From an optimization exercise on the open Yosys and OpenROAD flow, aimed at small area; shortcuts taken in it are not production practice. In this exercise RTL edits were held to simulation tests only and were not proved equivalent to the original. The series may have gaps, and a smaller design here may also do less where the tests do not look.

### run.sh
#!/bin/bash
# synth_recipe.tcl (not shown) runs the flow's synth.tcl, then flattens the netlist and writes it again
# the make line also repeats each setting of config.mk as NAME=value (left out here)
make -C /OpenROAD-flow-scripts/flow DESIGN_CONFIG=/design/flow/config.mk WORK_HOME=/design/flow/orfs CLKGATE_MAP_FILE= SYNTH_SCRIPT=/design/flow/synth_recipe.tcl finish
### config.mk
export PLATFORM = sky130hd
export DESIGN_NAME = crc32
export DESIGN_NICKNAME = crc32
export VERILOG_FILES = /design/flow/design.v
export SDC_FILE = /design/flow/constraint.sdc
export NUM_CORES = 4
export LEC_CHECK = 0
export CAP_MARGIN = 20
export CORE_MARGIN = 2
export CORE_UTILIZATION = 30
export GPL_ROUTABILITY_DRIVEN = 1
export SLEW_MARGIN = 20
export SYNTH_HIERARCHICAL = 1
export SYNTH_MINIMUM_KEEP_SIZE = 0
### constraint.sdc
create_clock -name core_clock -period 8.0 [get_ports {clk}]
set_input_delay 1.6000 -clock core_clock [delete_from_list [all_inputs] [get_ports {clk}]]
set_output_delay 1.6000 -clock core_clock [all_outputs]
set_load 0.01 [all_outputs]
### design.v
module crc32 (
  input         crc_en,
  input [511:0] data_in,
  output [31:0] crc_out,
  input         clk,
  input         rst
);
  reg [31:0] lfsr_q;
  wire [31:0] lfsr_c;
  assign crc_out = lfsr_q;
  wire [2202:0] t;
  crc32_xor2 x0 (.a(data_in[480]), .b(lfsr_q[0]), .y(t[0]));
  crc32_xor2 x1 (.a(data_in[481]), .b(lfsr_q[1]), .y(t[1]));
  crc32_xor2 x2 (.a(data_in[482]), .b(lfsr_q[2]), .y(t[2]));
  crc32_xor2 x3 (.a(data_in[483]), .b(lfsr_q[3]), .y(t[3]));
  crc32_xor2 x4 (.a(data_in[484]), .b(lfsr_q[4]), .y(t[4]));
  crc32_xor2 x5 (.a(data_in[485]), .b(lfsr_q[5]), .y(t[5]));
  crc32_xor2 x6 (.a(data_in[486]), .b(lfsr_q[6]), .y(t[6]));
  crc32_xor2 x7 (.a(data_in[487]), .b(lfsr_q[7]), .y(t[7]));
  crc32_xor2 x8 (.a(data_in[488]), .b(lfsr_q[8]), .y(t[8]));
  crc32_xor2 x9 (.a(data_in[489]), .b(lfsr_q[9]), .y(t[9]));
  crc32_xor2 x10 (.a(data_in[490]), .b(lfsr_q[10]), .y(t[10]));
  crc32_xor2 x11 (.a(data_in[491]), .b(lfsr_q[11]), .y(t[11]));
  crc32_xor2 x12 (.a(data_in[492]), .b(lfsr_q[12]), .y(t[12]));
  crc32_xor2 x13 (.a(data_in[493]), .b(lfsr_q[13]), .y(t[13]));
  crc32_xor2 x14 (.a(data_in[494]), .b(lfsr_q[14]), .y(t[14]));
  crc32_xor2 x15 (.a(data_in[495]), .b(lfsr_q[15]), .y(t[15]));
  crc32_xor2 x16 (.a(data_in[496]), .b(lfsr_q[16]), .y(t[16]));
  crc32_xor2 x17 (.a(data_in[497]), .b(lfsr_q[17]), .y(t[17]));
  crc32_xor2 x18 (.a(data_in[498]), .b(lfsr_q[18]), .y(t[18]));
  crc32_xor2 x19 (.a(data_in[499]), .b(lfsr_q[19]), .y(t[19]));
  crc32_xor2 x20 (.a(data_in[500]), .b(lfsr_q[20]), .y(t[20]));
  crc32_xor2 x21 (.a(data_in[501]), .b(lfsr_q[21]), .y(t[21]));
  crc32_xor2 x22 (.a(data_in[502]), .b(lfsr_q[22]), .y(t[22]));
  crc32_xor2 x23 (.a(data_in[503]), .b(lfsr_q[23]), .y(t[23]));
  crc32_xor2 x24 (.a(data_in[504]), .b(lfsr_q[24]), .y(t[24]));
  crc32_xor2 x25 (.a(data_in[505]), .b(lfsr_q[25]), .y(t[25]));
  crc32_xor2 x26 (.a(data_in[506]), .b(lfsr_q[26]), .y(t[26]));
  crc32_xor2 x27 (.a(data_in[507]), .b(lfsr_q[27]), .y(t[27]));
  crc32_xor2 x28 (.a(data_in[508]), .b(lfsr_q[28]), .y(t[28]));
  crc32_xor2 x29 (.a(data_in[509]), .b(lfsr_q[29]), .y(t[29]));
  crc32_xor2 x30 (.a(data_in[510]), .b(lfsr_q[30]), .y(t[30]));
  crc32_xor2 x31 (.a(data_in[511]), .b(lfsr_q[31]), .y(t[31]));
  crc32_xor2 x32 (.a(data_in[358]), .b(data_in[95]), .y(t[32]));
  crc32_xor2 x33 (.a(data_in[458]), .b(data_in[251]), .y(t[33]));
  crc32_xor2 x34 (.a(data_in[337]), .b(data_in[59]), .y(t[34]));
  crc32_xor2 x35 (.a(data_in[47]), .b(t[32]), .y(t[35]));
  crc32_xor2 x36 (.a(data_in[405]), .b(data_in[318]), .y(t[36]));
  crc32_xor2 x37 (.a(data_in[207]), .b(data_in[233]), .y(t[37]));
  crc32_xor2 x38 (.a(data_in[9]), .b(data_in[302]), .y(t[38]));
  crc32_xor2 x39 (.a(data_in[9]), .b(data_in[219]), .y(t[39]));
  crc32_xor2 x40 (.a(data_in[386]), .b(t[39]), .y(t[40]));
  crc32_xor2 x41 (.a(data_in[123]), .b(data_in[388]), .y(t[41]));
  crc32_xor2 x42 (.a(data_in[345]), .b(data_in[367]), .y(t[42]));
  crc32_xor2 x43 (.a(data_in[222]), .b(data_in[62]), .y(t[43]));
  crc32_xor2 x44 (.a(data_in[193]), .b(data_in[196]), .y(t[44]));
  crc32_xor2 x45 (.a(t[43]), .b(t[44]), .y(t[45]));
  crc32_xor2 x46 (.a(data_in[466]), .b(data_in[299]), .y(t[46]));
  crc32_xor2 x47 (.a(t[42]), .b(t[46]), .y(t[47]));
  crc32_xor2 x48 (.a(data_in[343]), .b(data_in[371]), .y(t[48]));
  crc32_xor2 x49 (.a(data_in[247]), .b(data_in[24]), .y(t[49]));
  crc32_xor2 x50 (.a(t[48]), .b(t[49]), .y(t[50]));
  crc32_xor2 x51 (.a(data_in[48]), .b(data_in[101]), .y(t[51]));
  crc32_xor2 x52 (.a(data_in[259]), .b(t[51]), .y(t[52]));
  crc32_xor2 x53 (.a(data_in[459]), .b(t[12]), .y(t[53]));
  crc32_xor2 x54 (.a(data_in[258]), .b(data_in[340]), .y(t[54]));
  crc32_xor2 x55 (.a(data_in[353]), .b(data_in[338]), .y(t[55]));
  crc32_xor2 x56 (.a(data_in[228]), .b(t[55]), .y(t[56]));
  crc32_xor2 x57 (.a(data_in[345]), .b(data_in[196]), .y(t[57]));
  crc32_xor2 x58 (.a(data_in[116]), .b(t[57]), .y(t[58]));
  crc32_xor2 x59 (.a(data_in[69]), .b(t[58]), .y(t[59]));
  crc32_xor2 x60 (.a(data_in[110]), .b(data_in[56]), .y(t[60]));
  crc32_xor2 x61 (.a(data_in[12]), .b(data_in[233]), .y(t[61]));
  crc32_xor2 x62 (.a(data_in[12]), .b(data_in[13]), .y(t[62]));
  crc32_xor2 x63 (.a(data_in[105]), .b(data_in[39]), .y(t[63]));
  crc32_xor2 x64 (.a(data_in[320]), .b(t[62]), .y(t[64]));
  crc32_xor2 x65 (.a(t[63]), .b(t[64]), .y(t[65]));
  crc32_xor2 x66 (.a(data_in[136]), .b(data_in[417]), .y(t[66]));
  crc32_xor2 x67 (.a(data_in[475]), .b(t[66]), .y(t[67]));
  crc32_xor2 x68 (.a(data_in[445]), .b(data_in[219]), .y(t[68]));
  crc32_xor2 x69 (.a(data_in[71]), .b(data_in[130]), .y(t[69]));
  crc32_xor2 x70 (.a(data_in[0]), .b(data_in[468]), .y(t[70]));
  crc32_xor2 x71 (.a(data_in[380]), .b(data_in[279]), .y(t[71]));
  crc32_xor2 x72 (.a(data_in[24]), .b(data_in[375]), .y(t[72]));
  crc32_xor2 x73 (.a(t[71]), .b(t[72]), .y(t[73]));
  crc32_xor2 x74 (.a(data_in[30]), .b(data_in[97]), .y(t[74]));
  crc32_xor2 x75 (.a(t[37]), .b(t[74]), .y(t[75]));
  crc32_xor2 x76 (.a(t[25]), .b(t[3]), .y(t[76]));
  crc32_xor2 x77 (.a(data_in[341]), .b(data_in[411]), .y(t[77]));
  crc32_xor2 x78 (.a(data_in[320]), .b(t[77]), .y(t[78]));
  crc32_xor2 x79 (.a(data_in[341]), .b(data_in[270]), .y(t[79]));
  crc32_xor2 x80 (.a(data_in[51]), .b(t[79]), .y(t[80]));
  crc32_xor2 x81 (.a(data_in[288]), .b(data_in[220]), .y(t[81]));
  crc32_xor2 x82 (.a(data_in[258]), .b(t[29]), .y(t[82]));
  crc32_xor2 x83 (.a(data_in[15]), .b(data_in[30]), .y(t[83]));
  crc32_xor2 x84 (.a(data_in[421]), .b(data_in[25]), .y(t[84]));
  crc32_xor2 x85 (.a(data_in[133]), .b(data_in[344]), .y(t[85]));
  crc32_xor2 x86 (.a(data_in[48]), .b(t[85]), .y(t[86]));
  crc32_xor2 x87 (.a(data_in[267]), .b(data_in[121]), .y(t[87]));
  crc32_xor2 x88 (.a(data_in[177]), .b(data_in[39]), .y(t[88]));
  crc32_xor2 x89 (.a(data_in[177]), .b(data_in[416]), .y(t[89]));
  crc32_xor2 x90 (.a(data_in[153]), .b(t[52]), .y(t[90]));
  crc32_xor2 x91 (.a(t[40]), .b(t[90]), .y(t[91]));
  crc32_xor2 x92 (.a(data_in[100]), .b(data_in[433]), .y(t[92]));
  crc32_xor2 x93 (.a(t[17]), .b(t[92]), .y(t[93]));
  crc32_xor2 x94 (.a(data_in[100]), .b(data_in[304]), .y(t[94]));
  crc32_xor2 x95 (.a(data_in[335]), .b(data_in[79]), .y(t[95]));
  crc32_xor2 x96 (.a(data_in[476]), .b(data_in[415]), .y(t[96]));
  crc32_xor2 x97 (.a(data_in[410]), .b(t[96]), .y(t[97]));
  crc32_xor2 x98 (.a(data_in[476]), .b(t[89]), .y(t[98]));
  crc32_xor2 x99 (.a(data_in[230]), .b(data_in[424]), .y(t[99]));
  crc32_xor2 x100 (.a(data_in[99]), .b(data_in[69]), .y(t[100]));
  crc32_xor2 x101 (.a(data_in[123]), .b(t[100]), .y(t[101]));
  crc32_xor2 x102 (.a(data_in[296]), .b(data_in[250]), .y(t[102]));
  crc32_xor2 x103 (.a(data_in[126]), .b(t[88]), .y(t[103]));
  crc32_xor2 x104 (.a(t[102]), .b(t[103]), .y(t[104]));
  crc32_xor2 x105 (.a(data_in[284]), .b(t[101]), .y(t[105]));
  crc32_xor2 x106 (.a(data_in[166]), .b(data_in[47]), .y(t[106]));
  crc32_xor2 x107 (.a(data_in[166]), .b(data_in[375]), .y(t[107]));
  crc32_xor2 x108 (.a(data_in[152]), .b(t[59]), .y(t[108]));
  crc32_xor2 x109 (.a(data_in[152]), .b(data_in[273]), .y(t[109]));
  crc32_xor2 x110 (.a(data_in[461]), .b(data_in[48]), .y(t[110]));
  crc32_xor2 x111 (.a(data_in[461]), .b(data_in[468]), .y(t[111]));
  crc32_xor2 x112 (.a(data_in[374]), .b(t[111]), .y(t[112]));
  crc32_xor2 x113 (.a(data_in[292]), .b(data_in[353]), .y(t[113]));
  crc32_xor2 x114 (.a(data_in[360]), .b(data_in[267]), .y(t[114]));
  crc32_xor2 x115 (.a(data_in[110]), .b(data_in[36]), .y(t[115]));
  crc32_xor2 x116 (.a(data_in[440]), .b(t[114]), .y(t[116]));
  crc32_xor2 x117 (.a(t[115]), .b(t[116]), .y(t[117]));
  crc32_xor2 x118 (.a(data_in[160]), .b(data_in[287]), .y(t[118]));
  crc32_xor2 x119 (.a(data_in[419]), .b(t[118]), .y(t[119]));
  crc32_xor2 x120 (.a(t[86]), .b(t[119]), .y(t[120]));
  crc32_xor2 x121 (.a(data_in[16]), .b(data_in[337]), .y(t[121]));
  crc32_xor2 x122 (.a(data_in[7]), .b(t[113]), .y(t[122]));
  crc32_xor2 x123 (.a(data_in[477]), .b(data_in[62]), .y(t[123]));
  crc32_xor2 x124 (.a(t[33]), .b(t[123]), .y(t[124]));
  crc32_xor2 x125 (.a(data_in[238]), .b(data_in[416]), .y(t[125]));
  crc32_xor2 x126 (.a(data_in[204]), .b(t[112]), .y(t[126]));
  crc32_xor2 x127 (.a(data_in[185]), .b(data_in[288]), .y(t[127]));
  crc32_xor2 x128 (.a(t[106]), .b(t[127]), .y(t[128]));
  crc32_xor2 x129 (.a(data_in[463]), .b(data_in[360]), .y(t[129]));
  crc32_xor2 x130 (.a(data_in[459]), .b(t[129]), .y(t[130]));
  crc32_xor2 x131 (.a(data_in[294]), .b(data_in[299]), .y(t[131]));
  crc32_xor2 x132 (.a(data_in[294]), .b(data_in[114]), .y(t[132]));
  crc32_xor2 x133 (.a(data_in[198]), .b(data_in[453]), .y(t[133]));
  crc32_xor2 x134 (.a(t[89]), .b(t[132]), .y(t[134]));
  crc32_xor2 x135 (.a(t[133]), .b(t[134]), .y(t[135]));
  crc32_xor2 x136 (.a(t[65]), .b(t[135]), .y(t[136]));
  crc32_xor2 x137 (.a(data_in[188]), .b(data_in[181]), .y(t[137]));
  crc32_xor2 x138 (.a(data_in[94]), .b(data_in[8]), .y(t[138]));
  crc32_xor2 x139 (.a(data_in[161]), .b(t[138]), .y(t[139]));
  crc32_xor2 x140 (.a(data_in[334]), .b(data_in[398]), .y(t[140]));
  crc32_xor2 x141 (.a(data_in[8]), .b(data_in[345]), .y(t[141]));
  crc32_xor2 x142 (.a(data_in[46]), .b(t[29]), .y(t[142]));
  crc32_xor2 x143 (.a(t[141]), .b(t[142]), .y(t[143]));
  crc32_xor2 x144 (.a(data_in[284]), .b(t[130]), .y(t[144]));
  crc32_xor2 x145 (.a(t[143]), .b(t[144]), .y(t[145]));
  crc32_xor2 x146 (.a(data_in[302]), .b(t[124]), .y(t[146]));
  crc32_xor2 x147 (.a(t[143]), .b(t[146]), .y(t[147]));
  crc32_xor2 x148 (.a(data_in[4]), .b(data_in[295]), .y(t[148]));
  crc32_xor2 x149 (.a(data_in[11]), .b(data_in[33]), .y(t[149]));
  crc32_xor2 x150 (.a(t[148]), .b(t[149]), .y(t[150]));
  crc32_xor2 x151 (.a(data_in[84]), .b(t[84]), .y(t[151]));
  crc32_xor2 x152 (.a(data_in[6]), .b(t[136]), .y(t[152]));
  crc32_xor2 x153 (.a(data_in[472]), .b(data_in[99]), .y(t[153]));
  crc32_xor2 x154 (.a(data_in[118]), .b(t[153]), .y(t[154]));
  crc32_xor2 x155 (.a(data_in[342]), .b(data_in[230]), .y(t[155]));
  crc32_xor2 x156 (.a(data_in[118]), .b(t[155]), .y(t[156]));
  crc32_xor2 x157 (.a(data_in[58]), .b(t[23]), .y(t[157]));
  crc32_xor2 x158 (.a(data_in[428]), .b(data_in[0]), .y(t[158]));
  crc32_xor2 x159 (.a(data_in[189]), .b(data_in[298]), .y(t[159]));
  crc32_xor2 x160 (.a(data_in[207]), .b(data_in[318]), .y(t[160]));
  crc32_xor2 x161 (.a(t[131]), .b(t[159]), .y(t[161]));
  crc32_xor2 x162 (.a(t[160]), .b(t[161]), .y(t[162]));
  crc32_xor2 x163 (.a(data_in[189]), .b(data_in[287]), .y(t[163]));
  crc32_xor2 x164 (.a(data_in[413]), .b(t[163]), .y(t[164]));
  crc32_xor2 x165 (.a(data_in[346]), .b(t[151]), .y(t[165]));
  crc32_xor2 x166 (.a(data_in[261]), .b(t[137]), .y(t[166]));
  crc32_xor2 x167 (.a(t[156]), .b(t[139]), .y(t[167]));
  crc32_xor2 x168 (.a(t[166]), .b(t[167]), .y(t[168]));
  crc32_xor2 x169 (.a(data_in[139]), .b(data_in[305]), .y(t[169]));
  crc32_xor2 x170 (.a(data_in[353]), .b(data_in[340]), .y(t[170]));
  crc32_xor2 x171 (.a(t[169]), .b(t[170]), .y(t[171]));
  crc32_xor2 x172 (.a(data_in[460]), .b(t[169]), .y(t[172]));
  crc32_xor2 x173 (.a(data_in[239]), .b(data_in[104]), .y(t[173]));
  crc32_xor2 x174 (.a(data_in[22]), .b(data_in[195]), .y(t[174]));
  crc32_xor2 x175 (.a(t[24]), .b(t[174]), .y(t[175]));
  crc32_xor2 x176 (.a(data_in[202]), .b(data_in[375]), .y(t[176]));
  crc32_xor2 x177 (.a(data_in[96]), .b(data_in[475]), .y(t[177]));
  crc32_xor2 x178 (.a(data_in[201]), .b(data_in[168]), .y(t[178]));
  crc32_xor2 x179 (.a(data_in[366]), .b(data_in[84]), .y(t[179]));
  crc32_xor2 x180 (.a(data_in[418]), .b(data_in[51]), .y(t[180]));
  crc32_xor2 x181 (.a(t[179]), .b(t[180]), .y(t[181]));
  crc32_xor2 x182 (.a(data_in[366]), .b(data_in[149]), .y(t[182]));
  crc32_xor2 x183 (.a(data_in[297]), .b(data_in[332]), .y(t[183]));
  crc32_xor2 x184 (.a(data_in[357]), .b(data_in[6]), .y(t[184]));
  crc32_xor2 x185 (.a(data_in[39]), .b(t[184]), .y(t[185]));
  crc32_xor2 x186 (.a(data_in[227]), .b(data_in[410]), .y(t[186]));
  crc32_xor2 x187 (.a(t[5]), .b(t[186]), .y(t[187]));
  crc32_xor2 x188 (.a(data_in[401]), .b(data_in[268]), .y(t[188]));
  crc32_xor2 x189 (.a(t[140]), .b(t[188]), .y(t[189]));
  crc32_xor2 x190 (.a(t[189]), .b(t[105]), .y(t[190]));
  crc32_xor2 x191 (.a(data_in[32]), .b(t[157]), .y(t[191]));
  crc32_xor2 x192 (.a(data_in[218]), .b(data_in[247]), .y(t[192]));
  crc32_xor2 x193 (.a(t[192]), .b(t[126]), .y(t[193]));
  crc32_xor2 x194 (.a(data_in[145]), .b(t[5]), .y(t[194]));
  crc32_xor2 x195 (.a(data_in[182]), .b(t[194]), .y(t[195]));
  crc32_xor2 x196 (.a(data_in[385]), .b(data_in[239]), .y(t[196]));
  crc32_xor2 x197 (.a(data_in[470]), .b(data_in[445]), .y(t[197]));
  crc32_xor2 x198 (.a(t[196]), .b(t[197]), .y(t[198]));
  crc32_xor2 x199 (.a(data_in[385]), .b(data_in[198]), .y(t[199]));
  crc32_xor2 x200 (.a(t[121]), .b(t[95]), .y(t[200]));
  crc32_xor2 x201 (.a(t[199]), .b(t[200]), .y(t[201]));
  crc32_xor2 x202 (.a(data_in[316]), .b(data_in[161]), .y(t[202]));
  crc32_xor2 x203 (.a(data_in[361]), .b(data_in[197]), .y(t[203]));
  crc32_xor2 x204 (.a(data_in[466]), .b(t[203]), .y(t[204]));
  crc32_xor2 x205 (.a(t[204]), .b(t[147]), .y(t[205]));
  crc32_xor2 x206 (.a(data_in[91]), .b(data_in[397]), .y(t[206]));
  crc32_xor2 x207 (.a(data_in[15]), .b(t[206]), .y(t[207]));
  crc32_xor2 x208 (.a(data_in[91]), .b(data_in[380]), .y(t[208]));
  crc32_xor2 x209 (.a(t[208]), .b(t[185]), .y(t[209]));
  crc32_xor2 x210 (.a(data_in[414]), .b(data_in[407]), .y(t[210]));
  crc32_xor2 x211 (.a(data_in[181]), .b(t[3]), .y(t[211]));
  crc32_xor2 x212 (.a(t[210]), .b(t[211]), .y(t[212]));
  crc32_xor2 x213 (.a(data_in[436]), .b(data_in[475]), .y(t[213]));
  crc32_xor2 x214 (.a(t[213]), .b(t[47]), .y(t[214]));
  crc32_xor2 x215 (.a(t[201]), .b(t[214]), .y(t[215]));
  crc32_xor2 x216 (.a(data_in[457]), .b(data_in[458]), .y(t[216]));
  crc32_xor2 x217 (.a(data_in[2]), .b(data_in[69]), .y(t[217]));
  crc32_xor2 x218 (.a(t[217]), .b(t[130]), .y(t[218]));
  crc32_xor2 x219 (.a(data_in[278]), .b(data_in[33]), .y(t[219]));
  crc32_xor2 x220 (.a(data_in[367]), .b(t[219]), .y(t[220]));
  crc32_xor2 x221 (.a(t[97]), .b(t[220]), .y(t[221]));
  crc32_xor2 x222 (.a(data_in[236]), .b(t[60]), .y(t[222]));
  crc32_xor2 x223 (.a(data_in[179]), .b(data_in[41]), .y(t[223]));
  crc32_xor2 x224 (.a(data_in[440]), .b(t[223]), .y(t[224]));
  crc32_xor2 x225 (.a(data_in[194]), .b(data_in[391]), .y(t[225]));
  crc32_xor2 x226 (.a(t[178]), .b(t[225]), .y(t[226]));
  crc32_xor2 x227 (.a(t[139]), .b(t[226]), .y(t[227]));
  crc32_xor2 x228 (.a(data_in[194]), .b(data_in[457]), .y(t[228]));
  crc32_xor2 x229 (.a(data_in[234]), .b(data_in[185]), .y(t[229]));
  crc32_xor2 x230 (.a(t[28]), .b(t[228]), .y(t[230]));
  crc32_xor2 x231 (.a(t[229]), .b(t[230]), .y(t[231]));
  crc32_xor2 x232 (.a(data_in[281]), .b(data_in[98]), .y(t[232]));
  crc32_xor2 x233 (.a(data_in[130]), .b(t[232]), .y(t[233]));
  crc32_xor2 x234 (.a(data_in[281]), .b(data_in[261]), .y(t[234]));
  crc32_xor2 x235 (.a(data_in[473]), .b(data_in[477]), .y(t[235]));
  crc32_xor2 x236 (.a(data_in[221]), .b(data_in[373]), .y(t[236]));
  crc32_xor2 x237 (.a(data_in[285]), .b(data_in[414]), .y(t[237]));
  crc32_xor2 x238 (.a(data_in[186]), .b(data_in[197]), .y(t[238]));
  crc32_xor2 x239 (.a(data_in[133]), .b(t[238]), .y(t[239]));
  crc32_xor2 x240 (.a(t[239]), .b(t[117]), .y(t[240]));
  crc32_xor2 x241 (.a(data_in[186]), .b(data_in[374]), .y(t[241]));
  crc32_xor2 x242 (.a(t[69]), .b(t[241]), .y(t[242]));
  crc32_xor2 x243 (.a(data_in[115]), .b(t[237]), .y(t[243]));
  crc32_xor2 x244 (.a(t[28]), .b(t[243]), .y(t[244]));
  crc32_xor2 x245 (.a(data_in[103]), .b(t[94]), .y(t[245]));
  crc32_xor2 x246 (.a(data_in[223]), .b(data_in[45]), .y(t[246]));
  crc32_xor2 x247 (.a(data_in[401]), .b(data_in[55]), .y(t[247]));
  crc32_xor2 x248 (.a(data_in[358]), .b(t[246]), .y(t[248]));
  crc32_xor2 x249 (.a(t[247]), .b(t[248]), .y(t[249]));
  crc32_xor2 x250 (.a(data_in[113]), .b(data_in[279]), .y(t[250]));
  crc32_xor2 x251 (.a(data_in[61]), .b(t[137]), .y(t[251]));
  crc32_xor2 x252 (.a(t[222]), .b(t[251]), .y(t[252]));
  crc32_xor2 x253 (.a(t[165]), .b(t[252]), .y(t[253]));
  crc32_xor2 x254 (.a(data_in[291]), .b(data_in[329]), .y(t[254]));
  crc32_xor2 x255 (.a(data_in[30]), .b(t[254]), .y(t[255]));
  crc32_xor2 x256 (.a(data_in[74]), .b(data_in[237]), .y(t[256]));
  crc32_xor2 x257 (.a(t[99]), .b(t[256]), .y(t[257]));
  crc32_xor2 x258 (.a(data_in[249]), .b(data_in[111]), .y(t[258]));
  crc32_xor2 x259 (.a(data_in[121]), .b(t[258]), .y(t[259]));
  crc32_xor2 x260 (.a(t[245]), .b(t[259]), .y(t[260]));
  crc32_xor2 x261 (.a(data_in[73]), .b(data_in[38]), .y(t[261]));
  crc32_xor2 x262 (.a(t[5]), .b(t[106]), .y(t[262]));
  crc32_xor2 x263 (.a(t[261]), .b(t[262]), .y(t[263]));
  crc32_xor2 x264 (.a(data_in[140]), .b(t[3]), .y(t[264]));
  crc32_xor2 x265 (.a(data_in[323]), .b(data_in[384]), .y(t[265]));
  crc32_xor2 x266 (.a(t[265]), .b(t[76]), .y(t[266]));
  crc32_xor2 x267 (.a(data_in[243]), .b(t[73]), .y(t[267]));
  crc32_xor2 x268 (.a(data_in[432]), .b(data_in[179]), .y(t[268]));
  crc32_xor2 x269 (.a(data_in[165]), .b(t[268]), .y(t[269]));
  crc32_xor2 x270 (.a(data_in[136]), .b(data_in[210]), .y(t[270]));
  crc32_xor2 x271 (.a(data_in[466]), .b(t[270]), .y(t[271]));
  crc32_xor2 x272 (.a(data_in[78]), .b(data_in[371]), .y(t[272]));
  crc32_xor2 x273 (.a(t[270]), .b(t[272]), .y(t[273]));
  crc32_xor2 x274 (.a(data_in[64]), .b(data_in[57]), .y(t[274]));
  crc32_xor2 x275 (.a(data_in[418]), .b(data_in[288]), .y(t[275]));
  crc32_xor2 x276 (.a(t[274]), .b(t[275]), .y(t[276]));
  crc32_xor2 x277 (.a(data_in[64]), .b(data_in[251]), .y(t[277]));
  crc32_xor2 x278 (.a(data_in[276]), .b(t[236]), .y(t[278]));
  crc32_xor2 x279 (.a(t[164]), .b(t[278]), .y(t[279]));
  crc32_xor2 x280 (.a(data_in[253]), .b(data_in[193]), .y(t[280]));
  crc32_xor2 x281 (.a(t[4]), .b(t[280]), .y(t[281]));
  crc32_xor2 x282 (.a(data_in[156]), .b(data_in[74]), .y(t[282]));
  crc32_xor2 x283 (.a(data_in[197]), .b(data_in[413]), .y(t[283]));
  crc32_xor2 x284 (.a(data_in[53]), .b(t[282]), .y(t[284]));
  crc32_xor2 x285 (.a(t[283]), .b(t[284]), .y(t[285]));
  crc32_xor2 x286 (.a(data_in[282]), .b(data_in[472]), .y(t[286]));
  crc32_xor2 x287 (.a(data_in[87]), .b(data_in[96]), .y(t[287]));
  crc32_xor2 x288 (.a(data_in[157]), .b(t[287]), .y(t[288]));
  crc32_xor2 x289 (.a(data_in[246]), .b(data_in[73]), .y(t[289]));
  crc32_xor2 x290 (.a(data_in[45]), .b(data_in[228]), .y(t[290]));
  crc32_xor2 x291 (.a(t[289]), .b(t[290]), .y(t[291]));
  crc32_xor2 x292 (.a(data_in[246]), .b(data_in[97]), .y(t[292]));
  crc32_xor2 x293 (.a(data_in[371]), .b(t[292]), .y(t[293]));
  crc32_xor2 x294 (.a(t[293]), .b(t[209]), .y(t[294]));
  crc32_xor2 x295 (.a(data_in[252]), .b(data_in[354]), .y(t[295]));
  crc32_xor2 x296 (.a(data_in[324]), .b(data_in[4]), .y(t[296]));
  crc32_xor2 x297 (.a(t[295]), .b(t[296]), .y(t[297]));
  crc32_xor2 x298 (.a(data_in[252]), .b(data_in[140]), .y(t[298]));
  crc32_xor2 x299 (.a(data_in[182]), .b(data_in[433]), .y(t[299]));
  crc32_xor2 x300 (.a(data_in[240]), .b(data_in[157]), .y(t[300]));
  crc32_xor2 x301 (.a(t[298]), .b(t[299]), .y(t[301]));
  crc32_xor2 x302 (.a(t[300]), .b(t[301]), .y(t[302]));
  crc32_xor2 x303 (.a(data_in[119]), .b(data_in[473]), .y(t[303]));
  crc32_xor2 x304 (.a(data_in[202]), .b(data_in[271]), .y(t[304]));
  crc32_xor2 x305 (.a(t[303]), .b(t[304]), .y(t[305]));
  crc32_xor2 x306 (.a(t[305]), .b(t[267]), .y(t[306]));
  crc32_xor2 x307 (.a(data_in[364]), .b(data_in[32]), .y(t[307]));
  crc32_xor2 x308 (.a(data_in[101]), .b(t[307]), .y(t[308]));
  crc32_xor2 x309 (.a(data_in[364]), .b(data_in[38]), .y(t[309]));
  crc32_xor2 x310 (.a(data_in[410]), .b(t[309]), .y(t[310]));
  crc32_xor2 x311 (.a(data_in[77]), .b(data_in[265]), .y(t[311]));
  crc32_xor2 x312 (.a(data_in[406]), .b(data_in[125]), .y(t[312]));
  crc32_xor2 x313 (.a(data_in[267]), .b(data_in[433]), .y(t[313]));
  crc32_xor2 x314 (.a(t[312]), .b(t[313]), .y(t[314]));
  crc32_xor2 x315 (.a(data_in[1]), .b(data_in[363]), .y(t[315]));
  crc32_xor2 x316 (.a(t[107]), .b(t[83]), .y(t[316]));
  crc32_xor2 x317 (.a(t[315]), .b(t[316]), .y(t[317]));
  crc32_xor2 x318 (.a(data_in[179]), .b(data_in[139]), .y(t[318]));
  crc32_xor2 x319 (.a(data_in[36]), .b(t[8]), .y(t[319]));
  crc32_xor2 x320 (.a(t[183]), .b(t[158]), .y(t[320]));
  crc32_xor2 x321 (.a(t[318]), .b(t[273]), .y(t[321]));
  crc32_xor2 x322 (.a(t[53]), .b(t[319]), .y(t[322]));
  crc32_xor2 x323 (.a(t[320]), .b(t[321]), .y(t[323]));
  crc32_xor2 x324 (.a(t[322]), .b(t[323]), .y(t[324]));
  crc32_xor2 x325 (.a(data_in[119]), .b(data_in[59]), .y(t[325]));
  crc32_xor2 x326 (.a(data_in[130]), .b(data_in[128]), .y(t[326]));
  crc32_xor2 x327 (.a(t[325]), .b(t[326]), .y(t[327]));
  crc32_xor2 x328 (.a(t[327]), .b(t[80]), .y(t[328]));
  crc32_xor2 x329 (.a(data_in[370]), .b(data_in[87]), .y(t[329]));
  crc32_xor2 x330 (.a(data_in[182]), .b(t[202]), .y(t[330]));
  crc32_xor2 x331 (.a(t[36]), .b(t[329]), .y(t[331]));
  crc32_xor2 x332 (.a(t[330]), .b(t[331]), .y(t[332]));
  crc32_xor2 x333 (.a(t[218]), .b(t[332]), .y(t[333]));
  crc32_xor2 x334 (.a(data_in[86]), .b(data_in[160]), .y(t[334]));
  crc32_xor2 x335 (.a(data_in[376]), .b(data_in[149]), .y(t[335]));
  crc32_xor2 x336 (.a(data_in[299]), .b(t[176]), .y(t[336]));
  crc32_xor2 x337 (.a(t[335]), .b(t[336]), .y(t[337]));
  crc32_xor2 x338 (.a(data_in[376]), .b(data_in[132]), .y(t[338]));
  crc32_xor2 x339 (.a(data_in[191]), .b(data_in[44]), .y(t[339]));
  crc32_xor2 x340 (.a(t[339]), .b(t[302]), .y(t[340]));
  crc32_xor2 x341 (.a(data_in[112]), .b(data_in[223]), .y(t[341]));
  crc32_xor2 x342 (.a(data_in[190]), .b(data_in[276]), .y(t[342]));
  crc32_xor2 x343 (.a(data_in[190]), .b(data_in[54]), .y(t[343]));
  crc32_xor2 x344 (.a(t[343]), .b(t[112]), .y(t[344]));
  crc32_xor2 x345 (.a(data_in[49]), .b(data_in[282]), .y(t[345]));
  crc32_xor2 x346 (.a(data_in[292]), .b(t[345]), .y(t[346]));
  crc32_xor2 x347 (.a(t[58]), .b(t[346]), .y(t[347]));
  crc32_xor2 x348 (.a(data_in[49]), .b(data_in[26]), .y(t[348]));
  crc32_xor2 x349 (.a(data_in[206]), .b(data_in[238]), .y(t[349]));
  crc32_xor2 x350 (.a(data_in[415]), .b(t[4]), .y(t[350]));
  crc32_xor2 x351 (.a(t[348]), .b(t[349]), .y(t[351]));
  crc32_xor2 x352 (.a(t[350]), .b(t[351]), .y(t[352]));
  crc32_xor2 x353 (.a(data_in[157]), .b(t[2]), .y(t[353]));
  crc32_xor2 x354 (.a(data_in[220]), .b(t[2]), .y(t[354]));
  crc32_xor2 x355 (.a(t[354]), .b(t[240]), .y(t[355]));
  crc32_xor2 x356 (.a(t[13]), .b(t[83]), .y(t[356]));
  crc32_xor2 x357 (.a(data_in[331]), .b(data_in[236]), .y(t[357]));
  crc32_xor2 x358 (.a(data_in[22]), .b(data_in[335]), .y(t[358]));
  crc32_xor2 x359 (.a(t[357]), .b(t[358]), .y(t[359]));
  crc32_xor2 x360 (.a(data_in[331]), .b(data_in[63]), .y(t[360]));
  crc32_xor2 x361 (.a(t[334]), .b(t[360]), .y(t[361]));
  crc32_xor2 x362 (.a(data_in[82]), .b(data_in[343]), .y(t[362]));
  crc32_xor2 x363 (.a(data_in[398]), .b(data_in[66]), .y(t[363]));
  crc32_xor2 x364 (.a(t[362]), .b(t[363]), .y(t[364]));
  crc32_xor2 x365 (.a(t[364]), .b(t[314]), .y(t[365]));
  crc32_xor2 x366 (.a(data_in[411]), .b(t[364]), .y(t[366]));
  crc32_xor2 x367 (.a(data_in[349]), .b(data_in[117]), .y(t[367]));
  crc32_xor2 x368 (.a(data_in[265]), .b(data_in[278]), .y(t[368]));
  crc32_xor2 x369 (.a(t[367]), .b(t[368]), .y(t[369]));
  crc32_xor2 x370 (.a(data_in[349]), .b(t[40]), .y(t[370]));
  crc32_xor2 x371 (.a(data_in[359]), .b(data_in[202]), .y(t[371]));
  crc32_xor2 x372 (.a(data_in[101]), .b(t[371]), .y(t[372]));
  crc32_xor2 x373 (.a(data_in[359]), .b(data_in[335]), .y(t[373]));
  crc32_xor2 x374 (.a(t[338]), .b(t[373]), .y(t[374]));
  crc32_xor2 x375 (.a(data_in[332]), .b(data_in[347]), .y(t[375]));
  crc32_xor2 x376 (.a(data_in[84]), .b(data_in[160]), .y(t[376]));
  crc32_xor2 x377 (.a(t[375]), .b(t[34]), .y(t[377]));
  crc32_xor2 x378 (.a(t[376]), .b(t[377]), .y(t[378]));
  crc32_xor2 x379 (.a(t[375]), .b(t[14]), .y(t[379]));
  crc32_xor2 x380 (.a(data_in[382]), .b(data_in[354]), .y(t[380]));
  crc32_xor2 x381 (.a(data_in[290]), .b(t[21]), .y(t[381]));
  crc32_xor2 x382 (.a(t[34]), .b(t[359]), .y(t[382]));
  crc32_xor2 x383 (.a(t[381]), .b(t[382]), .y(t[383]));
  crc32_xor2 x384 (.a(data_in[277]), .b(data_in[218]), .y(t[384]));
  crc32_xor2 x385 (.a(data_in[344]), .b(t[384]), .y(t[385]));
  crc32_xor2 x386 (.a(t[45]), .b(t[385]), .y(t[386]));
  crc32_xor2 x387 (.a(data_in[422]), .b(data_in[350]), .y(t[387]));
  crc32_xor2 x388 (.a(data_in[156]), .b(data_in[234]), .y(t[388]));
  crc32_xor2 x389 (.a(data_in[56]), .b(t[387]), .y(t[389]));
  crc32_xor2 x390 (.a(t[388]), .b(t[389]), .y(t[390]));
  crc32_xor2 x391 (.a(data_in[192]), .b(t[311]), .y(t[391]));
  crc32_xor2 x392 (.a(t[177]), .b(t[391]), .y(t[392]));
  crc32_xor2 x393 (.a(data_in[148]), .b(t[277]), .y(t[393]));
  crc32_xor2 x394 (.a(t[393]), .b(t[65]), .y(t[394]));
  crc32_xor2 x395 (.a(t[340]), .b(t[394]), .y(t[395]));
  crc32_xor2 x396 (.a(data_in[31]), .b(data_in[284]), .y(t[396]));
  crc32_xor2 x397 (.a(t[15]), .b(t[396]), .y(t[397]));
  crc32_xor2 x398 (.a(data_in[31]), .b(t[378]), .y(t[398]));
  crc32_xor2 x399 (.a(data_in[444]), .b(data_in[199]), .y(t[399]));
  crc32_xor2 x400 (.a(t[399]), .b(t[310]), .y(t[400]));
  crc32_xor2 x401 (.a(t[257]), .b(t[400]), .y(t[401]));
  crc32_xor2 x402 (.a(data_in[339]), .b(data_in[146]), .y(t[402]));
  crc32_xor2 x403 (.a(data_in[108]), .b(data_in[431]), .y(t[403]));
  crc32_xor2 x404 (.a(t[402]), .b(t[403]), .y(t[404]));
  crc32_xor2 x405 (.a(data_in[339]), .b(t[173]), .y(t[405]));
  crc32_xor2 x406 (.a(t[109]), .b(t[87]), .y(t[406]));
  crc32_xor2 x407 (.a(t[405]), .b(t[406]), .y(t[407]));
  crc32_xor2 x408 (.a(data_in[227]), .b(data_in[19]), .y(t[408]));
  crc32_xor2 x409 (.a(data_in[422]), .b(data_in[55]), .y(t[409]));
  crc32_xor2 x410 (.a(t[408]), .b(t[380]), .y(t[410]));
  crc32_xor2 x411 (.a(t[409]), .b(t[410]), .y(t[411]));
  crc32_xor2 x412 (.a(t[352]), .b(t[411]), .y(t[412]));
  crc32_xor2 x413 (.a(t[408]), .b(t[76]), .y(t[413]));
  crc32_xor2 x414 (.a(t[126]), .b(t[413]), .y(t[414]));
  crc32_xor2 x415 (.a(t[414]), .b(t[152]), .y(t[415]));
  crc32_xor2 x416 (.a(data_in[300]), .b(data_in[58]), .y(t[416]));
  crc32_xor2 x417 (.a(data_in[300]), .b(data_in[471]), .y(t[417]));
  crc32_xor2 x418 (.a(data_in[262]), .b(t[417]), .y(t[418]));
  crc32_xor2 x419 (.a(data_in[86]), .b(data_in[404]), .y(t[419]));
  crc32_xor2 x420 (.a(data_in[260]), .b(t[28]), .y(t[420]));
  crc32_xor2 x421 (.a(t[419]), .b(t[420]), .y(t[421]));
  crc32_xor2 x422 (.a(t[372]), .b(t[421]), .y(t[422]));
  crc32_xor2 x423 (.a(data_in[418]), .b(data_in[299]), .y(t[423]));
  crc32_xor2 x424 (.a(t[95]), .b(t[423]), .y(t[424]));
  crc32_xor2 x425 (.a(t[424]), .b(t[421]), .y(t[425]));
  crc32_xor2 x426 (.a(data_in[155]), .b(data_in[309]), .y(t[426]));
  crc32_xor2 x427 (.a(data_in[25]), .b(data_in[229]), .y(t[427]));
  crc32_xor2 x428 (.a(t[426]), .b(t[427]), .y(t[428]));
  crc32_xor2 x429 (.a(data_in[155]), .b(data_in[296]), .y(t[429]));
  crc32_xor2 x430 (.a(data_in[58]), .b(data_in[181]), .y(t[430]));
  crc32_xor2 x431 (.a(t[429]), .b(t[430]), .y(t[431]));
  crc32_xor2 x432 (.a(data_in[135]), .b(data_in[198]), .y(t[432]));
  crc32_xor2 x433 (.a(t[432]), .b(t[80]), .y(t[433]));
  crc32_xor2 x434 (.a(t[56]), .b(t[433]), .y(t[434]));
  crc32_xor2 x435 (.a(data_in[124]), .b(data_in[112]), .y(t[435]));
  crc32_xor2 x436 (.a(data_in[61]), .b(data_in[121]), .y(t[436]));
  crc32_xor2 x437 (.a(t[435]), .b(t[436]), .y(t[437]));
  crc32_xor2 x438 (.a(data_in[124]), .b(data_in[125]), .y(t[438]));
  crc32_xor2 x439 (.a(t[113]), .b(t[438]), .y(t[439]));
  crc32_xor2 x440 (.a(t[369]), .b(t[439]), .y(t[440]));
  crc32_xor2 x441 (.a(data_in[336]), .b(data_in[405]), .y(t[441]));
  crc32_xor2 x442 (.a(data_in[460]), .b(t[441]), .y(t[442]));
  crc32_xor2 x443 (.a(data_in[163]), .b(data_in[234]), .y(t[443]));
  crc32_xor2 x444 (.a(data_in[163]), .b(t[440]), .y(t[444]));
  crc32_xor2 x445 (.a(t[383]), .b(t[444]), .y(t[445]));
  crc32_xor2 x446 (.a(data_in[356]), .b(t[3]), .y(t[446]));
  crc32_xor2 x447 (.a(data_in[368]), .b(t[81]), .y(t[447]));
  crc32_xor2 x448 (.a(t[447]), .b(t[91]), .y(t[448]));
  crc32_xor2 x449 (.a(data_in[148]), .b(data_in[209]), .y(t[449]));
  crc32_xor2 x450 (.a(data_in[408]), .b(data_in[258]), .y(t[450]));
  crc32_xor2 x451 (.a(data_in[371]), .b(data_in[254]), .y(t[451]));
  crc32_xor2 x452 (.a(t[449]), .b(t[450]), .y(t[452]));
  crc32_xor2 x453 (.a(t[451]), .b(t[452]), .y(t[453]));
  crc32_xor2 x454 (.a(data_in[361]), .b(t[453]), .y(t[454]));
  crc32_xor2 x455 (.a(data_in[283]), .b(data_in[336]), .y(t[455]));
  crc32_xor2 x456 (.a(data_in[221]), .b(t[455]), .y(t[456]));
  crc32_xor2 x457 (.a(data_in[283]), .b(t[431]), .y(t[457]));
  crc32_xor2 x458 (.a(data_in[278]), .b(t[18]), .y(t[458]));
  crc32_xor2 x459 (.a(t[81]), .b(t[171]), .y(t[459]));
  crc32_xor2 x460 (.a(t[458]), .b(t[459]), .y(t[460]));
  crc32_xor2 x461 (.a(t[383]), .b(t[460]), .y(t[461]));
  crc32_xor2 x462 (.a(data_in[52]), .b(data_in[111]), .y(t[462]));
  crc32_xor2 x463 (.a(data_in[94]), .b(data_in[295]), .y(t[463]));
  crc32_xor2 x464 (.a(t[18]), .b(t[462]), .y(t[464]));
  crc32_xor2 x465 (.a(t[463]), .b(t[464]), .y(t[465]));
  crc32_xor2 x466 (.a(t[19]), .b(t[24]), .y(t[466]));
  crc32_xor2 x467 (.a(data_in[313]), .b(data_in[323]), .y(t[467]));
  crc32_xor2 x468 (.a(data_in[295]), .b(data_in[25]), .y(t[468]));
  crc32_xor2 x469 (.a(data_in[343]), .b(t[467]), .y(t[469]));
  crc32_xor2 x470 (.a(t[468]), .b(t[466]), .y(t[470]));
  crc32_xor2 x471 (.a(t[456]), .b(t[233]), .y(t[471]));
  crc32_xor2 x472 (.a(t[469]), .b(t[470]), .y(t[472]));
  crc32_xor2 x473 (.a(t[471]), .b(t[472]), .y(t[473]));
  crc32_xor2 x474 (.a(data_in[425]), .b(data_in[282]), .y(t[474]));
  crc32_xor2 x475 (.a(data_in[104]), .b(t[474]), .y(t[475]));
  crc32_xor2 x476 (.a(data_in[141]), .b(t[207]), .y(t[476]));
  crc32_xor2 x477 (.a(data_in[272]), .b(t[136]), .y(t[477]));
  crc32_xor2 x478 (.a(data_in[143]), .b(t[182]), .y(t[478]));
  crc32_xor2 x479 (.a(t[124]), .b(t[478]), .y(t[479]));
  crc32_xor2 x480 (.a(data_in[443]), .b(t[416]), .y(t[480]));
  crc32_xor2 x481 (.a(t[397]), .b(t[480]), .y(t[481]));
  crc32_xor2 x482 (.a(data_in[386]), .b(t[18]), .y(t[482]));
  crc32_xor2 x483 (.a(t[482]), .b(t[481]), .y(t[483]));
  crc32_xor2 x484 (.a(data_in[272]), .b(t[6]), .y(t[484]));
  crc32_xor2 x485 (.a(t[14]), .b(t[484]), .y(t[485]));
  crc32_xor2 x486 (.a(data_in[277]), .b(t[6]), .y(t[486]));
  crc32_xor2 x487 (.a(data_in[184]), .b(data_in[373]), .y(t[487]));
  crc32_xor2 x488 (.a(data_in[153]), .b(t[487]), .y(t[488]));
  crc32_xor2 x489 (.a(data_in[75]), .b(t[328]), .y(t[489]));
  crc32_xor2 x490 (.a(data_in[75]), .b(data_in[434]), .y(t[490]));
  crc32_xor2 x491 (.a(data_in[412]), .b(data_in[424]), .y(t[491]));
  crc32_xor2 x492 (.a(t[490]), .b(t[491]), .y(t[492]));
  crc32_xor2 x493 (.a(data_in[142]), .b(data_in[357]), .y(t[493]));
  crc32_xor2 x494 (.a(data_in[53]), .b(t[1]), .y(t[494]));
  crc32_xor2 x495 (.a(t[493]), .b(t[494]), .y(t[495]));
  crc32_xor2 x496 (.a(data_in[427]), .b(t[1]), .y(t[496]));
  crc32_xor2 x497 (.a(data_in[397]), .b(data_in[374]), .y(t[497]));
  crc32_xor2 x498 (.a(data_in[212]), .b(t[15]), .y(t[498]));
  crc32_xor2 x499 (.a(t[497]), .b(t[498]), .y(t[499]));
  crc32_xor2 x500 (.a(data_in[184]), .b(t[443]), .y(t[500]));
  crc32_xor2 x501 (.a(t[341]), .b(t[500]), .y(t[501]));
  crc32_xor2 x502 (.a(t[499]), .b(t[501]), .y(t[502]));
  crc32_xor2 x503 (.a(t[24]), .b(t[499]), .y(t[503]));
  crc32_xor2 x504 (.a(data_in[306]), .b(data_in[26]), .y(t[504]));
  crc32_xor2 x505 (.a(data_in[408]), .b(data_in[95]), .y(t[505]));
  crc32_xor2 x506 (.a(t[237]), .b(t[504]), .y(t[506]));
  crc32_xor2 x507 (.a(t[505]), .b(t[506]), .y(t[507]));
  crc32_xor2 x508 (.a(t[507]), .b(t[108]), .y(t[508]));
  crc32_xor2 x509 (.a(data_in[306]), .b(data_in[115]), .y(t[509]));
  crc32_xor2 x510 (.a(data_in[41]), .b(t[509]), .y(t[510]));
  crc32_xor2 x511 (.a(data_in[129]), .b(data_in[41]), .y(t[511]));
  crc32_xor2 x512 (.a(data_in[78]), .b(t[511]), .y(t[512]));
  crc32_xor2 x513 (.a(data_in[216]), .b(data_in[309]), .y(t[513]));
  crc32_xor2 x514 (.a(data_in[226]), .b(data_in[169]), .y(t[514]));
  crc32_xor2 x515 (.a(data_in[445]), .b(data_in[126]), .y(t[515]));
  crc32_xor2 x516 (.a(data_in[165]), .b(t[514]), .y(t[516]));
  crc32_xor2 x517 (.a(t[515]), .b(t[516]), .y(t[517]));
  crc32_xor2 x518 (.a(data_in[226]), .b(data_in[417]), .y(t[518]));
  crc32_xor2 x519 (.a(t[518]), .b(t[369]), .y(t[519]));
  crc32_xor2 x520 (.a(data_in[43]), .b(data_in[430]), .y(t[520]));
  crc32_xor2 x521 (.a(data_in[432]), .b(t[520]), .y(t[521]));
  crc32_xor2 x522 (.a(data_in[43]), .b(data_in[249]), .y(t[522]));
  crc32_xor2 x523 (.a(data_in[103]), .b(data_in[7]), .y(t[523]));
  crc32_xor2 x524 (.a(t[522]), .b(t[523]), .y(t[524]));
  crc32_xor2 x525 (.a(data_in[311]), .b(data_in[146]), .y(t[525]));
  crc32_xor2 x526 (.a(data_in[312]), .b(data_in[129]), .y(t[526]));
  crc32_xor2 x527 (.a(data_in[194]), .b(t[526]), .y(t[527]));
  crc32_xor2 x528 (.a(t[78]), .b(t[527]), .y(t[528]));
  crc32_xor2 x529 (.a(data_in[216]), .b(data_in[87]), .y(t[529]));
  crc32_xor2 x530 (.a(data_in[16]), .b(data_in[174]), .y(t[530]));
  crc32_xor2 x531 (.a(t[529]), .b(t[530]), .y(t[531]));
  crc32_xor2 x532 (.a(data_in[291]), .b(data_in[290]), .y(t[532]));
  crc32_xor2 x533 (.a(t[532]), .b(t[531]), .y(t[533]));
  crc32_xor2 x534 (.a(t[418]), .b(t[533]), .y(t[534]));
  crc32_xor2 x535 (.a(data_in[329]), .b(t[531]), .y(t[535]));
  crc32_xor2 x536 (.a(t[457]), .b(t[453]), .y(t[536]));
  crc32_xor2 x537 (.a(t[370]), .b(t[535]), .y(t[537]));
  crc32_xor2 x538 (.a(t[536]), .b(t[537]), .y(t[538]));
  crc32_xor2 x539 (.a(data_in[35]), .b(data_in[370]), .y(t[539]));
  crc32_xor2 x540 (.a(data_in[168]), .b(t[539]), .y(t[540]));
  crc32_xor2 x541 (.a(data_in[205]), .b(data_in[412]), .y(t[541]));
  crc32_xor2 x542 (.a(data_in[139]), .b(t[250]), .y(t[542]));
  crc32_xor2 x543 (.a(t[541]), .b(t[542]), .y(t[543]));
  crc32_xor2 x544 (.a(data_in[423]), .b(data_in[182]), .y(t[544]));
  crc32_xor2 x545 (.a(data_in[423]), .b(t[492]), .y(t[545]));
  crc32_xor2 x546 (.a(data_in[143]), .b(data_in[326]), .y(t[546]));
  crc32_xor2 x547 (.a(data_in[132]), .b(data_in[413]), .y(t[547]));
  crc32_xor2 x548 (.a(data_in[421]), .b(data_in[467]), .y(t[548]));
  crc32_xor2 x549 (.a(t[525]), .b(t[41]), .y(t[549]));
  crc32_xor2 x550 (.a(t[546]), .b(t[547]), .y(t[550]));
  crc32_xor2 x551 (.a(t[548]), .b(t[297]), .y(t[551]));
  crc32_xor2 x552 (.a(t[549]), .b(t[550]), .y(t[552]));
  crc32_xor2 x553 (.a(t[551]), .b(t[552]), .y(t[553]));
  crc32_xor2 x554 (.a(data_in[470]), .b(data_in[121]), .y(t[554]));
  crc32_xor2 x555 (.a(t[554]), .b(t[365]), .y(t[555]));
  crc32_xor2 x556 (.a(t[553]), .b(t[555]), .y(t[556]));
  crc32_xor2 x557 (.a(data_in[275]), .b(data_in[105]), .y(t[557]));
  crc32_xor2 x558 (.a(t[557]), .b(t[510]), .y(t[558]));
  crc32_xor2 x559 (.a(t[122]), .b(t[528]), .y(t[559]));
  crc32_xor2 x560 (.a(t[558]), .b(t[553]), .y(t[560]));
  crc32_xor2 x561 (.a(t[306]), .b(t[559]), .y(t[561]));
  crc32_xor2 x562 (.a(t[560]), .b(t[561]), .y(t[562]));
  crc32_xor2 x563 (.a(data_in[21]), .b(data_in[195]), .y(t[563]));
  crc32_xor2 x564 (.a(data_in[29]), .b(data_in[367]), .y(t[564]));
  crc32_xor2 x565 (.a(data_in[40]), .b(data_in[431]), .y(t[565]));
  crc32_xor2 x566 (.a(t[565]), .b(t[374]), .y(t[566]));
  crc32_xor2 x567 (.a(t[476]), .b(t[317]), .y(t[567]));
  crc32_xor2 x568 (.a(t[566]), .b(t[567]), .y(t[568]));
  crc32_xor2 x569 (.a(t[324]), .b(t[568]), .y(t[569]));
  crc32_xor2 x570 (.a(data_in[446]), .b(t[82]), .y(t[570]));
  crc32_xor2 x571 (.a(t[519]), .b(t[570]), .y(t[571]));
  crc32_xor2 x572 (.a(t[483]), .b(t[571]), .y(t[572]));
  crc32_xor2 x573 (.a(t[355]), .b(t[572]), .y(t[573]));
  crc32_xor2 x574 (.a(data_in[211]), .b(data_in[52]), .y(t[574]));
  crc32_xor2 x575 (.a(data_in[298]), .b(data_in[398]), .y(t[575]));
  crc32_xor2 x576 (.a(t[574]), .b(t[575]), .y(t[576]));
  crc32_xor2 x577 (.a(t[52]), .b(t[576]), .y(t[577]));
  crc32_xor2 x578 (.a(t[479]), .b(t[577]), .y(t[578]));
  crc32_xor2 x579 (.a(t[294]), .b(t[578]), .y(t[579]));
  crc32_xor2 x580 (.a(data_in[311]), .b(data_in[321]), .y(t[580]));
  crc32_xor2 x581 (.a(t[31]), .b(t[580]), .y(t[581]));
  crc32_xor2 x582 (.a(data_in[314]), .b(data_in[298]), .y(t[582]));
  crc32_xor2 x583 (.a(data_in[270]), .b(data_in[460]), .y(t[583]));
  crc32_xor2 x584 (.a(data_in[455]), .b(t[582]), .y(t[584]));
  crc32_xor2 x585 (.a(t[583]), .b(t[150]), .y(t[585]));
  crc32_xor2 x586 (.a(t[584]), .b(t[585]), .y(t[586]));
  crc32_xor2 x587 (.a(data_in[13]), .b(t[586]), .y(t[587]));
  crc32_xor2 x588 (.a(data_in[205]), .b(data_in[363]), .y(t[588]));
  crc32_xor2 x589 (.a(t[588]), .b(t[586]), .y(t[589]));
  crc32_xor2 x590 (.a(t[412]), .b(t[589]), .y(t[590]));
  crc32_xor2 x591 (.a(data_in[205]), .b(data_in[92]), .y(t[591]));
  crc32_xor2 x592 (.a(data_in[319]), .b(t[591]), .y(t[592]));
  crc32_xor2 x593 (.a(t[524]), .b(t[592]), .y(t[593]));
  crc32_xor2 x594 (.a(t[485]), .b(t[593]), .y(t[594]));
  crc32_xor2 x595 (.a(data_in[430]), .b(t[591]), .y(t[595]));
  crc32_xor2 x596 (.a(t[510]), .b(t[595]), .y(t[596]));
  crc32_xor2 x597 (.a(t[352]), .b(t[596]), .y(t[597]));
  crc32_xor2 x598 (.a(data_in[68]), .b(data_in[393]), .y(t[598]));
  crc32_xor2 x599 (.a(data_in[448]), .b(t[598]), .y(t[599]));
  crc32_xor2 x600 (.a(data_in[350]), .b(data_in[309]), .y(t[600]));
  crc32_xor2 x601 (.a(data_in[175]), .b(t[600]), .y(t[601]));
  crc32_xor2 x602 (.a(data_in[262]), .b(data_in[373]), .y(t[602]));
  crc32_xor2 x603 (.a(t[602]), .b(t[601]), .y(t[603]));
  crc32_xor2 x604 (.a(data_in[363]), .b(t[140]), .y(t[604]));
  crc32_xor2 x605 (.a(t[601]), .b(t[327]), .y(t[605]));
  crc32_xor2 x606 (.a(t[242]), .b(t[604]), .y(t[606]));
  crc32_xor2 x607 (.a(t[344]), .b(t[605]), .y(t[607]));
  crc32_xor2 x608 (.a(t[606]), .b(t[607]), .y(t[608]));
  crc32_xor2 x609 (.a(data_in[70]), .b(data_in[472]), .y(t[609]));
  crc32_xor2 x610 (.a(data_in[229]), .b(t[609]), .y(t[610]));
  crc32_xor2 x611 (.a(t[418]), .b(t[172]), .y(t[611]));
  crc32_xor2 x612 (.a(t[610]), .b(t[407]), .y(t[612]));
  crc32_xor2 x613 (.a(t[611]), .b(t[503]), .y(t[613]));
  crc32_xor2 x614 (.a(t[612]), .b(t[613]), .y(t[614]));
  crc32_xor2 x615 (.a(data_in[34]), .b(data_in[199]), .y(t[615]));
  crc32_xor2 x616 (.a(data_in[34]), .b(t[446]), .y(t[616]));
  crc32_xor2 x617 (.a(t[361]), .b(t[616]), .y(t[617]));
  crc32_xor2 x618 (.a(t[617]), .b(t[448]), .y(t[618]));
  crc32_xor2 x619 (.a(data_in[65]), .b(data_in[80]), .y(t[619]));
  crc32_xor2 x620 (.a(data_in[368]), .b(data_in[274]), .y(t[620]));
  crc32_xor2 x621 (.a(t[10]), .b(t[619]), .y(t[621]));
  crc32_xor2 x622 (.a(t[620]), .b(t[621]), .y(t[622]));
  crc32_xor2 x623 (.a(data_in[162]), .b(data_in[446]), .y(t[623]));
  crc32_xor2 x624 (.a(data_in[312]), .b(data_in[383]), .y(t[624]));
  crc32_xor2 x625 (.a(data_in[114]), .b(t[623]), .y(t[625]));
  crc32_xor2 x626 (.a(t[624]), .b(t[625]), .y(t[626]));
  crc32_xor2 x627 (.a(data_in[162]), .b(t[191]), .y(t[627]));
  crc32_xor2 x628 (.a(t[627]), .b(t[608]), .y(t[628]));
  crc32_xor2 x629 (.a(data_in[400]), .b(data_in[57]), .y(t[629]));
  crc32_xor2 x630 (.a(data_in[441]), .b(data_in[334]), .y(t[630]));
  crc32_xor2 x631 (.a(data_in[37]), .b(t[630]), .y(t[631]));
  crc32_xor2 x632 (.a(t[631]), .b(t[157]), .y(t[632]));
  crc32_xor2 x633 (.a(t[631]), .b(t[370]), .y(t[633]));
  crc32_xor2 x634 (.a(t[340]), .b(t[633]), .y(t[634]));
  crc32_xor2 x635 (.a(data_in[242]), .b(data_in[380]), .y(t[635]));
  crc32_xor2 x636 (.a(data_in[242]), .b(data_in[427]), .y(t[636]));
  crc32_xor2 x637 (.a(data_in[11]), .b(t[636]), .y(t[637]));
  crc32_xor2 x638 (.a(t[637]), .b(t[401]), .y(t[638]));
  crc32_xor2 x639 (.a(data_in[167]), .b(data_in[233]), .y(t[639]));
  crc32_xor2 x640 (.a(data_in[167]), .b(data_in[357]), .y(t[640]));
  crc32_xor2 x641 (.a(data_in[78]), .b(data_in[391]), .y(t[641]));
  crc32_xor2 x642 (.a(t[250]), .b(t[640]), .y(t[642]));
  crc32_xor2 x643 (.a(t[641]), .b(t[540]), .y(t[643]));
  crc32_xor2 x644 (.a(t[642]), .b(t[643]), .y(t[644]));
  crc32_xor2 x645 (.a(t[425]), .b(t[644]), .y(t[645]));
  crc32_xor2 x646 (.a(data_in[109]), .b(data_in[275]), .y(t[646]));
  crc32_xor2 x647 (.a(data_in[407]), .b(t[21]), .y(t[647]));
  crc32_xor2 x648 (.a(t[646]), .b(t[647]), .y(t[648]));
  crc32_xor2 x649 (.a(data_in[109]), .b(t[635]), .y(t[649]));
  crc32_xor2 x650 (.a(data_in[310]), .b(data_in[441]), .y(t[650]));
  crc32_xor2 x651 (.a(data_in[36]), .b(t[650]), .y(t[651]));
  crc32_xor2 x652 (.a(t[224]), .b(t[651]), .y(t[652]));
  crc32_xor2 x653 (.a(data_in[469]), .b(t[60]), .y(t[653]));
  crc32_xor2 x654 (.a(t[653]), .b(t[366]), .y(t[654]));
  crc32_xor2 x655 (.a(data_in[285]), .b(data_in[410]), .y(t[655]));
  crc32_xor2 x656 (.a(data_in[241]), .b(t[655]), .y(t[656]));
  crc32_xor2 x657 (.a(data_in[57]), .b(t[656]), .y(t[657]));
  crc32_xor2 x658 (.a(t[656]), .b(t[654]), .y(t[658]));
  crc32_xor2 x659 (.a(data_in[362]), .b(t[19]), .y(t[659]));
  crc32_xor2 x660 (.a(data_in[362]), .b(t[171]), .y(t[660]));
  crc32_xor2 x661 (.a(t[545]), .b(t[266]), .y(t[661]));
  crc32_xor2 x662 (.a(t[660]), .b(t[597]), .y(t[662]));
  crc32_xor2 x663 (.a(t[425]), .b(t[661]), .y(t[663]));
  crc32_xor2 x664 (.a(t[662]), .b(t[663]), .y(t[664]));
  crc32_xor2 x665 (.a(data_in[464]), .b(data_in[111]), .y(t[665]));
  crc32_xor2 x666 (.a(data_in[384]), .b(t[665]), .y(t[666]));
  crc32_xor2 x667 (.a(data_in[27]), .b(data_in[346]), .y(t[667]));
  crc32_xor2 x668 (.a(data_in[63]), .b(t[15]), .y(t[668]));
  crc32_xor2 x669 (.a(t[14]), .b(t[667]), .y(t[669]));
  crc32_xor2 x670 (.a(t[668]), .b(t[669]), .y(t[670]));
  crc32_xor2 x671 (.a(data_in[27]), .b(data_in[471]), .y(t[671]));
  crc32_xor2 x672 (.a(t[87]), .b(t[671]), .y(t[672]));
  crc32_xor2 x673 (.a(data_in[478]), .b(data_in[344]), .y(t[673]));
  crc32_xor2 x674 (.a(t[673]), .b(t[488]), .y(t[674]));
  crc32_xor2 x675 (.a(t[440]), .b(t[674]), .y(t[675]));
  crc32_xor2 x676 (.a(t[534]), .b(t[675]), .y(t[676]));
  crc32_xor2 x677 (.a(data_in[390]), .b(data_in[225]), .y(t[677]));
  crc32_xor2 x678 (.a(data_in[268]), .b(t[677]), .y(t[678]));
  crc32_xor2 x679 (.a(data_in[333]), .b(data_in[129]), .y(t[679]));
  crc32_xor2 x680 (.a(data_in[105]), .b(t[13]), .y(t[680]));
  crc32_xor2 x681 (.a(t[679]), .b(t[680]), .y(t[681]));
  crc32_xor2 x682 (.a(data_in[245]), .b(data_in[224]), .y(t[682]));
  crc32_xor2 x683 (.a(data_in[319]), .b(data_in[384]), .y(t[683]));
  crc32_xor2 x684 (.a(t[682]), .b(t[683]), .y(t[684]));
  crc32_xor2 x685 (.a(data_in[301]), .b(data_in[415]), .y(t[685]));
  crc32_xor2 x686 (.a(t[685]), .b(t[465]), .y(t[686]));
  crc32_xor2 x687 (.a(data_in[176]), .b(data_in[168]), .y(t[687]));
  crc32_xor2 x688 (.a(t[687]), .b(t[218]), .y(t[688]));
  crc32_xor2 x689 (.a(t[168]), .b(t[688]), .y(t[689]));
  crc32_xor2 x690 (.a(data_in[248]), .b(t[626]), .y(t[690]));
  crc32_xor2 x691 (.a(t[190]), .b(t[690]), .y(t[691]));
  crc32_xor2 x692 (.a(t[676]), .b(t[691]), .y(t[692]));
  crc32_xor2 x693 (.a(data_in[85]), .b(data_in[259]), .y(t[693]));
  crc32_xor2 x694 (.a(data_in[444]), .b(data_in[434]), .y(t[694]));
  crc32_xor2 x695 (.a(data_in[354]), .b(t[22]), .y(t[695]));
  crc32_xor2 x696 (.a(t[694]), .b(t[695]), .y(t[696]));
  crc32_xor2 x697 (.a(data_in[21]), .b(data_in[287]), .y(t[697]));
  crc32_xor2 x698 (.a(data_in[95]), .b(t[22]), .y(t[698]));
  crc32_xor2 x699 (.a(t[277]), .b(t[236]), .y(t[699]));
  crc32_xor2 x700 (.a(t[697]), .b(t[672]), .y(t[700]));
  crc32_xor2 x701 (.a(t[101]), .b(t[698]), .y(t[701]));
  crc32_xor2 x702 (.a(t[699]), .b(t[700]), .y(t[702]));
  crc32_xor2 x703 (.a(t[701]), .b(t[702]), .y(t[703]));
  crc32_xor2 x704 (.a(data_in[235]), .b(data_in[183]), .y(t[704]));
  crc32_xor2 x705 (.a(data_in[424]), .b(t[704]), .y(t[705]));
  crc32_xor2 x706 (.a(data_in[383]), .b(data_in[225]), .y(t[706]));
  crc32_xor2 x707 (.a(data_in[280]), .b(t[706]), .y(t[707]));
  crc32_xor2 x708 (.a(data_in[327]), .b(data_in[245]), .y(t[708]));
  crc32_xor2 x709 (.a(data_in[310]), .b(data_in[321]), .y(t[709]));
  crc32_xor2 x710 (.a(data_in[82]), .b(t[708]), .y(t[710]));
  crc32_xor2 x711 (.a(t[709]), .b(t[659]), .y(t[711]));
  crc32_xor2 x712 (.a(t[710]), .b(t[711]), .y(t[712]));
  crc32_xor2 x713 (.a(data_in[327]), .b(data_in[79]), .y(t[713]));
  crc32_xor2 x714 (.a(t[713]), .b(t[581]), .y(t[714]));
  crc32_xor2 x715 (.a(t[488]), .b(t[714]), .y(t[715]));
  crc32_xor2 x716 (.a(data_in[83]), .b(data_in[112]), .y(t[716]));
  crc32_xor2 x717 (.a(data_in[448]), .b(t[716]), .y(t[717]));
  crc32_xor2 x718 (.a(data_in[351]), .b(data_in[70]), .y(t[718]));
  crc32_xor2 x719 (.a(data_in[446]), .b(data_in[342]), .y(t[719]));
  crc32_xor2 x720 (.a(data_in[320]), .b(t[12]), .y(t[720]));
  crc32_xor2 x721 (.a(t[718]), .b(t[719]), .y(t[721]));
  crc32_xor2 x722 (.a(t[720]), .b(t[721]), .y(t[722]));
  crc32_xor2 x723 (.a(data_in[18]), .b(data_in[80]), .y(t[723]));
  crc32_xor2 x724 (.a(data_in[108]), .b(t[723]), .y(t[724]));
  crc32_xor2 x725 (.a(t[273]), .b(t[724]), .y(t[725]));
  crc32_xor2 x726 (.a(t[725]), .b(t[634]), .y(t[726]));
  crc32_xor2 x727 (.a(data_in[256]), .b(data_in[365]), .y(t[727]));
  crc32_xor2 x728 (.a(data_in[301]), .b(data_in[211]), .y(t[728]));
  crc32_xor2 x729 (.a(data_in[391]), .b(t[727]), .y(t[729]));
  crc32_xor2 x730 (.a(t[728]), .b(t[729]), .y(t[730]));
  crc32_xor2 x731 (.a(data_in[150]), .b(data_in[184]), .y(t[731]));
  crc32_xor2 x732 (.a(data_in[383]), .b(t[731]), .y(t[732]));
  crc32_xor2 x733 (.a(data_in[137]), .b(data_in[456]), .y(t[733]));
  crc32_xor2 x734 (.a(data_in[193]), .b(t[733]), .y(t[734]));
  crc32_xor2 x735 (.a(data_in[137]), .b(data_in[351]), .y(t[735]));
  crc32_xor2 x736 (.a(data_in[65]), .b(data_in[192]), .y(t[736]));
  crc32_xor2 x737 (.a(data_in[323]), .b(t[735]), .y(t[737]));
  crc32_xor2 x738 (.a(t[736]), .b(t[737]), .y(t[738]));
  crc32_xor2 x739 (.a(data_in[5]), .b(data_in[370]), .y(t[739]));
  crc32_xor2 x740 (.a(data_in[412]), .b(data_in[204]), .y(t[740]));
  crc32_xor2 x741 (.a(t[739]), .b(t[740]), .y(t[741]));
  crc32_xor2 x742 (.a(t[741]), .b(t[386]), .y(t[742]));
  crc32_xor2 x743 (.a(data_in[399]), .b(t[12]), .y(t[743]));
  crc32_xor2 x744 (.a(t[743]), .b(t[221]), .y(t[744]));
  crc32_xor2 x745 (.a(data_in[399]), .b(data_in[142]), .y(t[745]));
  crc32_xor2 x746 (.a(data_in[178]), .b(data_in[74]), .y(t[746]));
  crc32_xor2 x747 (.a(data_in[2]), .b(data_in[428]), .y(t[747]));
  crc32_xor2 x748 (.a(t[745]), .b(t[746]), .y(t[748]));
  crc32_xor2 x749 (.a(t[747]), .b(t[748]), .y(t[749]));
  crc32_xor2 x750 (.a(data_in[208]), .b(data_in[146]), .y(t[750]));
  crc32_xor2 x751 (.a(data_in[54]), .b(t[41]), .y(t[751]));
  crc32_xor2 x752 (.a(t[750]), .b(t[751]), .y(t[752]));
  crc32_xor2 x753 (.a(t[696]), .b(t[648]), .y(t[753]));
  crc32_xor2 x754 (.a(t[752]), .b(t[753]), .y(t[754]));
  crc32_xor2 x755 (.a(data_in[436]), .b(data_in[391]), .y(t[755]));
  crc32_xor2 x756 (.a(data_in[247]), .b(data_in[325]), .y(t[756]));
  crc32_xor2 x757 (.a(t[755]), .b(t[756]), .y(t[757]));
  crc32_xor2 x758 (.a(data_in[250]), .b(t[639]), .y(t[758]));
  crc32_xor2 x759 (.a(t[443]), .b(t[757]), .y(t[759]));
  crc32_xor2 x760 (.a(t[758]), .b(t[738]), .y(t[760]));
  crc32_xor2 x761 (.a(t[759]), .b(t[760]), .y(t[761]));
  crc32_xor2 x762 (.a(data_in[441]), .b(t[757]), .y(t[762]));
  crc32_xor2 x763 (.a(data_in[389]), .b(data_in[1]), .y(t[763]));
  crc32_xor2 x764 (.a(data_in[227]), .b(t[763]), .y(t[764]));
  crc32_xor2 x765 (.a(t[732]), .b(t[764]), .y(t[765]));
  crc32_xor2 x766 (.a(data_in[396]), .b(data_in[237]), .y(t[766]));
  crc32_xor2 x767 (.a(t[766]), .b(t[603]), .y(t[767]));
  crc32_xor2 x768 (.a(data_in[319]), .b(data_in[81]), .y(t[768]));
  crc32_xor2 x769 (.a(data_in[292]), .b(t[768]), .y(t[769]));
  crc32_xor2 x770 (.a(t[563]), .b(t[25]), .y(t[770]));
  crc32_xor2 x771 (.a(t[769]), .b(t[770]), .y(t[771]));
  crc32_xor2 x772 (.a(t[244]), .b(t[771]), .y(t[772]));
  crc32_xor2 x773 (.a(data_in[396]), .b(data_in[365]), .y(t[773]));
  crc32_xor2 x774 (.a(data_in[219]), .b(t[768]), .y(t[774]));
  crc32_xor2 x775 (.a(t[773]), .b(t[353]), .y(t[775]));
  crc32_xor2 x776 (.a(t[175]), .b(t[774]), .y(t[776]));
  crc32_xor2 x777 (.a(t[775]), .b(t[776]), .y(t[777]));
  crc32_xor2 x778 (.a(data_in[10]), .b(data_in[26]), .y(t[778]));
  crc32_xor2 x779 (.a(data_in[403]), .b(data_in[314]), .y(t[779]));
  crc32_xor2 x780 (.a(t[23]), .b(t[779]), .y(t[780]));
  crc32_xor2 x781 (.a(data_in[403]), .b(data_in[444]), .y(t[781]));
  crc32_xor2 x782 (.a(t[781]), .b(t[777]), .y(t[782]));
  crc32_xor2 x783 (.a(data_in[386]), .b(data_in[420]), .y(t[783]));
  crc32_xor2 x784 (.a(t[783]), .b(t[233]), .y(t[784]));
  crc32_xor2 x785 (.a(t[271]), .b(t[75]), .y(t[785]));
  crc32_xor2 x786 (.a(t[784]), .b(t[785]), .y(t[786]));
  crc32_xor2 x787 (.a(data_in[57]), .b(data_in[63]), .y(t[787]));
  crc32_xor2 x788 (.a(data_in[196]), .b(t[787]), .y(t[788]));
  crc32_xor2 x789 (.a(t[788]), .b(t[784]), .y(t[789]));
  crc32_xor2 x790 (.a(data_in[15]), .b(data_in[387]), .y(t[790]));
  crc32_xor2 x791 (.a(data_in[360]), .b(data_in[110]), .y(t[791]));
  crc32_xor2 x792 (.a(data_in[251]), .b(t[790]), .y(t[792]));
  crc32_xor2 x793 (.a(t[563]), .b(t[110]), .y(t[793]));
  crc32_xor2 x794 (.a(t[791]), .b(t[792]), .y(t[794]));
  crc32_xor2 x795 (.a(t[793]), .b(t[794]), .y(t[795]));
  crc32_xor2 x796 (.a(data_in[419]), .b(t[790]), .y(t[796]));
  crc32_xor2 x797 (.a(t[397]), .b(t[796]), .y(t[797]));
  crc32_xor2 x798 (.a(data_in[90]), .b(data_in[350]), .y(t[798]));
  crc32_xor2 x799 (.a(t[234]), .b(t[798]), .y(t[799]));
  crc32_xor2 x800 (.a(data_in[351]), .b(data_in[176]), .y(t[800]));
  crc32_xor2 x801 (.a(data_in[456]), .b(data_in[3]), .y(t[801]));
  crc32_xor2 x802 (.a(t[800]), .b(t[801]), .y(t[802]));
  crc32_xor2 x803 (.a(t[778]), .b(t[629]), .y(t[803]));
  crc32_xor2 x804 (.a(t[110]), .b(t[802]), .y(t[804]));
  crc32_xor2 x805 (.a(t[428]), .b(t[803]), .y(t[805]));
  crc32_xor2 x806 (.a(t[804]), .b(t[805]), .y(t[806]));
  crc32_xor2 x807 (.a(t[712]), .b(t[806]), .y(t[807]));
  crc32_xor2 x808 (.a(data_in[448]), .b(data_in[207]), .y(t[808]));
  crc32_xor2 x809 (.a(t[808]), .b(t[802]), .y(t[809]));
  crc32_xor2 x810 (.a(t[707]), .b(t[809]), .y(t[810]));
  crc32_xor2 x811 (.a(t[789]), .b(t[744]), .y(t[811]));
  crc32_xor2 x812 (.a(t[810]), .b(t[811]), .y(t[812]));
  crc32_xor2 x813 (.a(data_in[154]), .b(data_in[18]), .y(t[813]));
  crc32_xor2 x814 (.a(data_in[377]), .b(t[380]), .y(t[814]));
  crc32_xor2 x815 (.a(t[799]), .b(t[814]), .y(t[815]));
  crc32_xor2 x816 (.a(data_in[269]), .b(data_in[40]), .y(t[816]));
  crc32_xor2 x817 (.a(data_in[86]), .b(data_in[188]), .y(t[817]));
  crc32_xor2 x818 (.a(t[816]), .b(t[817]), .y(t[818]));
  crc32_xor2 x819 (.a(data_in[269]), .b(t[564]), .y(t[819]));
  crc32_xor2 x820 (.a(t[819]), .b(t[767]), .y(t[820]));
  crc32_xor2 x821 (.a(data_in[442]), .b(t[717]), .y(t[821]));
  crc32_xor2 x822 (.a(t[517]), .b(t[821]), .y(t[822]));
  crc32_xor2 x823 (.a(data_in[442]), .b(data_in[108]), .y(t[823]));
  crc32_xor2 x824 (.a(data_in[8]), .b(t[823]), .y(t[824]));
  crc32_xor2 x825 (.a(t[492]), .b(t[194]), .y(t[825]));
  crc32_xor2 x826 (.a(t[824]), .b(t[266]), .y(t[826]));
  crc32_xor2 x827 (.a(t[825]), .b(t[826]), .y(t[827]));
  crc32_xor2 x828 (.a(t[658]), .b(t[827]), .y(t[828]));
  crc32_xor2 x829 (.a(data_in[381]), .b(data_in[85]), .y(t[829]));
  crc32_xor2 x830 (.a(data_in[1]), .b(data_in[249]), .y(t[830]));
  crc32_xor2 x831 (.a(data_in[45]), .b(t[829]), .y(t[831]));
  crc32_xor2 x832 (.a(t[830]), .b(t[831]), .y(t[832]));
  crc32_xor2 x833 (.a(data_in[381]), .b(data_in[404]), .y(t[833]));
  crc32_xor2 x834 (.a(data_in[161]), .b(t[12]), .y(t[834]));
  crc32_xor2 x835 (.a(t[833]), .b(t[834]), .y(t[835]));
  crc32_xor2 x836 (.a(data_in[303]), .b(data_in[208]), .y(t[836]));
  crc32_xor2 x837 (.a(data_in[235]), .b(data_in[135]), .y(t[837]));
  crc32_xor2 x838 (.a(data_in[314]), .b(t[836]), .y(t[838]));
  crc32_xor2 x839 (.a(t[837]), .b(t[838]), .y(t[839]));
  crc32_xor2 x840 (.a(data_in[303]), .b(t[765]), .y(t[840]));
  crc32_xor2 x841 (.a(data_in[328]), .b(data_in[85]), .y(t[841]));
  crc32_xor2 x842 (.a(data_in[419]), .b(t[841]), .y(t[842]));
  crc32_xor2 x843 (.a(data_in[131]), .b(data_in[291]), .y(t[843]));
  crc32_xor2 x844 (.a(data_in[329]), .b(data_in[297]), .y(t[844]));
  crc32_xor2 x845 (.a(data_in[78]), .b(data_in[338]), .y(t[845]));
  crc32_xor2 x846 (.a(data_in[459]), .b(t[843]), .y(t[846]));
  crc32_xor2 x847 (.a(t[844]), .b(t[845]), .y(t[847]));
  crc32_xor2 x848 (.a(t[846]), .b(t[847]), .y(t[848]));
  crc32_xor2 x849 (.a(data_in[216]), .b(data_in[173]), .y(t[849]));
  crc32_xor2 x850 (.a(t[849]), .b(t[222]), .y(t[850]));
  crc32_xor2 x851 (.a(t[154]), .b(t[285]), .y(t[851]));
  crc32_xor2 x852 (.a(t[850]), .b(t[851]), .y(t[852]));
  crc32_xor2 x853 (.a(t[69]), .b(t[512]), .y(t[853]));
  crc32_xor2 x854 (.a(t[545]), .b(t[853]), .y(t[854]));
  crc32_xor2 x855 (.a(t[854]), .b(t[852]), .y(t[855]));
  crc32_xor2 x856 (.a(data_in[187]), .b(data_in[101]), .y(t[856]));
  crc32_xor2 x857 (.a(t[183]), .b(t[856]), .y(t[857]));
  crc32_xor2 x858 (.a(t[581]), .b(t[857]), .y(t[858]));
  crc32_xor2 x859 (.a(t[858]), .b(t[852]), .y(t[859]));
  crc32_xor2 x860 (.a(data_in[20]), .b(data_in[90]), .y(t[860]));
  crc32_xor2 x861 (.a(data_in[400]), .b(data_in[2]), .y(t[861]));
  crc32_xor2 x862 (.a(data_in[94]), .b(t[860]), .y(t[862]));
  crc32_xor2 x863 (.a(t[861]), .b(t[862]), .y(t[863]));
  crc32_xor2 x864 (.a(data_in[20]), .b(t[98]), .y(t[864]));
  crc32_xor2 x865 (.a(t[815]), .b(t[227]), .y(t[865]));
  crc32_xor2 x866 (.a(t[864]), .b(t[865]), .y(t[866]));
  crc32_xor2 x867 (.a(t[866]), .b(t[618]), .y(t[867]));
  crc32_xor2 x868 (.a(data_in[449]), .b(data_in[82]), .y(t[868]));
  crc32_xor2 x869 (.a(data_in[168]), .b(data_in[62]), .y(t[869]));
  crc32_xor2 x870 (.a(t[868]), .b(t[869]), .y(t[870]));
  crc32_xor2 x871 (.a(data_in[449]), .b(data_in[118]), .y(t[871]));
  crc32_xor2 x872 (.a(t[871]), .b(t[742]), .y(t[872]));
  crc32_xor2 x873 (.a(data_in[93]), .b(data_in[76]), .y(t[873]));
  crc32_xor2 x874 (.a(data_in[465]), .b(t[873]), .y(t[874]));
  crc32_xor2 x875 (.a(t[874]), .b(t[807]), .y(t[875]));
  crc32_xor2 x876 (.a(t[761]), .b(t[875]), .y(t[876]));
  crc32_xor2 x877 (.a(t[874]), .b(t[632]), .y(t[877]));
  crc32_xor2 x878 (.a(t[392]), .b(t[120]), .y(t[878]));
  crc32_xor2 x879 (.a(t[877]), .b(t[878]), .y(t[879]));
  crc32_xor2 x880 (.a(data_in[107]), .b(data_in[113]), .y(t[880]));
  crc32_xor2 x881 (.a(t[525]), .b(t[880]), .y(t[881]));
  crc32_xor2 x882 (.a(data_in[107]), .b(data_in[425]), .y(t[882]));
  crc32_xor2 x883 (.a(data_in[411]), .b(t[882]), .y(t[883]));
  crc32_xor2 x884 (.a(data_in[232]), .b(t[870]), .y(t[884]));
  crc32_xor2 x885 (.a(t[93]), .b(t[884]), .y(t[885]));
  crc32_xor2 x886 (.a(data_in[435]), .b(data_in[256]), .y(t[886]));
  crc32_xor2 x887 (.a(data_in[447]), .b(data_in[478]), .y(t[887]));
  crc32_xor2 x888 (.a(data_in[96]), .b(data_in[247]), .y(t[888]));
  crc32_xor2 x889 (.a(t[887]), .b(t[888]), .y(t[889]));
  crc32_xor2 x890 (.a(data_in[447]), .b(t[328]), .y(t[890]));
  crc32_xor2 x891 (.a(t[890]), .b(t[879]), .y(t[891]));
  crc32_xor2 x892 (.a(t[782]), .b(t[645]), .y(t[892]));
  crc32_xor2 x893 (.a(t[891]), .b(t[892]), .y(t[893]));
  crc32_xor2 x894 (.a(data_in[319]), .b(data_in[138]), .y(t[894]));
  crc32_xor2 x895 (.a(data_in[318]), .b(t[894]), .y(t[895]));
  crc32_xor2 x896 (.a(t[895]), .b(t[104]), .y(t[896]));
  crc32_xor2 x897 (.a(t[896]), .b(t[807]), .y(t[897]));
  crc32_xor2 x898 (.a(data_in[209]), .b(t[894]), .y(t[898]));
  crc32_xor2 x899 (.a(data_in[333]), .b(data_in[479]), .y(t[899]));
  crc32_xor2 x900 (.a(data_in[274]), .b(t[899]), .y(t[900]));
  crc32_xor2 x901 (.a(t[342]), .b(t[889]), .y(t[901]));
  crc32_xor2 x902 (.a(t[521]), .b(t[442]), .y(t[902]));
  crc32_xor2 x903 (.a(t[276]), .b(t[900]), .y(t[903]));
  crc32_xor2 x904 (.a(t[901]), .b(t[902]), .y(t[904]));
  crc32_xor2 x905 (.a(t[903]), .b(t[904]), .y(t[905]));
  crc32_xor2 x906 (.a(data_in[183]), .b(data_in[298]), .y(t[906]));
  crc32_xor2 x907 (.a(t[899]), .b(t[906]), .y(t[907]));
  crc32_xor2 x908 (.a(t[907]), .b(t[59]), .y(t[908]));
  crc32_xor2 x909 (.a(data_in[477]), .b(data_in[79]), .y(t[909]));
  crc32_xor2 x910 (.a(data_in[315]), .b(t[909]), .y(t[910]));
  crc32_xor2 x911 (.a(data_in[187]), .b(t[910]), .y(t[911]));
  crc32_xor2 x912 (.a(t[622]), .b(t[117]), .y(t[912]));
  crc32_xor2 x913 (.a(t[911]), .b(t[912]), .y(t[913]));
  crc32_xor2 x914 (.a(t[910]), .b(t[614]), .y(t[914]));
  crc32_xor2 x915 (.a(data_in[322]), .b(t[404]), .y(t[915]));
  crc32_xor2 x916 (.a(t[495]), .b(t[915]), .y(t[916]));
  crc32_xor2 x917 (.a(data_in[322]), .b(data_in[464]), .y(t[917]));
  crc32_xor2 x918 (.a(t[778]), .b(t[917]), .y(t[918]));
  crc32_xor2 x919 (.a(data_in[389]), .b(data_in[150]), .y(t[919]));
  crc32_xor2 x920 (.a(t[0]), .b(t[919]), .y(t[920]));
  crc32_xor2 x921 (.a(data_in[191]), .b(t[416]), .y(t[921]));
  crc32_xor2 x922 (.a(t[23]), .b(t[920]), .y(t[922]));
  crc32_xor2 x923 (.a(t[921]), .b(t[922]), .y(t[923]));
  crc32_xor2 x924 (.a(data_in[428]), .b(t[10]), .y(t[924]));
  crc32_xor2 x925 (.a(t[920]), .b(t[924]), .y(t[925]));
  crc32_xor2 x926 (.a(data_in[462]), .b(t[839]), .y(t[926]));
  crc32_xor2 x927 (.a(data_in[188]), .b(t[926]), .y(t[927]));
  crc32_xor2 x928 (.a(t[913]), .b(t[927]), .y(t[928]));
  crc32_xor2 x929 (.a(data_in[448]), .b(data_in[98]), .y(t[929]));
  crc32_xor2 x930 (.a(data_in[196]), .b(t[929]), .y(t[930]));
  crc32_xor2 x931 (.a(t[356]), .b(t[930]), .y(t[931]));
  crc32_xor2 x932 (.a(t[227]), .b(t[931]), .y(t[932]));
  crc32_xor2 x933 (.a(t[926]), .b(t[932]), .y(t[933]));
  crc32_xor2 x934 (.a(data_in[451]), .b(t[544]), .y(t[934]));
  crc32_xor2 x935 (.a(t[934]), .b(t[145]), .y(t[935]));
  crc32_xor2 x936 (.a(data_in[451]), .b(data_in[22]), .y(t[936]));
  crc32_xor2 x937 (.a(t[936]), .b(t[925]), .y(t[937]));
  crc32_xor2 x938 (.a(data_in[266]), .b(t[544]), .y(t[938]));
  crc32_xor2 x939 (.a(data_in[102]), .b(data_in[65]), .y(t[939]));
  crc32_xor2 x940 (.a(data_in[98]), .b(data_in[165]), .y(t[940]));
  crc32_xor2 x941 (.a(t[639]), .b(t[939]), .y(t[941]));
  crc32_xor2 x942 (.a(t[940]), .b(t[941]), .y(t[942]));
  crc32_xor2 x943 (.a(data_in[255]), .b(data_in[273]), .y(t[943]));
  crc32_xor2 x944 (.a(t[943]), .b(t[818]), .y(t[944]));
  crc32_xor2 x945 (.a(t[626]), .b(t[944]), .y(t[945]));
  crc32_xor2 x946 (.a(data_in[430]), .b(data_in[422]), .y(t[946]));
  crc32_xor2 x947 (.a(data_in[408]), .b(data_in[342]), .y(t[947]));
  crc32_xor2 x948 (.a(data_in[71]), .b(data_in[149]), .y(t[948]));
  crc32_xor2 x949 (.a(data_in[89]), .b(t[946]), .y(t[949]));
  crc32_xor2 x950 (.a(t[947]), .b(t[948]), .y(t[950]));
  crc32_xor2 x951 (.a(t[949]), .b(t[950]), .y(t[951]));
  crc32_xor2 x952 (.a(t[886]), .b(t[951]), .y(t[952]));
  crc32_xor2 x953 (.a(t[832]), .b(t[681]), .y(t[953]));
  crc32_xor2 x954 (.a(t[952]), .b(t[953]), .y(t[954]));
  crc32_xor2 x955 (.a(data_in[169]), .b(data_in[209]), .y(t[955]));
  crc32_xor2 x956 (.a(t[94]), .b(t[955]), .y(t[956]));
  crc32_xor2 x957 (.a(t[956]), .b(t[951]), .y(t[957]));
  crc32_xor2 x958 (.a(data_in[293]), .b(data_in[144]), .y(t[958]));
  crc32_xor2 x959 (.a(data_in[248]), .b(data_in[243]), .y(t[959]));
  crc32_xor2 x960 (.a(t[958]), .b(t[959]), .y(t[960]));
  crc32_xor2 x961 (.a(data_in[245]), .b(t[20]), .y(t[961]));
  crc32_xor2 x962 (.a(t[961]), .b(t[378]), .y(t[962]));
  crc32_xor2 x963 (.a(t[885]), .b(t[772]), .y(t[963]));
  crc32_xor2 x964 (.a(t[962]), .b(t[963]), .y(t[964]));
  crc32_xor2 x965 (.a(data_in[44]), .b(data_in[206]), .y(t[965]));
  crc32_xor2 x966 (.a(data_in[416]), .b(t[20]), .y(t[966]));
  crc32_xor2 x967 (.a(t[16]), .b(t[965]), .y(t[967]));
  crc32_xor2 x968 (.a(t[966]), .b(t[967]), .y(t[968]));
  crc32_xor2 x969 (.a(data_in[223]), .b(data_in[240]), .y(t[969]));
  crc32_xor2 x970 (.a(data_in[114]), .b(data_in[159]), .y(t[970]));
  crc32_xor2 x971 (.a(t[235]), .b(t[969]), .y(t[971]));
  crc32_xor2 x972 (.a(t[970]), .b(t[684]), .y(t[972]));
  crc32_xor2 x973 (.a(t[971]), .b(t[972]), .y(t[973]));
  crc32_xor2 x974 (.a(data_in[328]), .b(data_in[265]), .y(t[974]));
  crc32_xor2 x975 (.a(t[974]), .b(t[738]), .y(t[975]));
  crc32_xor2 x976 (.a(t[337]), .b(t[973]), .y(t[976]));
  crc32_xor2 x977 (.a(t[975]), .b(t[976]), .y(t[977]));
  crc32_xor2 x978 (.a(data_in[238]), .b(data_in[79]), .y(t[978]));
  crc32_xor2 x979 (.a(t[17]), .b(t[978]), .y(t[979]));
  crc32_xor2 x980 (.a(t[979]), .b(t[973]), .y(t[980]));
  crc32_xor2 x981 (.a(t[168]), .b(t[980]), .y(t[981]));
  crc32_xor2 x982 (.a(data_in[264]), .b(data_in[63]), .y(t[982]));
  crc32_xor2 x983 (.a(t[982]), .b(t[883]), .y(t[983]));
  crc32_xor2 x984 (.a(data_in[141]), .b(data_in[206]), .y(t[984]));
  crc32_xor2 x985 (.a(t[7]), .b(t[813]), .y(t[985]));
  crc32_xor2 x986 (.a(t[984]), .b(t[93]), .y(t[986]));
  crc32_xor2 x987 (.a(t[985]), .b(t[986]), .y(t[987]));
  crc32_xor2 x988 (.a(data_in[131]), .b(data_in[224]), .y(t[988]));
  crc32_xor2 x989 (.a(data_in[314]), .b(data_in[324]), .y(t[989]));
  crc32_xor2 x990 (.a(data_in[237]), .b(t[7]), .y(t[990]));
  crc32_xor2 x991 (.a(t[988]), .b(t[989]), .y(t[991]));
  crc32_xor2 x992 (.a(t[990]), .b(t[991]), .y(t[992]));
  crc32_xor2 x993 (.a(data_in[286]), .b(data_in[417]), .y(t[993]));
  crc32_xor2 x994 (.a(t[513]), .b(t[993]), .y(t[994]));
  crc32_xor2 x995 (.a(t[599]), .b(t[994]), .y(t[995]));
  crc32_xor2 x996 (.a(t[992]), .b(t[968]), .y(t[996]));
  crc32_xor2 x997 (.a(t[995]), .b(t[996]), .y(t[997]));
  crc32_xor2 x998 (.a(data_in[10]), .b(data_in[68]), .y(t[998]));
  crc32_xor2 x999 (.a(data_in[426]), .b(t[998]), .y(t[999]));
  crc32_xor2 x1000 (.a(t[999]), .b(t[288]), .y(t[1000]));
  crc32_xor2 x1001 (.a(data_in[59]), .b(t[999]), .y(t[1001]));
  crc32_xor2 x1002 (.a(t[681]), .b(t[1001]), .y(t[1002]));
  crc32_xor2 x1003 (.a(t[253]), .b(t[1002]), .y(t[1003]));
  crc32_xor2 x1004 (.a(data_in[113]), .b(data_in[72]), .y(t[1004]));
  crc32_xor2 x1005 (.a(data_in[239]), .b(t[1004]), .y(t[1005]));
  crc32_xor2 x1006 (.a(data_in[16]), .b(t[1004]), .y(t[1006]));
  crc32_xor2 x1007 (.a(t[131]), .b(t[1006]), .y(t[1007]));
  crc32_xor2 x1008 (.a(data_in[356]), .b(data_in[338]), .y(t[1008]));
  crc32_xor2 x1009 (.a(data_in[367]), .b(data_in[439]), .y(t[1009]));
  crc32_xor2 x1010 (.a(t[1008]), .b(t[1009]), .y(t[1010]));
  crc32_xor2 x1011 (.a(t[1010]), .b(t[954]), .y(t[1011]));
  crc32_xor2 x1012 (.a(data_in[93]), .b(t[412]), .y(t[1012]));
  crc32_xor2 x1013 (.a(t[1012]), .b(t[1011]), .y(t[1013]));
  crc32_xor2 x1014 (.a(t[855]), .b(t[1013]), .y(t[1014]));
  crc32_xor2 x1015 (.a(t[1011]), .b(t[562]), .y(t[1015]));
  crc32_xor2 x1016 (.a(data_in[378]), .b(data_in[473]), .y(t[1016]));
  crc32_xor2 x1017 (.a(data_in[316]), .b(data_in[261]), .y(t[1017]));
  crc32_xor2 x1018 (.a(data_in[6]), .b(data_in[458]), .y(t[1018]));
  crc32_xor2 x1019 (.a(t[16]), .b(t[29]), .y(t[1019]));
  crc32_xor2 x1020 (.a(t[1016]), .b(t[1017]), .y(t[1020]));
  crc32_xor2 x1021 (.a(t[1018]), .b(t[1019]), .y(t[1021]));
  crc32_xor2 x1022 (.a(t[1020]), .b(t[1021]), .y(t[1022]));
  crc32_xor2 x1023 (.a(data_in[378]), .b(data_in[384]), .y(t[1023]));
  crc32_xor2 x1024 (.a(t[8]), .b(t[1023]), .y(t[1024]));
  crc32_xor2 x1025 (.a(t[1024]), .b(t[749]), .y(t[1025]));
  crc32_xor2 x1026 (.a(data_in[293]), .b(data_in[390]), .y(t[1026]));
  crc32_xor2 x1027 (.a(data_in[464]), .b(data_in[169]), .y(t[1027]));
  crc32_xor2 x1028 (.a(data_in[44]), .b(data_in[296]), .y(t[1028]));
  crc32_xor2 x1029 (.a(data_in[28]), .b(t[1026]), .y(t[1029]));
  crc32_xor2 x1030 (.a(t[1027]), .b(t[1028]), .y(t[1030]));
  crc32_xor2 x1031 (.a(t[1029]), .b(t[1030]), .y(t[1031]));
  crc32_xor2 x1032 (.a(data_in[117]), .b(t[281]), .y(t[1032]));
  crc32_xor2 x1033 (.a(t[1031]), .b(t[1032]), .y(t[1033]));
  crc32_xor2 x1034 (.a(data_in[221]), .b(data_in[401]), .y(t[1034]));
  crc32_xor2 x1035 (.a(t[1034]), .b(t[347]), .y(t[1035]));
  crc32_xor2 x1036 (.a(t[195]), .b(t[1033]), .y(t[1036]));
  crc32_xor2 x1037 (.a(t[1035]), .b(t[1036]), .y(t[1037]));
  crc32_xor2 x1038 (.a(t[897]), .b(t[1037]), .y(t[1038]));
  crc32_xor2 x1039 (.a(data_in[183]), .b(t[1033]), .y(t[1039]));
  crc32_xor2 x1040 (.a(t[215]), .b(t[935]), .y(t[1040]));
  crc32_xor2 x1041 (.a(t[1039]), .b(t[415]), .y(t[1041]));
  crc32_xor2 x1042 (.a(t[1040]), .b(t[1041]), .y(t[1042]));
  crc32_xor2 x1043 (.a(t[356]), .b(t[992]), .y(t[1043]));
  crc32_xor2 x1044 (.a(t[797]), .b(t[1043]), .y(t[1044]));
  crc32_xor2 x1045 (.a(t[579]), .b(t[1044]), .y(t[1045]));
  crc32_xor2 x1046 (.a(t[1045]), .b(t[1038]), .y(t[1046]));
  crc32_xor2 x1047 (.a(t[445]), .b(t[1038]), .y(t[1047]));
  crc32_xor2 x1048 (.a(data_in[419]), .b(t[4]), .y(t[1048]));
  crc32_xor2 x1049 (.a(t[53]), .b(t[1048]), .y(t[1049]));
  crc32_xor2 x1050 (.a(t[1049]), .b(t[828]), .y(t[1050]));
  crc32_xor2 x1051 (.a(t[1050]), .b(t[1042]), .y(t[1051]));
  crc32_xor2 x1052 (.a(data_in[255]), .b(data_in[328]), .y(t[1052]));
  crc32_xor2 x1053 (.a(data_in[456]), .b(data_in[368]), .y(t[1053]));
  crc32_xor2 x1054 (.a(data_in[164]), .b(t[1052]), .y(t[1054]));
  crc32_xor2 x1055 (.a(t[1053]), .b(t[1054]), .y(t[1055]));
  crc32_xor2 x1056 (.a(t[353]), .b(t[128]), .y(t[1056]));
  crc32_xor2 x1057 (.a(t[1055]), .b(t[1056]), .y(t[1057]));
  crc32_xor2 x1058 (.a(data_in[41]), .b(t[1057]), .y(t[1058]));
  crc32_xor2 x1059 (.a(data_in[36]), .b(t[615]), .y(t[1059]));
  crc32_xor2 x1060 (.a(t[1059]), .b(t[1057]), .y(t[1060]));
  crc32_xor2 x1061 (.a(data_in[302]), .b(t[1057]), .y(t[1061]));
  crc32_xor2 x1062 (.a(data_in[215]), .b(t[1005]), .y(t[1062]));
  crc32_xor2 x1063 (.a(t[938]), .b(t[983]), .y(t[1063]));
  crc32_xor2 x1064 (.a(t[1062]), .b(t[1063]), .y(t[1064]));
  crc32_xor2 x1065 (.a(t[754]), .b(t[1064]), .y(t[1065]));
  crc32_xor2 x1066 (.a(data_in[326]), .b(t[686]), .y(t[1066]));
  crc32_xor2 x1067 (.a(t[1066]), .b(t[1065]), .y(t[1067]));
  crc32_xor2 x1068 (.a(t[981]), .b(t[1067]), .y(t[1068]));
  crc32_xor2 x1069 (.a(t[693]), .b(t[75]), .y(t[1069]));
  crc32_xor2 x1070 (.a(t[347]), .b(t[1069]), .y(t[1070]));
  crc32_xor2 x1071 (.a(t[422]), .b(t[1070]), .y(t[1071]));
  crc32_xor2 x1072 (.a(t[1071]), .b(t[1065]), .y(t[1072]));
  crc32_xor2 x1073 (.a(t[590]), .b(t[1072]), .y(t[1073]));
  crc32_xor2 x1074 (.a(data_in[115]), .b(data_in[340]), .y(t[1074]));
  crc32_xor2 x1075 (.a(t[1074]), .b(t[1068]), .y(t[1075]));
  crc32_xor2 x1076 (.a(data_in[11]), .b(t[91]), .y(t[1076]));
  crc32_xor2 x1077 (.a(t[1076]), .b(t[1068]), .y(t[1077]));
  crc32_xor2 x1078 (.a(data_in[118]), .b(t[297]), .y(t[1078]));
  crc32_xor2 x1079 (.a(t[1078]), .b(t[916]), .y(t[1079]));
  crc32_xor2 x1080 (.a(t[483]), .b(t[1079]), .y(t[1080]));
  crc32_xor2 x1081 (.a(t[1080]), .b(t[1073]), .y(t[1081]));
  crc32_xor2 x1082 (.a(data_in[424]), .b(t[1015]), .y(t[1082]));
  crc32_xor2 x1083 (.a(t[1082]), .b(t[1075]), .y(t[1083]));
  crc32_xor2 x1084 (.a(data_in[396]), .b(data_in[326]), .y(t[1084]));
  crc32_xor2 x1085 (.a(data_in[402]), .b(t[1084]), .y(t[1085]));
  crc32_xor2 x1086 (.a(data_in[463]), .b(t[1085]), .y(t[1086]));
  crc32_xor2 x1087 (.a(t[1086]), .b(t[1022]), .y(t[1087]));
  crc32_xor2 x1088 (.a(data_in[144]), .b(data_in[68]), .y(t[1088]));
  crc32_xor2 x1089 (.a(t[1088]), .b(t[1085]), .y(t[1089]));
  crc32_xor2 x1090 (.a(t[707]), .b(t[175]), .y(t[1090]));
  crc32_xor2 x1091 (.a(t[154]), .b(t[1089]), .y(t[1091]));
  crc32_xor2 x1092 (.a(t[1090]), .b(t[1091]), .y(t[1092]));
  crc32_xor2 x1093 (.a(data_in[286]), .b(data_in[438]), .y(t[1093]));
  crc32_xor2 x1094 (.a(t[1093]), .b(t[597]), .y(t[1094]));
  crc32_xor2 x1095 (.a(t[271]), .b(t[1094]), .y(t[1095]));
  crc32_xor2 x1096 (.a(data_in[127]), .b(data_in[102]), .y(t[1096]));
  crc32_xor2 x1097 (.a(data_in[141]), .b(t[31]), .y(t[1097]));
  crc32_xor2 x1098 (.a(t[1096]), .b(t[1097]), .y(t[1098]));
  crc32_xor2 x1099 (.a(data_in[454]), .b(t[61]), .y(t[1099]));
  crc32_xor2 x1100 (.a(t[224]), .b(t[1099]), .y(t[1100]));
  crc32_xor2 x1101 (.a(t[1100]), .b(t[905]), .y(t[1101]));
  crc32_xor2 x1102 (.a(data_in[33]), .b(t[1101]), .y(t[1102]));
  crc32_xor2 x1103 (.a(data_in[471]), .b(data_in[237]), .y(t[1103]));
  crc32_xor2 x1104 (.a(data_in[388]), .b(t[158]), .y(t[1104]));
  crc32_xor2 x1105 (.a(t[1103]), .b(t[898]), .y(t[1105]));
  crc32_xor2 x1106 (.a(t[1104]), .b(t[1105]), .y(t[1106]));
  crc32_xor2 x1107 (.a(t[1106]), .b(t[355]), .y(t[1107]));
  crc32_xor2 x1108 (.a(t[1101]), .b(t[1107]), .y(t[1108]));
  crc32_xor2 x1109 (.a(data_in[390]), .b(t[1102]), .y(t[1109]));
  crc32_xor2 x1110 (.a(data_in[122]), .b(data_in[148]), .y(t[1110]));
  crc32_xor2 x1111 (.a(data_in[156]), .b(data_in[417]), .y(t[1111]));
  crc32_xor2 x1112 (.a(t[1110]), .b(t[1111]), .y(t[1112]));
  crc32_xor2 x1113 (.a(data_in[289]), .b(data_in[122]), .y(t[1113]));
  crc32_xor2 x1114 (.a(data_in[266]), .b(data_in[54]), .y(t[1114]));
  crc32_xor2 x1115 (.a(t[1113]), .b(t[1114]), .y(t[1115]));
  crc32_xor2 x1116 (.a(data_in[289]), .b(t[185]), .y(t[1116]));
  crc32_xor2 x1117 (.a(data_in[180]), .b(data_in[313]), .y(t[1117]));
  crc32_xor2 x1118 (.a(data_in[416]), .b(t[1117]), .y(t[1118]));
  crc32_xor2 x1119 (.a(data_in[180]), .b(t[107]), .y(t[1119]));
  crc32_xor2 x1120 (.a(data_in[379]), .b(data_in[209]), .y(t[1120]));
  crc32_xor2 x1121 (.a(data_in[268]), .b(t[1120]), .y(t[1121]));
  crc32_xor2 x1122 (.a(t[1121]), .b(t[1007]), .y(t[1122]));
  crc32_xor2 x1123 (.a(data_in[231]), .b(t[1115]), .y(t[1123]));
  crc32_xor2 x1124 (.a(t[249]), .b(t[1123]), .y(t[1124]));
  crc32_xor2 x1125 (.a(data_in[382]), .b(data_in[297]), .y(t[1125]));
  crc32_xor2 x1126 (.a(data_in[468]), .b(data_in[257]), .y(t[1126]));
  crc32_xor2 x1127 (.a(t[1125]), .b(t[1126]), .y(t[1127]));
  crc32_xor2 x1128 (.a(t[1127]), .b(t[761]), .y(t[1128]));
  crc32_xor2 x1129 (.a(t[45]), .b(t[1128]), .y(t[1129]));
  crc32_xor2 x1130 (.a(data_in[234]), .b(t[454]), .y(t[1130]));
  crc32_xor2 x1131 (.a(t[1087]), .b(t[1130]), .y(t[1131]));
  crc32_xor2 x1132 (.a(t[1131]), .b(t[1129]), .y(t[1132]));
  crc32_xor2 x1133 (.a(data_in[253]), .b(t[1122]), .y(t[1133]));
  crc32_xor2 x1134 (.a(t[789]), .b(t[205]), .y(t[1134]));
  crc32_xor2 x1135 (.a(t[1133]), .b(t[1128]), .y(t[1135]));
  crc32_xor2 x1136 (.a(t[1134]), .b(t[1102]), .y(t[1136]));
  crc32_xor2 x1137 (.a(t[1135]), .b(t[1136]), .y(t[1137]));
  crc32_xor2 x1138 (.a(data_in[330]), .b(data_in[454]), .y(t[1138]));
  crc32_xor2 x1139 (.a(data_in[232]), .b(data_in[50]), .y(t[1139]));
  crc32_xor2 x1140 (.a(t[1138]), .b(t[1139]), .y(t[1140]));
  crc32_xor2 x1141 (.a(data_in[394]), .b(data_in[397]), .y(t[1141]));
  crc32_xor2 x1142 (.a(data_in[453]), .b(data_in[76]), .y(t[1142]));
  crc32_xor2 x1143 (.a(t[1141]), .b(t[1142]), .y(t[1143]));
  crc32_xor2 x1144 (.a(t[1143]), .b(t[676]), .y(t[1144]));
  crc32_xor2 x1145 (.a(data_in[154]), .b(data_in[5]), .y(t[1145]));
  crc32_xor2 x1146 (.a(data_in[463]), .b(data_in[271]), .y(t[1146]));
  crc32_xor2 x1147 (.a(data_in[42]), .b(t[1145]), .y(t[1147]));
  crc32_xor2 x1148 (.a(t[1146]), .b(t[1147]), .y(t[1148]));
  crc32_xor2 x1149 (.a(data_in[301]), .b(data_in[434]), .y(t[1149]));
  crc32_xor2 x1150 (.a(t[173]), .b(t[1149]), .y(t[1150]));
  crc32_xor2 x1151 (.a(t[1118]), .b(t[1150]), .y(t[1151]));
  crc32_xor2 x1152 (.a(t[1148]), .b(t[1151]), .y(t[1152]));
  crc32_xor2 x1153 (.a(t[68]), .b(t[659]), .y(t[1153]));
  crc32_xor2 x1154 (.a(t[1148]), .b(t[1153]), .y(t[1154]));
  crc32_xor2 x1155 (.a(data_in[21]), .b(data_in[218]), .y(t[1155]));
  crc32_xor2 x1156 (.a(data_in[240]), .b(data_in[14]), .y(t[1156]));
  crc32_xor2 x1157 (.a(t[1155]), .b(t[1156]), .y(t[1157]));
  crc32_xor2 x1158 (.a(data_in[290]), .b(data_in[7]), .y(t[1158]));
  crc32_xor2 x1159 (.a(t[1158]), .b(t[1157]), .y(t[1159]));
  crc32_xor2 x1160 (.a(t[540]), .b(t[308]), .y(t[1160]));
  crc32_xor2 x1161 (.a(t[1159]), .b(t[1160]), .y(t[1161]));
  crc32_xor2 x1162 (.a(data_in[119]), .b(t[1157]), .y(t[1162]));
  crc32_xor2 x1163 (.a(t[734]), .b(t[705]), .y(t[1163]));
  crc32_xor2 x1164 (.a(t[543]), .b(t[1162]), .y(t[1164]));
  crc32_xor2 x1165 (.a(t[1163]), .b(t[1164]), .y(t[1165]));
  crc32_xor2 x1166 (.a(data_in[120]), .b(data_in[143]), .y(t[1166]));
  crc32_xor2 x1167 (.a(data_in[229]), .b(t[1166]), .y(t[1167]));
  crc32_xor2 x1168 (.a(data_in[355]), .b(data_in[29]), .y(t[1168]));
  crc32_xor2 x1169 (.a(data_in[356]), .b(data_in[262]), .y(t[1169]));
  crc32_xor2 x1170 (.a(data_in[54]), .b(t[11]), .y(t[1170]));
  crc32_xor2 x1171 (.a(t[8]), .b(t[1168]), .y(t[1171]));
  crc32_xor2 x1172 (.a(t[1169]), .b(t[1170]), .y(t[1172]));
  crc32_xor2 x1173 (.a(t[1171]), .b(t[1172]), .y(t[1173]));
  crc32_xor2 x1174 (.a(data_in[324]), .b(t[11]), .y(t[1174]));
  crc32_xor2 x1175 (.a(t[1174]), .b(t[461]), .y(t[1175]));
  crc32_xor2 x1176 (.a(data_in[17]), .b(data_in[122]), .y(t[1176]));
  crc32_xor2 x1177 (.a(data_in[82]), .b(data_in[375]), .y(t[1177]));
  crc32_xor2 x1178 (.a(t[1176]), .b(t[1177]), .y(t[1178]));
  crc32_xor2 x1179 (.a(data_in[330]), .b(data_in[264]), .y(t[1179]));
  crc32_xor2 x1180 (.a(data_in[50]), .b(data_in[104]), .y(t[1180]));
  crc32_xor2 x1181 (.a(data_in[358]), .b(t[27]), .y(t[1181]));
  crc32_xor2 x1182 (.a(t[1179]), .b(t[1180]), .y(t[1182]));
  crc32_xor2 x1183 (.a(t[1181]), .b(t[1182]), .y(t[1183]));
  crc32_xor2 x1184 (.a(t[1183]), .b(t[848]), .y(t[1184]));
  crc32_xor2 x1185 (.a(t[730]), .b(t[1173]), .y(t[1185]));
  crc32_xor2 x1186 (.a(t[1184]), .b(t[1185]), .y(t[1186]));
  crc32_xor2 x1187 (.a(data_in[478]), .b(data_in[230]), .y(t[1187]));
  crc32_xor2 x1188 (.a(t[1187]), .b(t[1183]), .y(t[1188]));
  crc32_xor2 x1189 (.a(t[1188]), .b(t[872]), .y(t[1189]));
  crc32_xor2 x1190 (.a(t[508]), .b(t[1189]), .y(t[1190]));
  crc32_xor2 x1191 (.a(data_in[17]), .b(data_in[172]), .y(t[1191]));
  crc32_xor2 x1192 (.a(t[1191]), .b(t[1140]), .y(t[1192]));
  crc32_xor2 x1193 (.a(t[666]), .b(t[1192]), .y(t[1193]));
  crc32_xor2 x1194 (.a(data_in[55]), .b(t[1193]), .y(t[1194]));
  crc32_xor2 x1195 (.a(data_in[293]), .b(t[684]), .y(t[1195]));
  crc32_xor2 x1196 (.a(t[1195]), .b(t[1193]), .y(t[1196]));
  crc32_xor2 x1197 (.a(t[1196]), .b(t[1129]), .y(t[1197]));
  crc32_xor2 x1198 (.a(data_in[266]), .b(data_in[430]), .y(t[1198]));
  crc32_xor2 x1199 (.a(data_in[192]), .b(data_in[316]), .y(t[1199]));
  crc32_xor2 x1200 (.a(data_in[71]), .b(data_in[263]), .y(t[1200]));
  crc32_xor2 x1201 (.a(t[693]), .b(t[13]), .y(t[1201]));
  crc32_xor2 x1202 (.a(t[1198]), .b(t[1199]), .y(t[1202]));
  crc32_xor2 x1203 (.a(t[1200]), .b(t[780]), .y(t[1203]));
  crc32_xor2 x1204 (.a(t[291]), .b(t[1201]), .y(t[1204]));
  crc32_xor2 x1205 (.a(t[1202]), .b(t[696]), .y(t[1205]));
  crc32_xor2 x1206 (.a(t[1203]), .b(t[1204]), .y(t[1206]));
  crc32_xor2 x1207 (.a(t[1205]), .b(t[1206]), .y(t[1207]));
  crc32_xor2 x1208 (.a(data_in[329]), .b(t[1207]), .y(t[1208]));
  crc32_xor2 x1209 (.a(data_in[264]), .b(t[1208]), .y(t[1209]));
  crc32_xor2 x1210 (.a(data_in[321]), .b(t[678]), .y(t[1210]));
  crc32_xor2 x1211 (.a(t[1210]), .b(t[1208]), .y(t[1211]));
  crc32_xor2 x1212 (.a(data_in[255]), .b(data_in[333]), .y(t[1212]));
  crc32_xor2 x1213 (.a(data_in[313]), .b(t[1212]), .y(t[1213]));
  crc32_xor2 x1214 (.a(t[960]), .b(t[150]), .y(t[1214]));
  crc32_xor2 x1215 (.a(t[1213]), .b(t[839]), .y(t[1215]));
  crc32_xor2 x1216 (.a(t[1214]), .b(t[1215]), .y(t[1216]));
  crc32_xor2 x1217 (.a(t[1216]), .b(t[1209]), .y(t[1217]));
  crc32_xor2 x1218 (.a(data_in[470]), .b(data_in[302]), .y(t[1218]));
  crc32_xor2 x1219 (.a(t[1218]), .b(t[1112]), .y(t[1219]));
  crc32_xor2 x1220 (.a(t[1219]), .b(t[1211]), .y(t[1220]));
  crc32_xor2 x1221 (.a(data_in[253]), .b(data_in[270]), .y(t[1221]));
  crc32_xor2 x1222 (.a(data_in[149]), .b(t[1221]), .y(t[1222]));
  crc32_xor2 x1223 (.a(t[1222]), .b(t[1094]), .y(t[1223]));
  crc32_xor2 x1224 (.a(t[1003]), .b(t[689]), .y(t[1224]));
  crc32_xor2 x1225 (.a(t[1223]), .b(t[1224]), .y(t[1225]));
  crc32_xor2 x1226 (.a(t[1211]), .b(t[1015]), .y(t[1226]));
  crc32_xor2 x1227 (.a(t[1225]), .b(t[1226]), .y(t[1227]));
  crc32_xor2 x1228 (.a(data_in[268]), .b(data_in[405]), .y(t[1228]));
  crc32_xor2 x1229 (.a(data_in[67]), .b(t[1228]), .y(t[1229]));
  crc32_xor2 x1230 (.a(t[1229]), .b(t[722]), .y(t[1230]));
  crc32_xor2 x1231 (.a(t[1230]), .b(t[885]), .y(t[1231]));
  crc32_xor2 x1232 (.a(data_in[62]), .b(t[1230]), .y(t[1232]));
  crc32_xor2 x1233 (.a(t[1232]), .b(t[569]), .y(t[1233]));
  crc32_xor2 x1234 (.a(data_in[355]), .b(data_in[379]), .y(t[1234]));
  crc32_xor2 x1235 (.a(data_in[93]), .b(data_in[365]), .y(t[1235]));
  crc32_xor2 x1236 (.a(data_in[406]), .b(data_in[201]), .y(t[1236]));
  crc32_xor2 x1237 (.a(data_in[295]), .b(data_in[217]), .y(t[1237]));
  crc32_xor2 x1238 (.a(t[1234]), .b(t[1235]), .y(t[1238]));
  crc32_xor2 x1239 (.a(t[1236]), .b(t[1237]), .y(t[1239]));
  crc32_xor2 x1240 (.a(t[1238]), .b(t[1239]), .y(t[1240]));
  crc32_xor2 x1241 (.a(data_in[120]), .b(data_in[211]), .y(t[1241]));
  crc32_xor2 x1242 (.a(data_in[243]), .b(t[1241]), .y(t[1242]));
  crc32_xor2 x1243 (.a(t[431]), .b(t[1242]), .y(t[1243]));
  crc32_xor2 x1244 (.a(t[1240]), .b(t[1243]), .y(t[1244]));
  crc32_xor2 x1245 (.a(t[1240]), .b(t[997]), .y(t[1245]));
  crc32_xor2 x1246 (.a(data_in[308]), .b(data_in[286]), .y(t[1246]));
  crc32_xor2 x1247 (.a(data_in[377]), .b(data_in[169]), .y(t[1247]));
  crc32_xor2 x1248 (.a(data_in[77]), .b(data_in[132]), .y(t[1248]));
  crc32_xor2 x1249 (.a(data_in[181]), .b(t[1246]), .y(t[1249]));
  crc32_xor2 x1250 (.a(t[1247]), .b(t[1248]), .y(t[1250]));
  crc32_xor2 x1251 (.a(t[1249]), .b(t[1250]), .y(t[1251]));
  crc32_xor2 x1252 (.a(data_in[308]), .b(t[122]), .y(t[1252]));
  crc32_xor2 x1253 (.a(t[863]), .b(t[1252]), .y(t[1253]));
  crc32_xor2 x1254 (.a(data_in[18]), .b(data_in[317]), .y(t[1254]));
  crc32_xor2 x1255 (.a(t[1254]), .b(t[1178]), .y(t[1255]));
  crc32_xor2 x1256 (.a(data_in[393]), .b(t[870]), .y(t[1256]));
  crc32_xor2 x1257 (.a(t[1255]), .b(t[1256]), .y(t[1257]));
  crc32_xor2 x1258 (.a(t[987]), .b(t[1257]), .y(t[1258]));
  crc32_xor2 x1259 (.a(data_in[29]), .b(data_in[431]), .y(t[1259]));
  crc32_xor2 x1260 (.a(t[16]), .b(t[1259]), .y(t[1260]));
  crc32_xor2 x1261 (.a(t[1260]), .b(t[1255]), .y(t[1261]));
  crc32_xor2 x1262 (.a(t[632]), .b(t[1253]), .y(t[1262]));
  crc32_xor2 x1263 (.a(t[1261]), .b(t[1262]), .y(t[1263]));
  crc32_xor2 x1264 (.a(data_in[468]), .b(t[1263]), .y(t[1264]));
  crc32_xor2 x1265 (.a(data_in[365]), .b(t[502]), .y(t[1265]));
  crc32_xor2 x1266 (.a(t[1265]), .b(t[1263]), .y(t[1266]));
  crc32_xor2 x1267 (.a(data_in[259]), .b(t[1264]), .y(t[1267]));
  crc32_xor2 x1268 (.a(t[1267]), .b(t[1075]), .y(t[1268]));
  crc32_xor2 x1269 (.a(t[1264]), .b(t[1190]), .y(t[1269]));
  crc32_xor2 x1270 (.a(data_in[372]), .b(data_in[312]), .y(t[1270]));
  crc32_xor2 x1271 (.a(t[1270]), .b(t[848]), .y(t[1271]));
  crc32_xor2 x1272 (.a(t[476]), .b(t[1271]), .y(t[1272]));
  crc32_xor2 x1273 (.a(t[1272]), .b(t[1165]), .y(t[1273]));
  crc32_xor2 x1274 (.a(t[234]), .b(t[285]), .y(t[1274]));
  crc32_xor2 x1275 (.a(t[686]), .b(t[1274]), .y(t[1275]));
  crc32_xor2 x1276 (.a(t[1272]), .b(t[1275]), .y(t[1276]));
  crc32_xor2 x1277 (.a(t[928]), .b(t[1276]), .y(t[1277]));
  crc32_xor2 x1278 (.a(data_in[251]), .b(t[477]), .y(t[1278]));
  crc32_xor2 x1279 (.a(t[1273]), .b(t[1278]), .y(t[1279]));
  crc32_xor2 x1280 (.a(data_in[372]), .b(data_in[127]), .y(t[1280]));
  crc32_xor2 x1281 (.a(data_in[412]), .b(data_in[187]), .y(t[1281]));
  crc32_xor2 x1282 (.a(data_in[214]), .b(t[1280]), .y(t[1282]));
  crc32_xor2 x1283 (.a(t[1281]), .b(t[1282]), .y(t[1283]));
  crc32_xor2 x1284 (.a(data_in[377]), .b(data_in[154]), .y(t[1284]));
  crc32_xor2 x1285 (.a(t[1284]), .b(t[1283]), .y(t[1285]));
  crc32_xor2 x1286 (.a(t[390]), .b(t[1285]), .y(t[1286]));
  crc32_xor2 x1287 (.a(t[1283]), .b(t[366]), .y(t[1287]));
  crc32_xor2 x1288 (.a(t[840]), .b(t[1287]), .y(t[1288]));
  crc32_xor2 x1289 (.a(data_in[150]), .b(data_in[285]), .y(t[1289]));
  crc32_xor2 x1290 (.a(data_in[474]), .b(t[1289]), .y(t[1290]));
  crc32_xor2 x1291 (.a(t[466]), .b(t[1290]), .y(t[1291]));
  crc32_xor2 x1292 (.a(t[365]), .b(t[1291]), .y(t[1292]));
  crc32_xor2 x1293 (.a(t[1292]), .b(t[1207]), .y(t[1293]));
  crc32_xor2 x1294 (.a(t[1186]), .b(t[1293]), .y(t[1294]));
  crc32_xor2 x1295 (.a(data_in[332]), .b(t[38]), .y(t[1295]));
  crc32_xor2 x1296 (.a(t[1295]), .b(t[1294]), .y(t[1296]));
  crc32_xor2 x1297 (.a(data_in[379]), .b(data_in[127]), .y(t[1297]));
  crc32_xor2 x1298 (.a(t[1297]), .b(t[281]), .y(t[1298]));
  crc32_xor2 x1299 (.a(t[1298]), .b(t[977]), .y(t[1299]));
  crc32_xor2 x1300 (.a(t[1294]), .b(t[1299]), .y(t[1300]));
  crc32_xor2 x1301 (.a(data_in[277]), .b(data_in[33]), .y(t[1301]));
  crc32_xor2 x1302 (.a(t[202]), .b(t[1301]), .y(t[1302]));
  crc32_xor2 x1303 (.a(t[446]), .b(t[1302]), .y(t[1303]));
  crc32_xor2 x1304 (.a(t[1303]), .b(t[1095]), .y(t[1304]));
  crc32_xor2 x1305 (.a(t[1294]), .b(t[1304]), .y(t[1305]));
  crc32_xor2 x1306 (.a(t[1175]), .b(t[1294]), .y(t[1306]));
  crc32_xor2 x1307 (.a(t[1233]), .b(t[1306]), .y(t[1307]));
  crc32_xor2 x1308 (.a(data_in[231]), .b(data_in[326]), .y(t[1308]));
  crc32_xor2 x1309 (.a(data_in[270]), .b(data_in[304]), .y(t[1309]));
  crc32_xor2 x1310 (.a(data_in[88]), .b(t[1308]), .y(t[1310]));
  crc32_xor2 x1311 (.a(t[1309]), .b(t[1310]), .y(t[1311]));
  crc32_xor2 x1312 (.a(t[1167]), .b(t[1311]), .y(t[1312]));
  crc32_xor2 x1313 (.a(t[603]), .b(t[822]), .y(t[1313]));
  crc32_xor2 x1314 (.a(t[1312]), .b(t[954]), .y(t[1314]));
  crc32_xor2 x1315 (.a(t[1313]), .b(t[1314]), .y(t[1315]));
  crc32_xor2 x1316 (.a(data_in[53]), .b(data_in[437]), .y(t[1316]));
  crc32_xor2 x1317 (.a(t[216]), .b(t[1316]), .y(t[1317]));
  crc32_xor2 x1318 (.a(t[672]), .b(t[1317]), .y(t[1318]));
  crc32_xor2 x1319 (.a(data_in[240]), .b(data_in[24]), .y(t[1319]));
  crc32_xor2 x1320 (.a(t[24]), .b(t[1319]), .y(t[1320]));
  crc32_xor2 x1321 (.a(t[1320]), .b(t[1318]), .y(t[1321]));
  crc32_xor2 x1322 (.a(t[925]), .b(t[762]), .y(t[1322]));
  crc32_xor2 x1323 (.a(t[1321]), .b(t[1322]), .y(t[1323]));
  crc32_xor2 x1324 (.a(t[1231]), .b(t[1323]), .y(t[1324]));
  crc32_xor2 x1325 (.a(data_in[290]), .b(t[1318]), .y(t[1325]));
  crc32_xor2 x1326 (.a(t[503]), .b(t[1325]), .y(t[1326]));
  crc32_xor2 x1327 (.a(data_in[433]), .b(data_in[200]), .y(t[1327]));
  crc32_xor2 x1328 (.a(t[1327]), .b(t[465]), .y(t[1328]));
  crc32_xor2 x1329 (.a(t[1098]), .b(t[1328]), .y(t[1329]));
  crc32_xor2 x1330 (.a(t[923]), .b(t[454]), .y(t[1330]));
  crc32_xor2 x1331 (.a(t[905]), .b(t[1329]), .y(t[1331]));
  crc32_xor2 x1332 (.a(t[1330]), .b(t[1331]), .y(t[1332]));
  crc32_xor2 x1333 (.a(t[1328]), .b(t[434]), .y(t[1333]));
  crc32_xor2 x1334 (.a(t[638]), .b(t[473]), .y(t[1334]));
  crc32_xor2 x1335 (.a(t[1333]), .b(t[1144]), .y(t[1335]));
  crc32_xor2 x1336 (.a(t[1334]), .b(t[1335]), .y(t[1336]));
  crc32_xor2 x1337 (.a(data_in[334]), .b(data_in[198]), .y(t[1337]));
  crc32_xor2 x1338 (.a(data_in[395]), .b(t[1337]), .y(t[1338]));
  crc32_xor2 x1339 (.a(t[1338]), .b(t[1251]), .y(t[1339]));
  crc32_xor2 x1340 (.a(t[1339]), .b(t[1154]), .y(t[1340]));
  crc32_xor2 x1341 (.a(t[445]), .b(t[1340]), .y(t[1341]));
  crc32_xor2 x1342 (.a(data_in[83]), .b(data_in[321]), .y(t[1342]));
  crc32_xor2 x1343 (.a(t[32]), .b(t[1342]), .y(t[1343]));
  crc32_xor2 x1344 (.a(t[1343]), .b(t[1341]), .y(t[1344]));
  crc32_xor2 x1345 (.a(t[1095]), .b(t[1344]), .y(t[1345]));
  crc32_xor2 x1346 (.a(data_in[32]), .b(t[1286]), .y(t[1346]));
  crc32_xor2 x1347 (.a(t[1341]), .b(t[1346]), .y(t[1347]));
  crc32_xor2 x1348 (.a(data_in[25]), .b(t[342]), .y(t[1348]));
  crc32_xor2 x1349 (.a(t[82]), .b(t[1348]), .y(t[1349]));
  crc32_xor2 x1350 (.a(t[652]), .b(t[1349]), .y(t[1350]));
  crc32_xor2 x1351 (.a(t[1350]), .b(t[1345]), .y(t[1351]));
  crc32_xor2 x1352 (.a(t[257]), .b(t[828]), .y(t[1352]));
  crc32_xor2 x1353 (.a(t[1352]), .b(t[1345]), .y(t[1353]));
  crc32_xor2 x1354 (.a(data_in[392]), .b(t[717]), .y(t[1354]));
  crc32_xor2 x1355 (.a(t[475]), .b(t[1354]), .y(t[1355]));
  crc32_xor2 x1356 (.a(data_in[414]), .b(data_in[197]), .y(t[1356]));
  crc32_xor2 x1357 (.a(t[1356]), .b(t[1355]), .y(t[1357]));
  crc32_xor2 x1358 (.a(t[1357]), .b(t[1315]), .y(t[1358]));
  crc32_xor2 x1359 (.a(t[678]), .b(t[35]), .y(t[1359]));
  crc32_xor2 x1360 (.a(t[1359]), .b(t[1355]), .y(t[1360]));
  crc32_xor2 x1361 (.a(t[1360]), .b(t[562]), .y(t[1361]));
  crc32_xor2 x1362 (.a(data_in[135]), .b(t[622]), .y(t[1362]));
  crc32_xor2 x1363 (.a(t[1362]), .b(t[590]), .y(t[1363]));
  crc32_xor2 x1364 (.a(t[1363]), .b(t[1358]), .y(t[1364]));
  crc32_xor2 x1365 (.a(data_in[123]), .b(data_in[130]), .y(t[1365]));
  crc32_xor2 x1366 (.a(t[1365]), .b(t[832]), .y(t[1366]));
  crc32_xor2 x1367 (.a(t[908]), .b(t[786]), .y(t[1367]));
  crc32_xor2 x1368 (.a(t[1366]), .b(t[1367]), .y(t[1368]));
  crc32_xor2 x1369 (.a(t[1368]), .b(t[1358]), .y(t[1369]));
  crc32_xor2 x1370 (.a(data_in[125]), .b(t[842]), .y(t[1370]));
  crc32_xor2 x1371 (.a(t[1370]), .b(t[1361]), .y(t[1371]));
  crc32_xor2 x1372 (.a(data_in[355]), .b(data_in[394]), .y(t[1372]));
  crc32_xor2 x1373 (.a(data_in[117]), .b(data_in[187]), .y(t[1373]));
  crc32_xor2 x1374 (.a(data_in[171]), .b(t[1372]), .y(t[1374]));
  crc32_xor2 x1375 (.a(t[1373]), .b(t[1374]), .y(t[1375]));
  crc32_xor2 x1376 (.a(data_in[61]), .b(t[341]), .y(t[1376]));
  crc32_xor2 x1377 (.a(t[1376]), .b(t[1375]), .y(t[1377]));
  crc32_xor2 x1378 (.a(t[1339]), .b(t[1377]), .y(t[1378]));
  crc32_xor2 x1379 (.a(t[372]), .b(t[1378]), .y(t[1379]));
  crc32_xor2 x1380 (.a(t[556]), .b(t[1379]), .y(t[1380]));
  crc32_xor2 x1381 (.a(data_in[195]), .b(t[945]), .y(t[1381]));
  crc32_xor2 x1382 (.a(t[434]), .b(t[1378]), .y(t[1382]));
  crc32_xor2 x1383 (.a(t[933]), .b(t[579]), .y(t[1383]));
  crc32_xor2 x1384 (.a(t[1381]), .b(t[1382]), .y(t[1384]));
  crc32_xor2 x1385 (.a(t[1383]), .b(t[1384]), .y(t[1385]));
  crc32_xor2 x1386 (.a(data_in[373]), .b(t[1380]), .y(t[1386]));
  crc32_xor2 x1387 (.a(t[876]), .b(t[1386]), .y(t[1387]));
  crc32_xor2 x1388 (.a(data_in[140]), .b(t[1380]), .y(t[1388]));
  crc32_xor2 x1389 (.a(data_in[369]), .b(data_in[363]), .y(t[1389]));
  crc32_xor2 x1390 (.a(t[1389]), .b(t[1296]), .y(t[1390]));
  crc32_xor2 x1391 (.a(data_in[369]), .b(data_in[324]), .y(t[1391]));
  crc32_xor2 x1392 (.a(data_in[279]), .b(data_in[244]), .y(t[1392]));
  crc32_xor2 x1393 (.a(t[1392]), .b(t[502]), .y(t[1393]));
  crc32_xor2 x1394 (.a(t[240]), .b(t[1286]), .y(t[1394]));
  crc32_xor2 x1395 (.a(t[754]), .b(t[1393]), .y(t[1395]));
  crc32_xor2 x1396 (.a(t[1394]), .b(t[1395]), .y(t[1396]));
  crc32_xor2 x1397 (.a(t[795]), .b(t[1396]), .y(t[1397]));
  crc32_xor2 x1398 (.a(data_in[441]), .b(data_in[51]), .y(t[1398]));
  crc32_xor2 x1399 (.a(t[1398]), .b(t[479]), .y(t[1399]));
  crc32_xor2 x1400 (.a(t[1399]), .b(t[1396]), .y(t[1400]));
  crc32_xor2 x1401 (.a(t[649]), .b(t[1273]), .y(t[1401]));
  crc32_xor2 x1402 (.a(t[1401]), .b(t[1397]), .y(t[1402]));
  crc32_xor2 x1403 (.a(data_in[199]), .b(t[379]), .y(t[1403]));
  crc32_xor2 x1404 (.a(t[1403]), .b(t[1400]), .y(t[1404]));
  crc32_xor2 x1405 (.a(data_in[253]), .b(t[70]), .y(t[1405]));
  crc32_xor2 x1406 (.a(t[1405]), .b(t[1400]), .y(t[1406]));
  crc32_xor2 x1407 (.a(data_in[213]), .b(t[615]), .y(t[1407]));
  crc32_xor2 x1408 (.a(data_in[50]), .b(data_in[206]), .y(t[1408]));
  crc32_xor2 x1409 (.a(data_in[275]), .b(t[1408]), .y(t[1409]));
  crc32_xor2 x1410 (.a(t[1407]), .b(t[156]), .y(t[1410]));
  crc32_xor2 x1411 (.a(t[1409]), .b(t[1311]), .y(t[1411]));
  crc32_xor2 x1412 (.a(t[1410]), .b(t[1411]), .y(t[1412]));
  crc32_xor2 x1413 (.a(data_in[272]), .b(t[1407]), .y(t[1413]));
  crc32_xor2 x1414 (.a(t[495]), .b(t[1413]), .y(t[1414]));
  crc32_xor2 x1415 (.a(t[712]), .b(t[1414]), .y(t[1415]));
  crc32_xor2 x1416 (.a(t[294]), .b(t[1412]), .y(t[1416]));
  crc32_xor2 x1417 (.a(data_in[330]), .b(data_in[457]), .y(t[1417]));
  crc32_xor2 x1418 (.a(t[1417]), .b(t[744]), .y(t[1418]));
  crc32_xor2 x1419 (.a(t[1415]), .b(t[935]), .y(t[1419]));
  crc32_xor2 x1420 (.a(t[1418]), .b(t[1419]), .y(t[1420]));
  crc32_xor2 x1421 (.a(t[652]), .b(t[1415]), .y(t[1421]));
  crc32_xor2 x1422 (.a(data_in[77]), .b(data_in[352]), .y(t[1422]));
  crc32_xor2 x1423 (.a(t[635]), .b(t[1422]), .y(t[1423]));
  crc32_xor2 x1424 (.a(t[1115]), .b(t[475]), .y(t[1424]));
  crc32_xor2 x1425 (.a(t[1423]), .b(t[1424]), .y(t[1425]));
  crc32_xor2 x1426 (.a(data_in[471]), .b(data_in[262]), .y(t[1426]));
  crc32_xor2 x1427 (.a(data_in[397]), .b(data_in[11]), .y(t[1427]));
  crc32_xor2 x1428 (.a(t[17]), .b(t[1426]), .y(t[1428]));
  crc32_xor2 x1429 (.a(t[1427]), .b(t[67]), .y(t[1429]));
  crc32_xor2 x1430 (.a(t[1428]), .b(t[1429]), .y(t[1430]));
  crc32_xor2 x1431 (.a(t[1425]), .b(t[1430]), .y(t[1431]));
  crc32_xor2 x1432 (.a(t[1231]), .b(t[1431]), .y(t[1432]));
  crc32_xor2 x1433 (.a(data_in[132]), .b(t[1000]), .y(t[1433]));
  crc32_xor2 x1434 (.a(t[1425]), .b(t[1433]), .y(t[1434]));
  crc32_xor2 x1435 (.a(data_in[222]), .b(data_in[199]), .y(t[1435]));
  crc32_xor2 x1436 (.a(data_in[147]), .b(t[1435]), .y(t[1436]));
  crc32_xor2 x1437 (.a(t[67]), .b(t[1436]), .y(t[1437]));
  crc32_xor2 x1438 (.a(data_in[80]), .b(t[564]), .y(t[1438]));
  crc32_xor2 x1439 (.a(t[198]), .b(t[1438]), .y(t[1439]));
  crc32_xor2 x1440 (.a(t[1437]), .b(t[1439]), .y(t[1440]));
  crc32_xor2 x1441 (.a(t[190]), .b(t[1440]), .y(t[1441]));
  crc32_xor2 x1442 (.a(t[1434]), .b(t[1194]), .y(t[1442]));
  crc32_xor2 x1443 (.a(t[1441]), .b(t[981]), .y(t[1443]));
  crc32_xor2 x1444 (.a(t[1442]), .b(t[1443]), .y(t[1444]));
  crc32_xor2 x1445 (.a(data_in[276]), .b(data_in[133]), .y(t[1445]));
  crc32_xor2 x1446 (.a(t[1445]), .b(t[1437]), .y(t[1446]));
  crc32_xor2 x1447 (.a(t[145]), .b(t[1446]), .y(t[1447]));
  crc32_xor2 x1448 (.a(data_in[126]), .b(data_in[398]), .y(t[1448]));
  crc32_xor2 x1449 (.a(t[1448]), .b(t[1444]), .y(t[1449]));
  crc32_xor2 x1450 (.a(t[1296]), .b(t[1449]), .y(t[1450]));
  crc32_xor2 x1451 (.a(t[524]), .b(t[386]), .y(t[1451]));
  crc32_xor2 x1452 (.a(t[786]), .b(t[1451]), .y(t[1452]));
  crc32_xor2 x1453 (.a(t[1447]), .b(t[1452]), .y(t[1453]));
  crc32_xor2 x1454 (.a(data_in[191]), .b(t[1253]), .y(t[1454]));
  crc32_xor2 x1455 (.a(t[1447]), .b(t[1454]), .y(t[1455]));
  crc32_xor2 x1456 (.a(t[692]), .b(t[1455]), .y(t[1456]));
  crc32_xor2 x1457 (.a(data_in[271]), .b(t[898]), .y(t[1457]));
  crc32_xor2 x1458 (.a(t[98]), .b(t[1457]), .y(t[1458]));
  crc32_xor2 x1459 (.a(t[1458]), .b(t[1450]), .y(t[1459]));
  crc32_xor2 x1460 (.a(data_in[222]), .b(t[121]), .y(t[1460]));
  crc32_xor2 x1461 (.a(t[54]), .b(t[732]), .y(t[1461]));
  crc32_xor2 x1462 (.a(t[1460]), .b(t[1461]), .y(t[1462]));
  crc32_xor2 x1463 (.a(t[1462]), .b(t[1336]), .y(t[1463]));
  crc32_xor2 x1464 (.a(t[1463]), .b(t[1450]), .y(t[1464]));
  crc32_xor2 x1465 (.a(data_in[435]), .b(data_in[393]), .y(t[1465]));
  crc32_xor2 x1466 (.a(data_in[225]), .b(data_in[178]), .y(t[1466]));
  crc32_xor2 x1467 (.a(t[30]), .b(t[1465]), .y(t[1467]));
  crc32_xor2 x1468 (.a(t[1466]), .b(t[1467]), .y(t[1468]));
  crc32_xor2 x1469 (.a(data_in[432]), .b(data_in[204]), .y(t[1469]));
  crc32_xor2 x1470 (.a(data_in[250]), .b(t[1469]), .y(t[1470]));
  crc32_xor2 x1471 (.a(t[187]), .b(t[1470]), .y(t[1471]));
  crc32_xor2 x1472 (.a(t[1468]), .b(t[1471]), .y(t[1472]));
  crc32_xor2 x1473 (.a(t[379]), .b(t[1116]), .y(t[1473]));
  crc32_xor2 x1474 (.a(t[1472]), .b(t[1473]), .y(t[1474]));
  crc32_xor2 x1475 (.a(t[1474]), .b(t[1324]), .y(t[1475]));
  crc32_xor2 x1476 (.a(t[374]), .b(t[333]), .y(t[1476]));
  crc32_xor2 x1477 (.a(t[1474]), .b(t[1476]), .y(t[1477]));
  crc32_xor2 x1478 (.a(data_in[232]), .b(data_in[51]), .y(t[1478]));
  crc32_xor2 x1479 (.a(t[17]), .b(t[1478]), .y(t[1479]));
  crc32_xor2 x1480 (.a(t[1479]), .b(t[1475]), .y(t[1480]));
  crc32_xor2 x1481 (.a(t[705]), .b(t[587]), .y(t[1481]));
  crc32_xor2 x1482 (.a(t[1245]), .b(t[1481]), .y(t[1482]));
  crc32_xor2 x1483 (.a(t[1475]), .b(t[1482]), .y(t[1483]));
  crc32_xor2 x1484 (.a(t[1336]), .b(t[1483]), .y(t[1484]));
  crc32_xor2 x1485 (.a(data_in[126]), .b(t[54]), .y(t[1485]));
  crc32_xor2 x1486 (.a(t[1485]), .b(t[1094]), .y(t[1486]));
  crc32_xor2 x1487 (.a(t[1477]), .b(t[1486]), .y(t[1487]));
  crc32_xor2 x1488 (.a(data_in[394]), .b(data_in[93]), .y(t[1488]));
  crc32_xor2 x1489 (.a(data_in[24]), .b(t[26]), .y(t[1489]));
  crc32_xor2 x1490 (.a(t[1488]), .b(t[1489]), .y(t[1490]));
  crc32_xor2 x1491 (.a(data_in[236]), .b(t[176]), .y(t[1491]));
  crc32_xor2 x1492 (.a(t[264]), .b(t[1491]), .y(t[1492]));
  crc32_xor2 x1493 (.a(t[1490]), .b(t[1492]), .y(t[1493]));
  crc32_xor2 x1494 (.a(t[1490]), .b(t[797]), .y(t[1494]));
  crc32_xor2 x1495 (.a(data_in[336]), .b(t[207]), .y(t[1495]));
  crc32_xor2 x1496 (.a(t[337]), .b(t[1495]), .y(t[1496]));
  crc32_xor2 x1497 (.a(t[1494]), .b(t[1472]), .y(t[1497]));
  crc32_xor2 x1498 (.a(t[772]), .b(t[1496]), .y(t[1498]));
  crc32_xor2 x1499 (.a(t[1497]), .b(t[1498]), .y(t[1499]));
  crc32_xor2 x1500 (.a(data_in[120]), .b(data_in[35]), .y(t[1500]));
  crc32_xor2 x1501 (.a(data_in[13]), .b(t[10]), .y(t[1501]));
  crc32_xor2 x1502 (.a(t[1500]), .b(t[1501]), .y(t[1502]));
  crc32_xor2 x1503 (.a(t[1502]), .b(t[1494]), .y(t[1503]));
  crc32_xor2 x1504 (.a(t[1503]), .b(t[726]), .y(t[1504]));
  crc32_xor2 x1505 (.a(data_in[157]), .b(data_in[440]), .y(t[1505]));
  crc32_xor2 x1506 (.a(t[1505]), .b(t[221]), .y(t[1506]));
  crc32_xor2 x1507 (.a(t[1506]), .b(t[1326]), .y(t[1507]));
  crc32_xor2 x1508 (.a(t[1499]), .b(t[664]), .y(t[1508]));
  crc32_xor2 x1509 (.a(t[1507]), .b(t[1508]), .y(t[1509]));
  crc32_xor2 x1510 (.a(t[1499]), .b(t[1390]), .y(t[1510]));
  crc32_xor2 x1511 (.a(data_in[400]), .b(t[105]), .y(t[1511]));
  crc32_xor2 x1512 (.a(t[1122]), .b(t[1511]), .y(t[1512]));
  crc32_xor2 x1513 (.a(t[1512]), .b(t[618]), .y(t[1513]));
  crc32_xor2 x1514 (.a(t[1504]), .b(t[1513]), .y(t[1514]));
  crc32_xor2 x1515 (.a(t[942]), .b(t[485]), .y(t[1515]));
  crc32_xor2 x1516 (.a(t[1515]), .b(t[538]), .y(t[1516]));
  crc32_xor2 x1517 (.a(t[395]), .b(t[1516]), .y(t[1517]));
  crc32_xor2 x1518 (.a(t[1504]), .b(t[1517]), .y(t[1518]));
  crc32_xor2 x1519 (.a(data_in[98]), .b(t[9]), .y(t[1519]));
  crc32_xor2 x1520 (.a(t[437]), .b(t[86]), .y(t[1520]));
  crc32_xor2 x1521 (.a(t[1519]), .b(t[1468]), .y(t[1521]));
  crc32_xor2 x1522 (.a(t[670]), .b(t[1520]), .y(t[1522]));
  crc32_xor2 x1523 (.a(t[1521]), .b(t[1522]), .y(t[1523]));
  crc32_xor2 x1524 (.a(t[881]), .b(t[707]), .y(t[1524]));
  crc32_xor2 x1525 (.a(t[128]), .b(t[1524]), .y(t[1525]));
  crc32_xor2 x1526 (.a(t[1525]), .b(t[1523]), .y(t[1526]));
  crc32_xor2 x1527 (.a(t[1087]), .b(t[1526]), .y(t[1527]));
  crc32_xor2 x1528 (.a(t[97]), .b(t[1152]), .y(t[1528]));
  crc32_xor2 x1529 (.a(t[1528]), .b(t[1527]), .y(t[1529]));
  crc32_xor2 x1530 (.a(t[813]), .b(t[1527]), .y(t[1530]));
  crc32_xor2 x1531 (.a(t[1073]), .b(t[1530]), .y(t[1531]));
  crc32_xor2 x1532 (.a(t[1124]), .b(t[1529]), .y(t[1532]));
  crc32_xor2 x1533 (.a(data_in[38]), .b(data_in[97]), .y(t[1533]));
  crc32_xor2 x1534 (.a(t[1533]), .b(t[987]), .y(t[1534]));
  crc32_xor2 x1535 (.a(t[1534]), .b(t[1277]), .y(t[1535]));
  crc32_xor2 x1536 (.a(t[1529]), .b(t[1535]), .y(t[1536]));
  crc32_xor2 x1537 (.a(t[957]), .b(t[193]), .y(t[1537]));
  crc32_xor2 x1538 (.a(t[638]), .b(t[1537]), .y(t[1538]));
  crc32_xor2 x1539 (.a(t[1538]), .b(t[1531]), .y(t[1539]));
  crc32_xor2 x1540 (.a(t[707]), .b(t[1531]), .y(t[1540]));
  crc32_xor2 x1541 (.a(data_in[158]), .b(data_in[355]), .y(t[1541]));
  crc32_xor2 x1542 (.a(data_in[56]), .b(t[1541]), .y(t[1542]));
  crc32_xor2 x1543 (.a(t[1542]), .b(t[715]), .y(t[1543]));
  crc32_xor2 x1544 (.a(t[594]), .b(t[422]), .y(t[1544]));
  crc32_xor2 x1545 (.a(t[913]), .b(t[1543]), .y(t[1545]));
  crc32_xor2 x1546 (.a(t[1544]), .b(t[1545]), .y(t[1546]));
  crc32_xor2 x1547 (.a(data_in[224]), .b(t[942]), .y(t[1547]));
  crc32_xor2 x1548 (.a(t[489]), .b(t[1547]), .y(t[1548]));
  crc32_xor2 x1549 (.a(t[1092]), .b(t[1548]), .y(t[1549]));
  crc32_xor2 x1550 (.a(t[1549]), .b(t[1546]), .y(t[1550]));
  crc32_xor2 x1551 (.a(t[818]), .b(t[968]), .y(t[1551]));
  crc32_xor2 x1552 (.a(t[1551]), .b(t[812]), .y(t[1552]));
  crc32_xor2 x1553 (.a(t[1546]), .b(t[1332]), .y(t[1553]));
  crc32_xor2 x1554 (.a(t[1552]), .b(t[1553]), .y(t[1554]));
  crc32_xor2 x1555 (.a(data_in[70]), .b(t[1000]), .y(t[1555]));
  crc32_xor2 x1556 (.a(t[1555]), .b(t[1550]), .y(t[1556]));
  crc32_xor2 x1557 (.a(data_in[248]), .b(t[1118]), .y(t[1557]));
  crc32_xor2 x1558 (.a(t[496]), .b(t[1557]), .y(t[1558]));
  crc32_xor2 x1559 (.a(t[1558]), .b(t[1550]), .y(t[1559]));
  crc32_xor2 x1560 (.a(data_in[332]), .b(data_in[453]), .y(t[1560]));
  crc32_xor2 x1561 (.a(t[84]), .b(t[61]), .y(t[1561]));
  crc32_xor2 x1562 (.a(t[1560]), .b(t[1561]), .y(t[1562]));
  crc32_xor2 x1563 (.a(t[1562]), .b(t[1416]), .y(t[1563]));
  crc32_xor2 x1564 (.a(t[1563]), .b(t[1554]), .y(t[1564]));
  crc32_xor2 x1565 (.a(t[125]), .b(t[477]), .y(t[1565]));
  crc32_xor2 x1566 (.a(t[692]), .b(t[1565]), .y(t[1566]));
  crc32_xor2 x1567 (.a(t[1566]), .b(t[1554]), .y(t[1567]));
  crc32_xor2 x1568 (.a(t[1077]), .b(t[1567]), .y(t[1568]));
  crc32_xor2 x1569 (.a(data_in[469]), .b(data_in[287]), .y(t[1569]));
  crc32_xor2 x1570 (.a(data_in[273]), .b(data_in[60]), .y(t[1570]));
  crc32_xor2 x1571 (.a(t[1569]), .b(t[1570]), .y(t[1571]));
  crc32_xor2 x1572 (.a(data_in[310]), .b(t[1571]), .y(t[1572]));
  crc32_xor2 x1573 (.a(t[198]), .b(t[1055]), .y(t[1573]));
  crc32_xor2 x1574 (.a(t[1572]), .b(t[1573]), .y(t[1574]));
  crc32_xor2 x1575 (.a(data_in[382]), .b(data_in[117]), .y(t[1575]));
  crc32_xor2 x1576 (.a(t[1392]), .b(t[1575]), .y(t[1576]));
  crc32_xor2 x1577 (.a(t[1571]), .b(t[1576]), .y(t[1577]));
  crc32_xor2 x1578 (.a(t[1577]), .b(t[1161]), .y(t[1578]));
  crc32_xor2 x1579 (.a(t[1022]), .b(t[1578]), .y(t[1579]));
  crc32_xor2 x1580 (.a(t[1574]), .b(t[1412]), .y(t[1580]));
  crc32_xor2 x1581 (.a(data_in[144]), .b(t[648]), .y(t[1581]));
  crc32_xor2 x1582 (.a(t[957]), .b(t[333]), .y(t[1582]));
  crc32_xor2 x1583 (.a(t[1581]), .b(t[608]), .y(t[1583]));
  crc32_xor2 x1584 (.a(t[1582]), .b(t[1579]), .y(t[1584]));
  crc32_xor2 x1585 (.a(t[1583]), .b(t[1584]), .y(t[1585]));
  crc32_xor2 x1586 (.a(t[634]), .b(t[1580]), .y(t[1586]));
  crc32_xor2 x1587 (.a(data_in[13]), .b(t[512]), .y(t[1587]));
  crc32_xor2 x1588 (.a(t[1587]), .b(t[1580]), .y(t[1588]));
  crc32_xor2 x1589 (.a(data_in[97]), .b(t[1585]), .y(t[1589]));
  crc32_xor2 x1590 (.a(t[1042]), .b(t[1589]), .y(t[1590]));
  crc32_xor2 x1591 (.a(data_in[203]), .b(t[496]), .y(t[1591]));
  crc32_xor2 x1592 (.a(t[863]), .b(t[1591]), .y(t[1592]));
  crc32_xor2 x1593 (.a(data_in[435]), .b(t[1354]), .y(t[1593]));
  crc32_xor2 x1594 (.a(t[162]), .b(t[1592]), .y(t[1594]));
  crc32_xor2 x1595 (.a(t[1593]), .b(t[1594]), .y(t[1595]));
  crc32_xor2 x1596 (.a(t[104]), .b(t[1592]), .y(t[1596]));
  crc32_xor2 x1597 (.a(t[780]), .b(t[1595]), .y(t[1597]));
  crc32_xor2 x1598 (.a(t[1596]), .b(t[893]), .y(t[1598]));
  crc32_xor2 x1599 (.a(data_in[389]), .b(t[1165]), .y(t[1599]));
  crc32_xor2 x1600 (.a(t[1599]), .b(t[1597]), .y(t[1600]));
  crc32_xor2 x1601 (.a(data_in[53]), .b(t[263]), .y(t[1601]));
  crc32_xor2 x1602 (.a(t[1601]), .b(t[1597]), .y(t[1602]));
  crc32_xor2 x1603 (.a(data_in[235]), .b(data_in[0]), .y(t[1603]));
  crc32_xor2 x1604 (.a(data_in[452]), .b(t[14]), .y(t[1604]));
  crc32_xor2 x1605 (.a(t[1603]), .b(t[1604]), .y(t[1605]));
  crc32_xor2 x1606 (.a(t[1605]), .b(t[1244]), .y(t[1606]));
  crc32_xor2 x1607 (.a(t[1025]), .b(t[1606]), .y(t[1607]));
  crc32_xor2 x1608 (.a(data_in[231]), .b(t[1607]), .y(t[1608]));
  crc32_xor2 x1609 (.a(data_in[76]), .b(t[742]), .y(t[1609]));
  crc32_xor2 x1610 (.a(t[1609]), .b(t[1607]), .y(t[1610]));
  crc32_xor2 x1611 (.a(data_in[383]), .b(data_in[374]), .y(t[1611]));
  crc32_xor2 x1612 (.a(t[1611]), .b(t[534]), .y(t[1612]));
  crc32_xor2 x1613 (.a(t[1612]), .b(t[1608]), .y(t[1613]));
  crc32_xor2 x1614 (.a(t[286]), .b(t[269]), .y(t[1614]));
  crc32_xor2 x1615 (.a(t[1614]), .b(t[1608]), .y(t[1615]));
  crc32_xor2 x1616 (.a(t[1444]), .b(t[1014]), .y(t[1616]));
  crc32_xor2 x1617 (.a(t[1615]), .b(t[1616]), .y(t[1617]));
  crc32_xor2 x1618 (.a(data_in[256]), .b(t[163]), .y(t[1618]));
  crc32_xor2 x1619 (.a(t[1618]), .b(t[765]), .y(t[1619]));
  crc32_xor2 x1620 (.a(t[670]), .b(t[108]), .y(t[1620]));
  crc32_xor2 x1621 (.a(t[1619]), .b(t[1620]), .y(t[1621]));
  crc32_xor2 x1622 (.a(t[1621]), .b(t[1610]), .y(t[1622]));
  crc32_xor2 x1623 (.a(t[1610]), .b(t[1598]), .y(t[1623]));
  crc32_xor2 x1624 (.a(data_in[407]), .b(data_in[165]), .y(t[1624]));
  crc32_xor2 x1625 (.a(t[1624]), .b(t[317]), .y(t[1625]));
  crc32_xor2 x1626 (.a(t[1154]), .b(t[937]), .y(t[1626]));
  crc32_xor2 x1627 (.a(t[1625]), .b(t[1626]), .y(t[1627]));
  crc32_xor2 x1628 (.a(t[614]), .b(t[1627]), .y(t[1628]));
  crc32_xor2 x1629 (.a(t[1628]), .b(t[1613]), .y(t[1629]));
  crc32_xor2 x1630 (.a(t[730]), .b(t[390]), .y(t[1630]));
  crc32_xor2 x1631 (.a(t[1630]), .b(t[1092]), .y(t[1631]));
  crc32_xor2 x1632 (.a(t[324]), .b(t[1631]), .y(t[1632]));
  crc32_xor2 x1633 (.a(t[1266]), .b(t[1632]), .y(t[1633]));
  crc32_xor2 x1634 (.a(t[1613]), .b(t[1633]), .y(t[1634]));
  crc32_xor2 x1635 (.a(data_in[265]), .b(data_in[450]), .y(t[1635]));
  crc32_xor2 x1636 (.a(t[1635]), .b(t[657]), .y(t[1636]));
  crc32_xor2 x1637 (.a(t[1152]), .b(t[1636]), .y(t[1637]));
  crc32_xor2 x1638 (.a(data_in[178]), .b(data_in[73]), .y(t[1638]));
  crc32_xor2 x1639 (.a(t[1638]), .b(t[1637]), .y(t[1639]));
  crc32_xor2 x1640 (.a(data_in[427]), .b(data_in[320]), .y(t[1640]));
  crc32_xor2 x1641 (.a(t[1640]), .b(t[267]), .y(t[1641]));
  crc32_xor2 x1642 (.a(t[1641]), .b(t[1637]), .y(t[1642]));
  crc32_xor2 x1643 (.a(t[933]), .b(t[1642]), .y(t[1643]));
  crc32_xor2 x1644 (.a(data_in[208]), .b(t[1639]), .y(t[1644]));
  crc32_xor2 x1645 (.a(t[1644]), .b(t[1397]), .y(t[1645]));
  crc32_xor2 x1646 (.a(t[1119]), .b(t[1416]), .y(t[1646]));
  crc32_xor2 x1647 (.a(t[1643]), .b(t[1347]), .y(t[1647]));
  crc32_xor2 x1648 (.a(t[914]), .b(t[867]), .y(t[1648]));
  crc32_xor2 x1649 (.a(t[1646]), .b(t[1647]), .y(t[1649]));
  crc32_xor2 x1650 (.a(t[1648]), .b(t[1649]), .y(t[1650]));
  crc32_xor2 x1651 (.a(data_in[17]), .b(data_in[59]), .y(t[1651]));
  crc32_xor2 x1652 (.a(data_in[106]), .b(t[1651]), .y(t[1652]));
  crc32_xor2 x1653 (.a(t[1652]), .b(t[231]), .y(t[1653]));
  crc32_xor2 x1654 (.a(data_in[225]), .b(t[889]), .y(t[1654]));
  crc32_xor2 x1655 (.a(t[212]), .b(t[1654]), .y(t[1655]));
  crc32_xor2 x1656 (.a(t[1653]), .b(t[945]), .y(t[1656]));
  crc32_xor2 x1657 (.a(t[777]), .b(t[1655]), .y(t[1657]));
  crc32_xor2 x1658 (.a(t[1656]), .b(t[1657]), .y(t[1658]));
  crc32_xor2 x1659 (.a(t[120]), .b(t[1653]), .y(t[1659]));
  crc32_xor2 x1660 (.a(t[215]), .b(t[1659]), .y(t[1660]));
  crc32_xor2 x1661 (.a(t[334]), .b(t[657]), .y(t[1661]));
  crc32_xor2 x1662 (.a(t[209]), .b(t[1661]), .y(t[1662]));
  crc32_xor2 x1663 (.a(t[1662]), .b(t[1658]), .y(t[1663]));
  crc32_xor2 x1664 (.a(data_in[393]), .b(t[395]), .y(t[1664]));
  crc32_xor2 x1665 (.a(t[1660]), .b(t[1664]), .y(t[1665]));
  crc32_xor2 x1666 (.a(t[893]), .b(t[1665]), .y(t[1666]));
  crc32_xor2 x1667 (.a(t[1288]), .b(t[1660]), .y(t[1667]));
  crc32_xor2 x1668 (.a(t[1140]), .b(t[1116]), .y(t[1668]));
  crc32_xor2 x1669 (.a(t[191]), .b(t[1668]), .y(t[1669]));
  crc32_xor2 x1670 (.a(t[1669]), .b(t[1663]), .y(t[1670]));
  crc32_xor2 x1671 (.a(t[1670]), .b(t[1556]), .y(t[1671]));
  crc32_xor2 x1672 (.a(t[664]), .b(t[1663]), .y(t[1672]));
  crc32_xor2 x1673 (.a(t[1046]), .b(t[1672]), .y(t[1673]));
  crc32_xor2 x1674 (.a(t[109]), .b(t[997]), .y(t[1674]));
  crc32_xor2 x1675 (.a(t[415]), .b(t[1674]), .y(t[1675]));
  crc32_xor2 x1676 (.a(t[1361]), .b(t[1675]), .y(t[1676]));
  crc32_xor2 x1677 (.a(t[1666]), .b(t[1217]), .y(t[1677]));
  crc32_xor2 x1678 (.a(t[1676]), .b(t[1677]), .y(t[1678]));
  crc32_xor2 x1679 (.a(data_in[318]), .b(t[1003]), .y(t[1679]));
  crc32_xor2 x1680 (.a(t[1679]), .b(t[1420]), .y(t[1680]));
  crc32_xor2 x1681 (.a(t[1666]), .b(t[1680]), .y(t[1681]));
  crc32_xor2 x1682 (.a(data_in[279]), .b(t[1667]), .y(t[1682]));
  crc32_xor2 x1683 (.a(data_in[436]), .b(data_in[134]), .y(t[1683]));
  crc32_xor2 x1684 (.a(t[1683]), .b(t[1178]), .y(t[1684]));
  crc32_xor2 x1685 (.a(t[1031]), .b(t[1684]), .y(t[1685]));
  crc32_xor2 x1686 (.a(data_in[404]), .b(t[629]), .y(t[1686]));
  crc32_xor2 x1687 (.a(t[456]), .b(t[1686]), .y(t[1687]));
  crc32_xor2 x1688 (.a(t[528]), .b(t[1687]), .y(t[1688]));
  crc32_xor2 x1689 (.a(t[1685]), .b(t[1688]), .y(t[1689]));
  crc32_xor2 x1690 (.a(data_in[176]), .b(t[31]), .y(t[1690]));
  crc32_xor2 x1691 (.a(t[314]), .b(t[1690]), .y(t[1691]));
  crc32_xor2 x1692 (.a(t[1691]), .b(t[1689]), .y(t[1692]));
  crc32_xor2 x1693 (.a(t[587]), .b(t[977]), .y(t[1693]));
  crc32_xor2 x1694 (.a(t[1692]), .b(t[1693]), .y(t[1694]));
  crc32_xor2 x1695 (.a(data_in[10]), .b(data_in[273]), .y(t[1695]));
  crc32_xor2 x1696 (.a(data_in[39]), .b(t[70]), .y(t[1696]));
  crc32_xor2 x1697 (.a(t[1695]), .b(t[194]), .y(t[1697]));
  crc32_xor2 x1698 (.a(t[1696]), .b(t[1697]), .y(t[1698]));
  crc32_xor2 x1699 (.a(t[1698]), .b(t[1689]), .y(t[1699]));
  crc32_xor2 x1700 (.a(t[859]), .b(t[1699]), .y(t[1700]));
  crc32_xor2 x1701 (.a(data_in[275]), .b(t[260]), .y(t[1701]));
  crc32_xor2 x1702 (.a(t[1701]), .b(t[859]), .y(t[1702]));
  crc32_xor2 x1703 (.a(t[1702]), .b(t[1694]), .y(t[1703]));
  crc32_xor2 x1704 (.a(t[1694]), .b(t[1532]), .y(t[1704]));
  crc32_xor2 x1705 (.a(t[302]), .b(t[260]), .y(t[1705]));
  crc32_xor2 x1706 (.a(t[1705]), .b(t[1700]), .y(t[1706]));
  crc32_xor2 x1707 (.a(data_in[139]), .b(data_in[76]), .y(t[1707]));
  crc32_xor2 x1708 (.a(t[1707]), .b(t[172]), .y(t[1708]));
  crc32_xor2 x1709 (.a(t[1708]), .b(t[538]), .y(t[1709]));
  crc32_xor2 x1710 (.a(t[205]), .b(t[1709]), .y(t[1710]));
  crc32_xor2 x1711 (.a(t[1700]), .b(t[1710]), .y(t[1711]));
  crc32_xor2 x1712 (.a(data_in[153]), .b(data_in[307]), .y(t[1712]));
  crc32_xor2 x1713 (.a(t[1712]), .b(t[359]), .y(t[1713]));
  crc32_xor2 x1714 (.a(t[181]), .b(t[1251]), .y(t[1714]));
  crc32_xor2 x1715 (.a(t[1098]), .b(t[1713]), .y(t[1715]));
  crc32_xor2 x1716 (.a(t[1714]), .b(t[1715]), .y(t[1716]));
  crc32_xor2 x1717 (.a(data_in[350]), .b(data_in[4]), .y(t[1717]));
  crc32_xor2 x1718 (.a(t[235]), .b(t[1717]), .y(t[1718]));
  crc32_xor2 x1719 (.a(t[918]), .b(t[1718]), .y(t[1719]));
  crc32_xor2 x1720 (.a(t[1719]), .b(t[1716]), .y(t[1720]));
  crc32_xor2 x1721 (.a(t[928]), .b(t[1720]), .y(t[1721]));
  crc32_xor2 x1722 (.a(data_in[185]), .b(data_in[421]), .y(t[1722]));
  crc32_xor2 x1723 (.a(data_in[453]), .b(t[66]), .y(t[1723]));
  crc32_xor2 x1724 (.a(t[1722]), .b(t[437]), .y(t[1724]));
  crc32_xor2 x1725 (.a(t[1723]), .b(t[1724]), .y(t[1725]));
  crc32_xor2 x1726 (.a(t[1725]), .b(t[1716]), .y(t[1726]));
  crc32_xor2 x1727 (.a(t[1726]), .b(t[1014]), .y(t[1727]));
  crc32_xor2 x1728 (.a(data_in[361]), .b(t[594]), .y(t[1728]));
  crc32_xor2 x1729 (.a(t[1728]), .b(t[1721]), .y(t[1729]));
  crc32_xor2 x1730 (.a(data_in[425]), .b(data_in[55]), .y(t[1730]));
  crc32_xor2 x1731 (.a(t[1730]), .b(t[815]), .y(t[1731]));
  crc32_xor2 x1732 (.a(t[147]), .b(t[1731]), .y(t[1732]));
  crc32_xor2 x1733 (.a(t[703]), .b(t[1732]), .y(t[1733]));
  crc32_xor2 x1734 (.a(t[1733]), .b(t[1721]), .y(t[1734]));
  crc32_xor2 x1735 (.a(t[886]), .b(t[1727]), .y(t[1735]));
  crc32_xor2 x1736 (.a(data_in[407]), .b(t[1326]), .y(t[1736]));
  crc32_xor2 x1737 (.a(t[1736]), .b(t[1046]), .y(t[1737]));
  crc32_xor2 x1738 (.a(t[1727]), .b(t[1737]), .y(t[1738]));
  crc32_xor2 x1739 (.a(data_in[144]), .b(data_in[429]), .y(t[1739]));
  crc32_xor2 x1740 (.a(t[1739]), .b(t[1124]), .y(t[1740]));
  crc32_xor2 x1741 (.a(data_in[369]), .b(t[983]), .y(t[1741]));
  crc32_xor2 x1742 (.a(t[279]), .b(t[212]), .y(t[1742]));
  crc32_xor2 x1743 (.a(t[1741]), .b(t[1742]), .y(t[1743]));
  crc32_xor2 x1744 (.a(t[1740]), .b(t[1716]), .y(t[1744]));
  crc32_xor2 x1745 (.a(t[1434]), .b(t[1743]), .y(t[1745]));
  crc32_xor2 x1746 (.a(t[1744]), .b(t[1745]), .y(t[1746]));
  crc32_xor2 x1747 (.a(data_in[47]), .b(t[308]), .y(t[1747]));
  crc32_xor2 x1748 (.a(t[749]), .b(t[1747]), .y(t[1748]));
  crc32_xor2 x1749 (.a(t[1748]), .b(t[1740]), .y(t[1749]));
  crc32_xor2 x1750 (.a(data_in[406]), .b(data_in[460]), .y(t[1750]));
  crc32_xor2 x1751 (.a(t[1750]), .b(t[165]), .y(t[1751]));
  crc32_xor2 x1752 (.a(t[1751]), .b(t[1746]), .y(t[1752]));
  crc32_xor2 x1753 (.a(data_in[40]), .b(data_in[108]), .y(t[1753]));
  crc32_xor2 x1754 (.a(t[1753]), .b(t[1746]), .y(t[1754]));
  crc32_xor2 x1755 (.a(data_in[346]), .b(t[649]), .y(t[1755]));
  crc32_xor2 x1756 (.a(t[1755]), .b(t[1749]), .y(t[1756]));
  crc32_xor2 x1757 (.a(t[1175]), .b(t[1756]), .y(t[1757]));
  crc32_xor2 x1758 (.a(data_in[220]), .b(t[25]), .y(t[1758]));
  crc32_xor2 x1759 (.a(t[1758]), .b(t[1288]), .y(t[1759]));
  crc32_xor2 x1760 (.a(t[1749]), .b(t[1759]), .y(t[1760]));
  crc32_xor2 x1761 (.a(t[1266]), .b(t[1760]), .y(t[1761]));
  crc32_xor2 x1762 (.a(t[68]), .b(t[461]), .y(t[1762]));
  crc32_xor2 x1763 (.a(t[1762]), .b(t[1752]), .y(t[1763]));
  crc32_xor2 x1764 (.a(data_in[45]), .b(t[1311]), .y(t[1764]));
  crc32_xor2 x1765 (.a(t[654]), .b(t[1764]), .y(t[1765]));
  crc32_xor2 x1766 (.a(t[1765]), .b(t[1108]), .y(t[1766]));
  crc32_xor2 x1767 (.a(t[1752]), .b(t[1766]), .y(t[1767]));
  crc32_xor2 x1768 (.a(t[820]), .b(t[1754]), .y(t[1768]));
  crc32_xor2 x1769 (.a(data_in[158]), .b(data_in[183]), .y(t[1769]));
  crc32_xor2 x1770 (.a(data_in[409]), .b(t[16]), .y(t[1770]));
  crc32_xor2 x1771 (.a(t[1769]), .b(t[1167]), .y(t[1771]));
  crc32_xor2 x1772 (.a(t[960]), .b(t[1770]), .y(t[1772]));
  crc32_xor2 x1773 (.a(t[1375]), .b(t[1771]), .y(t[1773]));
  crc32_xor2 x1774 (.a(t[1772]), .b(t[1773]), .y(t[1774]));
  crc32_xor2 x1775 (.a(data_in[201]), .b(t[795]), .y(t[1775]));
  crc32_xor2 x1776 (.a(t[1774]), .b(t[1775]), .y(t[1776]));
  crc32_xor2 x1777 (.a(t[1186]), .b(t[1776]), .y(t[1777]));
  crc32_xor2 x1778 (.a(t[182]), .b(t[1194]), .y(t[1778]));
  crc32_xor2 x1779 (.a(t[1245]), .b(t[569]), .y(t[1779]));
  crc32_xor2 x1780 (.a(t[1778]), .b(t[1777]), .y(t[1780]));
  crc32_xor2 x1781 (.a(t[1779]), .b(t[1780]), .y(t[1781]));
  crc32_xor2 x1782 (.a(data_in[95]), .b(t[37]), .y(t[1782]));
  crc32_xor2 x1783 (.a(t[486]), .b(t[264]), .y(t[1783]));
  crc32_xor2 x1784 (.a(t[1782]), .b(t[1783]), .y(t[1784]));
  crc32_xor2 x1785 (.a(t[1784]), .b(t[964]), .y(t[1785]));
  crc32_xor2 x1786 (.a(t[1777]), .b(t[1785]), .y(t[1786]));
  crc32_xor2 x1787 (.a(data_in[271]), .b(t[1007]), .y(t[1787]));
  crc32_xor2 x1788 (.a(t[195]), .b(t[1787]), .y(t[1788]));
  crc32_xor2 x1789 (.a(t[1788]), .b(t[1781]), .y(t[1789]));
  crc32_xor2 x1790 (.a(t[36]), .b(t[842]), .y(t[1790]));
  crc32_xor2 x1791 (.a(t[1790]), .b(t[658]), .y(t[1791]));
  crc32_xor2 x1792 (.a(t[1791]), .b(t[1781]), .y(t[1792]));
  crc32_xor2 x1793 (.a(data_in[340]), .b(t[1786]), .y(t[1793]));
  crc32_xor2 x1794 (.a(t[1244]), .b(t[1786]), .y(t[1794]));
  crc32_xor2 x1795 (.a(t[1364]), .b(t[1794]), .y(t[1795]));
  crc32_xor2 x1796 (.a(data_in[8]), .b(t[338]), .y(t[1796]));
  crc32_xor2 x1797 (.a(t[245]), .b(t[50]), .y(t[1797]));
  crc32_xor2 x1798 (.a(t[1796]), .b(t[1797]), .y(t[1798]));
  crc32_xor2 x1799 (.a(t[1798]), .b(t[1397]), .y(t[1799]));
  crc32_xor2 x1800 (.a(t[1385]), .b(t[1799]), .y(t[1800]));
  crc32_xor2 x1801 (.a(t[1789]), .b(t[1800]), .y(t[1801]));
  crc32_xor2 x1802 (.a(t[286]), .b(t[448]), .y(t[1802]));
  crc32_xor2 x1803 (.a(t[1802]), .b(t[1789]), .y(t[1803]));
  crc32_xor2 x1804 (.a(data_in[250]), .b(data_in[418]), .y(t[1804]));
  crc32_xor2 x1805 (.a(t[1804]), .b(t[1058]), .y(t[1805]));
  crc32_xor2 x1806 (.a(t[1805]), .b(t[1729]), .y(t[1806]));
  crc32_xor2 x1807 (.a(t[1556]), .b(t[1806]), .y(t[1807]));
  crc32_xor2 x1808 (.a(t[1792]), .b(t[1807]), .y(t[1808]));
  crc32_xor2 x1809 (.a(data_in[193]), .b(data_in[170]), .y(t[1809]));
  crc32_xor2 x1810 (.a(t[1809]), .b(t[486]), .y(t[1810]));
  crc32_xor2 x1811 (.a(t[1810]), .b(t[1685]), .y(t[1811]));
  crc32_xor2 x1812 (.a(t[1523]), .b(t[1811]), .y(t[1812]));
  crc32_xor2 x1813 (.a(data_in[102]), .b(data_in[44]), .y(t[1813]));
  crc32_xor2 x1814 (.a(t[42]), .b(t[1813]), .y(t[1814]));
  crc32_xor2 x1815 (.a(t[1814]), .b(t[1173]), .y(t[1815]));
  crc32_xor2 x1816 (.a(t[1815]), .b(t[1812]), .y(t[1816]));
  crc32_xor2 x1817 (.a(t[1579]), .b(t[1816]), .y(t[1817]));
  crc32_xor2 x1818 (.a(data_in[50]), .b(t[78]), .y(t[1818]));
  crc32_xor2 x1819 (.a(t[1818]), .b(t[1812]), .y(t[1819]));
  crc32_xor2 x1820 (.a(t[876]), .b(t[1819]), .y(t[1820]));
  crc32_xor2 x1821 (.a(t[822]), .b(t[1817]), .y(t[1821]));
  crc32_xor2 x1822 (.a(t[404]), .b(t[269]), .y(t[1822]));
  crc32_xor2 x1823 (.a(t[1822]), .b(t[1817]), .y(t[1823]));
  crc32_xor2 x1824 (.a(data_in[178]), .b(data_in[105]), .y(t[1824]));
  crc32_xor2 x1825 (.a(t[1824]), .b(t[938]), .y(t[1825]));
  crc32_xor2 x1826 (.a(t[1825]), .b(t[1209]), .y(t[1826]));
  crc32_xor2 x1827 (.a(t[1820]), .b(t[1826]), .y(t[1827]));
  crc32_xor2 x1828 (.a(t[263]), .b(t[1821]), .y(t[1828]));
  crc32_xor2 x1829 (.a(t[1617]), .b(t[1828]), .y(t[1829]));
  crc32_xor2 x1830 (.a(t[879]), .b(t[1300]), .y(t[1830]));
  crc32_xor2 x1831 (.a(t[1823]), .b(t[1830]), .y(t[1831]));
  crc32_xor2 x1832 (.a(t[666]), .b(t[1509]), .y(t[1832]));
  crc32_xor2 x1833 (.a(t[1385]), .b(t[1823]), .y(t[1833]));
  crc32_xor2 x1834 (.a(t[1832]), .b(t[1833]), .y(t[1834]));
  crc32_xor2 x1835 (.a(data_in[411]), .b(t[1754]), .y(t[1835]));
  crc32_xor2 x1836 (.a(t[1827]), .b(t[1835]), .y(t[1836]));
  crc32_xor2 x1837 (.a(data_in[103]), .b(data_in[348]), .y(t[1837]));
  crc32_xor2 x1838 (.a(t[38]), .b(t[1837]), .y(t[1838]));
  crc32_xor2 x1839 (.a(t[291]), .b(t[1838]), .y(t[1839]));
  crc32_xor2 x1840 (.a(data_in[311]), .b(t[1839]), .y(t[1840]));
  crc32_xor2 x1841 (.a(t[1339]), .b(t[398]), .y(t[1841]));
  crc32_xor2 x1842 (.a(t[1840]), .b(t[1841]), .y(t[1842]));
  crc32_xor2 x1843 (.a(t[1595]), .b(t[1842]), .y(t[1843]));
  crc32_xor2 x1844 (.a(data_in[111]), .b(data_in[304]), .y(t[1844]));
  crc32_xor2 x1845 (.a(t[1844]), .b(t[1839]), .y(t[1845]));
  crc32_xor2 x1846 (.a(data_in[259]), .b(t[255]), .y(t[1846]));
  crc32_xor2 x1847 (.a(t[1846]), .b(t[1639]), .y(t[1847]));
  crc32_xor2 x1848 (.a(t[1843]), .b(t[1847]), .y(t[1848]));
  crc32_xor2 x1849 (.a(data_in[431]), .b(t[1005]), .y(t[1849]));
  crc32_xor2 x1850 (.a(t[521]), .b(t[310]), .y(t[1850]));
  crc32_xor2 x1851 (.a(t[1849]), .b(t[1850]), .y(t[1851]));
  crc32_xor2 x1852 (.a(t[1851]), .b(t[1324]), .y(t[1852]));
  crc32_xor2 x1853 (.a(t[1843]), .b(t[1852]), .y(t[1853]));
  crc32_xor2 x1854 (.a(t[1820]), .b(t[1853]), .y(t[1854]));
  crc32_xor2 x1855 (.a(data_in[104]), .b(data_in[161]), .y(t[1855]));
  crc32_xor2 x1856 (.a(t[1855]), .b(t[883]), .y(t[1856]));
  crc32_xor2 x1857 (.a(t[1856]), .b(t[1845]), .y(t[1857]));
  crc32_xor2 x1858 (.a(t[1857]), .b(t[1387]), .y(t[1858]));
  crc32_xor2 x1859 (.a(t[453]), .b(t[1845]), .y(t[1859]));
  crc32_xor2 x1860 (.a(t[73]), .b(t[56]), .y(t[1860]));
  crc32_xor2 x1861 (.a(t[1860]), .b(t[1848]), .y(t[1861]));
  crc32_xor2 x1862 (.a(t[1402]), .b(t[1861]), .y(t[1862]));
  crc32_xor2 x1863 (.a(t[15]), .b(t[881]), .y(t[1863]));
  crc32_xor2 x1864 (.a(t[151]), .b(t[1863]), .y(t[1864]));
  crc32_xor2 x1865 (.a(t[1864]), .b(t[573]), .y(t[1865]));
  crc32_xor2 x1866 (.a(t[1865]), .b(t[1848]), .y(t[1866]));
  crc32_xor2 x1867 (.a(t[1585]), .b(t[1197]), .y(t[1867]));
  crc32_xor2 x1868 (.a(t[1866]), .b(t[1867]), .y(t[1868]));
  crc32_xor2 x1869 (.a(t[327]), .b(t[288]), .y(t[1869]));
  crc32_xor2 x1870 (.a(t[255]), .b(t[1869]), .y(t[1870]));
  crc32_xor2 x1871 (.a(t[1870]), .b(t[703]), .y(t[1871]));
  crc32_xor2 x1872 (.a(t[1871]), .b(t[1108]), .y(t[1872]));
  crc32_xor2 x1873 (.a(t[1872]), .b(t[1854]), .y(t[1873]));
  crc32_xor2 x1874 (.a(t[1792]), .b(t[1873]), .y(t[1874]));
  crc32_xor2 x1875 (.a(data_in[233]), .b(data_in[23]), .y(t[1875]));
  crc32_xor2 x1876 (.a(t[1875]), .b(t[722]), .y(t[1876]));
  crc32_xor2 x1877 (.a(t[162]), .b(t[1493]), .y(t[1877]));
  crc32_xor2 x1878 (.a(t[916]), .b(t[1876]), .y(t[1878]));
  crc32_xor2 x1879 (.a(t[1774]), .b(t[1574]), .y(t[1879]));
  crc32_xor2 x1880 (.a(t[1877]), .b(t[1878]), .y(t[1880]));
  crc32_xor2 x1881 (.a(t[1879]), .b(t[1880]), .y(t[1881]));
  crc32_xor2 x1882 (.a(data_in[469]), .b(data_in[195]), .y(t[1882]));
  crc32_xor2 x1883 (.a(t[88]), .b(t[1882]), .y(t[1883]));
  crc32_xor2 x1884 (.a(t[1883]), .b(t[489]), .y(t[1884]));
  crc32_xor2 x1885 (.a(t[1884]), .b(t[1881]), .y(t[1885]));
  crc32_xor2 x1886 (.a(data_in[5]), .b(t[1258]), .y(t[1886]));
  crc32_xor2 x1887 (.a(t[1886]), .b(t[1881]), .y(t[1887]));
  crc32_xor2 x1888 (.a(t[1332]), .b(t[1887]), .y(t[1888]));
  crc32_xor2 x1889 (.a(data_in[224]), .b(t[442]), .y(t[1889]));
  crc32_xor2 x1890 (.a(t[1889]), .b(t[1596]), .y(t[1890]));
  crc32_xor2 x1891 (.a(t[1432]), .b(t[573]), .y(t[1891]));
  crc32_xor2 x1892 (.a(t[1890]), .b(t[1891]), .y(t[1892]));
  crc32_xor2 x1893 (.a(t[1885]), .b(t[1892]), .y(t[1893]));
  crc32_xor2 x1894 (.a(t[1432]), .b(t[1315]), .y(t[1894]));
  crc32_xor2 x1895 (.a(t[1894]), .b(t[1888]), .y(t[1895]));
  crc32_xor2 x1896 (.a(data_in[274]), .b(t[1729]), .y(t[1896]));
  crc32_xor2 x1897 (.a(t[1888]), .b(t[1896]), .y(t[1897]));
  crc32_xor2 x1898 (.a(t[181]), .b(t[1893]), .y(t[1898]));
  crc32_xor2 x1899 (.a(t[253]), .b(t[1734]), .y(t[1899]));
  crc32_xor2 x1900 (.a(t[1893]), .b(t[1077]), .y(t[1900]));
  crc32_xor2 x1901 (.a(t[1899]), .b(t[1900]), .y(t[1901]));
  crc32_xor2 x1902 (.a(data_in[388]), .b(t[178]), .y(t[1902]));
  crc32_xor2 x1903 (.a(t[361]), .b(t[1902]), .y(t[1903]));
  crc32_xor2 x1904 (.a(t[344]), .b(t[1903]), .y(t[1904]));
  crc32_xor2 x1905 (.a(t[1904]), .b(t[1667]), .y(t[1905]));
  crc32_xor2 x1906 (.a(t[1586]), .b(t[1885]), .y(t[1906]));
  crc32_xor2 x1907 (.a(t[1905]), .b(t[1906]), .y(t[1907]));
  crc32_xor2 x1908 (.a(t[47]), .b(t[306]), .y(t[1908]));
  crc32_xor2 x1909 (.a(t[152]), .b(t[1908]), .y(t[1909]));
  crc32_xor2 x1910 (.a(t[1909]), .b(t[1885]), .y(t[1910]));
  crc32_xor2 x1911 (.a(t[1509]), .b(t[1910]), .y(t[1911]));
  crc32_xor2 x1912 (.a(t[1617]), .b(t[1911]), .y(t[1912]));
  crc32_xor2 x1913 (.a(data_in[151]), .b(t[1127]), .y(t[1913]));
  crc32_xor2 x1914 (.a(t[1913]), .b(t[1493]), .y(t[1914]));
  crc32_xor2 x1915 (.a(t[715]), .b(t[473]), .y(t[1915]));
  crc32_xor2 x1916 (.a(t[1914]), .b(t[1915]), .y(t[1916]));
  crc32_xor2 x1917 (.a(data_in[309]), .b(t[276]), .y(t[1917]));
  crc32_xor2 x1918 (.a(t[1917]), .b(t[1916]), .y(t[1918]));
  crc32_xor2 x1919 (.a(t[519]), .b(t[1258]), .y(t[1919]));
  crc32_xor2 x1920 (.a(t[1658]), .b(t[897]), .y(t[1920]));
  crc32_xor2 x1921 (.a(t[1919]), .b(t[1916]), .y(t[1921]));
  crc32_xor2 x1922 (.a(t[1920]), .b(t[1921]), .y(t[1922]));
  crc32_xor2 x1923 (.a(data_in[90]), .b(t[840]), .y(t[1923]));
  crc32_xor2 x1924 (.a(t[1923]), .b(t[1918]), .y(t[1924]));
  crc32_xor2 x1925 (.a(data_in[227]), .b(t[99]), .y(t[1925]));
  crc32_xor2 x1926 (.a(t[35]), .b(t[1925]), .y(t[1926]));
  crc32_xor2 x1927 (.a(t[1926]), .b(t[628]), .y(t[1927]));
  crc32_xor2 x1928 (.a(t[914]), .b(t[1927]), .y(t[1928]));
  crc32_xor2 x1929 (.a(t[1918]), .b(t[1928]), .y(t[1929]));
  crc32_xor2 x1930 (.a(data_in[354]), .b(t[835]), .y(t[1930]));
  crc32_xor2 x1931 (.a(t[201]), .b(t[1930]), .y(t[1931]));
  crc32_xor2 x1932 (.a(t[1931]), .b(t[1922]), .y(t[1932]));
  crc32_xor2 x1933 (.a(t[244]), .b(t[1757]), .y(t[1933]));
  crc32_xor2 x1934 (.a(t[1922]), .b(t[1559]), .y(t[1934]));
  crc32_xor2 x1935 (.a(t[1532]), .b(t[1933]), .y(t[1935]));
  crc32_xor2 x1936 (.a(t[1934]), .b(t[1935]), .y(t[1936]));
  crc32_xor2 x1937 (.a(t[242]), .b(t[543]), .y(t[1937]));
  crc32_xor2 x1938 (.a(t[1937]), .b(t[964]), .y(t[1938]));
  crc32_xor2 x1939 (.a(t[1938]), .b(t[1757]), .y(t[1939]));
  crc32_xor2 x1940 (.a(t[1924]), .b(t[1854]), .y(t[1940]));
  crc32_xor2 x1941 (.a(t[1390]), .b(t[1939]), .y(t[1941]));
  crc32_xor2 x1942 (.a(t[1940]), .b(t[1941]), .y(t[1942]));
  crc32_xor2 x1943 (.a(data_in[83]), .b(t[164]), .y(t[1943]));
  crc32_xor2 x1944 (.a(t[1943]), .b(t[398]), .y(t[1944]));
  crc32_xor2 x1945 (.a(t[1944]), .b(t[812]), .y(t[1945]));
  crc32_xor2 x1946 (.a(t[1277]), .b(t[1945]), .y(t[1946]));
  crc32_xor2 x1947 (.a(t[1598]), .b(t[1946]), .y(t[1947]));
  crc32_xor2 x1948 (.a(t[1924]), .b(t[1703]), .y(t[1948]));
  crc32_xor2 x1949 (.a(t[1947]), .b(t[1948]), .y(t[1949]));
  crc32_xor2 x1950 (.a(t[1929]), .b(t[1895]), .y(t[1950]));
  crc32_xor2 x1951 (.a(data_in[80]), .b(data_in[220]), .y(t[1951]));
  crc32_xor2 x1952 (.a(data_in[404]), .b(t[1951]), .y(t[1952]));
  crc32_xor2 x1953 (.a(t[1952]), .b(t[249]), .y(t[1953]));
  crc32_xor2 x1954 (.a(t[1953]), .b(t[645]), .y(t[1954]));
  crc32_xor2 x1955 (.a(t[1954]), .b(t[1929]), .y(t[1955]));
  crc32_xor2 x1956 (.a(t[1559]), .b(t[1955]), .y(t[1956]));
  crc32_xor2 x1957 (.a(data_in[456]), .b(t[1734]), .y(t[1957]));
  crc32_xor2 x1958 (.a(t[1703]), .b(t[1957]), .y(t[1958]));
  crc32_xor2 x1959 (.a(t[1932]), .b(t[1958]), .y(t[1959]));
  crc32_xor2 x1960 (.a(data_in[142]), .b(data_in[386]), .y(t[1960]));
  crc32_xor2 x1961 (.a(t[1960]), .b(t[401]), .y(t[1961]));
  crc32_xor2 x1962 (.a(t[1058]), .b(t[872]), .y(t[1962]));
  crc32_xor2 x1963 (.a(t[1961]), .b(t[1962]), .y(t[1963]));
  crc32_xor2 x1964 (.a(t[1586]), .b(t[1963]), .y(t[1964]));
  crc32_xor2 x1965 (.a(t[1622]), .b(t[1964]), .y(t[1965]));
  crc32_xor2 x1966 (.a(t[1965]), .b(t[1932]), .y(t[1966]));
  crc32_xor2 x1967 (.a(t[428]), .b(t[187]), .y(t[1967]));
  crc32_xor2 x1968 (.a(t[517]), .b(t[1967]), .y(t[1968]));
  crc32_xor2 x1969 (.a(t[1968]), .b(t[1060]), .y(t[1969]));
  crc32_xor2 x1970 (.a(t[1969]), .b(t[1420]), .y(t[1970]));
  crc32_xor2 x1971 (.a(t[1970]), .b(t[1827]), .y(t[1971]));
  crc32_xor2 x1972 (.a(t[1793]), .b(t[1364]), .y(t[1972]));
  crc32_xor2 x1973 (.a(t[1081]), .b(t[1895]), .y(t[1973]));
  crc32_xor2 x1974 (.a(t[1858]), .b(t[1971]), .y(t[1974]));
  crc32_xor2 x1975 (.a(t[1972]), .b(t[1973]), .y(t[1975]));
  crc32_xor2 x1976 (.a(t[1974]), .b(t[1975]), .y(t[1976]));
  crc32_xor2 x1977 (.a(data_in[99]), .b(t[21]), .y(t[1977]));
  crc32_xor2 x1978 (.a(t[58]), .b(t[1977]), .y(t[1978]));
  crc32_xor2 x1979 (.a(t[1978]), .b(t[1453]), .y(t[1979]));
  crc32_xor2 x1980 (.a(t[1979]), .b(t[1300]), .y(t[1980]));
  crc32_xor2 x1981 (.a(t[1132]), .b(t[1821]), .y(t[1981]));
  crc32_xor2 x1982 (.a(t[1793]), .b(t[1645]), .y(t[1982]));
  crc32_xor2 x1983 (.a(t[1980]), .b(t[1897]), .y(t[1983]));
  crc32_xor2 x1984 (.a(t[1981]), .b(t[1982]), .y(t[1984]));
  crc32_xor2 x1985 (.a(t[1983]), .b(t[1984]), .y(t[1985]));
  crc32_xor2 x1986 (.a(t[508]), .b(t[1421]), .y(t[1986]));
  crc32_xor2 x1987 (.a(t[1986]), .b(t[1217]), .y(t[1987]));
  crc32_xor2 x1988 (.a(t[1387]), .b(t[1987]), .y(t[1988]));
  crc32_xor2 x1989 (.a(t[1897]), .b(t[1704]), .y(t[1989]));
  crc32_xor2 x1990 (.a(t[1510]), .b(t[1988]), .y(t[1990]));
  crc32_xor2 x1991 (.a(t[1989]), .b(t[1990]), .y(t[1991]));
  crc32_xor2 x1992 (.a(t[1025]), .b(t[1453]), .y(t[1992]));
  crc32_xor2 x1993 (.a(t[1347]), .b(t[1190]), .y(t[1993]));
  crc32_xor2 x1994 (.a(t[1992]), .b(t[1600]), .y(t[1994]));
  crc32_xor2 x1995 (.a(t[1109]), .b(t[1047]), .y(t[1995]));
  crc32_xor2 x1996 (.a(t[1993]), .b(t[1402]), .y(t[1996]));
  crc32_xor2 x1997 (.a(t[1994]), .b(t[1995]), .y(t[1997]));
  crc32_xor2 x1998 (.a(t[1996]), .b(t[1997]), .y(t[1998]));
  crc32_xor2 x1999 (.a(t[1936]), .b(t[1998]), .y(t[1999]));
  crc32_xor2 x2000 (.a(t[1112]), .b(t[855]), .y(t[2000]));
  crc32_xor2 x2001 (.a(t[2000]), .b(t[1132]), .y(t[2001]));
  crc32_xor2 x2002 (.a(t[2001]), .b(t[1898]), .y(t[2002]));
  crc32_xor2 x2003 (.a(t[1858]), .b(t[1735]), .y(t[2003]));
  crc32_xor2 x2004 (.a(t[1510]), .b(t[1936]), .y(t[2004]));
  crc32_xor2 x2005 (.a(t[2002]), .b(t[2003]), .y(t[2005]));
  crc32_xor2 x2006 (.a(t[2004]), .b(t[2005]), .y(t[2006]));
  crc32_xor2 x2007 (.a(data_in[69]), .b(t[734]), .y(t[2007]));
  crc32_xor2 x2008 (.a(t[2007]), .b(t[923]), .y(t[2008]));
  crc32_xor2 x2009 (.a(t[767]), .b(t[2008]), .y(t[2009]));
  crc32_xor2 x2010 (.a(t[2009]), .b(t[1622]), .y(t[2010]));
  crc32_xor2 x2011 (.a(t[1305]), .b(t[1047]), .y(t[2011]));
  crc32_xor2 x2012 (.a(t[1536]), .b(t[2010]), .y(t[2012]));
  crc32_xor2 x2013 (.a(t[2011]), .b(t[1898]), .y(t[2013]));
  crc32_xor2 x2014 (.a(t[1795]), .b(t[2012]), .y(t[2014]));
  crc32_xor2 x2015 (.a(t[2013]), .b(t[2014]), .y(t[2015]));
  crc32_xor2 x2016 (.a(data_in[131]), .b(t[1060]), .y(t[2016]));
  crc32_xor2 x2017 (.a(t[556]), .b(t[1421]), .y(t[2017]));
  crc32_xor2 x2018 (.a(t[2016]), .b(t[2017]), .y(t[2018]));
  crc32_xor2 x2019 (.a(t[2018]), .b(t[1795]), .y(t[2019]));
  crc32_xor2 x2020 (.a(t[1671]), .b(t[1268]), .y(t[2020]));
  crc32_xor2 x2021 (.a(t[1942]), .b(t[2019]), .y(t[2021]));
  crc32_xor2 x2022 (.a(t[2020]), .b(t[2021]), .y(t[2022]));
  crc32_xor2 x2023 (.a(t[33]), .b(t[1477]), .y(t[2023]));
  crc32_xor2 x2024 (.a(t[1144]), .b(t[2023]), .y(t[2024]));
  crc32_xor2 x2025 (.a(t[1761]), .b(t[1220]), .y(t[2025]));
  crc32_xor2 x2026 (.a(t[2024]), .b(t[1821]), .y(t[2026]));
  crc32_xor2 x2027 (.a(t[1369]), .b(t[2025]), .y(t[2027]));
  crc32_xor2 x2028 (.a(t[1671]), .b(t[2026]), .y(t[2028]));
  crc32_xor2 x2029 (.a(t[2027]), .b(t[2028]), .y(t[2029]));
  crc32_xor2 x2030 (.a(data_in[274]), .b(data_in[125]), .y(t[2030]));
  crc32_xor2 x2031 (.a(t[2030]), .b(t[481]), .y(t[2031]));
  crc32_xor2 x2032 (.a(t[2031]), .b(t[1859]), .y(t[2032]));
  crc32_xor2 x2033 (.a(t[2032]), .b(t[1588]), .y(t[2033]));
  crc32_xor2 x2034 (.a(t[1456]), .b(t[2033]), .y(t[2034]));
  crc32_xor2 x2035 (.a(t[1623]), .b(t[1536]), .y(t[2035]));
  crc32_xor2 x2036 (.a(t[2034]), .b(t[1735]), .y(t[2036]));
  crc32_xor2 x2037 (.a(t[1268]), .b(t[2035]), .y(t[2037]));
  crc32_xor2 x2038 (.a(t[2036]), .b(t[2037]), .y(t[2038]));
  crc32_xor2 x2039 (.a(data_in[388]), .b(t[125]), .y(t[2039]));
  crc32_xor2 x2040 (.a(t[2039]), .b(t[1588]), .y(t[2040]));
  crc32_xor2 x2041 (.a(t[1761]), .b(t[2040]), .y(t[2041]));
  crc32_xor2 x2042 (.a(t[1351]), .b(t[1137]), .y(t[2042]));
  crc32_xor2 x2043 (.a(t[2041]), .b(t[1704]), .y(t[2043]));
  crc32_xor2 x2044 (.a(t[2042]), .b(t[1901]), .y(t[2044]));
  crc32_xor2 x2045 (.a(t[1829]), .b(t[2043]), .y(t[2045]));
  crc32_xor2 x2046 (.a(t[2044]), .b(t[2045]), .y(t[2046]));
  crc32_xor2 x2047 (.a(data_in[228]), .b(t[1859]), .y(t[2047]));
  crc32_xor2 x2048 (.a(t[2047]), .b(t[1233]), .y(t[2048]));
  crc32_xor2 x2049 (.a(t[1514]), .b(t[1480]), .y(t[2049]));
  crc32_xor2 x2050 (.a(t[2048]), .b(t[1763]), .y(t[2050]));
  crc32_xor2 x2051 (.a(t[1369]), .b(t[1351]), .y(t[2051]));
  crc32_xor2 x2052 (.a(t[2049]), .b(t[2050]), .y(t[2052]));
  crc32_xor2 x2053 (.a(t[2051]), .b(t[1801]), .y(t[2053]));
  crc32_xor2 x2054 (.a(t[2052]), .b(t[2053]), .y(t[2054]));
  crc32_xor2 x2055 (.a(t[1456]), .b(t[1480]), .y(t[2055]));
  crc32_xor2 x2056 (.a(t[1673]), .b(t[2055]), .y(t[2056]));
  crc32_xor2 x2057 (.a(t[1564]), .b(t[2056]), .y(t[2057]));
  crc32_xor2 x2058 (.a(t[1901]), .b(t[2057]), .y(t[2058]));
  crc32_xor2 x2059 (.a(t[1600]), .b(t[1220]), .y(t[2059]));
  crc32_xor2 x2060 (.a(t[1673]), .b(t[1081]), .y(t[2060]));
  crc32_xor2 x2061 (.a(t[2059]), .b(t[2060]), .y(t[2061]));
  crc32_xor2 x2062 (.a(t[1829]), .b(t[1801]), .y(t[2062]));
  crc32_xor2 x2063 (.a(t[2061]), .b(t[2062]), .y(t[2063]));
  crc32_xor2 x2064 (.a(t[50]), .b(t[481]), .y(t[2064]));
  crc32_xor2 x2065 (.a(t[457]), .b(t[392]), .y(t[2065]));
  crc32_xor2 x2066 (.a(t[2064]), .b(t[2065]), .y(t[2066]));
  crc32_xor2 x2067 (.a(t[2066]), .b(t[628]), .y(t[2067]));
  crc32_xor2 x2068 (.a(t[1279]), .b(t[2067]), .y(t[2068]));
  crc32_xor2 x2069 (.a(t[1388]), .b(t[2068]), .y(t[2069]));
  crc32_xor2 x2070 (.a(t[1763]), .b(t[1227]), .y(t[2070]));
  crc32_xor2 x2071 (.a(t[1051]), .b(t[2069]), .y(t[2071]));
  crc32_xor2 x2072 (.a(t[1907]), .b(t[2070]), .y(t[2072]));
  crc32_xor2 x2073 (.a(t[2071]), .b(t[1459]), .y(t[2073]));
  crc32_xor2 x2074 (.a(t[2072]), .b(t[2073]), .y(t[2074]));
  crc32_xor2 x2075 (.a(t[599]), .b(t[820]), .y(t[2075]));
  crc32_xor2 x2076 (.a(t[2075]), .b(t[867]), .y(t[2076]));
  crc32_xor2 x2077 (.a(t[1371]), .b(t[1269]), .y(t[2077]));
  crc32_xor2 x2078 (.a(t[2076]), .b(t[1484]), .y(t[2078]));
  crc32_xor2 x2079 (.a(t[1353]), .b(t[2077]), .y(t[2079]));
  crc32_xor2 x2080 (.a(t[1907]), .b(t[1862]), .y(t[2080]));
  crc32_xor2 x2081 (.a(t[2078]), .b(t[2079]), .y(t[2081]));
  crc32_xor2 x2082 (.a(t[2080]), .b(t[2081]), .y(t[2082]));
  crc32_xor2 x2083 (.a(t[1623]), .b(t[1484]), .y(t[2083]));
  crc32_xor2 x2084 (.a(t[1137]), .b(t[1738]), .y(t[2084]));
  crc32_xor2 x2085 (.a(t[2083]), .b(t[1942]), .y(t[2085]));
  crc32_xor2 x2086 (.a(t[2084]), .b(t[2085]), .y(t[2086]));
  crc32_xor2 x2087 (.a(data_in[58]), .b(data_in[229]), .y(t[2087]));
  crc32_xor2 x2088 (.a(t[2087]), .b(t[1119]), .y(t[2088]));
  crc32_xor2 x2089 (.a(t[2088]), .b(t[1161]), .y(t[2089]));
  crc32_xor2 x2090 (.a(t[2089]), .b(t[1706]), .y(t[2090]));
  crc32_xor2 x2091 (.a(t[1269]), .b(t[1227]), .y(t[2091]));
  crc32_xor2 x2092 (.a(t[2090]), .b(t[1831]), .y(t[2092]));
  crc32_xor2 x2093 (.a(t[1564]), .b(t[2091]), .y(t[2093]));
  crc32_xor2 x2094 (.a(t[1803]), .b(t[2092]), .y(t[2094]));
  crc32_xor2 x2095 (.a(t[2093]), .b(t[2094]), .y(t[2095]));
  crc32_xor2 x2096 (.a(data_in[434]), .b(data_in[344]), .y(t[2096]));
  crc32_xor2 x2097 (.a(data_in[228]), .b(data_in[76]), .y(t[2097]));
  crc32_xor2 x2098 (.a(t[513]), .b(t[2096]), .y(t[2098]));
  crc32_xor2 x2099 (.a(t[2097]), .b(t[2098]), .y(t[2099]));
  crc32_xor2 x2100 (.a(t[2099]), .b(t[1487]), .y(t[2100]));
  crc32_xor2 x2101 (.a(t[2100]), .b(t[1767]), .y(t[2101]));
  crc32_xor2 x2102 (.a(t[1831]), .b(t[2101]), .y(t[2102]));
  crc32_xor2 x2103 (.a(t[1949]), .b(t[1912]), .y(t[2103]));
  crc32_xor2 x2104 (.a(t[2102]), .b(t[2103]), .y(t[2104]));
  crc32_xor2 x2105 (.a(data_in[219]), .b(t[835]), .y(t[2105]));
  crc32_xor2 x2106 (.a(t[2105]), .b(t[1128]), .y(t[2106]));
  crc32_xor2 x2107 (.a(t[726]), .b(t[2106]), .y(t[2107]));
  crc32_xor2 x2108 (.a(t[1305]), .b(t[2107]), .y(t[2108]));
  crc32_xor2 x2109 (.a(t[1767]), .b(t[1629]), .y(t[2109]));
  crc32_xor2 x2110 (.a(t[2108]), .b(t[1678]), .y(t[2110]));
  crc32_xor2 x2111 (.a(t[2109]), .b(t[1834]), .y(t[2111]));
  crc32_xor2 x2112 (.a(t[1568]), .b(t[2110]), .y(t[2112]));
  crc32_xor2 x2113 (.a(t[2111]), .b(t[2112]), .y(t[2113]));
  crc32_xor2 x2114 (.a(data_in[65]), .b(data_in[38]), .y(t[2114]));
  crc32_xor2 x2115 (.a(data_in[470]), .b(data_in[337]), .y(t[2115]));
  crc32_xor2 x2116 (.a(t[177]), .b(t[2114]), .y(t[2116]));
  crc32_xor2 x2117 (.a(t[2115]), .b(t[2116]), .y(t[2117]));
  crc32_xor2 x2118 (.a(t[2117]), .b(t[1197]), .y(t[2118]));
  crc32_xor2 x2119 (.a(t[1645]), .b(t[2118]), .y(t[2119]));
  crc32_xor2 x2120 (.a(t[1590]), .b(t[1539]), .y(t[2120]));
  crc32_xor2 x2121 (.a(t[2119]), .b(t[1834]), .y(t[2121]));
  crc32_xor2 x2122 (.a(t[1803]), .b(t[2120]), .y(t[2122]));
  crc32_xor2 x2123 (.a(t[2121]), .b(t[2122]), .y(t[2123]));
  crc32_xor2 x2124 (.a(t[1061]), .b(t[1388]), .y(t[2124]));
  crc32_xor2 x2125 (.a(t[1109]), .b(t[1629]), .y(t[2125]));
  crc32_xor2 x2126 (.a(t[2124]), .b(t[1862]), .y(t[2126]));
  crc32_xor2 x2127 (.a(t[1836]), .b(t[2125]), .y(t[2127]));
  crc32_xor2 x2128 (.a(t[2126]), .b(t[2127]), .y(t[2128]));
  crc32_xor2 x2129 (.a(t[311]), .b(t[1868]), .y(t[2129]));
  crc32_xor2 x2130 (.a(t[1678]), .b(t[1949]), .y(t[2130]));
  crc32_xor2 x2131 (.a(t[1808]), .b(t[2129]), .y(t[2131]));
  crc32_xor2 x2132 (.a(t[2130]), .b(t[2131]), .y(t[2132]));
  crc32_xor2 x2133 (.a(t[1602]), .b(t[1371]), .y(t[2133]));
  crc32_xor2 x2134 (.a(t[1681]), .b(t[1634]), .y(t[2134]));
  crc32_xor2 x2135 (.a(t[2133]), .b(t[2134]), .y(t[2135]));
  crc32_xor2 x2136 (.a(t[1950]), .b(t[1459]), .y(t[2136]));
  crc32_xor2 x2137 (.a(t[2135]), .b(t[2136]), .y(t[2137]));
  crc32_xor2 x2138 (.a(t[1643]), .b(t[1706]), .y(t[2138]));
  crc32_xor2 x2139 (.a(t[1514]), .b(t[1051]), .y(t[2139]));
  crc32_xor2 x2140 (.a(t[2138]), .b(t[1836]), .y(t[2140]));
  crc32_xor2 x2141 (.a(t[1539]), .b(t[2139]), .y(t[2141]));
  crc32_xor2 x2142 (.a(t[1950]), .b(t[2140]), .y(t[2142]));
  crc32_xor2 x2143 (.a(t[2141]), .b(t[2142]), .y(t[2143]));
  crc32_xor2 x2144 (.a(data_in[338]), .b(t[1643]), .y(t[2144]));
  crc32_xor2 x2145 (.a(t[2144]), .b(t[1681]), .y(t[2145]));
  crc32_xor2 x2146 (.a(t[1404]), .b(t[1738]), .y(t[2146]));
  crc32_xor2 x2147 (.a(t[2145]), .b(t[1956]), .y(t[2147]));
  crc32_xor2 x2148 (.a(t[1912]), .b(t[2146]), .y(t[2148]));
  crc32_xor2 x2149 (.a(t[2147]), .b(t[2148]), .y(t[2149]));
  crc32_xor2 x2150 (.a(data_in[52]), .b(data_in[415]), .y(t[2150]));
  crc32_xor2 x2151 (.a(t[1391]), .b(t[2150]), .y(t[2151]));
  crc32_xor2 x2152 (.a(t[799]), .b(t[2151]), .y(t[2152]));
  crc32_xor2 x2153 (.a(t[231]), .b(t[2152]), .y(t[2153]));
  crc32_xor2 x2154 (.a(t[908]), .b(t[2153]), .y(t[2154]));
  crc32_xor2 x2155 (.a(t[782]), .b(t[689]), .y(t[2155]));
  crc32_xor2 x2156 (.a(t[2154]), .b(t[2155]), .y(t[2156]));
  crc32_xor2 x2157 (.a(t[2156]), .b(t[1768]), .y(t[2157]));
  crc32_xor2 x2158 (.a(t[1868]), .b(t[1083]), .y(t[2158]));
  crc32_xor2 x2159 (.a(t[2157]), .b(t[1956]), .y(t[2159]));
  crc32_xor2 x2160 (.a(t[1464]), .b(t[2158]), .y(t[2160]));
  crc32_xor2 x2161 (.a(t[2159]), .b(t[2160]), .y(t[2161]));
  crc32_xor2 x2162 (.a(t[279]), .b(t[193]), .y(t[2162]));
  crc32_xor2 x2163 (.a(t[1061]), .b(t[2162]), .y(t[2163]));
  crc32_xor2 x2164 (.a(t[1128]), .b(t[2163]), .y(t[2164]));
  crc32_xor2 x2165 (.a(t[2164]), .b(t[1768]), .y(t[2165]));
  crc32_xor2 x2166 (.a(t[1634]), .b(t[1404]), .y(t[2166]));
  crc32_xor2 x2167 (.a(t[1353]), .b(t[1307]), .y(t[2167]));
  crc32_xor2 x2168 (.a(t[1540]), .b(t[2165]), .y(t[2168]));
  crc32_xor2 x2169 (.a(t[2166]), .b(t[2167]), .y(t[2169]));
  crc32_xor2 x2170 (.a(t[1959]), .b(t[2168]), .y(t[2170]));
  crc32_xor2 x2171 (.a(t[2169]), .b(t[2170]), .y(t[2171]));
  crc32_xor2 x2172 (.a(data_in[114]), .b(t[407]), .y(t[2172]));
  crc32_xor2 x2173 (.a(t[2172]), .b(t[1711]), .y(t[2173]));
  crc32_xor2 x2174 (.a(t[1682]), .b(t[2173]), .y(t[2174]));
  crc32_xor2 x2175 (.a(t[1540]), .b(t[2174]), .y(t[2175]));
  crc32_xor2 x2176 (.a(t[1874]), .b(t[2175]), .y(t[2176]));
  crc32_xor2 x2177 (.a(t[762]), .b(t[1682]), .y(t[2177]));
  crc32_xor2 x2178 (.a(t[1518]), .b(t[2177]), .y(t[2178]));
  crc32_xor2 x2179 (.a(t[1590]), .b(t[2178]), .y(t[2179]));
  crc32_xor2 x2180 (.a(t[1959]), .b(t[1464]), .y(t[2180]));
  crc32_xor2 x2181 (.a(t[2179]), .b(t[2180]), .y(t[2181]));
  crc32_xor2 x2182 (.a(data_in[304]), .b(data_in[440]), .y(t[2182]));
  crc32_xor2 x2183 (.a(t[2182]), .b(t[1279]), .y(t[2183]));
  crc32_xor2 x2184 (.a(t[1602]), .b(t[1518]), .y(t[2184]));
  crc32_xor2 x2185 (.a(t[2183]), .b(t[1406]), .y(t[2185]));
  crc32_xor2 x2186 (.a(t[1307]), .b(t[2184]), .y(t[2186]));
  crc32_xor2 x2187 (.a(t[1650]), .b(t[1083]), .y(t[2187]));
  crc32_xor2 x2188 (.a(t[2185]), .b(t[2186]), .y(t[2188]));
  crc32_xor2 x2189 (.a(t[1808]), .b(t[2187]), .y(t[2189]));
  crc32_xor2 x2190 (.a(t[2188]), .b(t[2189]), .y(t[2190]));
  crc32_xor2 x2191 (.a(data_in[35]), .b(t[216]), .y(t[2191]));
  crc32_xor2 x2192 (.a(t[2191]), .b(t[937]), .y(t[2192]));
  crc32_xor2 x2193 (.a(t[2192]), .b(t[1487]), .y(t[2193]));
  crc32_xor2 x2194 (.a(t[1711]), .b(t[2193]), .y(t[2194]));
  crc32_xor2 x2195 (.a(t[1406]), .b(t[2194]), .y(t[2195]));
  crc32_xor2 x2196 (.a(t[2195]), .b(t[1966]), .y(t[2196]));
  crc32_xor2 x2197 (.a(t[1568]), .b(t[2196]), .y(t[2197]));
  crc32_xor2 x2198 (.a(data_in[408]), .b(t[1391]), .y(t[2198]));
  crc32_xor2 x2199 (.a(t[918]), .b(t[2198]), .y(t[2199]));
  crc32_xor2 x2200 (.a(t[2199]), .b(t[1650]), .y(t[2200]));
  crc32_xor2 x2201 (.a(t[1966]), .b(t[1874]), .y(t[2201]));
  crc32_xor2 x2202 (.a(t[2200]), .b(t[2201]), .y(t[2202]));
  assign lfsr_c[0] = t[2202];
  assign lfsr_c[1] = t[2197];
  assign lfsr_c[2] = t[2190];
  assign lfsr_c[3] = t[2181];
  assign lfsr_c[4] = t[2176];
  assign lfsr_c[5] = t[2171];
  assign lfsr_c[6] = t[2161];
  assign lfsr_c[7] = t[2149];
  assign lfsr_c[8] = t[2143];
  assign lfsr_c[9] = t[2137];
  assign lfsr_c[10] = t[2132];
  assign lfsr_c[11] = t[2128];
  assign lfsr_c[12] = t[2123];
  assign lfsr_c[13] = t[2113];
  assign lfsr_c[14] = t[2104];
  assign lfsr_c[15] = t[2095];
  assign lfsr_c[16] = t[2086];
  assign lfsr_c[17] = t[2082];
  assign lfsr_c[18] = t[2074];
  assign lfsr_c[19] = t[2063];
  assign lfsr_c[20] = t[2058];
  assign lfsr_c[21] = t[2054];
  assign lfsr_c[22] = t[2046];
  assign lfsr_c[23] = t[2038];
  assign lfsr_c[24] = t[2029];
  assign lfsr_c[25] = t[2022];
  assign lfsr_c[26] = t[2015];
  assign lfsr_c[27] = t[2006];
  assign lfsr_c[28] = t[1999];
  assign lfsr_c[29] = t[1991];
  assign lfsr_c[30] = t[1985];
  assign lfsr_c[31] = t[1976];
  always @(posedge clk, posedge rst) begin
    if(rst) begin
      lfsr_q <= {32{1'b1}};
    end
    else begin
      lfsr_q <= crc_en ? lfsr_c : lfsr_q;
    end
  end
endmodule  
module crc32_xor2 (
  input  a,
  input  b,
  output y
);
  assign y = a ^ b;
endmodule
==> metrics.yaml, run 1 <==
syn-num-nets: 2787
worstSetupStartpoint: "data_in[375]"
r2r_cells: 15
crit_slowest_cell: "clkdlybuf4s50_1"
viasPerCell: 5.31
antenna_found_initial: 3
synthFlopType: "dfstp_2"
fin_crit_sh: 0.935
critPathKind: "in2reg"
dieHeight_um: 267
largest_reg_flops: 32
cts.reportedPaths.clkPinSlew_ps: 60
yosysMostFrequentCell: "xor2_1"
first_iter_violations: 3161
setup_tns_ps: 0
multi_input_area_um2: 19800
synth_top_area_share: 0.933
outcome: "no timing/DRC/antenna violations"
syn_avg_cell_area_um2: 9.10
startpoint_type: "primary input"
hold_end: "lfsr_q[11]"
wl_per_cell_um: 47.4
num_rows: 96
final_layout_size_suffix_gt1_frac: 0.0688
critPathRequiredTime_ps: 8220
syn_to_final_growth_pct: 36.9
setup_viol: 0
yosysUniqueCellTypes: 7
crit_buf_inv: 1
drtAntennaViolNets: 0
dr_total_vias: 20342
yosys.area.top_type: "xor2_1"
die_w_um: 267
synth_edf_count: 0
crit_path_end: "lfsr_q[0]"
synth_area_leaders: "xor2_1, dfstp_2, mux2_4"
insertion_delay_ps: 290
hp-start: "lfsr_q[11]"
synth_warnings: 7
rsz0062_at_grt: "no"
cts_resized: 0
drc: 0
cts_buffer_depth: 2
io_buffers: 546
r2r_start: "lfsr_q[28]"
grt_pass1_wl_um: 221000
min_path_type: "reg2reg"
path_cells: "clkdlybuf4s50_1 -> xor2_1 -> xor2_1 -> xor2_1 -> xor2_1 -> xor2_1 -> xor2_1 -> xor2_1 -> xor2_1 -> xor2_1 -> xor2_1 -> xor2_1 -> xor2_1 -> xor2_1 -> mux2_4"
slew-limit-headroom: 0.145
dpl.hpwl_um: 168000
path_max_fanout: 4
reg_top3: "lfsr_q (32)"
grt-ovfl-total: 0
cap_violations: 0
cts_setup_buffers: 0
firstDrtPassIters: 5
ctsHoldBuffers: 0
grt_pass1_vias: 20281
cts_tree: "built"
reg2reg_slack_ps: 1890
final_nets: 3463
crit_path_end_kind: "flip-flop"
synth_common_cells: "xor2_1, dfstp_2, mux2_4, buf_12, mux2_2"
hold_viol_final: 0
cp_common_cell: "xor2_1"
skew_ps: 10.6
seq_area_um2: 841
die_area_um2: 71100
cts_max_level: 2
syn_area_um2: 20700
ys_ff_latch: 32
hold_path_depth: 1
max_stage_delay_ps: 840
clock.fmax_ghz: 0.134
grt_max_degree: 33
r2r-end: "lfsr_q[0]"
ios: 547
path_depth: 15
groute.usage.overall: 0.497
worstPathArrival_ps: 7700
syn_inst: 2272
ys_seq_area_frac: 0.0407
finalCriticalPeriod_ps: 7480
worst_pin_slew_ps: 1280
fillers: 6911
synthArstFlopShare: 1.00
slew_viol_final: 0
gp_congestion: 1.16
path_delay_family: "XOR/XNOR gates"
regMostFlops: "lfsr_q"
-- run 1: worst reg2reg max path: stages (launching register included) --
cell     delay, ps
dfstp_2        550
xor2_1         860
buf_4          290
xor2_1         170
xor2_1         620
xor2_1         550
xor2_1         670
xor2_1         200
buf_4          190
xor2_1         220
xor2_1         320
xor2_1         320
xor2_1         330
xor2_1         350
xor2_1         150
mux2_4         270
-- run 1: logic make-up after synthesis --
family / after synthesis / share of synthesized area
flip-flops: 32 / 0.0407
buffers and inverters: 5 / 0.00363
multiplexers: 32 / 0.0229
XOR/XNOR: 2203 / 0.933
-- run 1: metrics by stage --
stage / worst slack [ps] / instance area [um^2] / cells / hold slack, ps / util
5_1_grt: 737 / 28300 / 3831 / 641 / 0.414
6_report: 518 / 28300 / 3832 / 633 / 0.414
3_3_place_gp: 313 / 28100 / 3822 / 618 / 0.411
3_5_place_dp: 518 / 28200 / 3823 / 627 / 0.411
4_1_cts: 825 / 28300 / 3831 / 635 / 0.413
2_1_floorplan: 3180 / 20700 / 2272 / 637 / -
-- run 1: cells in the final DEF, fill, tap and decap left out --
cell,netlist,layout
mux2_2,2,2
clkbuf_8,0,1
diode_2,0,1
clkdlybuf4s50_1,0,545
mux2_4,30,30
xor2_1,2203,2198
clkbuf_1,0,2
clkbuf_16,0,5
buf_2,0,1
buf_6,1,1
inv_1,1,1
buf_4,0,126
xor2_2,0,5
dfstp_2,32,32
-- run 1: cell type report --
cell class	count	area share
repair buffers	673	0.227
multi-input cells	2235	0.699
inverters	1	0.000133
diodes	1	0.0000884
flip-flops and latches	32	0.0297
well taps	882	0.0390
clock buffers	8	0.00517
-- run 1: per-module statistics from Yosys, one instance, submodules excluded --
module | cell area (um^2) | times used | flip-flops and latches | cells
crc32 | 1390 | 1 | 32 | 69
crc32_xor2 | 8.76 | 2203 | 0 | 1
-- run 1: routing by layer --
metal,part of all wire,GRT usage,vias to the layer above
met4,0.11,0.451,4
met5,0.00015,0,-
met3,0.093,0.119,520
li1,-,-,8217
met1,0.39,0.596,9920
met2,0.41,0.732,1681
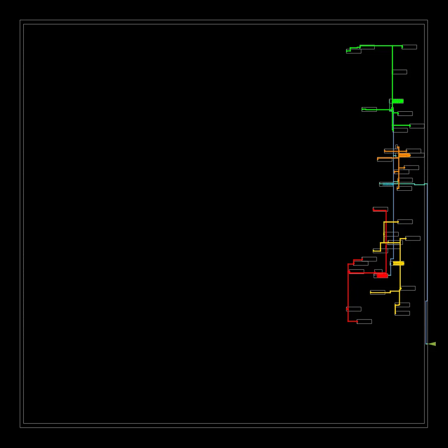
*The clock tree on the layout, run 1*
cts bufs inserted: 5
FF+latch count: 32
clock sinks: 32
Root Buffer: clkbuf_16

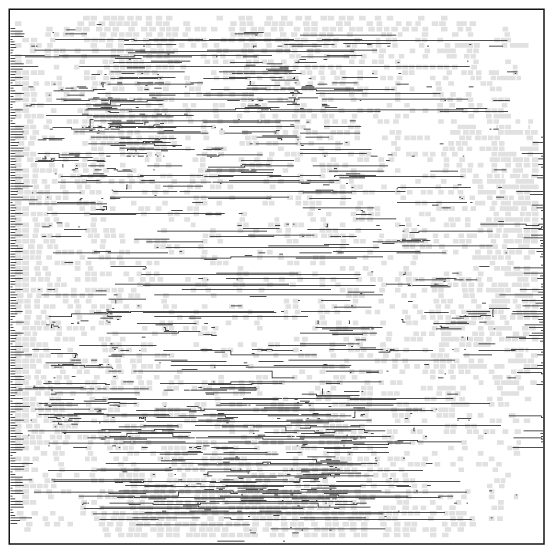
*Met3 routing, run 1*
Scale: 2 px per um. Cells faint in the background.
- share of all routed wire: 9.3%
- longest straight run: 195 um
- main direction: horizontal
- wire length on this layer: 16900 um
drt total wl: 182000 um
met3 Track Usage GR: 0.119

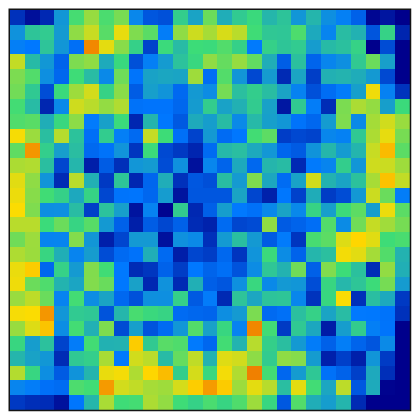
*Cell density map, run 1*
Scale: 1.5 px per um. The die is cut into 27 by 27 equal tiles; dark blue is low, red is high, 0 to 100% covered.
- tiles over 75% full: 2.3%
- nearly empty tiles: 2.2%
- mean over tiles: 38%
- fullest tile: 86%
initial core utilization: 0.302
Finished Core Util: 0.414
core outline area: 68500 um^2

### Signal metal coverage by tile, run 1

Scale: 1.5 px per um. The die is cut into 27 by 27 equal tiles; dark blue is low, red is high, scaled to the fullest tile. Values are wire area over tile area, all layers added.
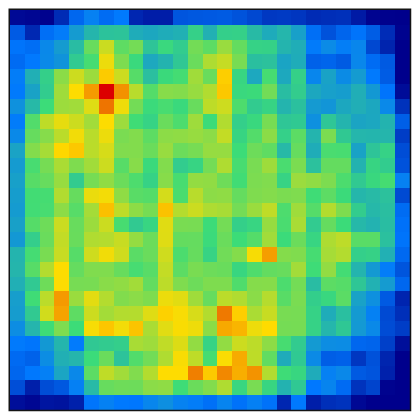

--- run 2 (diff from run 1) ---
--- a/config.mk
+++ b/config.mk
@@ -9,3 +9,3 @@
 export CORE_MARGIN = 2
-export CORE_UTILIZATION = 30
+export CORE_UTILIZATION = 20
 export GPL_ROUTABILITY_DRIVEN = 1
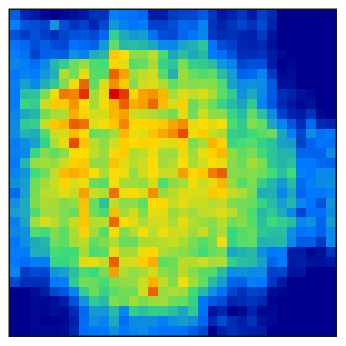
*Signal metal coverage by tile, run 2*
Scale: 1 px per um. The die is cut into 33 by 33 equal tiles; dark blue is low, red is high, scaled to the fullest tile. Values are wire area over tile area, all layers added.
- tiles over half the peak: 44%
- mean over tiles: 0.32
- emptiest ninth of the die: top right
- densest ninth of the die: middle
- nearly empty tiles: 11%
- fullest tile: 0.80
Wirelength per Cell: 46.1 um
detailed-route via count: 20119

==> run 2 against run 1 <==
Compared with the run above: via count down 1.1%; cell area grew 4.4%; final cell count increased by 15%; critical path depth stayed put; non-clock buffer count grew 84; synthesized cell count unchanged; global-route usage decreased by 13 points; sequential share of layout area is 0.12 points lower; critical path type unchanged; critical endpoint is now lfsr_q[15].
==> metrics.yaml, run 2 <==
synthXorXnorAreaFrac: 0.933
final_cell_mix: "xor2_1, clkdlybuf4s50_1, buf_4"
synth_area_leaders: "xor2_1, dfstp_2, mux2_4"
clock.fmax_ghz: 0.133
die_area_um2: 106000
final_layout_size_suffix_gt1_frac: 0.0943
synth_edf_count: 0
synth_fa_ha_area_frac: 0
startpoint_type: "primary input"
yosysMostFrequentCell: "xor2_1"
clkSinkCount: 32
critPathRequiredTime_ps: 8220
synthMuxAreaShare: 0.0229
cts_setup_buffers: 0
syn_to_final_growth_pct: 42.9
yosysUniqueCellTypes: 7
cts_buffer_depth: 2
fillers: 11194
max_stage_delay_ps: 890
coreArea_um2: 102000
path_max_fanout: 4
synth_warnings: 7
slew-limit-headroom: 0.0849
synth_top_area_share: 0.933
dpl.hpwl_um: 190000
regMostFlops: "lfsr_q"
cts_max_level: 2
groute.usage.overall: 0.370
worst_pin_slew_ps: 1370
cts.reportedPaths.clkPinSlew_ps: 60
outcome: "no timing/DRC/antenna violations"
cap_violations: 0
final_nets: 3547
drc: 0
layout_commonest_cell: "xor2_1"
grt_max_degree: 33
ios: 547
yosys.area.top_type: "xor2_1"
hold_end: "lfsr_q[10]"
syn_avg_cell_area_um2: 9.10
reg_top3: "lfsr_q (32)"
cts_tree: "built"
synth_top_family_by_area: "XOR/XNOR gates"
dieHeight_um: 326
synth_compound_area_frac: 0
rsz0062_at_grt: "no"
min_path_type: "reg2reg"
finalCriticalPeriod_ps: 7540
fin_crit_sh: 0.943
grt_pass1_vias: 20422
fin_area_um2: 29600
grt-ovfl-total: 0
start_util: 0.202
io_buffers: 546
instances_no_fill: 4402
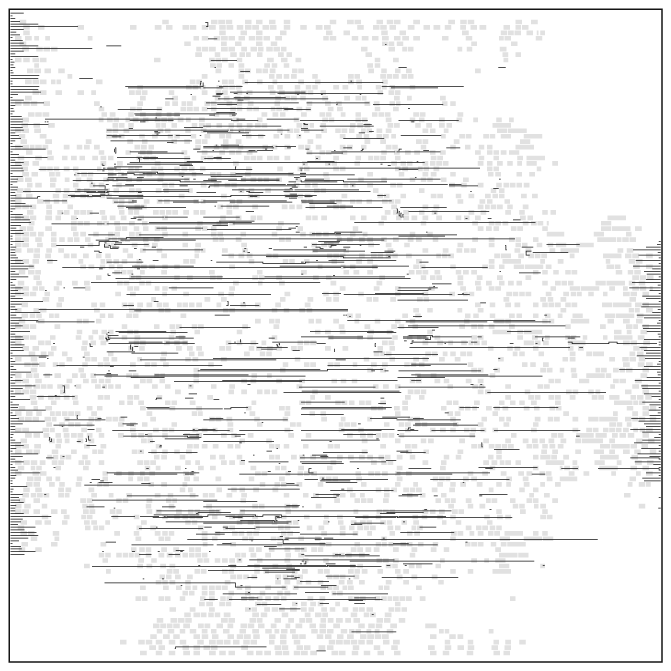
*Met3 routing, run 2*
Scale: 2 px per um. Cells faint in the background.
drt total wl: 203000 um
met3 Track Usage GR: 0.0637

run 2: cell count changes in the layout (fill, tap and decap cells not counted), sizes merged:
cell	before	now
buf	128	212
bufinv	0	1
clkbuf	8	6
clkinv	0	1
run 2: worst max-delay path by stage:
stage	depth (start not counted)	to	from	slack (ps)
4_1_cts	15	lfsr_q[15]	data_in[224]	740
2_1_floorplan	14	lfsr_q[19]	data_in[495]	3180
3_3_place_gp	15	lfsr_q[15]	data_in[224]	350
6_report	15	lfsr_q[15]	data_in[224]	460
5_1_grt	16	lfsr_q[15]	data_in[491]	680
3_5_place_dp	15	lfsr_q[15]	data_in[224]	430
run 2: logic make-up (layout without fill, tap and decap cells):
group / after synthesis / after routing
other: 0 / 1
muxes: 32 / 32
xor gates and xnor gates: 2203 / 2203
buffers and inverters: 5 / 766
DFF: 32 / 32
run 2: cell type report:
| type | instances | area [um^2] | share of cell area |
|---|---|---|---|
| diodes | 1 | 2.50 | 0.0000847 |
| clock buffers | 6 | 129 | 0.00436 |
| clock inverters | 2 | 35.0 | 0.00119 |
| inverters | 1 | 3.75 | 0.000127 |
| multi-input cells | 2235 | 19800 | 0.670 |
| flip-flops and latches | 32 | 841 | 0.0284 |
| well taps | 1368 | 1710 | 0.0579 |
| repair buffers | 757 | 7040 | 0.238 |
run 2: per-layer routing:
layer	global-route usage	routed length, um	vias to the layer above
met5	0	18	-
met4	0.266	17900	4
met3	0.0637	15000	371
met2	0.563	86000	1477
met1	0.471	84200	9871
li1	-	-	8396
run 2: worst max-delay path: cells and delay by family:
family	cells	cell delay, ps
xor+xnor	13	4990
buf+inv	1	890
mux	1	260
run 2: Yosys stat by module, one instance, submodules excluded:
module | area [um^2] | times used | flip-flops and latches
crc32 | 1390 | 1 | 32
crc32_xor2 | 8.76 | 2203 | 0
### Cell density map, run 2

Scale: 1 px per um. The die is cut into 33 by 33 equal tiles; dark blue is low, red is high, 0 to 100% covered.
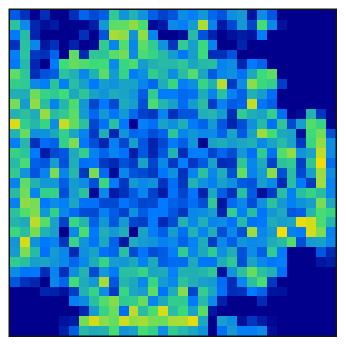

--- run 3 (diff from run 2) ---
--- a/config.mk
+++ b/config.mk
@@ -9,3 +9,3 @@
 export CORE_MARGIN = 2
-export CORE_UTILIZATION = 20
+export CORE_UTILIZATION = 40
 export GPL_ROUTABILITY_DRIVEN = 1
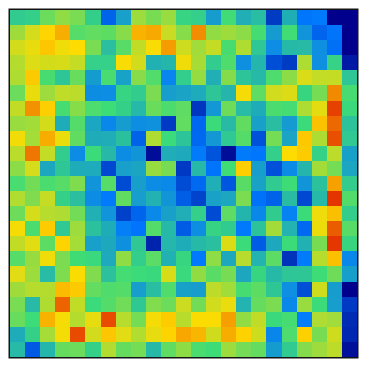
*Cell density map, run 3*
Scale: 1.5 px per um. The die is cut into 23 by 23 equal tiles; dark blue is low, red is high, 0 to 100% covered.
- fullest tile: 94%
- nearly empty tiles: 0.90%
- emptiest ninth of the die: middle
- mean over tiles: 50%
- tiles over 75% full: 8.1%
core outline area: 51200 um^2
initial core utilization: 0.404

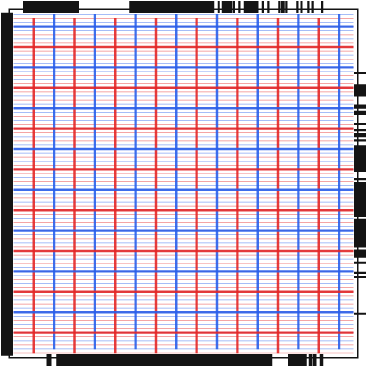
*Supply network, run 3*
Scale: 1.5 px per um. Pins as bars on the die edge.
- VSS: red
- VDD: blue
- met1 rails: 84
- met4 straps: 16
- met5 straps: 16
- signal pins: 547
Die W: 231 um
Die Ht: 231 um

==> run 3 against run 2 <==
Compared with the run above: the layout now fails its checks (negative setup slack); first-iteration DRC count rose by 57%; final cell count fell by 19%; sequential cell count did not move; synthesized cell count did not move; non-clock buffer count fell by 152.
==> metrics.yaml, run 3 <==
outcome: "finished with violations"
violations: "negative setup slack"
cts_buffer_depth: 2
ctsHoldBuffers: 0
crit_slowest_cell: "xor2_1"
layout_commonest_cell: "xor2_1"
synth_common_cells: "xor2_1, dfstp_2, mux2_4, buf_12, mux2_2"
groute.usage.overall: 0.590
cts_setup_buffers: 0
routed_wl_um: 164000
multi_input_area_um2: 19800
critPathRequiredTime_ps: 8210
clkSinkCount: 32
reg_top3: "lfsr_q (32)"
fillers: 4765
path_cells: "clkdlybuf4s50_1 -> xor2_1 -> xor2_1 -> xor2_1 -> xor2_1 -> xor2_1 -> xor2_1 -> xor2_1 -> xor2_1 -> xor2_1 -> xor2_1 -> xor2_1 -> xor2_1 -> xor2_1 -> mux2_4"
synth_fa_ha_area_frac: 0
startpoint_type: "primary input"
ys_ff_latch: 32
syn_avg_cell_area_um2: 9.10
worst_slack_ps: -90.3
hold_viol_final: 0
synthMuxAreaShare: 0.0229
clock.fmax_ghz: 0.124
yosysMostFrequentCell: "xor2_1"
final_nets: 3395
yosys.area.top_type: "xor2_1"
firstDrtPassIters: 6
finalCriticalPeriod_ps: 8090
grt_pass1_vias: 20439
synth_edf_count: 0
cts_buffers: 5
wl_per_cell_um: 45.9
n_antenna_cell: 0
gp_congestion: 1.25
seq_area_um2: 841
synth_top_area_share: 0.933
setup_viol: 1
skew_ps: 9.31
grt_pass1_wl_um: 202000
syn_to_final_growth_pct: 33.3
slew-limit-headroom: 0.0823
cp_common_cell: "xor2_1"
grt_max_degree: 33
synth_compound_area_frac: 0
cts_max_level: 2
cts.reportedPaths.clkPinSlew_ps: 60
io_buffers: 546
synth_warnings: 7
synth_area_leaders: "xor2_1, dfstp_2, mux2_4"
fin_crit_sh: 1.01
clock-root-buffer: "clkbuf_16"
first_iter_violations: 3687
grt-ovfl-total: 0
syn_inst: 2272
syn-num-nets: 2787
min_path_type: "reg2reg"
rsz0062_at_grt: "no"
[run 3: cell counts after synthesis]
Identical to the previous run, type by type.
[run 3: per-layer routing]
metal | up-vias | track usage | routed length [um]
met5 | - | 0.0119 | 91
met4 | 2 | 0.593 | 21000
met3 | 813 | 0.298 | 24700
met2 | 2378 | 0.818 | 62800
met1 | 9934 | 0.630 | 55000
li1 | 8078 | - | -
[run 3: path summary, 6_finish.rpt]
| check | cells past startpoint | from | slack, ps | end |
|---|---|---|---|---|
| worst max-delay path | 15 | data_in[504] | -90 | lfsr_q[27] |
| worst min-delay path | 1 | lfsr_q[11] | 650 | lfsr_q[11] |
| worst max register to register | 14 | lfsr_q[24] | 1140 | lfsr_q[27] |
| worst min register to register | 1 | lfsr_q[11] | 650 | lfsr_q[11] |
| max in group asynchronous | 3 | rst | 5940 | lfsr_q[25] |
| min in group asynchronous | 3 | rst | 2010 | lfsr_q[1] |
[run 3: kinds of logic after synthesis]
logic type / Yosys count
mux: 32
flops: 32
xor+xnor: 2203
buf+inv: 5
[run 3: through the flow]
| stage | setup TNS, ps | cells | instance area (um^2) |
|---|---|---|---|
| 2_1_floorplan | 0 | 2272 | 20700 |
| 3_3_place_gp | 0 | 3553 | 27400 |
| 3_5_place_dp | 0 | 3553 | 27400 |
| 4_1_cts | 0 | 3561 | 27600 |
| 5_1_grt | 0 | 3561 | 27600 |
| 6_report | -90.3 | 3561 | 27600 |
[run 3: modules after synthesis, one instance, submodules excluded]
| module | copies in the design | cells inside | area (um^2) | flip-flops and latches |
|---|---|---|---|---|
| crc32 | 1 | 69 | 1390 | 32 |
| crc32_xor2 | 2203 | 1 | 8.76 | 0 |
[run 3: final cells by class]
type | count | area share
inverter | 1 | 0.000136
tap | 680 | 0.0309
clock inverter | 3 | 0.00154
timing repair buffer | 605 | 0.214
sequential | 32 | 0.0305
clock buffer | 5 | 0.00454
multi-input combinational | 2235 | 0.718
[run 3: critical path, delay by kind of cell]
kind | cells | cell delay [ps]
muxes | 1 | 260
buffers and inverters | 1 | 470
xor gates and xnor gates | 13 | 5960
### Met3 routing, run 3

Scale: 2 px per um. Cells faint in the background.
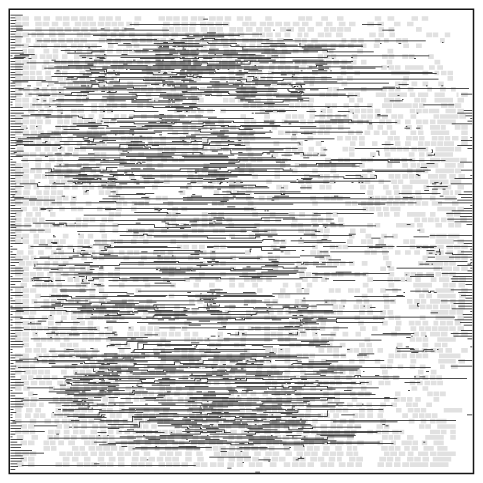

--- run 4 (diff from run 3) ---
==> flow/run.sh (new file) <==
#!/bin/bash
# The standard layout, with the port buffers made from the smallest buffer cell
# (every input and output port still gets its own buffer).
set -euo pipefail
export BUFFER_PORTS_ARGS="-buffer_cell sky130_fd_sc_hd__buf_1"
bash standard.sh finish > standard_finish.log 2>&1
==> standard.sh (new file) <==
#!/bin/bash
# synth_recipe.tcl (not shown) runs the flow's synth.tcl, then flattens the netlist and writes it again
# the make line also repeats each setting of config.mk as NAME=value (left out here)
make -C /OpenROAD-flow-scripts/flow DESIGN_CONFIG=/design/flow/config.mk WORK_HOME=/design/flow/orfs CLKGATE_MAP_FILE= SYNTH_SCRIPT=/design/flow/synth_recipe.tcl "${@:-finish}"
--- a/config.mk
+++ b/config.mk
@@ -9,3 +9,3 @@
 export CORE_MARGIN = 2
-export CORE_UTILIZATION = 40
+export CORE_UTILIZATION = 35
 export GPL_ROUTABILITY_DRIVEN = 1
removed: run.sh
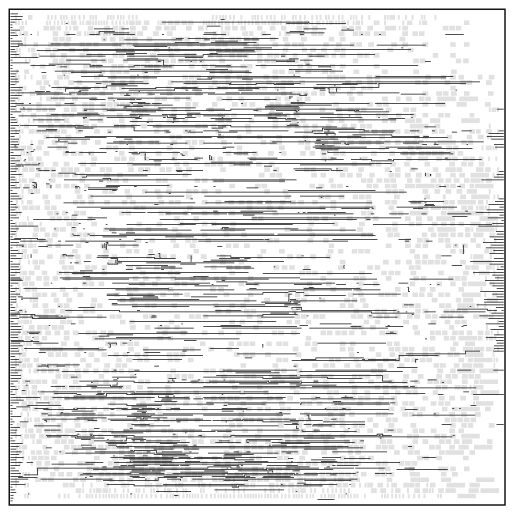
*Met3 routing, run 4*
Scale: 2 px per um. Cells faint in the background.
- nets with wire on the layer: 866
- main direction: horizontal
- wire length on this layer: 19400 um
- longest straight run: 176 um
- share of all routed wire: 11%
detailed-route via count: 20323
drt total wl: 174000 um

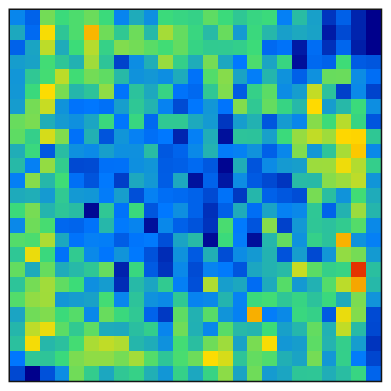
*Cell density map, run 4*
Scale: 1.5 px per um. The die is cut into 25 by 25 equal tiles; dark blue is low, red is high, 0 to 100% covered.
initial core utilization: 0.352
core outline area: 58700 um^2
Finished Core Util: 0.419

==> run 4 against run 3 <==
Compared with the run above: the run now finishes clean; fmax is 11% higher; wire length is 6.1% higher; sequential cell count stayed put; count of clock-buffer cells in the layout is 1 higher; highest routed layer unchanged.
==> metrics.yaml, run 4 <==
final_layout_size_suffix_gt1_frac: 0.0615
reg2reg_slack_ps: 1720
slew_viol_final: 0
grt_max_degree: 33
reg_top3: "lfsr_q (32)"
yosysUniqueCellTypes: 7
hold_path_depth: 1
dpl.hpwl_um: 160000
pre_cts_ws_ps: 711
startpoint_type: "primary input"
hp-start: "lfsr_q[11]"
syn_area_um2: 20700
syn-num-nets: 2787
clkSinkCount: 32
finalCriticalPeriod_ps: 7300
critPathKind: "in2reg"
die_w_um: 247
yosys.area.top_type: "xor2_1"
final_cell_mix: "xor2_1, buf_1, buf_4"
syn_avg_cell_area_um2: 9.10
r2r_cells: 15
syn_inst: 2272
cap_violations: 0
ctsHoldBuffers: 0
setup_viol: 0
grt_pass1_wl_um: 210000
ys_seq_area_frac: 0.0407
drc: 0
fillers: 6208
insertion_delay_ps: 290
skew_ps: 4.97
outcome: "no timing/DRC/antenna violations"
ys_ff_latch: 32
cts_max_level: 2
synth_warnings: 7
io_buffers: 546
worst_slack_ps: 704
antenna_found_initial: 2
synth_edf_count: 0
yosysMostFrequentCell: "xor2_1"
hold_viol_final: 0
wl_per_cell_um: 46.9
gp_congestion: 1.18
worst_pin_slew_ps: 1290
fin_crit_sh: 0.912
final_nets: 3439
synth_common_cells: "xor2_1, dfstp_2, mux2_4, buf_12, mux2_2"
cts.reportedPaths.clkPinSlew_ps: 60
num_rows: 89
r2r_start: "lfsr_q[21]"
path_max_fanout: 4
groute.usage.overall: 0.552
synthFlopType: "dfstp_2"
r2r-end: "lfsr_q[2]"
drtAntennaViolNets: 0
layout_commonest_cell: "xor2_1"
cts_setup_buffers: 0
syn_to_final_growth_pct: 19.0
synth_top_area_share: 0.933
crit_path_end_kind: "flip-flop"
synthArstFlopShare: 1.00
clock.fmax_ghz: 0.137
ios: 547
firstDrtPassIters: 5
cts_buffer_depth: 2
min_path_type: "reg2reg"
cts_buffers: 5
cts_tree: "built"
grt_pass1_vias: 19424
clock-root-buffer: "clkbuf_16"
dieHeight_um: 247
slew-limit-headroom: 0.134
first_iter_violations: 3124
die_area_um2: 61100
hold_end: "lfsr_q[11]"
rsz0062_at_grt: "no"
synth_area_leaders: "xor2_1, dfstp_2, mux2_4"
largest_reg_flops: 32
critPathRequiredTime_ps: 8220
regMostFlops: "lfsr_q"
worstPathArrival_ps: 7510
viasPerCell: 5.49
grt-ovfl-total: 0
cts_resized: 0
setup_tns_ps: 0
run 4: cell counts after synthesis:
Identical to the previous run, type by type.
run 4: how the worst max path moves through the flow:
stage	from	to	slack [ps]	depth (start not counted)
2_1_floorplan	data_in[495]	lfsr_q[19]	3180	14
3_3_place_gp	data_in[29]	lfsr_q[29]	610	13
3_5_place_dp	data_in[29]	lfsr_q[29]	710	13
4_1_cts	data_in[29]	lfsr_q[29]	1020	13
5_1_grt	data_in[29]	lfsr_q[29]	910	13
6_report	data_in[29]	lfsr_q[29]	700	13
run 4: cell type report:
cell class,instances,area [um^2],area share
clock buffer,6,129,0.00524
tap,773,967,0.0393
sequential,32,841,0.0342
timing repair buffer,649,2820,0.115
multi-input combinational,2235,19800,0.805
antenna,2,5.00,0.000203
clock inverter,2,35.0,0.00142
inverter,1,3.75,0.000153
run 4: cell families after synthesis:
logic type / synth area share
multiplexers: 0.0229
flip-flops: 0.0407
XOR/XNOR: 0.933
buffers and inverters: 0.00363
run 4: per-module statistics from Yosys, one instance, submodules excluded:
module	cells inside	times used
crc32	69	1
crc32_xor2	1	2203
run 4: routing by layer:
metal / track usage / up-vias / routed length, um / part of all wire
li1: - / 8181 / - / -
met1: 0.649 / 9762 / 64900 / 0.37
met2: 0.789 / 1846 / 69200 / 0.40
met3: 0.172 / 532 / 19400 / 0.11
met4: 0.519 / 2 / 20000 / 0.12
met5: 0 / - / 12 / 0.000069
run 4: worst max-delay path: stages:
cell and delay, ps:
buf_1 400, xor2_1 830, xor2_1 360, xor2_1 590, xor2_1 230, xor2_1 650, xor2_1 650, xor2_1 320
xor2_1 600, xor2_1 650, xor2_1 160, xor2_1 200, mux2_4 260
run 4: metrics by stage:
stage	area (um^2)	utilization	hold WS, ps	std cells
after global placement	24400	0.416	622	3690
after global routing	24600	0.419	653	3698
after floorplan	20700	-	637	2272
final	24600	0.419	637	3700
after CTS	24600	0.419	641	3698
after detailed placement	24400	0.416	632	3690
### Signal metal coverage by tile, run 4

Scale: 1.5 px per um. The die is cut into 25 by 25 equal tiles; dark blue is low, red is high, scaled to the fullest tile. Values are wire area over tile area, all layers added.
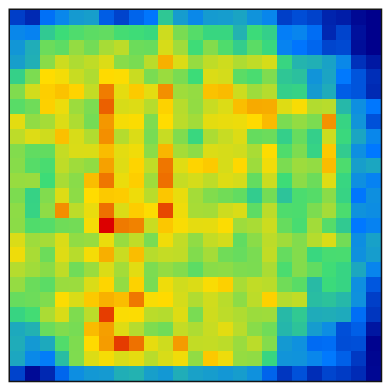

--- run 5 (diff from run 4) ---
--- a/config.mk
+++ b/config.mk
@@ -9,3 +9,3 @@
 export CORE_MARGIN = 2
-export CORE_UTILIZATION = 35
+export CORE_UTILIZATION = 30
 export GPL_ROUTABILITY_DRIVEN = 1
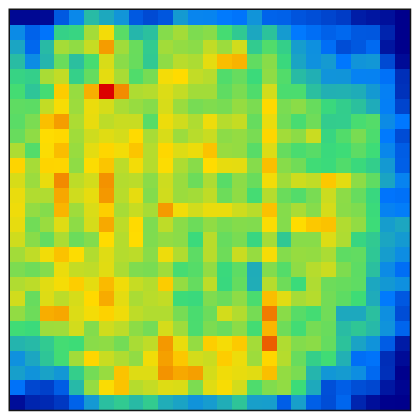
*Signal metal coverage by tile, run 5*
Scale: 1.5 px per um. The die is cut into 27 by 27 equal tiles; dark blue is low, red is high, scaled to the fullest tile. Values are wire area over tile area, all layers added.
- densest ninth of the die: left middle
- nearly empty tiles: 1.2%
- mean over tiles: 0.46
- fullest tile: 0.86
GRT Total Usage: 0.511
drt total wl: 187000 um

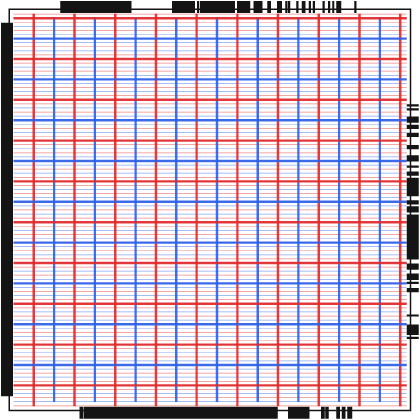
*Supply network, run 5*
Scale: 1.5 px per um. Pins as bars on the die edge.
- VDD: blue
- VSS: red
- signal pins: 547
- met1 rails: 97
core outline area: 68500 um^2
Die Ht: 267 um

==> run 5 against run 4 <==
Compared with the run above: worst setup slack improved by 270 ps; sequential share of layout area fell by 0.070 points; cell area rose by 2.1%; count of clock-buffer cells in the layout did not move; final cell count rose by 4.4%; clock skew rose by 4.3 ps; hold slack got worse by 1.8 ps; sequential cell count did not move; register-to-register slack improved by 390 ps; non-clock buffer count rose by 51; core utilization fell by 5.2 points.
==> metrics.yaml, run 5 <==
outcome: "no timing/DRC/antenna violations"
cts_resized: 0
cts_buffer_depth: 2
startpoint_type: "primary input"
cap_violations: 0
synth_edf_count: 0
path_delay_family: "XOR/XNOR gates"
die_area_um2: 71100
ys_seq_area_frac: 0.0407
synthArstFlopShare: 1.00
layout_commonest_cell: "xor2_1"
insertion_delay_ps: 300
path_cells: "buf_1 -> xor2_1 -> xor2_1 -> xor2_1 -> xor2_1 -> xor2_1 -> xor2_1 -> xor2_1 -> xor2_1 -> xor2_1 -> xor2_1 -> xor2_1 -> xor2_1 -> mux2_4"
final_nets: 3490
yosysMostFrequentCell: "xor2_1"
fin_crit_sh: 0.879
grt_pass1_wl_um: 225000
reg_top3: "lfsr_q (32)"
grt_max_degree: 33
final_layout_size_suffix_gt1_frac: 0.0773
syn-num-nets: 2787
synth_area_leaders: "xor2_1, dfstp_2, mux2_4"
cts_tree: "built"
clock.fmax_ghz: 0.142
ios: 547
clock-root-buffer: "clkbuf_16"
whs_ps: 635
yosysUniqueCellTypes: 7
synth_common_cells: "xor2_1, dfstp_2, mux2_4, buf_12, mux2_2"
multi_input_area_um2: 19800
setup_tns_ps: 0
clkSinkCount: 32
drc: 0
synth_top_area_share: 0.933
antenna_found_initial: 6
dp_cells: 3850
syn_to_final_growth_pct: 21.5
synth_warnings: 7
cts_max_level: 2
gp_congestion: 1.11
slew_viol_final: 0
post-route-util: 0.367
firstDrtPassIters: 5
max_stage_delay_ps: 850
first_iter_violations: 2729
dpl.hpwl_um: 174000
place_area_um2: 25000
setup_viol: 0
fillers: 7381
crit_slowest_cell: "xor2_1"
regMostFlops: "lfsr_q"
fin_area_um2: 25100
syn_avg_cell_area_um2: 9.10
die_w_um: 267
cts_buffers: 5
cts.reportedPaths.clkPinSlew_ps: 60
path_max_fanout: 3
viasPerCell: 5.28
slew-limit-headroom: 0.115
io_buffers: 546
ys_ff_latch: 32
worst_pin_slew_ps: 1320
seq_area_um2: 841
final_cell_mix: "xor2_1, buf_1, buf_4"
min_path_type: "reg2reg"
finalCriticalPeriod_ps: 7030
grt_pass1_vias: 19738
drtAntennaViolNets: 0
instances_no_fill: 3862
cp_common_cell: "xor2_1"
largest_reg_flops: 32
synthFlopType: "dfstp_2"
hold_viol_final: 0
crit_path_end_kind: "flip-flop"
crit_buf_inv: 1
worstPathArrival_ps: 7260
start_util: 0.302
skew_ps: 9.26
rsz0062_at_grt: "no"
wl_per_cell_um: 48.4
critPathKind: "in2reg"
cts_setup_buffers: 0
syn_inst: 2272
critPathRequiredTime_ps: 8230
ctsHoldBuffers: 0
yosys.area.top_type: "xor2_1"
num_rows: 96
grt-ovfl-total: 0
syn_area_um2: 20700
dr_total_vias: 20387
==> run 5: cell count changes in the layout (fill, tap and decap cells not counted), sizes merged <==
cell / before / now
buf: 648 / 699
diode: 2 / 4
==> run 5: cell type report <==
| cell class | instances | share of cell area |
|---|---|---|
| clock buffer | 6 | 0.00513 |
| multi-input combinational | 2235 | 0.788 |
| clock inverter | 2 | 0.00139 |
| sequential | 32 | 0.0335 |
| antenna | 4 | 0.000398 |
| tap | 882 | 0.0439 |
| inverter | 1 | 0.000149 |
| timing repair buffer | 700 | 0.128 |
==> run 5: worst paths after layout <==
kind	start	slack, ps	endpoint	cells after the start
worst max register to register	lfsr_q[3]	2110	lfsr_q[18]	13
worst min-delay path	lfsr_q[12]	640	lfsr_q[12]	1
worst min register to register	lfsr_q[12]	640	lfsr_q[12]	1
max in group asynchronous	rst	6240	lfsr_q[17]	3
worst max-delay path	data_in[192]	970	lfsr_q[8]	14
min in group asynchronous	rst	1710	lfsr_q[0]	3
==> run 5: per-layer routing <==
layer / GRT usage / wire length [um] / vias up / part of all wire
met5: 0 / 0 / - / 0
met4: 0.459 / 20900 / 0 / 0.11
met3: 0.118 / 16100 / 529 / 0.086
met2: 0.766 / 77600 / 1690 / 0.41
met1: 0.607 / 72400 / 9894 / 0.39
li1: - / - / 8274 / -
==> run 5: modules after synthesis, one instance, submodules excluded <==
module	flops+latches	copies in the design	area, um^2	cells
crc32	32	1	1390	69
crc32_xor2	0	2203	8.76	1
==> run 5: cells by family after synthesis <==
group,Yosys count,share of synthesized area
xor gates and xnor gates,2203,0.933
buffers and inverters,5,0.00363
DFF,32,0.0407
muxes,32,0.0229
==> run 5: metrics by stage <==
| step | setup slack (ps) |
|---|---|
| floorplan | 3180 |
| global placement | 765 |
| detailed placement | 969 |
| CTS | 1280 |
| global route | 1180 |
| finish | 970 |
### Cell density map, run 5

Scale: 1.5 px per um. The die is cut into 27 by 27 equal tiles; dark blue is low, red is high, 0 to 100% covered.
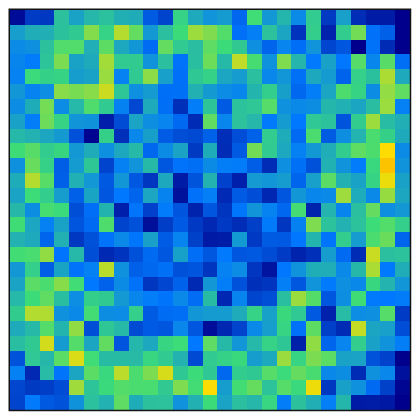

--- run 6 (diff from run 5) ---
--- a/config.mk
+++ b/config.mk
@@ -11,2 +11,3 @@
 export GPL_ROUTABILITY_DRIVEN = 1
+export GPL_TIMING_DRIVEN = 0
 export SLEW_MARGIN = 20
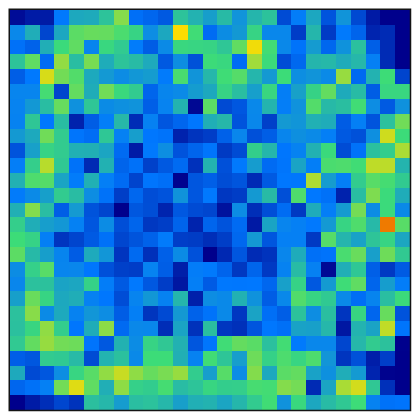
*Cell density map, run 6*
Scale: 1.5 px per um. The die is cut into 27 by 27 equal tiles; dark blue is low, red is high, 0 to 100% covered.
- fullest tile: 86%
- emptiest ninth of the die: middle
- nearly empty tiles: 2.2%
- mean over tiles: 32%
- tiles over 75% full: 0.10%
initial core utilization: 0.302
Finished Core Util: 0.352

==> run 6 against run 5 <==
Compared with the run above: wire length down 5.4%; clock skew barely moved; sequential cell count did not move; worst setup slack worse by 730 ps; cell area shrank 4.0%; count of clock-buffer cells in the layout is 1 lower; global-route usage is 2.8 points lower.
==> metrics.yaml, run 6 <==
dpl.hpwl_um: 165000
final_nets: 3341
coreArea_um2: 68500
ctsHoldBuffers: 0
reg_top3: "lfsr_q (32)"
drtAntennaViolNets: 0
final_cell_mix: "xor2_1, buf_1, dfstp_2"
worst_pin_slew_ps: 1310
startpoint_type: "primary input"
synth_warnings: 7
syn_area_um2: 20700
cts_buffers: 5
io_buffers: 545
ys_ff_latch: 32
cts.reportedPaths.clkPinSlew_ps: 50
syn_to_final_growth_pct: 16.7
clock.fmax_ghz: 0.129
hold_viol_final: 0
place_area_um2: 23900
grt-ovfl-total: 0
grt_pass1_wl_um: 211000
skew_ps: 9.49
yosysUniqueCellTypes: 7
viasPerCell: 5.14
slew_viol_final: 0
yosysMostFrequentCell: "xor2_1"
cts_resized: 0
outcome: "no timing/DRC/antenna violations"
fillers: 7412
syn_inst: 2272
cap_violations: 0
die_area_um2: 71100
ios: 547
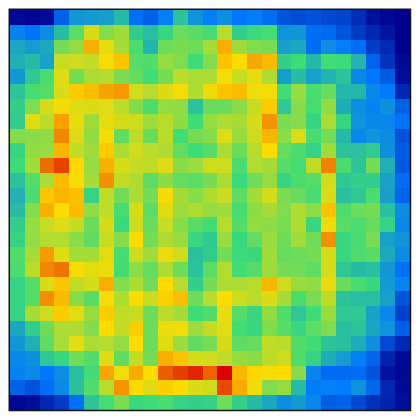
*Signal metal coverage by tile, run 6*
Scale: 1.5 px per um. The die is cut into 27 by 27 equal tiles; dark blue is low, red is high, scaled to the fullest tile. Values are wire area over tile area, all layers added.
- mean over tiles: 0.42
- nearly empty tiles: 1.4%
- tiles over half the peak: 65%
- emptiest ninth of the die: top right
- fullest tile: 0.80
drt total wl: 177000 um
Wirelength per Cell: 47.7 um
detailed-route via count: 19056
GRT Total Usage: 0.483

run 6: cell families (layout without fill, tap and decap cells):
group,Yosys count,count (layout),synth area share
mux,32,32,0.0229
xor+xnor,2203,2203,0.933
flops,32,32,0.0407
buf+inv,5,560,0.00363
run 6: path summary, 6_finish.rpt:
kind | start | end | slack, ps | cells past startpoint
max in group asynchronous | rst | lfsr_q[14] | 6200 | 2
min | lfsr_q[11] | lfsr_q[11] | 630 | 1
min in group asynchronous | rst | lfsr_q[29] | 1750 | 2
max reg2reg | lfsr_q[10] | lfsr_q[10] | 1080 | 14
min reg2reg | lfsr_q[11] | lfsr_q[11] | 630 | 1
max | data_in[490] | lfsr_q[10] | 240 | 15
run 6: layer usage:
layer,GRT usage,share of wire
met1,0.600,0.41
met2,0.745,0.43
met3,0.0845,0.076
met4,0.358,0.091
met5,0,0.00015
run 6: Yosys stat by module, one instance, submodules excluded:
module      area, um^2  times used  flip-flops and latches
crc32             1390           1                      32
crc32_xor2        8.76        2203                       0
run 6: area by class of cell:
cell class	count	area, um^2	share of cell area
Multi-Input combinational cell	2235	19900	0.823
Timing Repair Buffer	547	2070	0.0859
Tap cell	882	1100	0.0457
Sequential cell	32	841	0.0348
Clock buffer	5	125	0.00519
Buffer	4	71.3	0.00296
Clock inverter	3	46.3	0.00192
Inverter	1	3.75	0.000156
run 6: metrics by stage:
stage          worst slack [ps]  std cells
4_1_cts                     234       3709
3_3_place_gp               8.35       3699
3_5_place_dp              -65.1       3701
2_1_floorplan              3180       2272
6_report                    245       3709
5_1_grt                     581       3709
run 6: worst max-delay path, delay by kind of cell:
family | cells | cell delay, ps
muxes | 1 | 260
buffers and inverters | 1 | 80
xor gates and xnor gates | 13 | 6010
### The clock tree on the layout, run 6

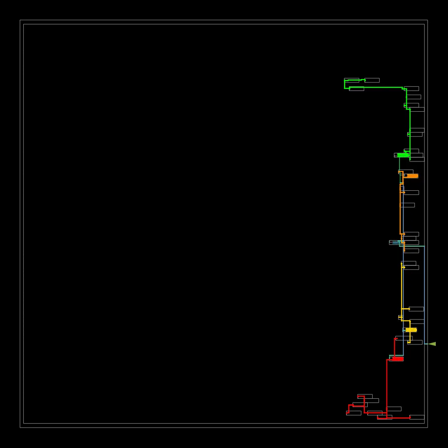

--- run 7 (diff from run 6) ---
==> flow/run.sh (replaced) <==
#!/bin/bash
set -euo pipefail
export BUFFER_PORTS_ARGS="-buffer_cell sky130_fd_sc_hd__buf_1"
R=orfs/results/sky130hd/crc32/base
bash standard.sh synth > standard_synth.log 2>&1
sed -i -E 's/sky130_fd_sc_hd__mux2_(2|4|8) /sky130_fd_sc_hd__mux2_1 /' $R/1_2_yosys.v
rm -f $R/1_synth.odb $R/1_synth.sdc
bash standard.sh finish > standard_finish.log 2>&1
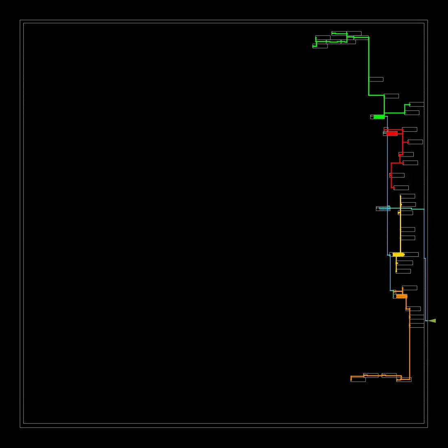
*The clock tree on the layout, run 7*
CTS H-tree depth: 2

==> run 7 against run 6 <==
Compared with the run above: still clean; sequential share of layout area about the same; cell area down 0.18%; wire length decreased by 2.1%; worst setup slack worse by 5.8 ps; critical path type unchanged.
==> metrics.yaml, run 7 <==
outcome: "no timing/DRC/antenna violations"
fin_crit_sh: 0.970
dr_total_vias: 19044
dieHeight_um: 266
layout_commonest_cell: "xor2_1"
seq_area_um2: 841
synthMuxAreaShare: 0.0229
startpoint_type: "primary input"
syn-num-nets: 2787
reg_top3: "lfsr_q (32)"
synth_top_area_share: 0.933
synthFlopType: "dfstp_2"
synth_area_leaders: "xor2_1, dfstp_2, mux2_4"
path_depth: 14
syn_to_final_growth_pct: 17.1
syn_inst: 2272
r2r_cells: 14
regMostFlops: "lfsr_q"
crit_path_end_kind: "flip-flop"
yosysMostFrequentCell: "xor2_1"
ys_seq_area_frac: 0.0407
antenna_found_initial: 1
ctsHoldBuffers: 0
syn_avg_cell_area_um2: 9.05
slew-limit-headroom: 0.121
path_delay_family: "XOR/XNOR gates"
clkSinkCount: 32
grt_pass1_vias: 18283
drc: 0
first_iter_violations: 2495
yosysUniqueCellTypes: 7
ys_ff_latch: 32
largest_reg_flops: 32
critPathRequiredTime_ps: 8210
die_area_um2: 70700
die_w_um: 266
hold_path_depth: 1
cap_violations: 0
synthArstFlopShare: 1.00
grt_max_degree: 33
path_max_fanout: 4
hold_viol_final: 0
final_layout_size_suffix_gt1_frac: 0.0240
cts_buffers: 5
synth_edf_count: 0
syn_area_um2: 20600
synth_common_cells: "xor2_1, dfstp_2, mux2_4, buf_12, mux2_2"
wl_per_cell_um: 46.6
synth_fa_ha_area_frac: 0
slew_viol_final: 0
cts_setup_buffers: 0
synth_top_family_by_area: "XOR/XNOR gates"
finalCriticalPeriod_ps: 7760
final_nets: 3342
num_rows: 96
crit_slowest_cell: "buf_1"
viasPerCell: 5.13
synthXorXnorAreaFrac: 0.933
worstPathArrival_ps: 7970
clock.fmax_ghz: 0.129
setup_viol: 0
n_antenna_cell: 0
insertion_delay_ps: 290
max_stage_delay_ps: 880
synthSimpleGateAreaFrac: 0
clock-root-buffer: "clkbuf_16"
skew_ps: 12.5
whs_ps: 650
yosys.area.top_type: "xor2_1"
multi_input_area_um2: 19800
firstDrtPassIters: 5
ios: 547
worst_pin_slew_ps: 1310
path_cells: "buf_1 -> xor2_1 -> xor2_1 -> xor2_1 -> xor2_1 -> xor2_1 -> xor2_1 -> xor2_1 -> xor2_1 -> xor2_1 -> xor2_1 -> xor2_1 -> xor2_1 -> mux2_1"
grt-ovfl-total: 0
io_buffers: 545
synth_warnings: 7
critPathKind: "in2reg"
fillers: 7430
cp_common_cell: "xor2_1"
rsz0062_at_grt: "no"
synth_compound_area_frac: 0
final_cell_mix: "xor2_1, buf_1, mux2_1, dfstp_2, xor2_2"
cts_tree: "built"
routed_wl_um: 173000
dpl.hpwl_um: 161000
min_path_type: "reg2reg"
drtAntennaViolNets: 0
groute.usage.overall: 0.475
gp_congestion: 1.10
grt_pass1_wl_um: 208000
crit_buf_inv: 1
cts.reportedPaths.clkPinSlew_ps: 50
cts_resized: 0
cts_buffer_depth: 2
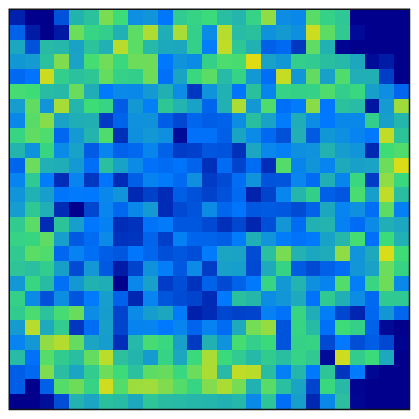
*Cell density map, run 7*
Scale: 1.5 px per um. The die is cut into 27 by 27 equal tiles; dark blue is low, red is high, 0 to 100% covered.
- fullest tile: 71%
- mean over tiles: 33%
- emptiest ninth of the die: middle
- nearly empty tiles: 4.9%
Finished Core Util: 0.353
core outline area: 68200 um^2
initial core utilization: 0.302

run 7: path summary, 6_finish.rpt:
| kind | start | end | slack, ps |
|---|---|---|---|
| worst max-delay path | data_in[144] | lfsr_q[21] | 240 |
| worst min-delay path | lfsr_q[8] | lfsr_q[8] | 650 |
| worst max register to register | lfsr_q[10] | lfsr_q[27] | 1110 |
| worst min register to register | lfsr_q[8] | lfsr_q[8] | 650 |
| max in group asynchronous | rst | lfsr_q[16] | 6150 |
| min in group asynchronous | rst | lfsr_q[23] | 1780 |
run 7: cells by family (layout without fill, tap and decap cells):
group / after synthesis / count (layout)
xor+xnor: 2203 / 2203
mux: 32 / 32
flops: 32 / 32
buf+inv: 5 / 561
run 7: modules after synthesis, one instance, submodules excluded:
module	flip-flops and latches	area, um^2	copies in the design	cells inside
crc32	32	1390	1	69
crc32_xor2	0	8.76	2203	1
run 7: layout make-up:
| cell class | count | share of cell area |
|---|---|---|
| multi-input cells | 2235 | 0.822 |
| well taps | 882 | 0.0458 |
| clock buffers | 5 | 0.00520 |
| clock inverters | 3 | 0.00177 |
| flip-flops and latches | 32 | 0.0349 |
| plain buffers | 4 | 0.00296 |
| inverters | 1 | 0.000156 |
| repair buffers | 548 | 0.0873 |
run 7: layer usage:
layer  GRT usage  vias to the layer above  wire length, um
met5           0                        -               16
met4       0.377                        2            16700
met3      0.0790                      378            13000
met2       0.723                     1425            73300
met1       0.594                     9271            70100
li1            -                     7968                -
run 7: per-stage QoR:
step / setup slack [ps] / area, um^2 / TNS (ps) / instances
after CTS: 447 / 24100 / 0 / 3710
after global routing: 505 / 24100 / 0 / 3710
final: 239 / 24100 / 0 / 3710
after floorplan: 3140 / 20600 / 0 / 2272
after global placement: -279 / 23700 / -561 / 3699
after detailed placement: 158 / 23900 / 0 / 3702
run 7: worst reg2reg max path, stage by stage (launching register included):
cell	delay (ps)
dfstp_2	540
xor2_1	750
xor2_1	400
xor2_1	980
xor2_1	240
xor2_1	420
xor2_1	390
xor2_1	780
xor2_1	440
xor2_1	540
xor2_1	480
xor2_1	290
xor2_1	200
xor2_1	80
mux2_1	290
### Met3 routing, run 7

Scale: 2 px per um. Cells faint in the background.
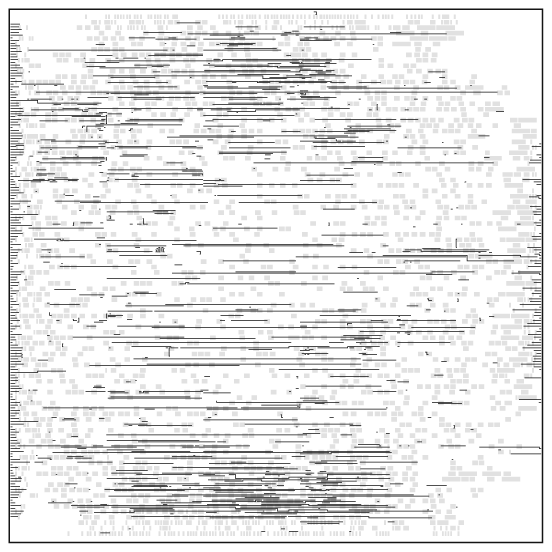

--- run 8 (diff from run 7) ---
--- a/flow/run.sh
+++ b/flow/run.sh
@@ -3,2 +3,3 @@
 export BUFFER_PORTS_ARGS="-buffer_cell sky130_fd_sc_hd__buf_1"
+export GPL_KEEP_OVERFLOW=0
 R=orfs/results/sky130hd/crc32/base
--- a/config.mk
+++ b/config.mk
@@ -11,3 +11,2 @@
 export GPL_ROUTABILITY_DRIVEN = 1
-export GPL_TIMING_DRIVEN = 0
 export SLEW_MARGIN = 20
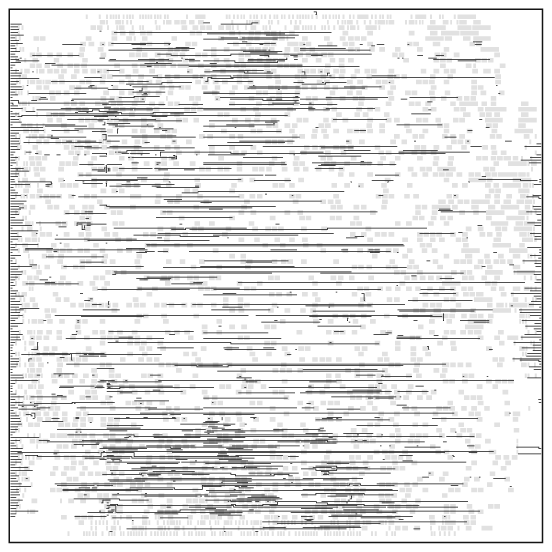
*Met3 routing, run 8*
Scale: 2 px per um. Cells faint in the background.
met3 Track Usage GR: 0.132
detailed-route via count: 19485

==> run 8 against run 7 <==
Compared with the run above: still clean on timing, DRC and antenna; global-route usage up 2.2 points; die area unchanged; critical path depth down 1; sequential cell count unchanged.
==> metrics.yaml, run 8 <==
ys_ff_latch: 32
dp_cells: 3705
r2r-end: "lfsr_q[22]"
synthFlopType: "dfstp_2"
fin_crit_sh: 0.989
cap_violations: 0
synth_common_cells: "xor2_1, dfstp_2, mux2_4, buf_12, mux2_2"
synth_edf_count: 0
groute.usage.overall: 0.497
drc: 0
final_layout_size_suffix_gt1_frac: 0.0247
io_buffers: 546
drtAntennaViolNets: 0
grt_max_degree: 29
dieHeight_um: 266
cts_setup_buffers: 0
rsz0062_at_grt: "no"
syn_inst: 2272
grt_pass1_vias: 19177
reg_top3: "lfsr_q (32)"
hold_viol_final: 0
cts_tree: "built"
critPathKind: "in2reg"
fillers: 7410
finalCriticalPeriod_ps: 7910
cts_max_level: 2
multi_input_area_um2: 19800
coreArea_um2: 68200
slew-limit-headroom: 0.0682
cts_buffer_depth: 2
setup_viol: 0
path_delay_family: "XOR/XNOR gates"
yosys.area.top_type: "xor2_1"
start_util: 0.302
setup_tns_ps: 0
outcome: "no timing/DRC/antenna violations"
cp_common_cell: "xor2_1"
fin_area_um2: 24100
critPathRequiredTime_ps: 8220
reg2reg_slack_ps: 1620
wl_per_cell_um: 48.7
hold_end: "lfsr_q[24]"
hp-start: "lfsr_q[24]"
syn-num-nets: 2787
die_w_um: 266
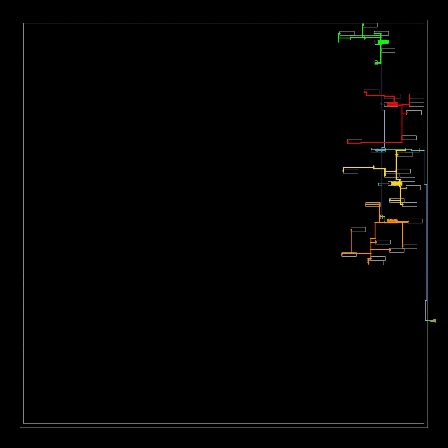
*The clock tree on the layout, run 8*

==> run 8: worst max-delay path by stage <==
stage | from | end | slack [ps] | depth (start not counted)
after global routing | data_in[25] | lfsr_q[9] | 380 | 13
after CTS | data_in[25] | lfsr_q[7] | 350 | 13
after floorplan | data_in[495] | lfsr_q[19] | 3140 | 14
after detailed placement | data_in[25] | lfsr_q[7] | 50 | 13
after global placement | data_in[25] | lfsr_q[7] | -100 | 13
final | data_in[25] | lfsr_q[9] | 90 | 13
==> run 8: cell type report <==
type | count | share of cell area
Antenna cell | 2 | 0.000208
Clock buffer | 6 | 0.00535
Clock inverter | 2 | 0.00146
Inverter | 1 | 0.000156
Multi-Input combinational cell | 2235 | 0.821
Sequential cell | 32 | 0.0349
Tap cell | 882 | 0.0458
Timing Repair Buffer | 555 | 0.0906
==> run 8: worst reg2reg max path: cells and delay by family, from the launching register on <==
| kind | cells | cell delay [ps] |
|---|---|---|
| DFF | 1 | 540 |
| xor gates and xnor gates | 13 | 5450 |
| muxes | 1 | 300 |
==> run 8: cell families after synthesis <==
logic type,Yosys count,share of synthesized area
DFF,32,0.0407
muxes,32,0.0229
xor gates and xnor gates,2203,0.933
buffers and inverters,5,0.00363
==> run 8: through the flow <==
stage               setup WS, ps
finish                      86.2
global route                 380
CTS                          346
detailed placement          47.6
global placement           -96.1
floorplan                   3140
==> run 8: routing by layer <==
metal  routed length (um)  up-vias  GRT usage
met1                69500     9499      0.590
met3                16900      447      0.132
met2                74800     1554      0.735
li1                     -     7981          -
met5                   25        -          0
met4                19600        4      0.445
==> run 8: Yosys stat by module, one instance, submodules excluded <==
module | cell area [um^2] | flops+latches | copies in the design
crc32 | 1390 | 32 | 1
crc32_xor2 | 8.76 | 0 | 2203
### Signal metal coverage by tile, run 8

Scale: 1.5 px per um. The die is cut into 27 by 27 equal tiles; dark blue is low, red is high, scaled to the fullest tile. Values are wire area over tile area, all layers added.
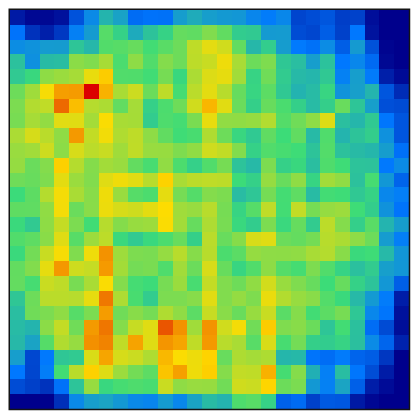

--- run 9 (diff from run 8) ---
--- a/flow/run.sh
+++ b/flow/run.sh
@@ -3,3 +3,2 @@
 export BUFFER_PORTS_ARGS="-buffer_cell sky130_fd_sc_hd__buf_1"
-export GPL_KEEP_OVERFLOW=0
 R=orfs/results/sky130hd/crc32/base
--- a/config.mk
+++ b/config.mk
@@ -10,3 +10,5 @@
 export CORE_UTILIZATION = 30
+export CTS_BUF_LIST = sky130_fd_sc_hd__clkbuf_8
 export GPL_ROUTABILITY_DRIVEN = 1
+export GPL_TIMING_DRIVEN = 0
 export SLEW_MARGIN = 20
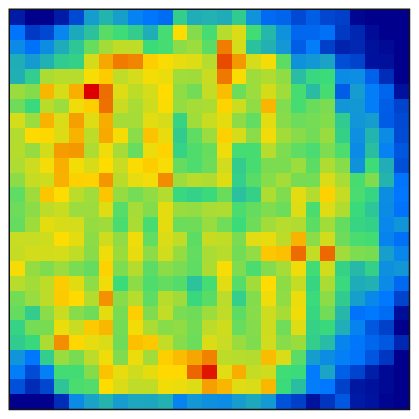
*Signal metal coverage by tile, run 9*
Scale: 1.5 px per um. The die is cut into 27 by 27 equal tiles; dark blue is low, red is high, scaled to the fullest tile. Values are wire area over tile area, all layers added.
- nearly empty tiles: 3.0%
- mean over tiles: 0.42
- tiles over half the peak: 66%
GRT Total Usage: 0.476
drt total wl: 173000 um
detailed-route via count: 18973
Wirelength per Cell: 46.7 um

==> run 9 against run 8 <==
Compared with the run above: still clean on timing, DRC and antenna; hold slack got worse by 2.8 ps; final cell count decreased by 0.11%; count of clock-buffer cells in the layout decreased by 1; global-route usage decreased by 2.1 points; clock skew increased by 4.9 ps; cell area decreased by 0.15%; non-clock buffer count decreased by 3; core utilization decreased by 0.053 points; sequential cell count unchanged; via count decreased by 2.6%; critical path type unchanged.
==> metrics.yaml, run 9 <==
yosys.area.top_type: "xor2_1"
viasPerCell: 5.11
min_path_type: "reg2reg"
firstDrtPassIters: 7
finalCriticalPeriod_ps: 7830
gp_congestion: 1.10
start_util: 0.302
skew_ps: 16.7
post-route-util: 0.352
drc: 0
reg_top3: "lfsr_q (32)"
slew-limit-headroom: 0.0911
insertion_delay_ps: 320
grt_max_degree: 33
synth_edf_count: 0
drtAntennaViolNets: 0
syn_area_um2: 20600
dpl.hpwl_um: 161000
clock-root-buffer: "clkbuf_8"
final_layout_size_suffix_gt1_frac: 0.0244
r2r-end: "lfsr_q[27]"
synth_common_cells: "xor2_1, dfstp_2, mux2_4, buf_12, mux2_2"
syn_to_final_growth_pct: 16.9
whs_ps: 652
max_stage_delay_ps: 1040
syn-num-nets: 2787
cts_buffers: 5
yosysUniqueCellTypes: 7
final_nets: 3342
synthArstFlopShare: 1.00
cp_common_cell: "xor2_1"
grt_pass1_vias: 18273
ctsHoldBuffers: 0
io_buffers: 545
syn_inst: 2272
grt_pass1_wl_um: 208000
fillers: 7438
final_cell_mix: "xor2_1, buf_1, mux2_1, dfstp_2, xor2_2"
cts_tree: "built"
ys_ff_latch: 32
hp-start: "lfsr_q[8]"
num_rows: 96
critPathRequiredTime_ps: 8250
synth_area_leaders: "xor2_1, dfstp_2, mux2_4"
layout_commonest_cell: "xor2_1"
cts_max_level: 2
crit_path_end_kind: "flip-flop"
cts_buffer_depth: 2
hold_viol_final: 0
seq_area_um2: 841
r2r_cells: 14
setup_viol: 0
multi_input_area_um2: 19800
antenna_found_initial: 1
largest_reg_flops: 32
first_iter_violations: 2563
cts_resized: 0
worst_pin_slew_ps: 1360
cts.reportedPaths.clkPinSlew_ps: 80
die_area_um2: 70700
yosysMostFrequentCell: "xor2_1"
crit_slowest_cell: "xor2_1"
critPathKind: "in2reg"
fin_crit_sh: 0.979
syn_avg_cell_area_um2: 9.05
path_cells: "buf_1 -> xor2_1 -> xor2_1 -> xor2_1 -> xor2_1 -> xor2_1 -> xor2_1 -> xor2_1 -> xor2_1 -> xor2_1 -> xor2_1 -> xor2_1 -> xor2_1 -> xor2_1 -> mux2_1"
outcome: "no timing/DRC/antenna violations"
cap_violations: 0
coreArea_um2: 68200
cts_setup_buffers: 0
path_max_fanout: 3
r2r_start: "lfsr_q[10]"
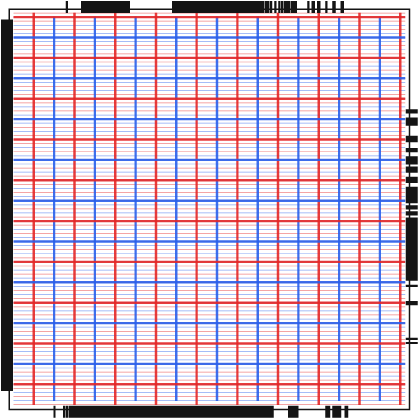
*Supply network, run 9*
Scale: 1.5 px per um. Pins as bars on the die edge.
- VDD: blue
- VSS: red
- met4 straps: 19
- signal pins: 547
Die W: 266 um

## run 9: cell types whose count changed in the layout (fill, tap and decap cells not counted), moves of 2 or more
cell	change
clkbuf_8	+5
buf_6	-3
buf_12	+2
clkbuf_16	-5
xor2_1	-2
## run 9: logic make-up (layout without fill, tap and decap cells)
family	after synthesis	count (layout)	synth area share
xor gates and xnor gates	2203	2203	0.933
muxes	32	32	0.0229
DFF	32	32	0.0407
buffers and inverters	5	561	0.00363
other	0	1	0
## run 9: worst max-delay path by stage
stage,startpoint,slack (ps),cells past startpoint,to
2_1_floorplan,data_in[495],3140,14,lfsr_q[19]
3_3_place_gp,data_in[492],-280,15,lfsr_q[22]
3_5_place_dp,data_in[80],160,15,lfsr_q[27]
4_1_cts,data_in[80],480,15,lfsr_q[27]
5_1_grt,data_in[65],460,15,lfsr_q[27]
6_report,data_in[490],170,15,lfsr_q[27]
## run 9: area by class of cell
| cell class | count | area share |
|---|---|---|
| multi-input cells | 2235 | 0.824 |
| flip-flops and latches | 32 | 0.0350 |
| clock inverters | 3 | 0.00177 |
| inverters | 1 | 0.000156 |
| plain buffers | 4 | 0.00297 |
| clock buffers | 5 | 0.00286 |
| well taps | 882 | 0.0459 |
| diodes | 1 | 0.000104 |
| repair buffers | 548 | 0.0875 |
## run 9: per-stage QoR
stage / TNS, ps / std cells / setup WS, ps / instance area [um^2]
2_1_floorplan: 0 / 2272 / 3140 / 20600
3_3_place_gp: -561 / 3699 / -279 / 23700
3_5_place_dp: 0 / 3702 / 158 / 23900
4_1_cts: 0 / 3710 / 481 / 24000
5_1_grt: 0 / 3710 / 461 / 24000
6_report: 0 / 3711 / 168 / 24000
## run 9: routing by layer
layer	routed length, um	vias up	global-route usage
met5	16	-	0
met4	17100	2	0.389
met3	12900	377	0.0777
met2	73000	1391	0.717
met1	70300	9232	0.596
li1	-	7971	-
## run 9: modules after synthesis, one instance, submodules excluded
module,cell area (um^2),copies in the design
crc32_xor2,8.76,2203
crc32,1390,1
### The clock tree on the layout, run 9

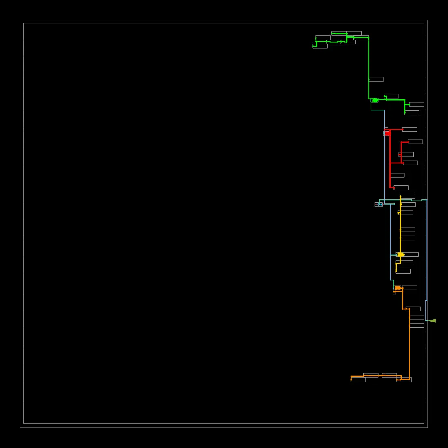

## Run 10: large edit since run 9, in outline
design.v: 2262 -> 2230 lines; modules unchanged: 1
  crc32: edited, 2255 -> 2223 lines
--- a/config.mk
+++ b/config.mk
@@ -6,5 +6,5 @@
 export NUM_CORES = 4
 export LEC_CHECK = 0
-export CAP_MARGIN = 20
+export CAP_MARGIN = 10
 export CORE_MARGIN = 2
 export CORE_UTILIZATION = 30
@@ -12,5 +12,5 @@
 export GPL_ROUTABILITY_DRIVEN = 1
 export GPL_TIMING_DRIVEN = 0
-export SLEW_MARGIN = 20
+export SLEW_MARGIN = 10
 export SYNTH_HIERARCHICAL = 1
 export SYNTH_MINIMUM_KEEP_SIZE = 0
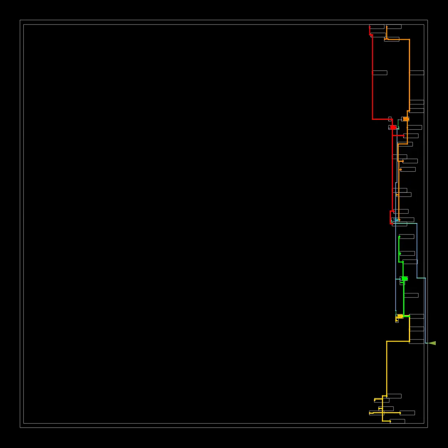
*The clock tree on the layout, run 10*
Root Buffer: clkbuf_8

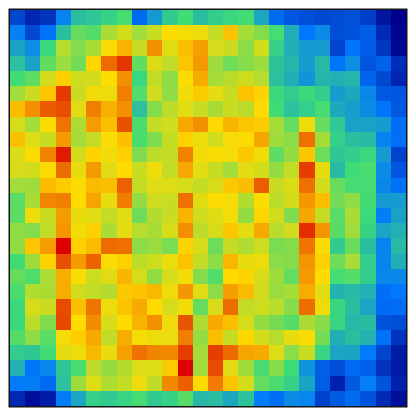
*Signal metal coverage by tile, run 10*
Scale: 1.5 px per um. The die is cut into 26 by 26 equal tiles; dark blue is low, red is high, scaled to the fullest tile. Values are wire area over tile area, all layers added.
GRT Total Usage: 0.482
detailed-route via count: 18675
drt total wl: 173000 um
Wirelength per Cell: 47.1 um

==> run 10 against run 9 <==
Compared with the run above: the layout now fails its checks (max-capacitance violations, max-slew violations); via count is 1.6% lower; synthesized cell count is 1.4% lower; clock skew is 4.7 ps higher; cell area is 1.3% lower; count of clock-buffer cells in the layout stayed put; final cell count is 0.97% lower; non-clock buffer count is 5 higher; sequential share of layout area hardly changed; sequential cell count stayed put; largest cell class unchanged; die area is 1.3% lower.
==> metrics.yaml, run 10 <==
cts_max_level: 2
dpl.hpwl_um: 162000
slew_viol_final: 3
slew-limit-headroom: -0.0955
critPathKind: "in2reg"
crit_path_end_kind: "flip-flop"
start_util: 0.303
layout_commonest_cell: "xor2_1"
worst_slack_ps: 325
cp_common_cell: "xor2_1"
path_max_fanout: 4
yosys.area.top_type: "xor2_1"
fillers: 7281
ctsHoldBuffers: 0
min_path_type: "reg2reg"
synth_warnings: 7
first_iter_violations: 2347
critPathRequiredTime_ps: 8220
grt_pass1_wl_um: 209000
antenna_found_initial: 2
outcome: "finished with violations"
viasPerCell: 5.08
gp_congestion: 1.11
syn_inst: 2240
violations: "max-capacitance violations, max-slew violations"
reg_top3: "lfsr_q (32)"
regMostFlops: "lfsr_q"
cap_violations: 2
skew_ps: 21.4
ys_seq_area_frac: 0.0412
worstSetupStartpoint: "data_in[178]"
cts_setup_buffers: 0
grt_pass1_vias: 18275
path_delay_family: "XOR/XNOR gates"
startpoint_type: "primary input"
reg2reg_slack_ps: 1520
drc: 0
insertion_delay_ps: 310
path_cells: "buf_1 -> xor2_1 -> xor2_1 -> xor2_1 -> xor2_1 -> xor2_1 -> xor2_1 -> xor2_1 -> xor2_1 -> xor2_1 -> xor2_1 -> xor2_1 -> mux2_1"
cts.reportedPaths.clkPinSlew_ps: 60
cts_buffers: 5
syn_avg_cell_area_um2: 9.06
synth_area_leaders: "xor2_1, dfstp_2, mux2_4"
worst_pin_slew_ps: 1640
synth_common_cells: "xor2_1, dfstp_2, mux2_4, buf_12, mux2_2"
drtAntennaViolNets: 0
syn-num-nets: 2755
## run 10: cell count changes in the layout (fill, tap and decap cells not counted), sizes merged
cell      before   now
buf          552   557
clkinv         1     3
clkinvlp       1     0
bufinv         1     0
xor2        2203  2171
## run 10: metrics by stage
stage / instances / hold slack, ps / instance area (um^2) / util
6_report: 3675 / 656 / 23700 / 0.354
3_5_place_dp: 3665 / 650 / 23600 / 0.352
2_1_floorplan: 2240 / 659 / 20300 / -
5_1_grt: 3674 / 672 / 23700 / 0.354
3_3_place_gp: 3658 / 642 / 23400 / 0.349
4_1_cts: 3673 / 659 / 23700 / 0.354
## run 10: per-layer routing
layer / up-vias / global-route usage / wire length (um)
li1: 7892 / - / -
met1: 9033 / 0.598 / 69300
met2: 1367 / 0.738 / 73900
met3: 381 / 0.0854 / 13400
met4: 2 / 0.377 / 16500
met5: - / 0 / 12
## run 10: final timing paths
check / end / cells after the start
worst max-delay path: lfsr_q[15] / 13
worst min-delay path: lfsr_q[9] / 1
worst max register to register: lfsr_q[31] / 14
worst min register to register: lfsr_q[9] / 1
max in group asynchronous: lfsr_q[15] / 2
min in group asynchronous: lfsr_q[4] / 2
## run 10: layout make-up
class,count,area (um^2),area share
clock inverters,3,18.8,0.000791
repair buffers,553,2160,0.0910
plain buffers,4,71.3,0.00301
flip-flops and latches,32,841,0.0354
inverters,1,3.75,0.000158
diodes,1,2.50,0.000105
well taps,873,1090,0.0460
clock buffers,5,68.8,0.00290
multi-input cells,2203,19500,0.821
## run 10: logic make-up after synthesis
group,synth area share
DFF,0.0412
xor gates and xnor gates,0.932
muxes,0.0232
buffers and inverters,0.00368
## run 10: per-module statistics from Yosys, one instance, submodules excluded
module      cell area (um^2)  copies in the design
crc32                   1390                     1
crc32_xor2              8.76                  2171

==> port drivers added, routing unchanged <==
The flow's constraints put no driver on any port. The routed layouts listed below were extracted and timed again, unchanged, in two steps. Step 1: set_driving_cell puts a clkbuf_16 on clk and a buf_2 on each other input, an assumption about the parent block. Step 2 moves the port delays by t, midway between the first and last clock arrival at a register: inputs arrive t later, outputs are due t later. That takes back most of the time a late clock gives input paths. Three values: no drivers, after step 1, after step 2; two values: the first two.
run | t, ns | setup slack, ns | hold WS [ns] | slew at the worst register clock pin (ns) | worst slew at a driven data input, ns
run 1 | 0.332 | 0.518 / 0.536 / 0.204 | 0.633 / 0.633 / 0.633 | 0.06 / 0.06 | 0.11
run 2 | 0.336 | 0.455 / 0.469 / 0.133 | 0.641 / 0.641 / 0.641 | 0.07 / 0.07 | 0.07
run 3 | 0.327 | -0.090 / -0.083 / -0.409 | 0.646 / 0.646 / 0.646 | 0.06 / 0.06 | 0.07
run 4 | 0.323 | 0.704 / 0.710 / 0.388 | 0.637 / 0.637 / 0.637 | 0.06 / 0.06 | 0.10
run 5 | 0.332 | 0.970 / 0.985 / 0.653 | 0.635 / 0.635 / 0.635 | 0.06 / 0.06 | 0.09
run 6 | 0.336 | 0.245 / 0.255 / -0.081 | 0.635 / 0.635 / 0.635 | 0.06 / 0.06 | 0.09
run 7 | 0.328 | 0.239 / 0.246 / -0.081 | 0.650 / 0.650 / 0.650 | 0.06 / 0.06 | 0.10
run 8 | 0.337 | 0.086 / 0.110 / -0.227 | 0.655 / 0.655 / 0.655 | 0.06 / 0.06 | 0.10
run 9 | 0.344 | 0.168 / 0.180 / -0.164 | 0.652 / 0.652 / 0.652 | 0.08 / 0.08 | 0.09
run 10 | 0.338 | 0.325 / 0.328 / -0.010 | 0.656 / 0.656 / 0.656 | 0.09 / 0.09 | 0.08
The setup slack of run 10, which loses most, moves by +0.003 ns with the drivers and by -0.335 ns with both steps.
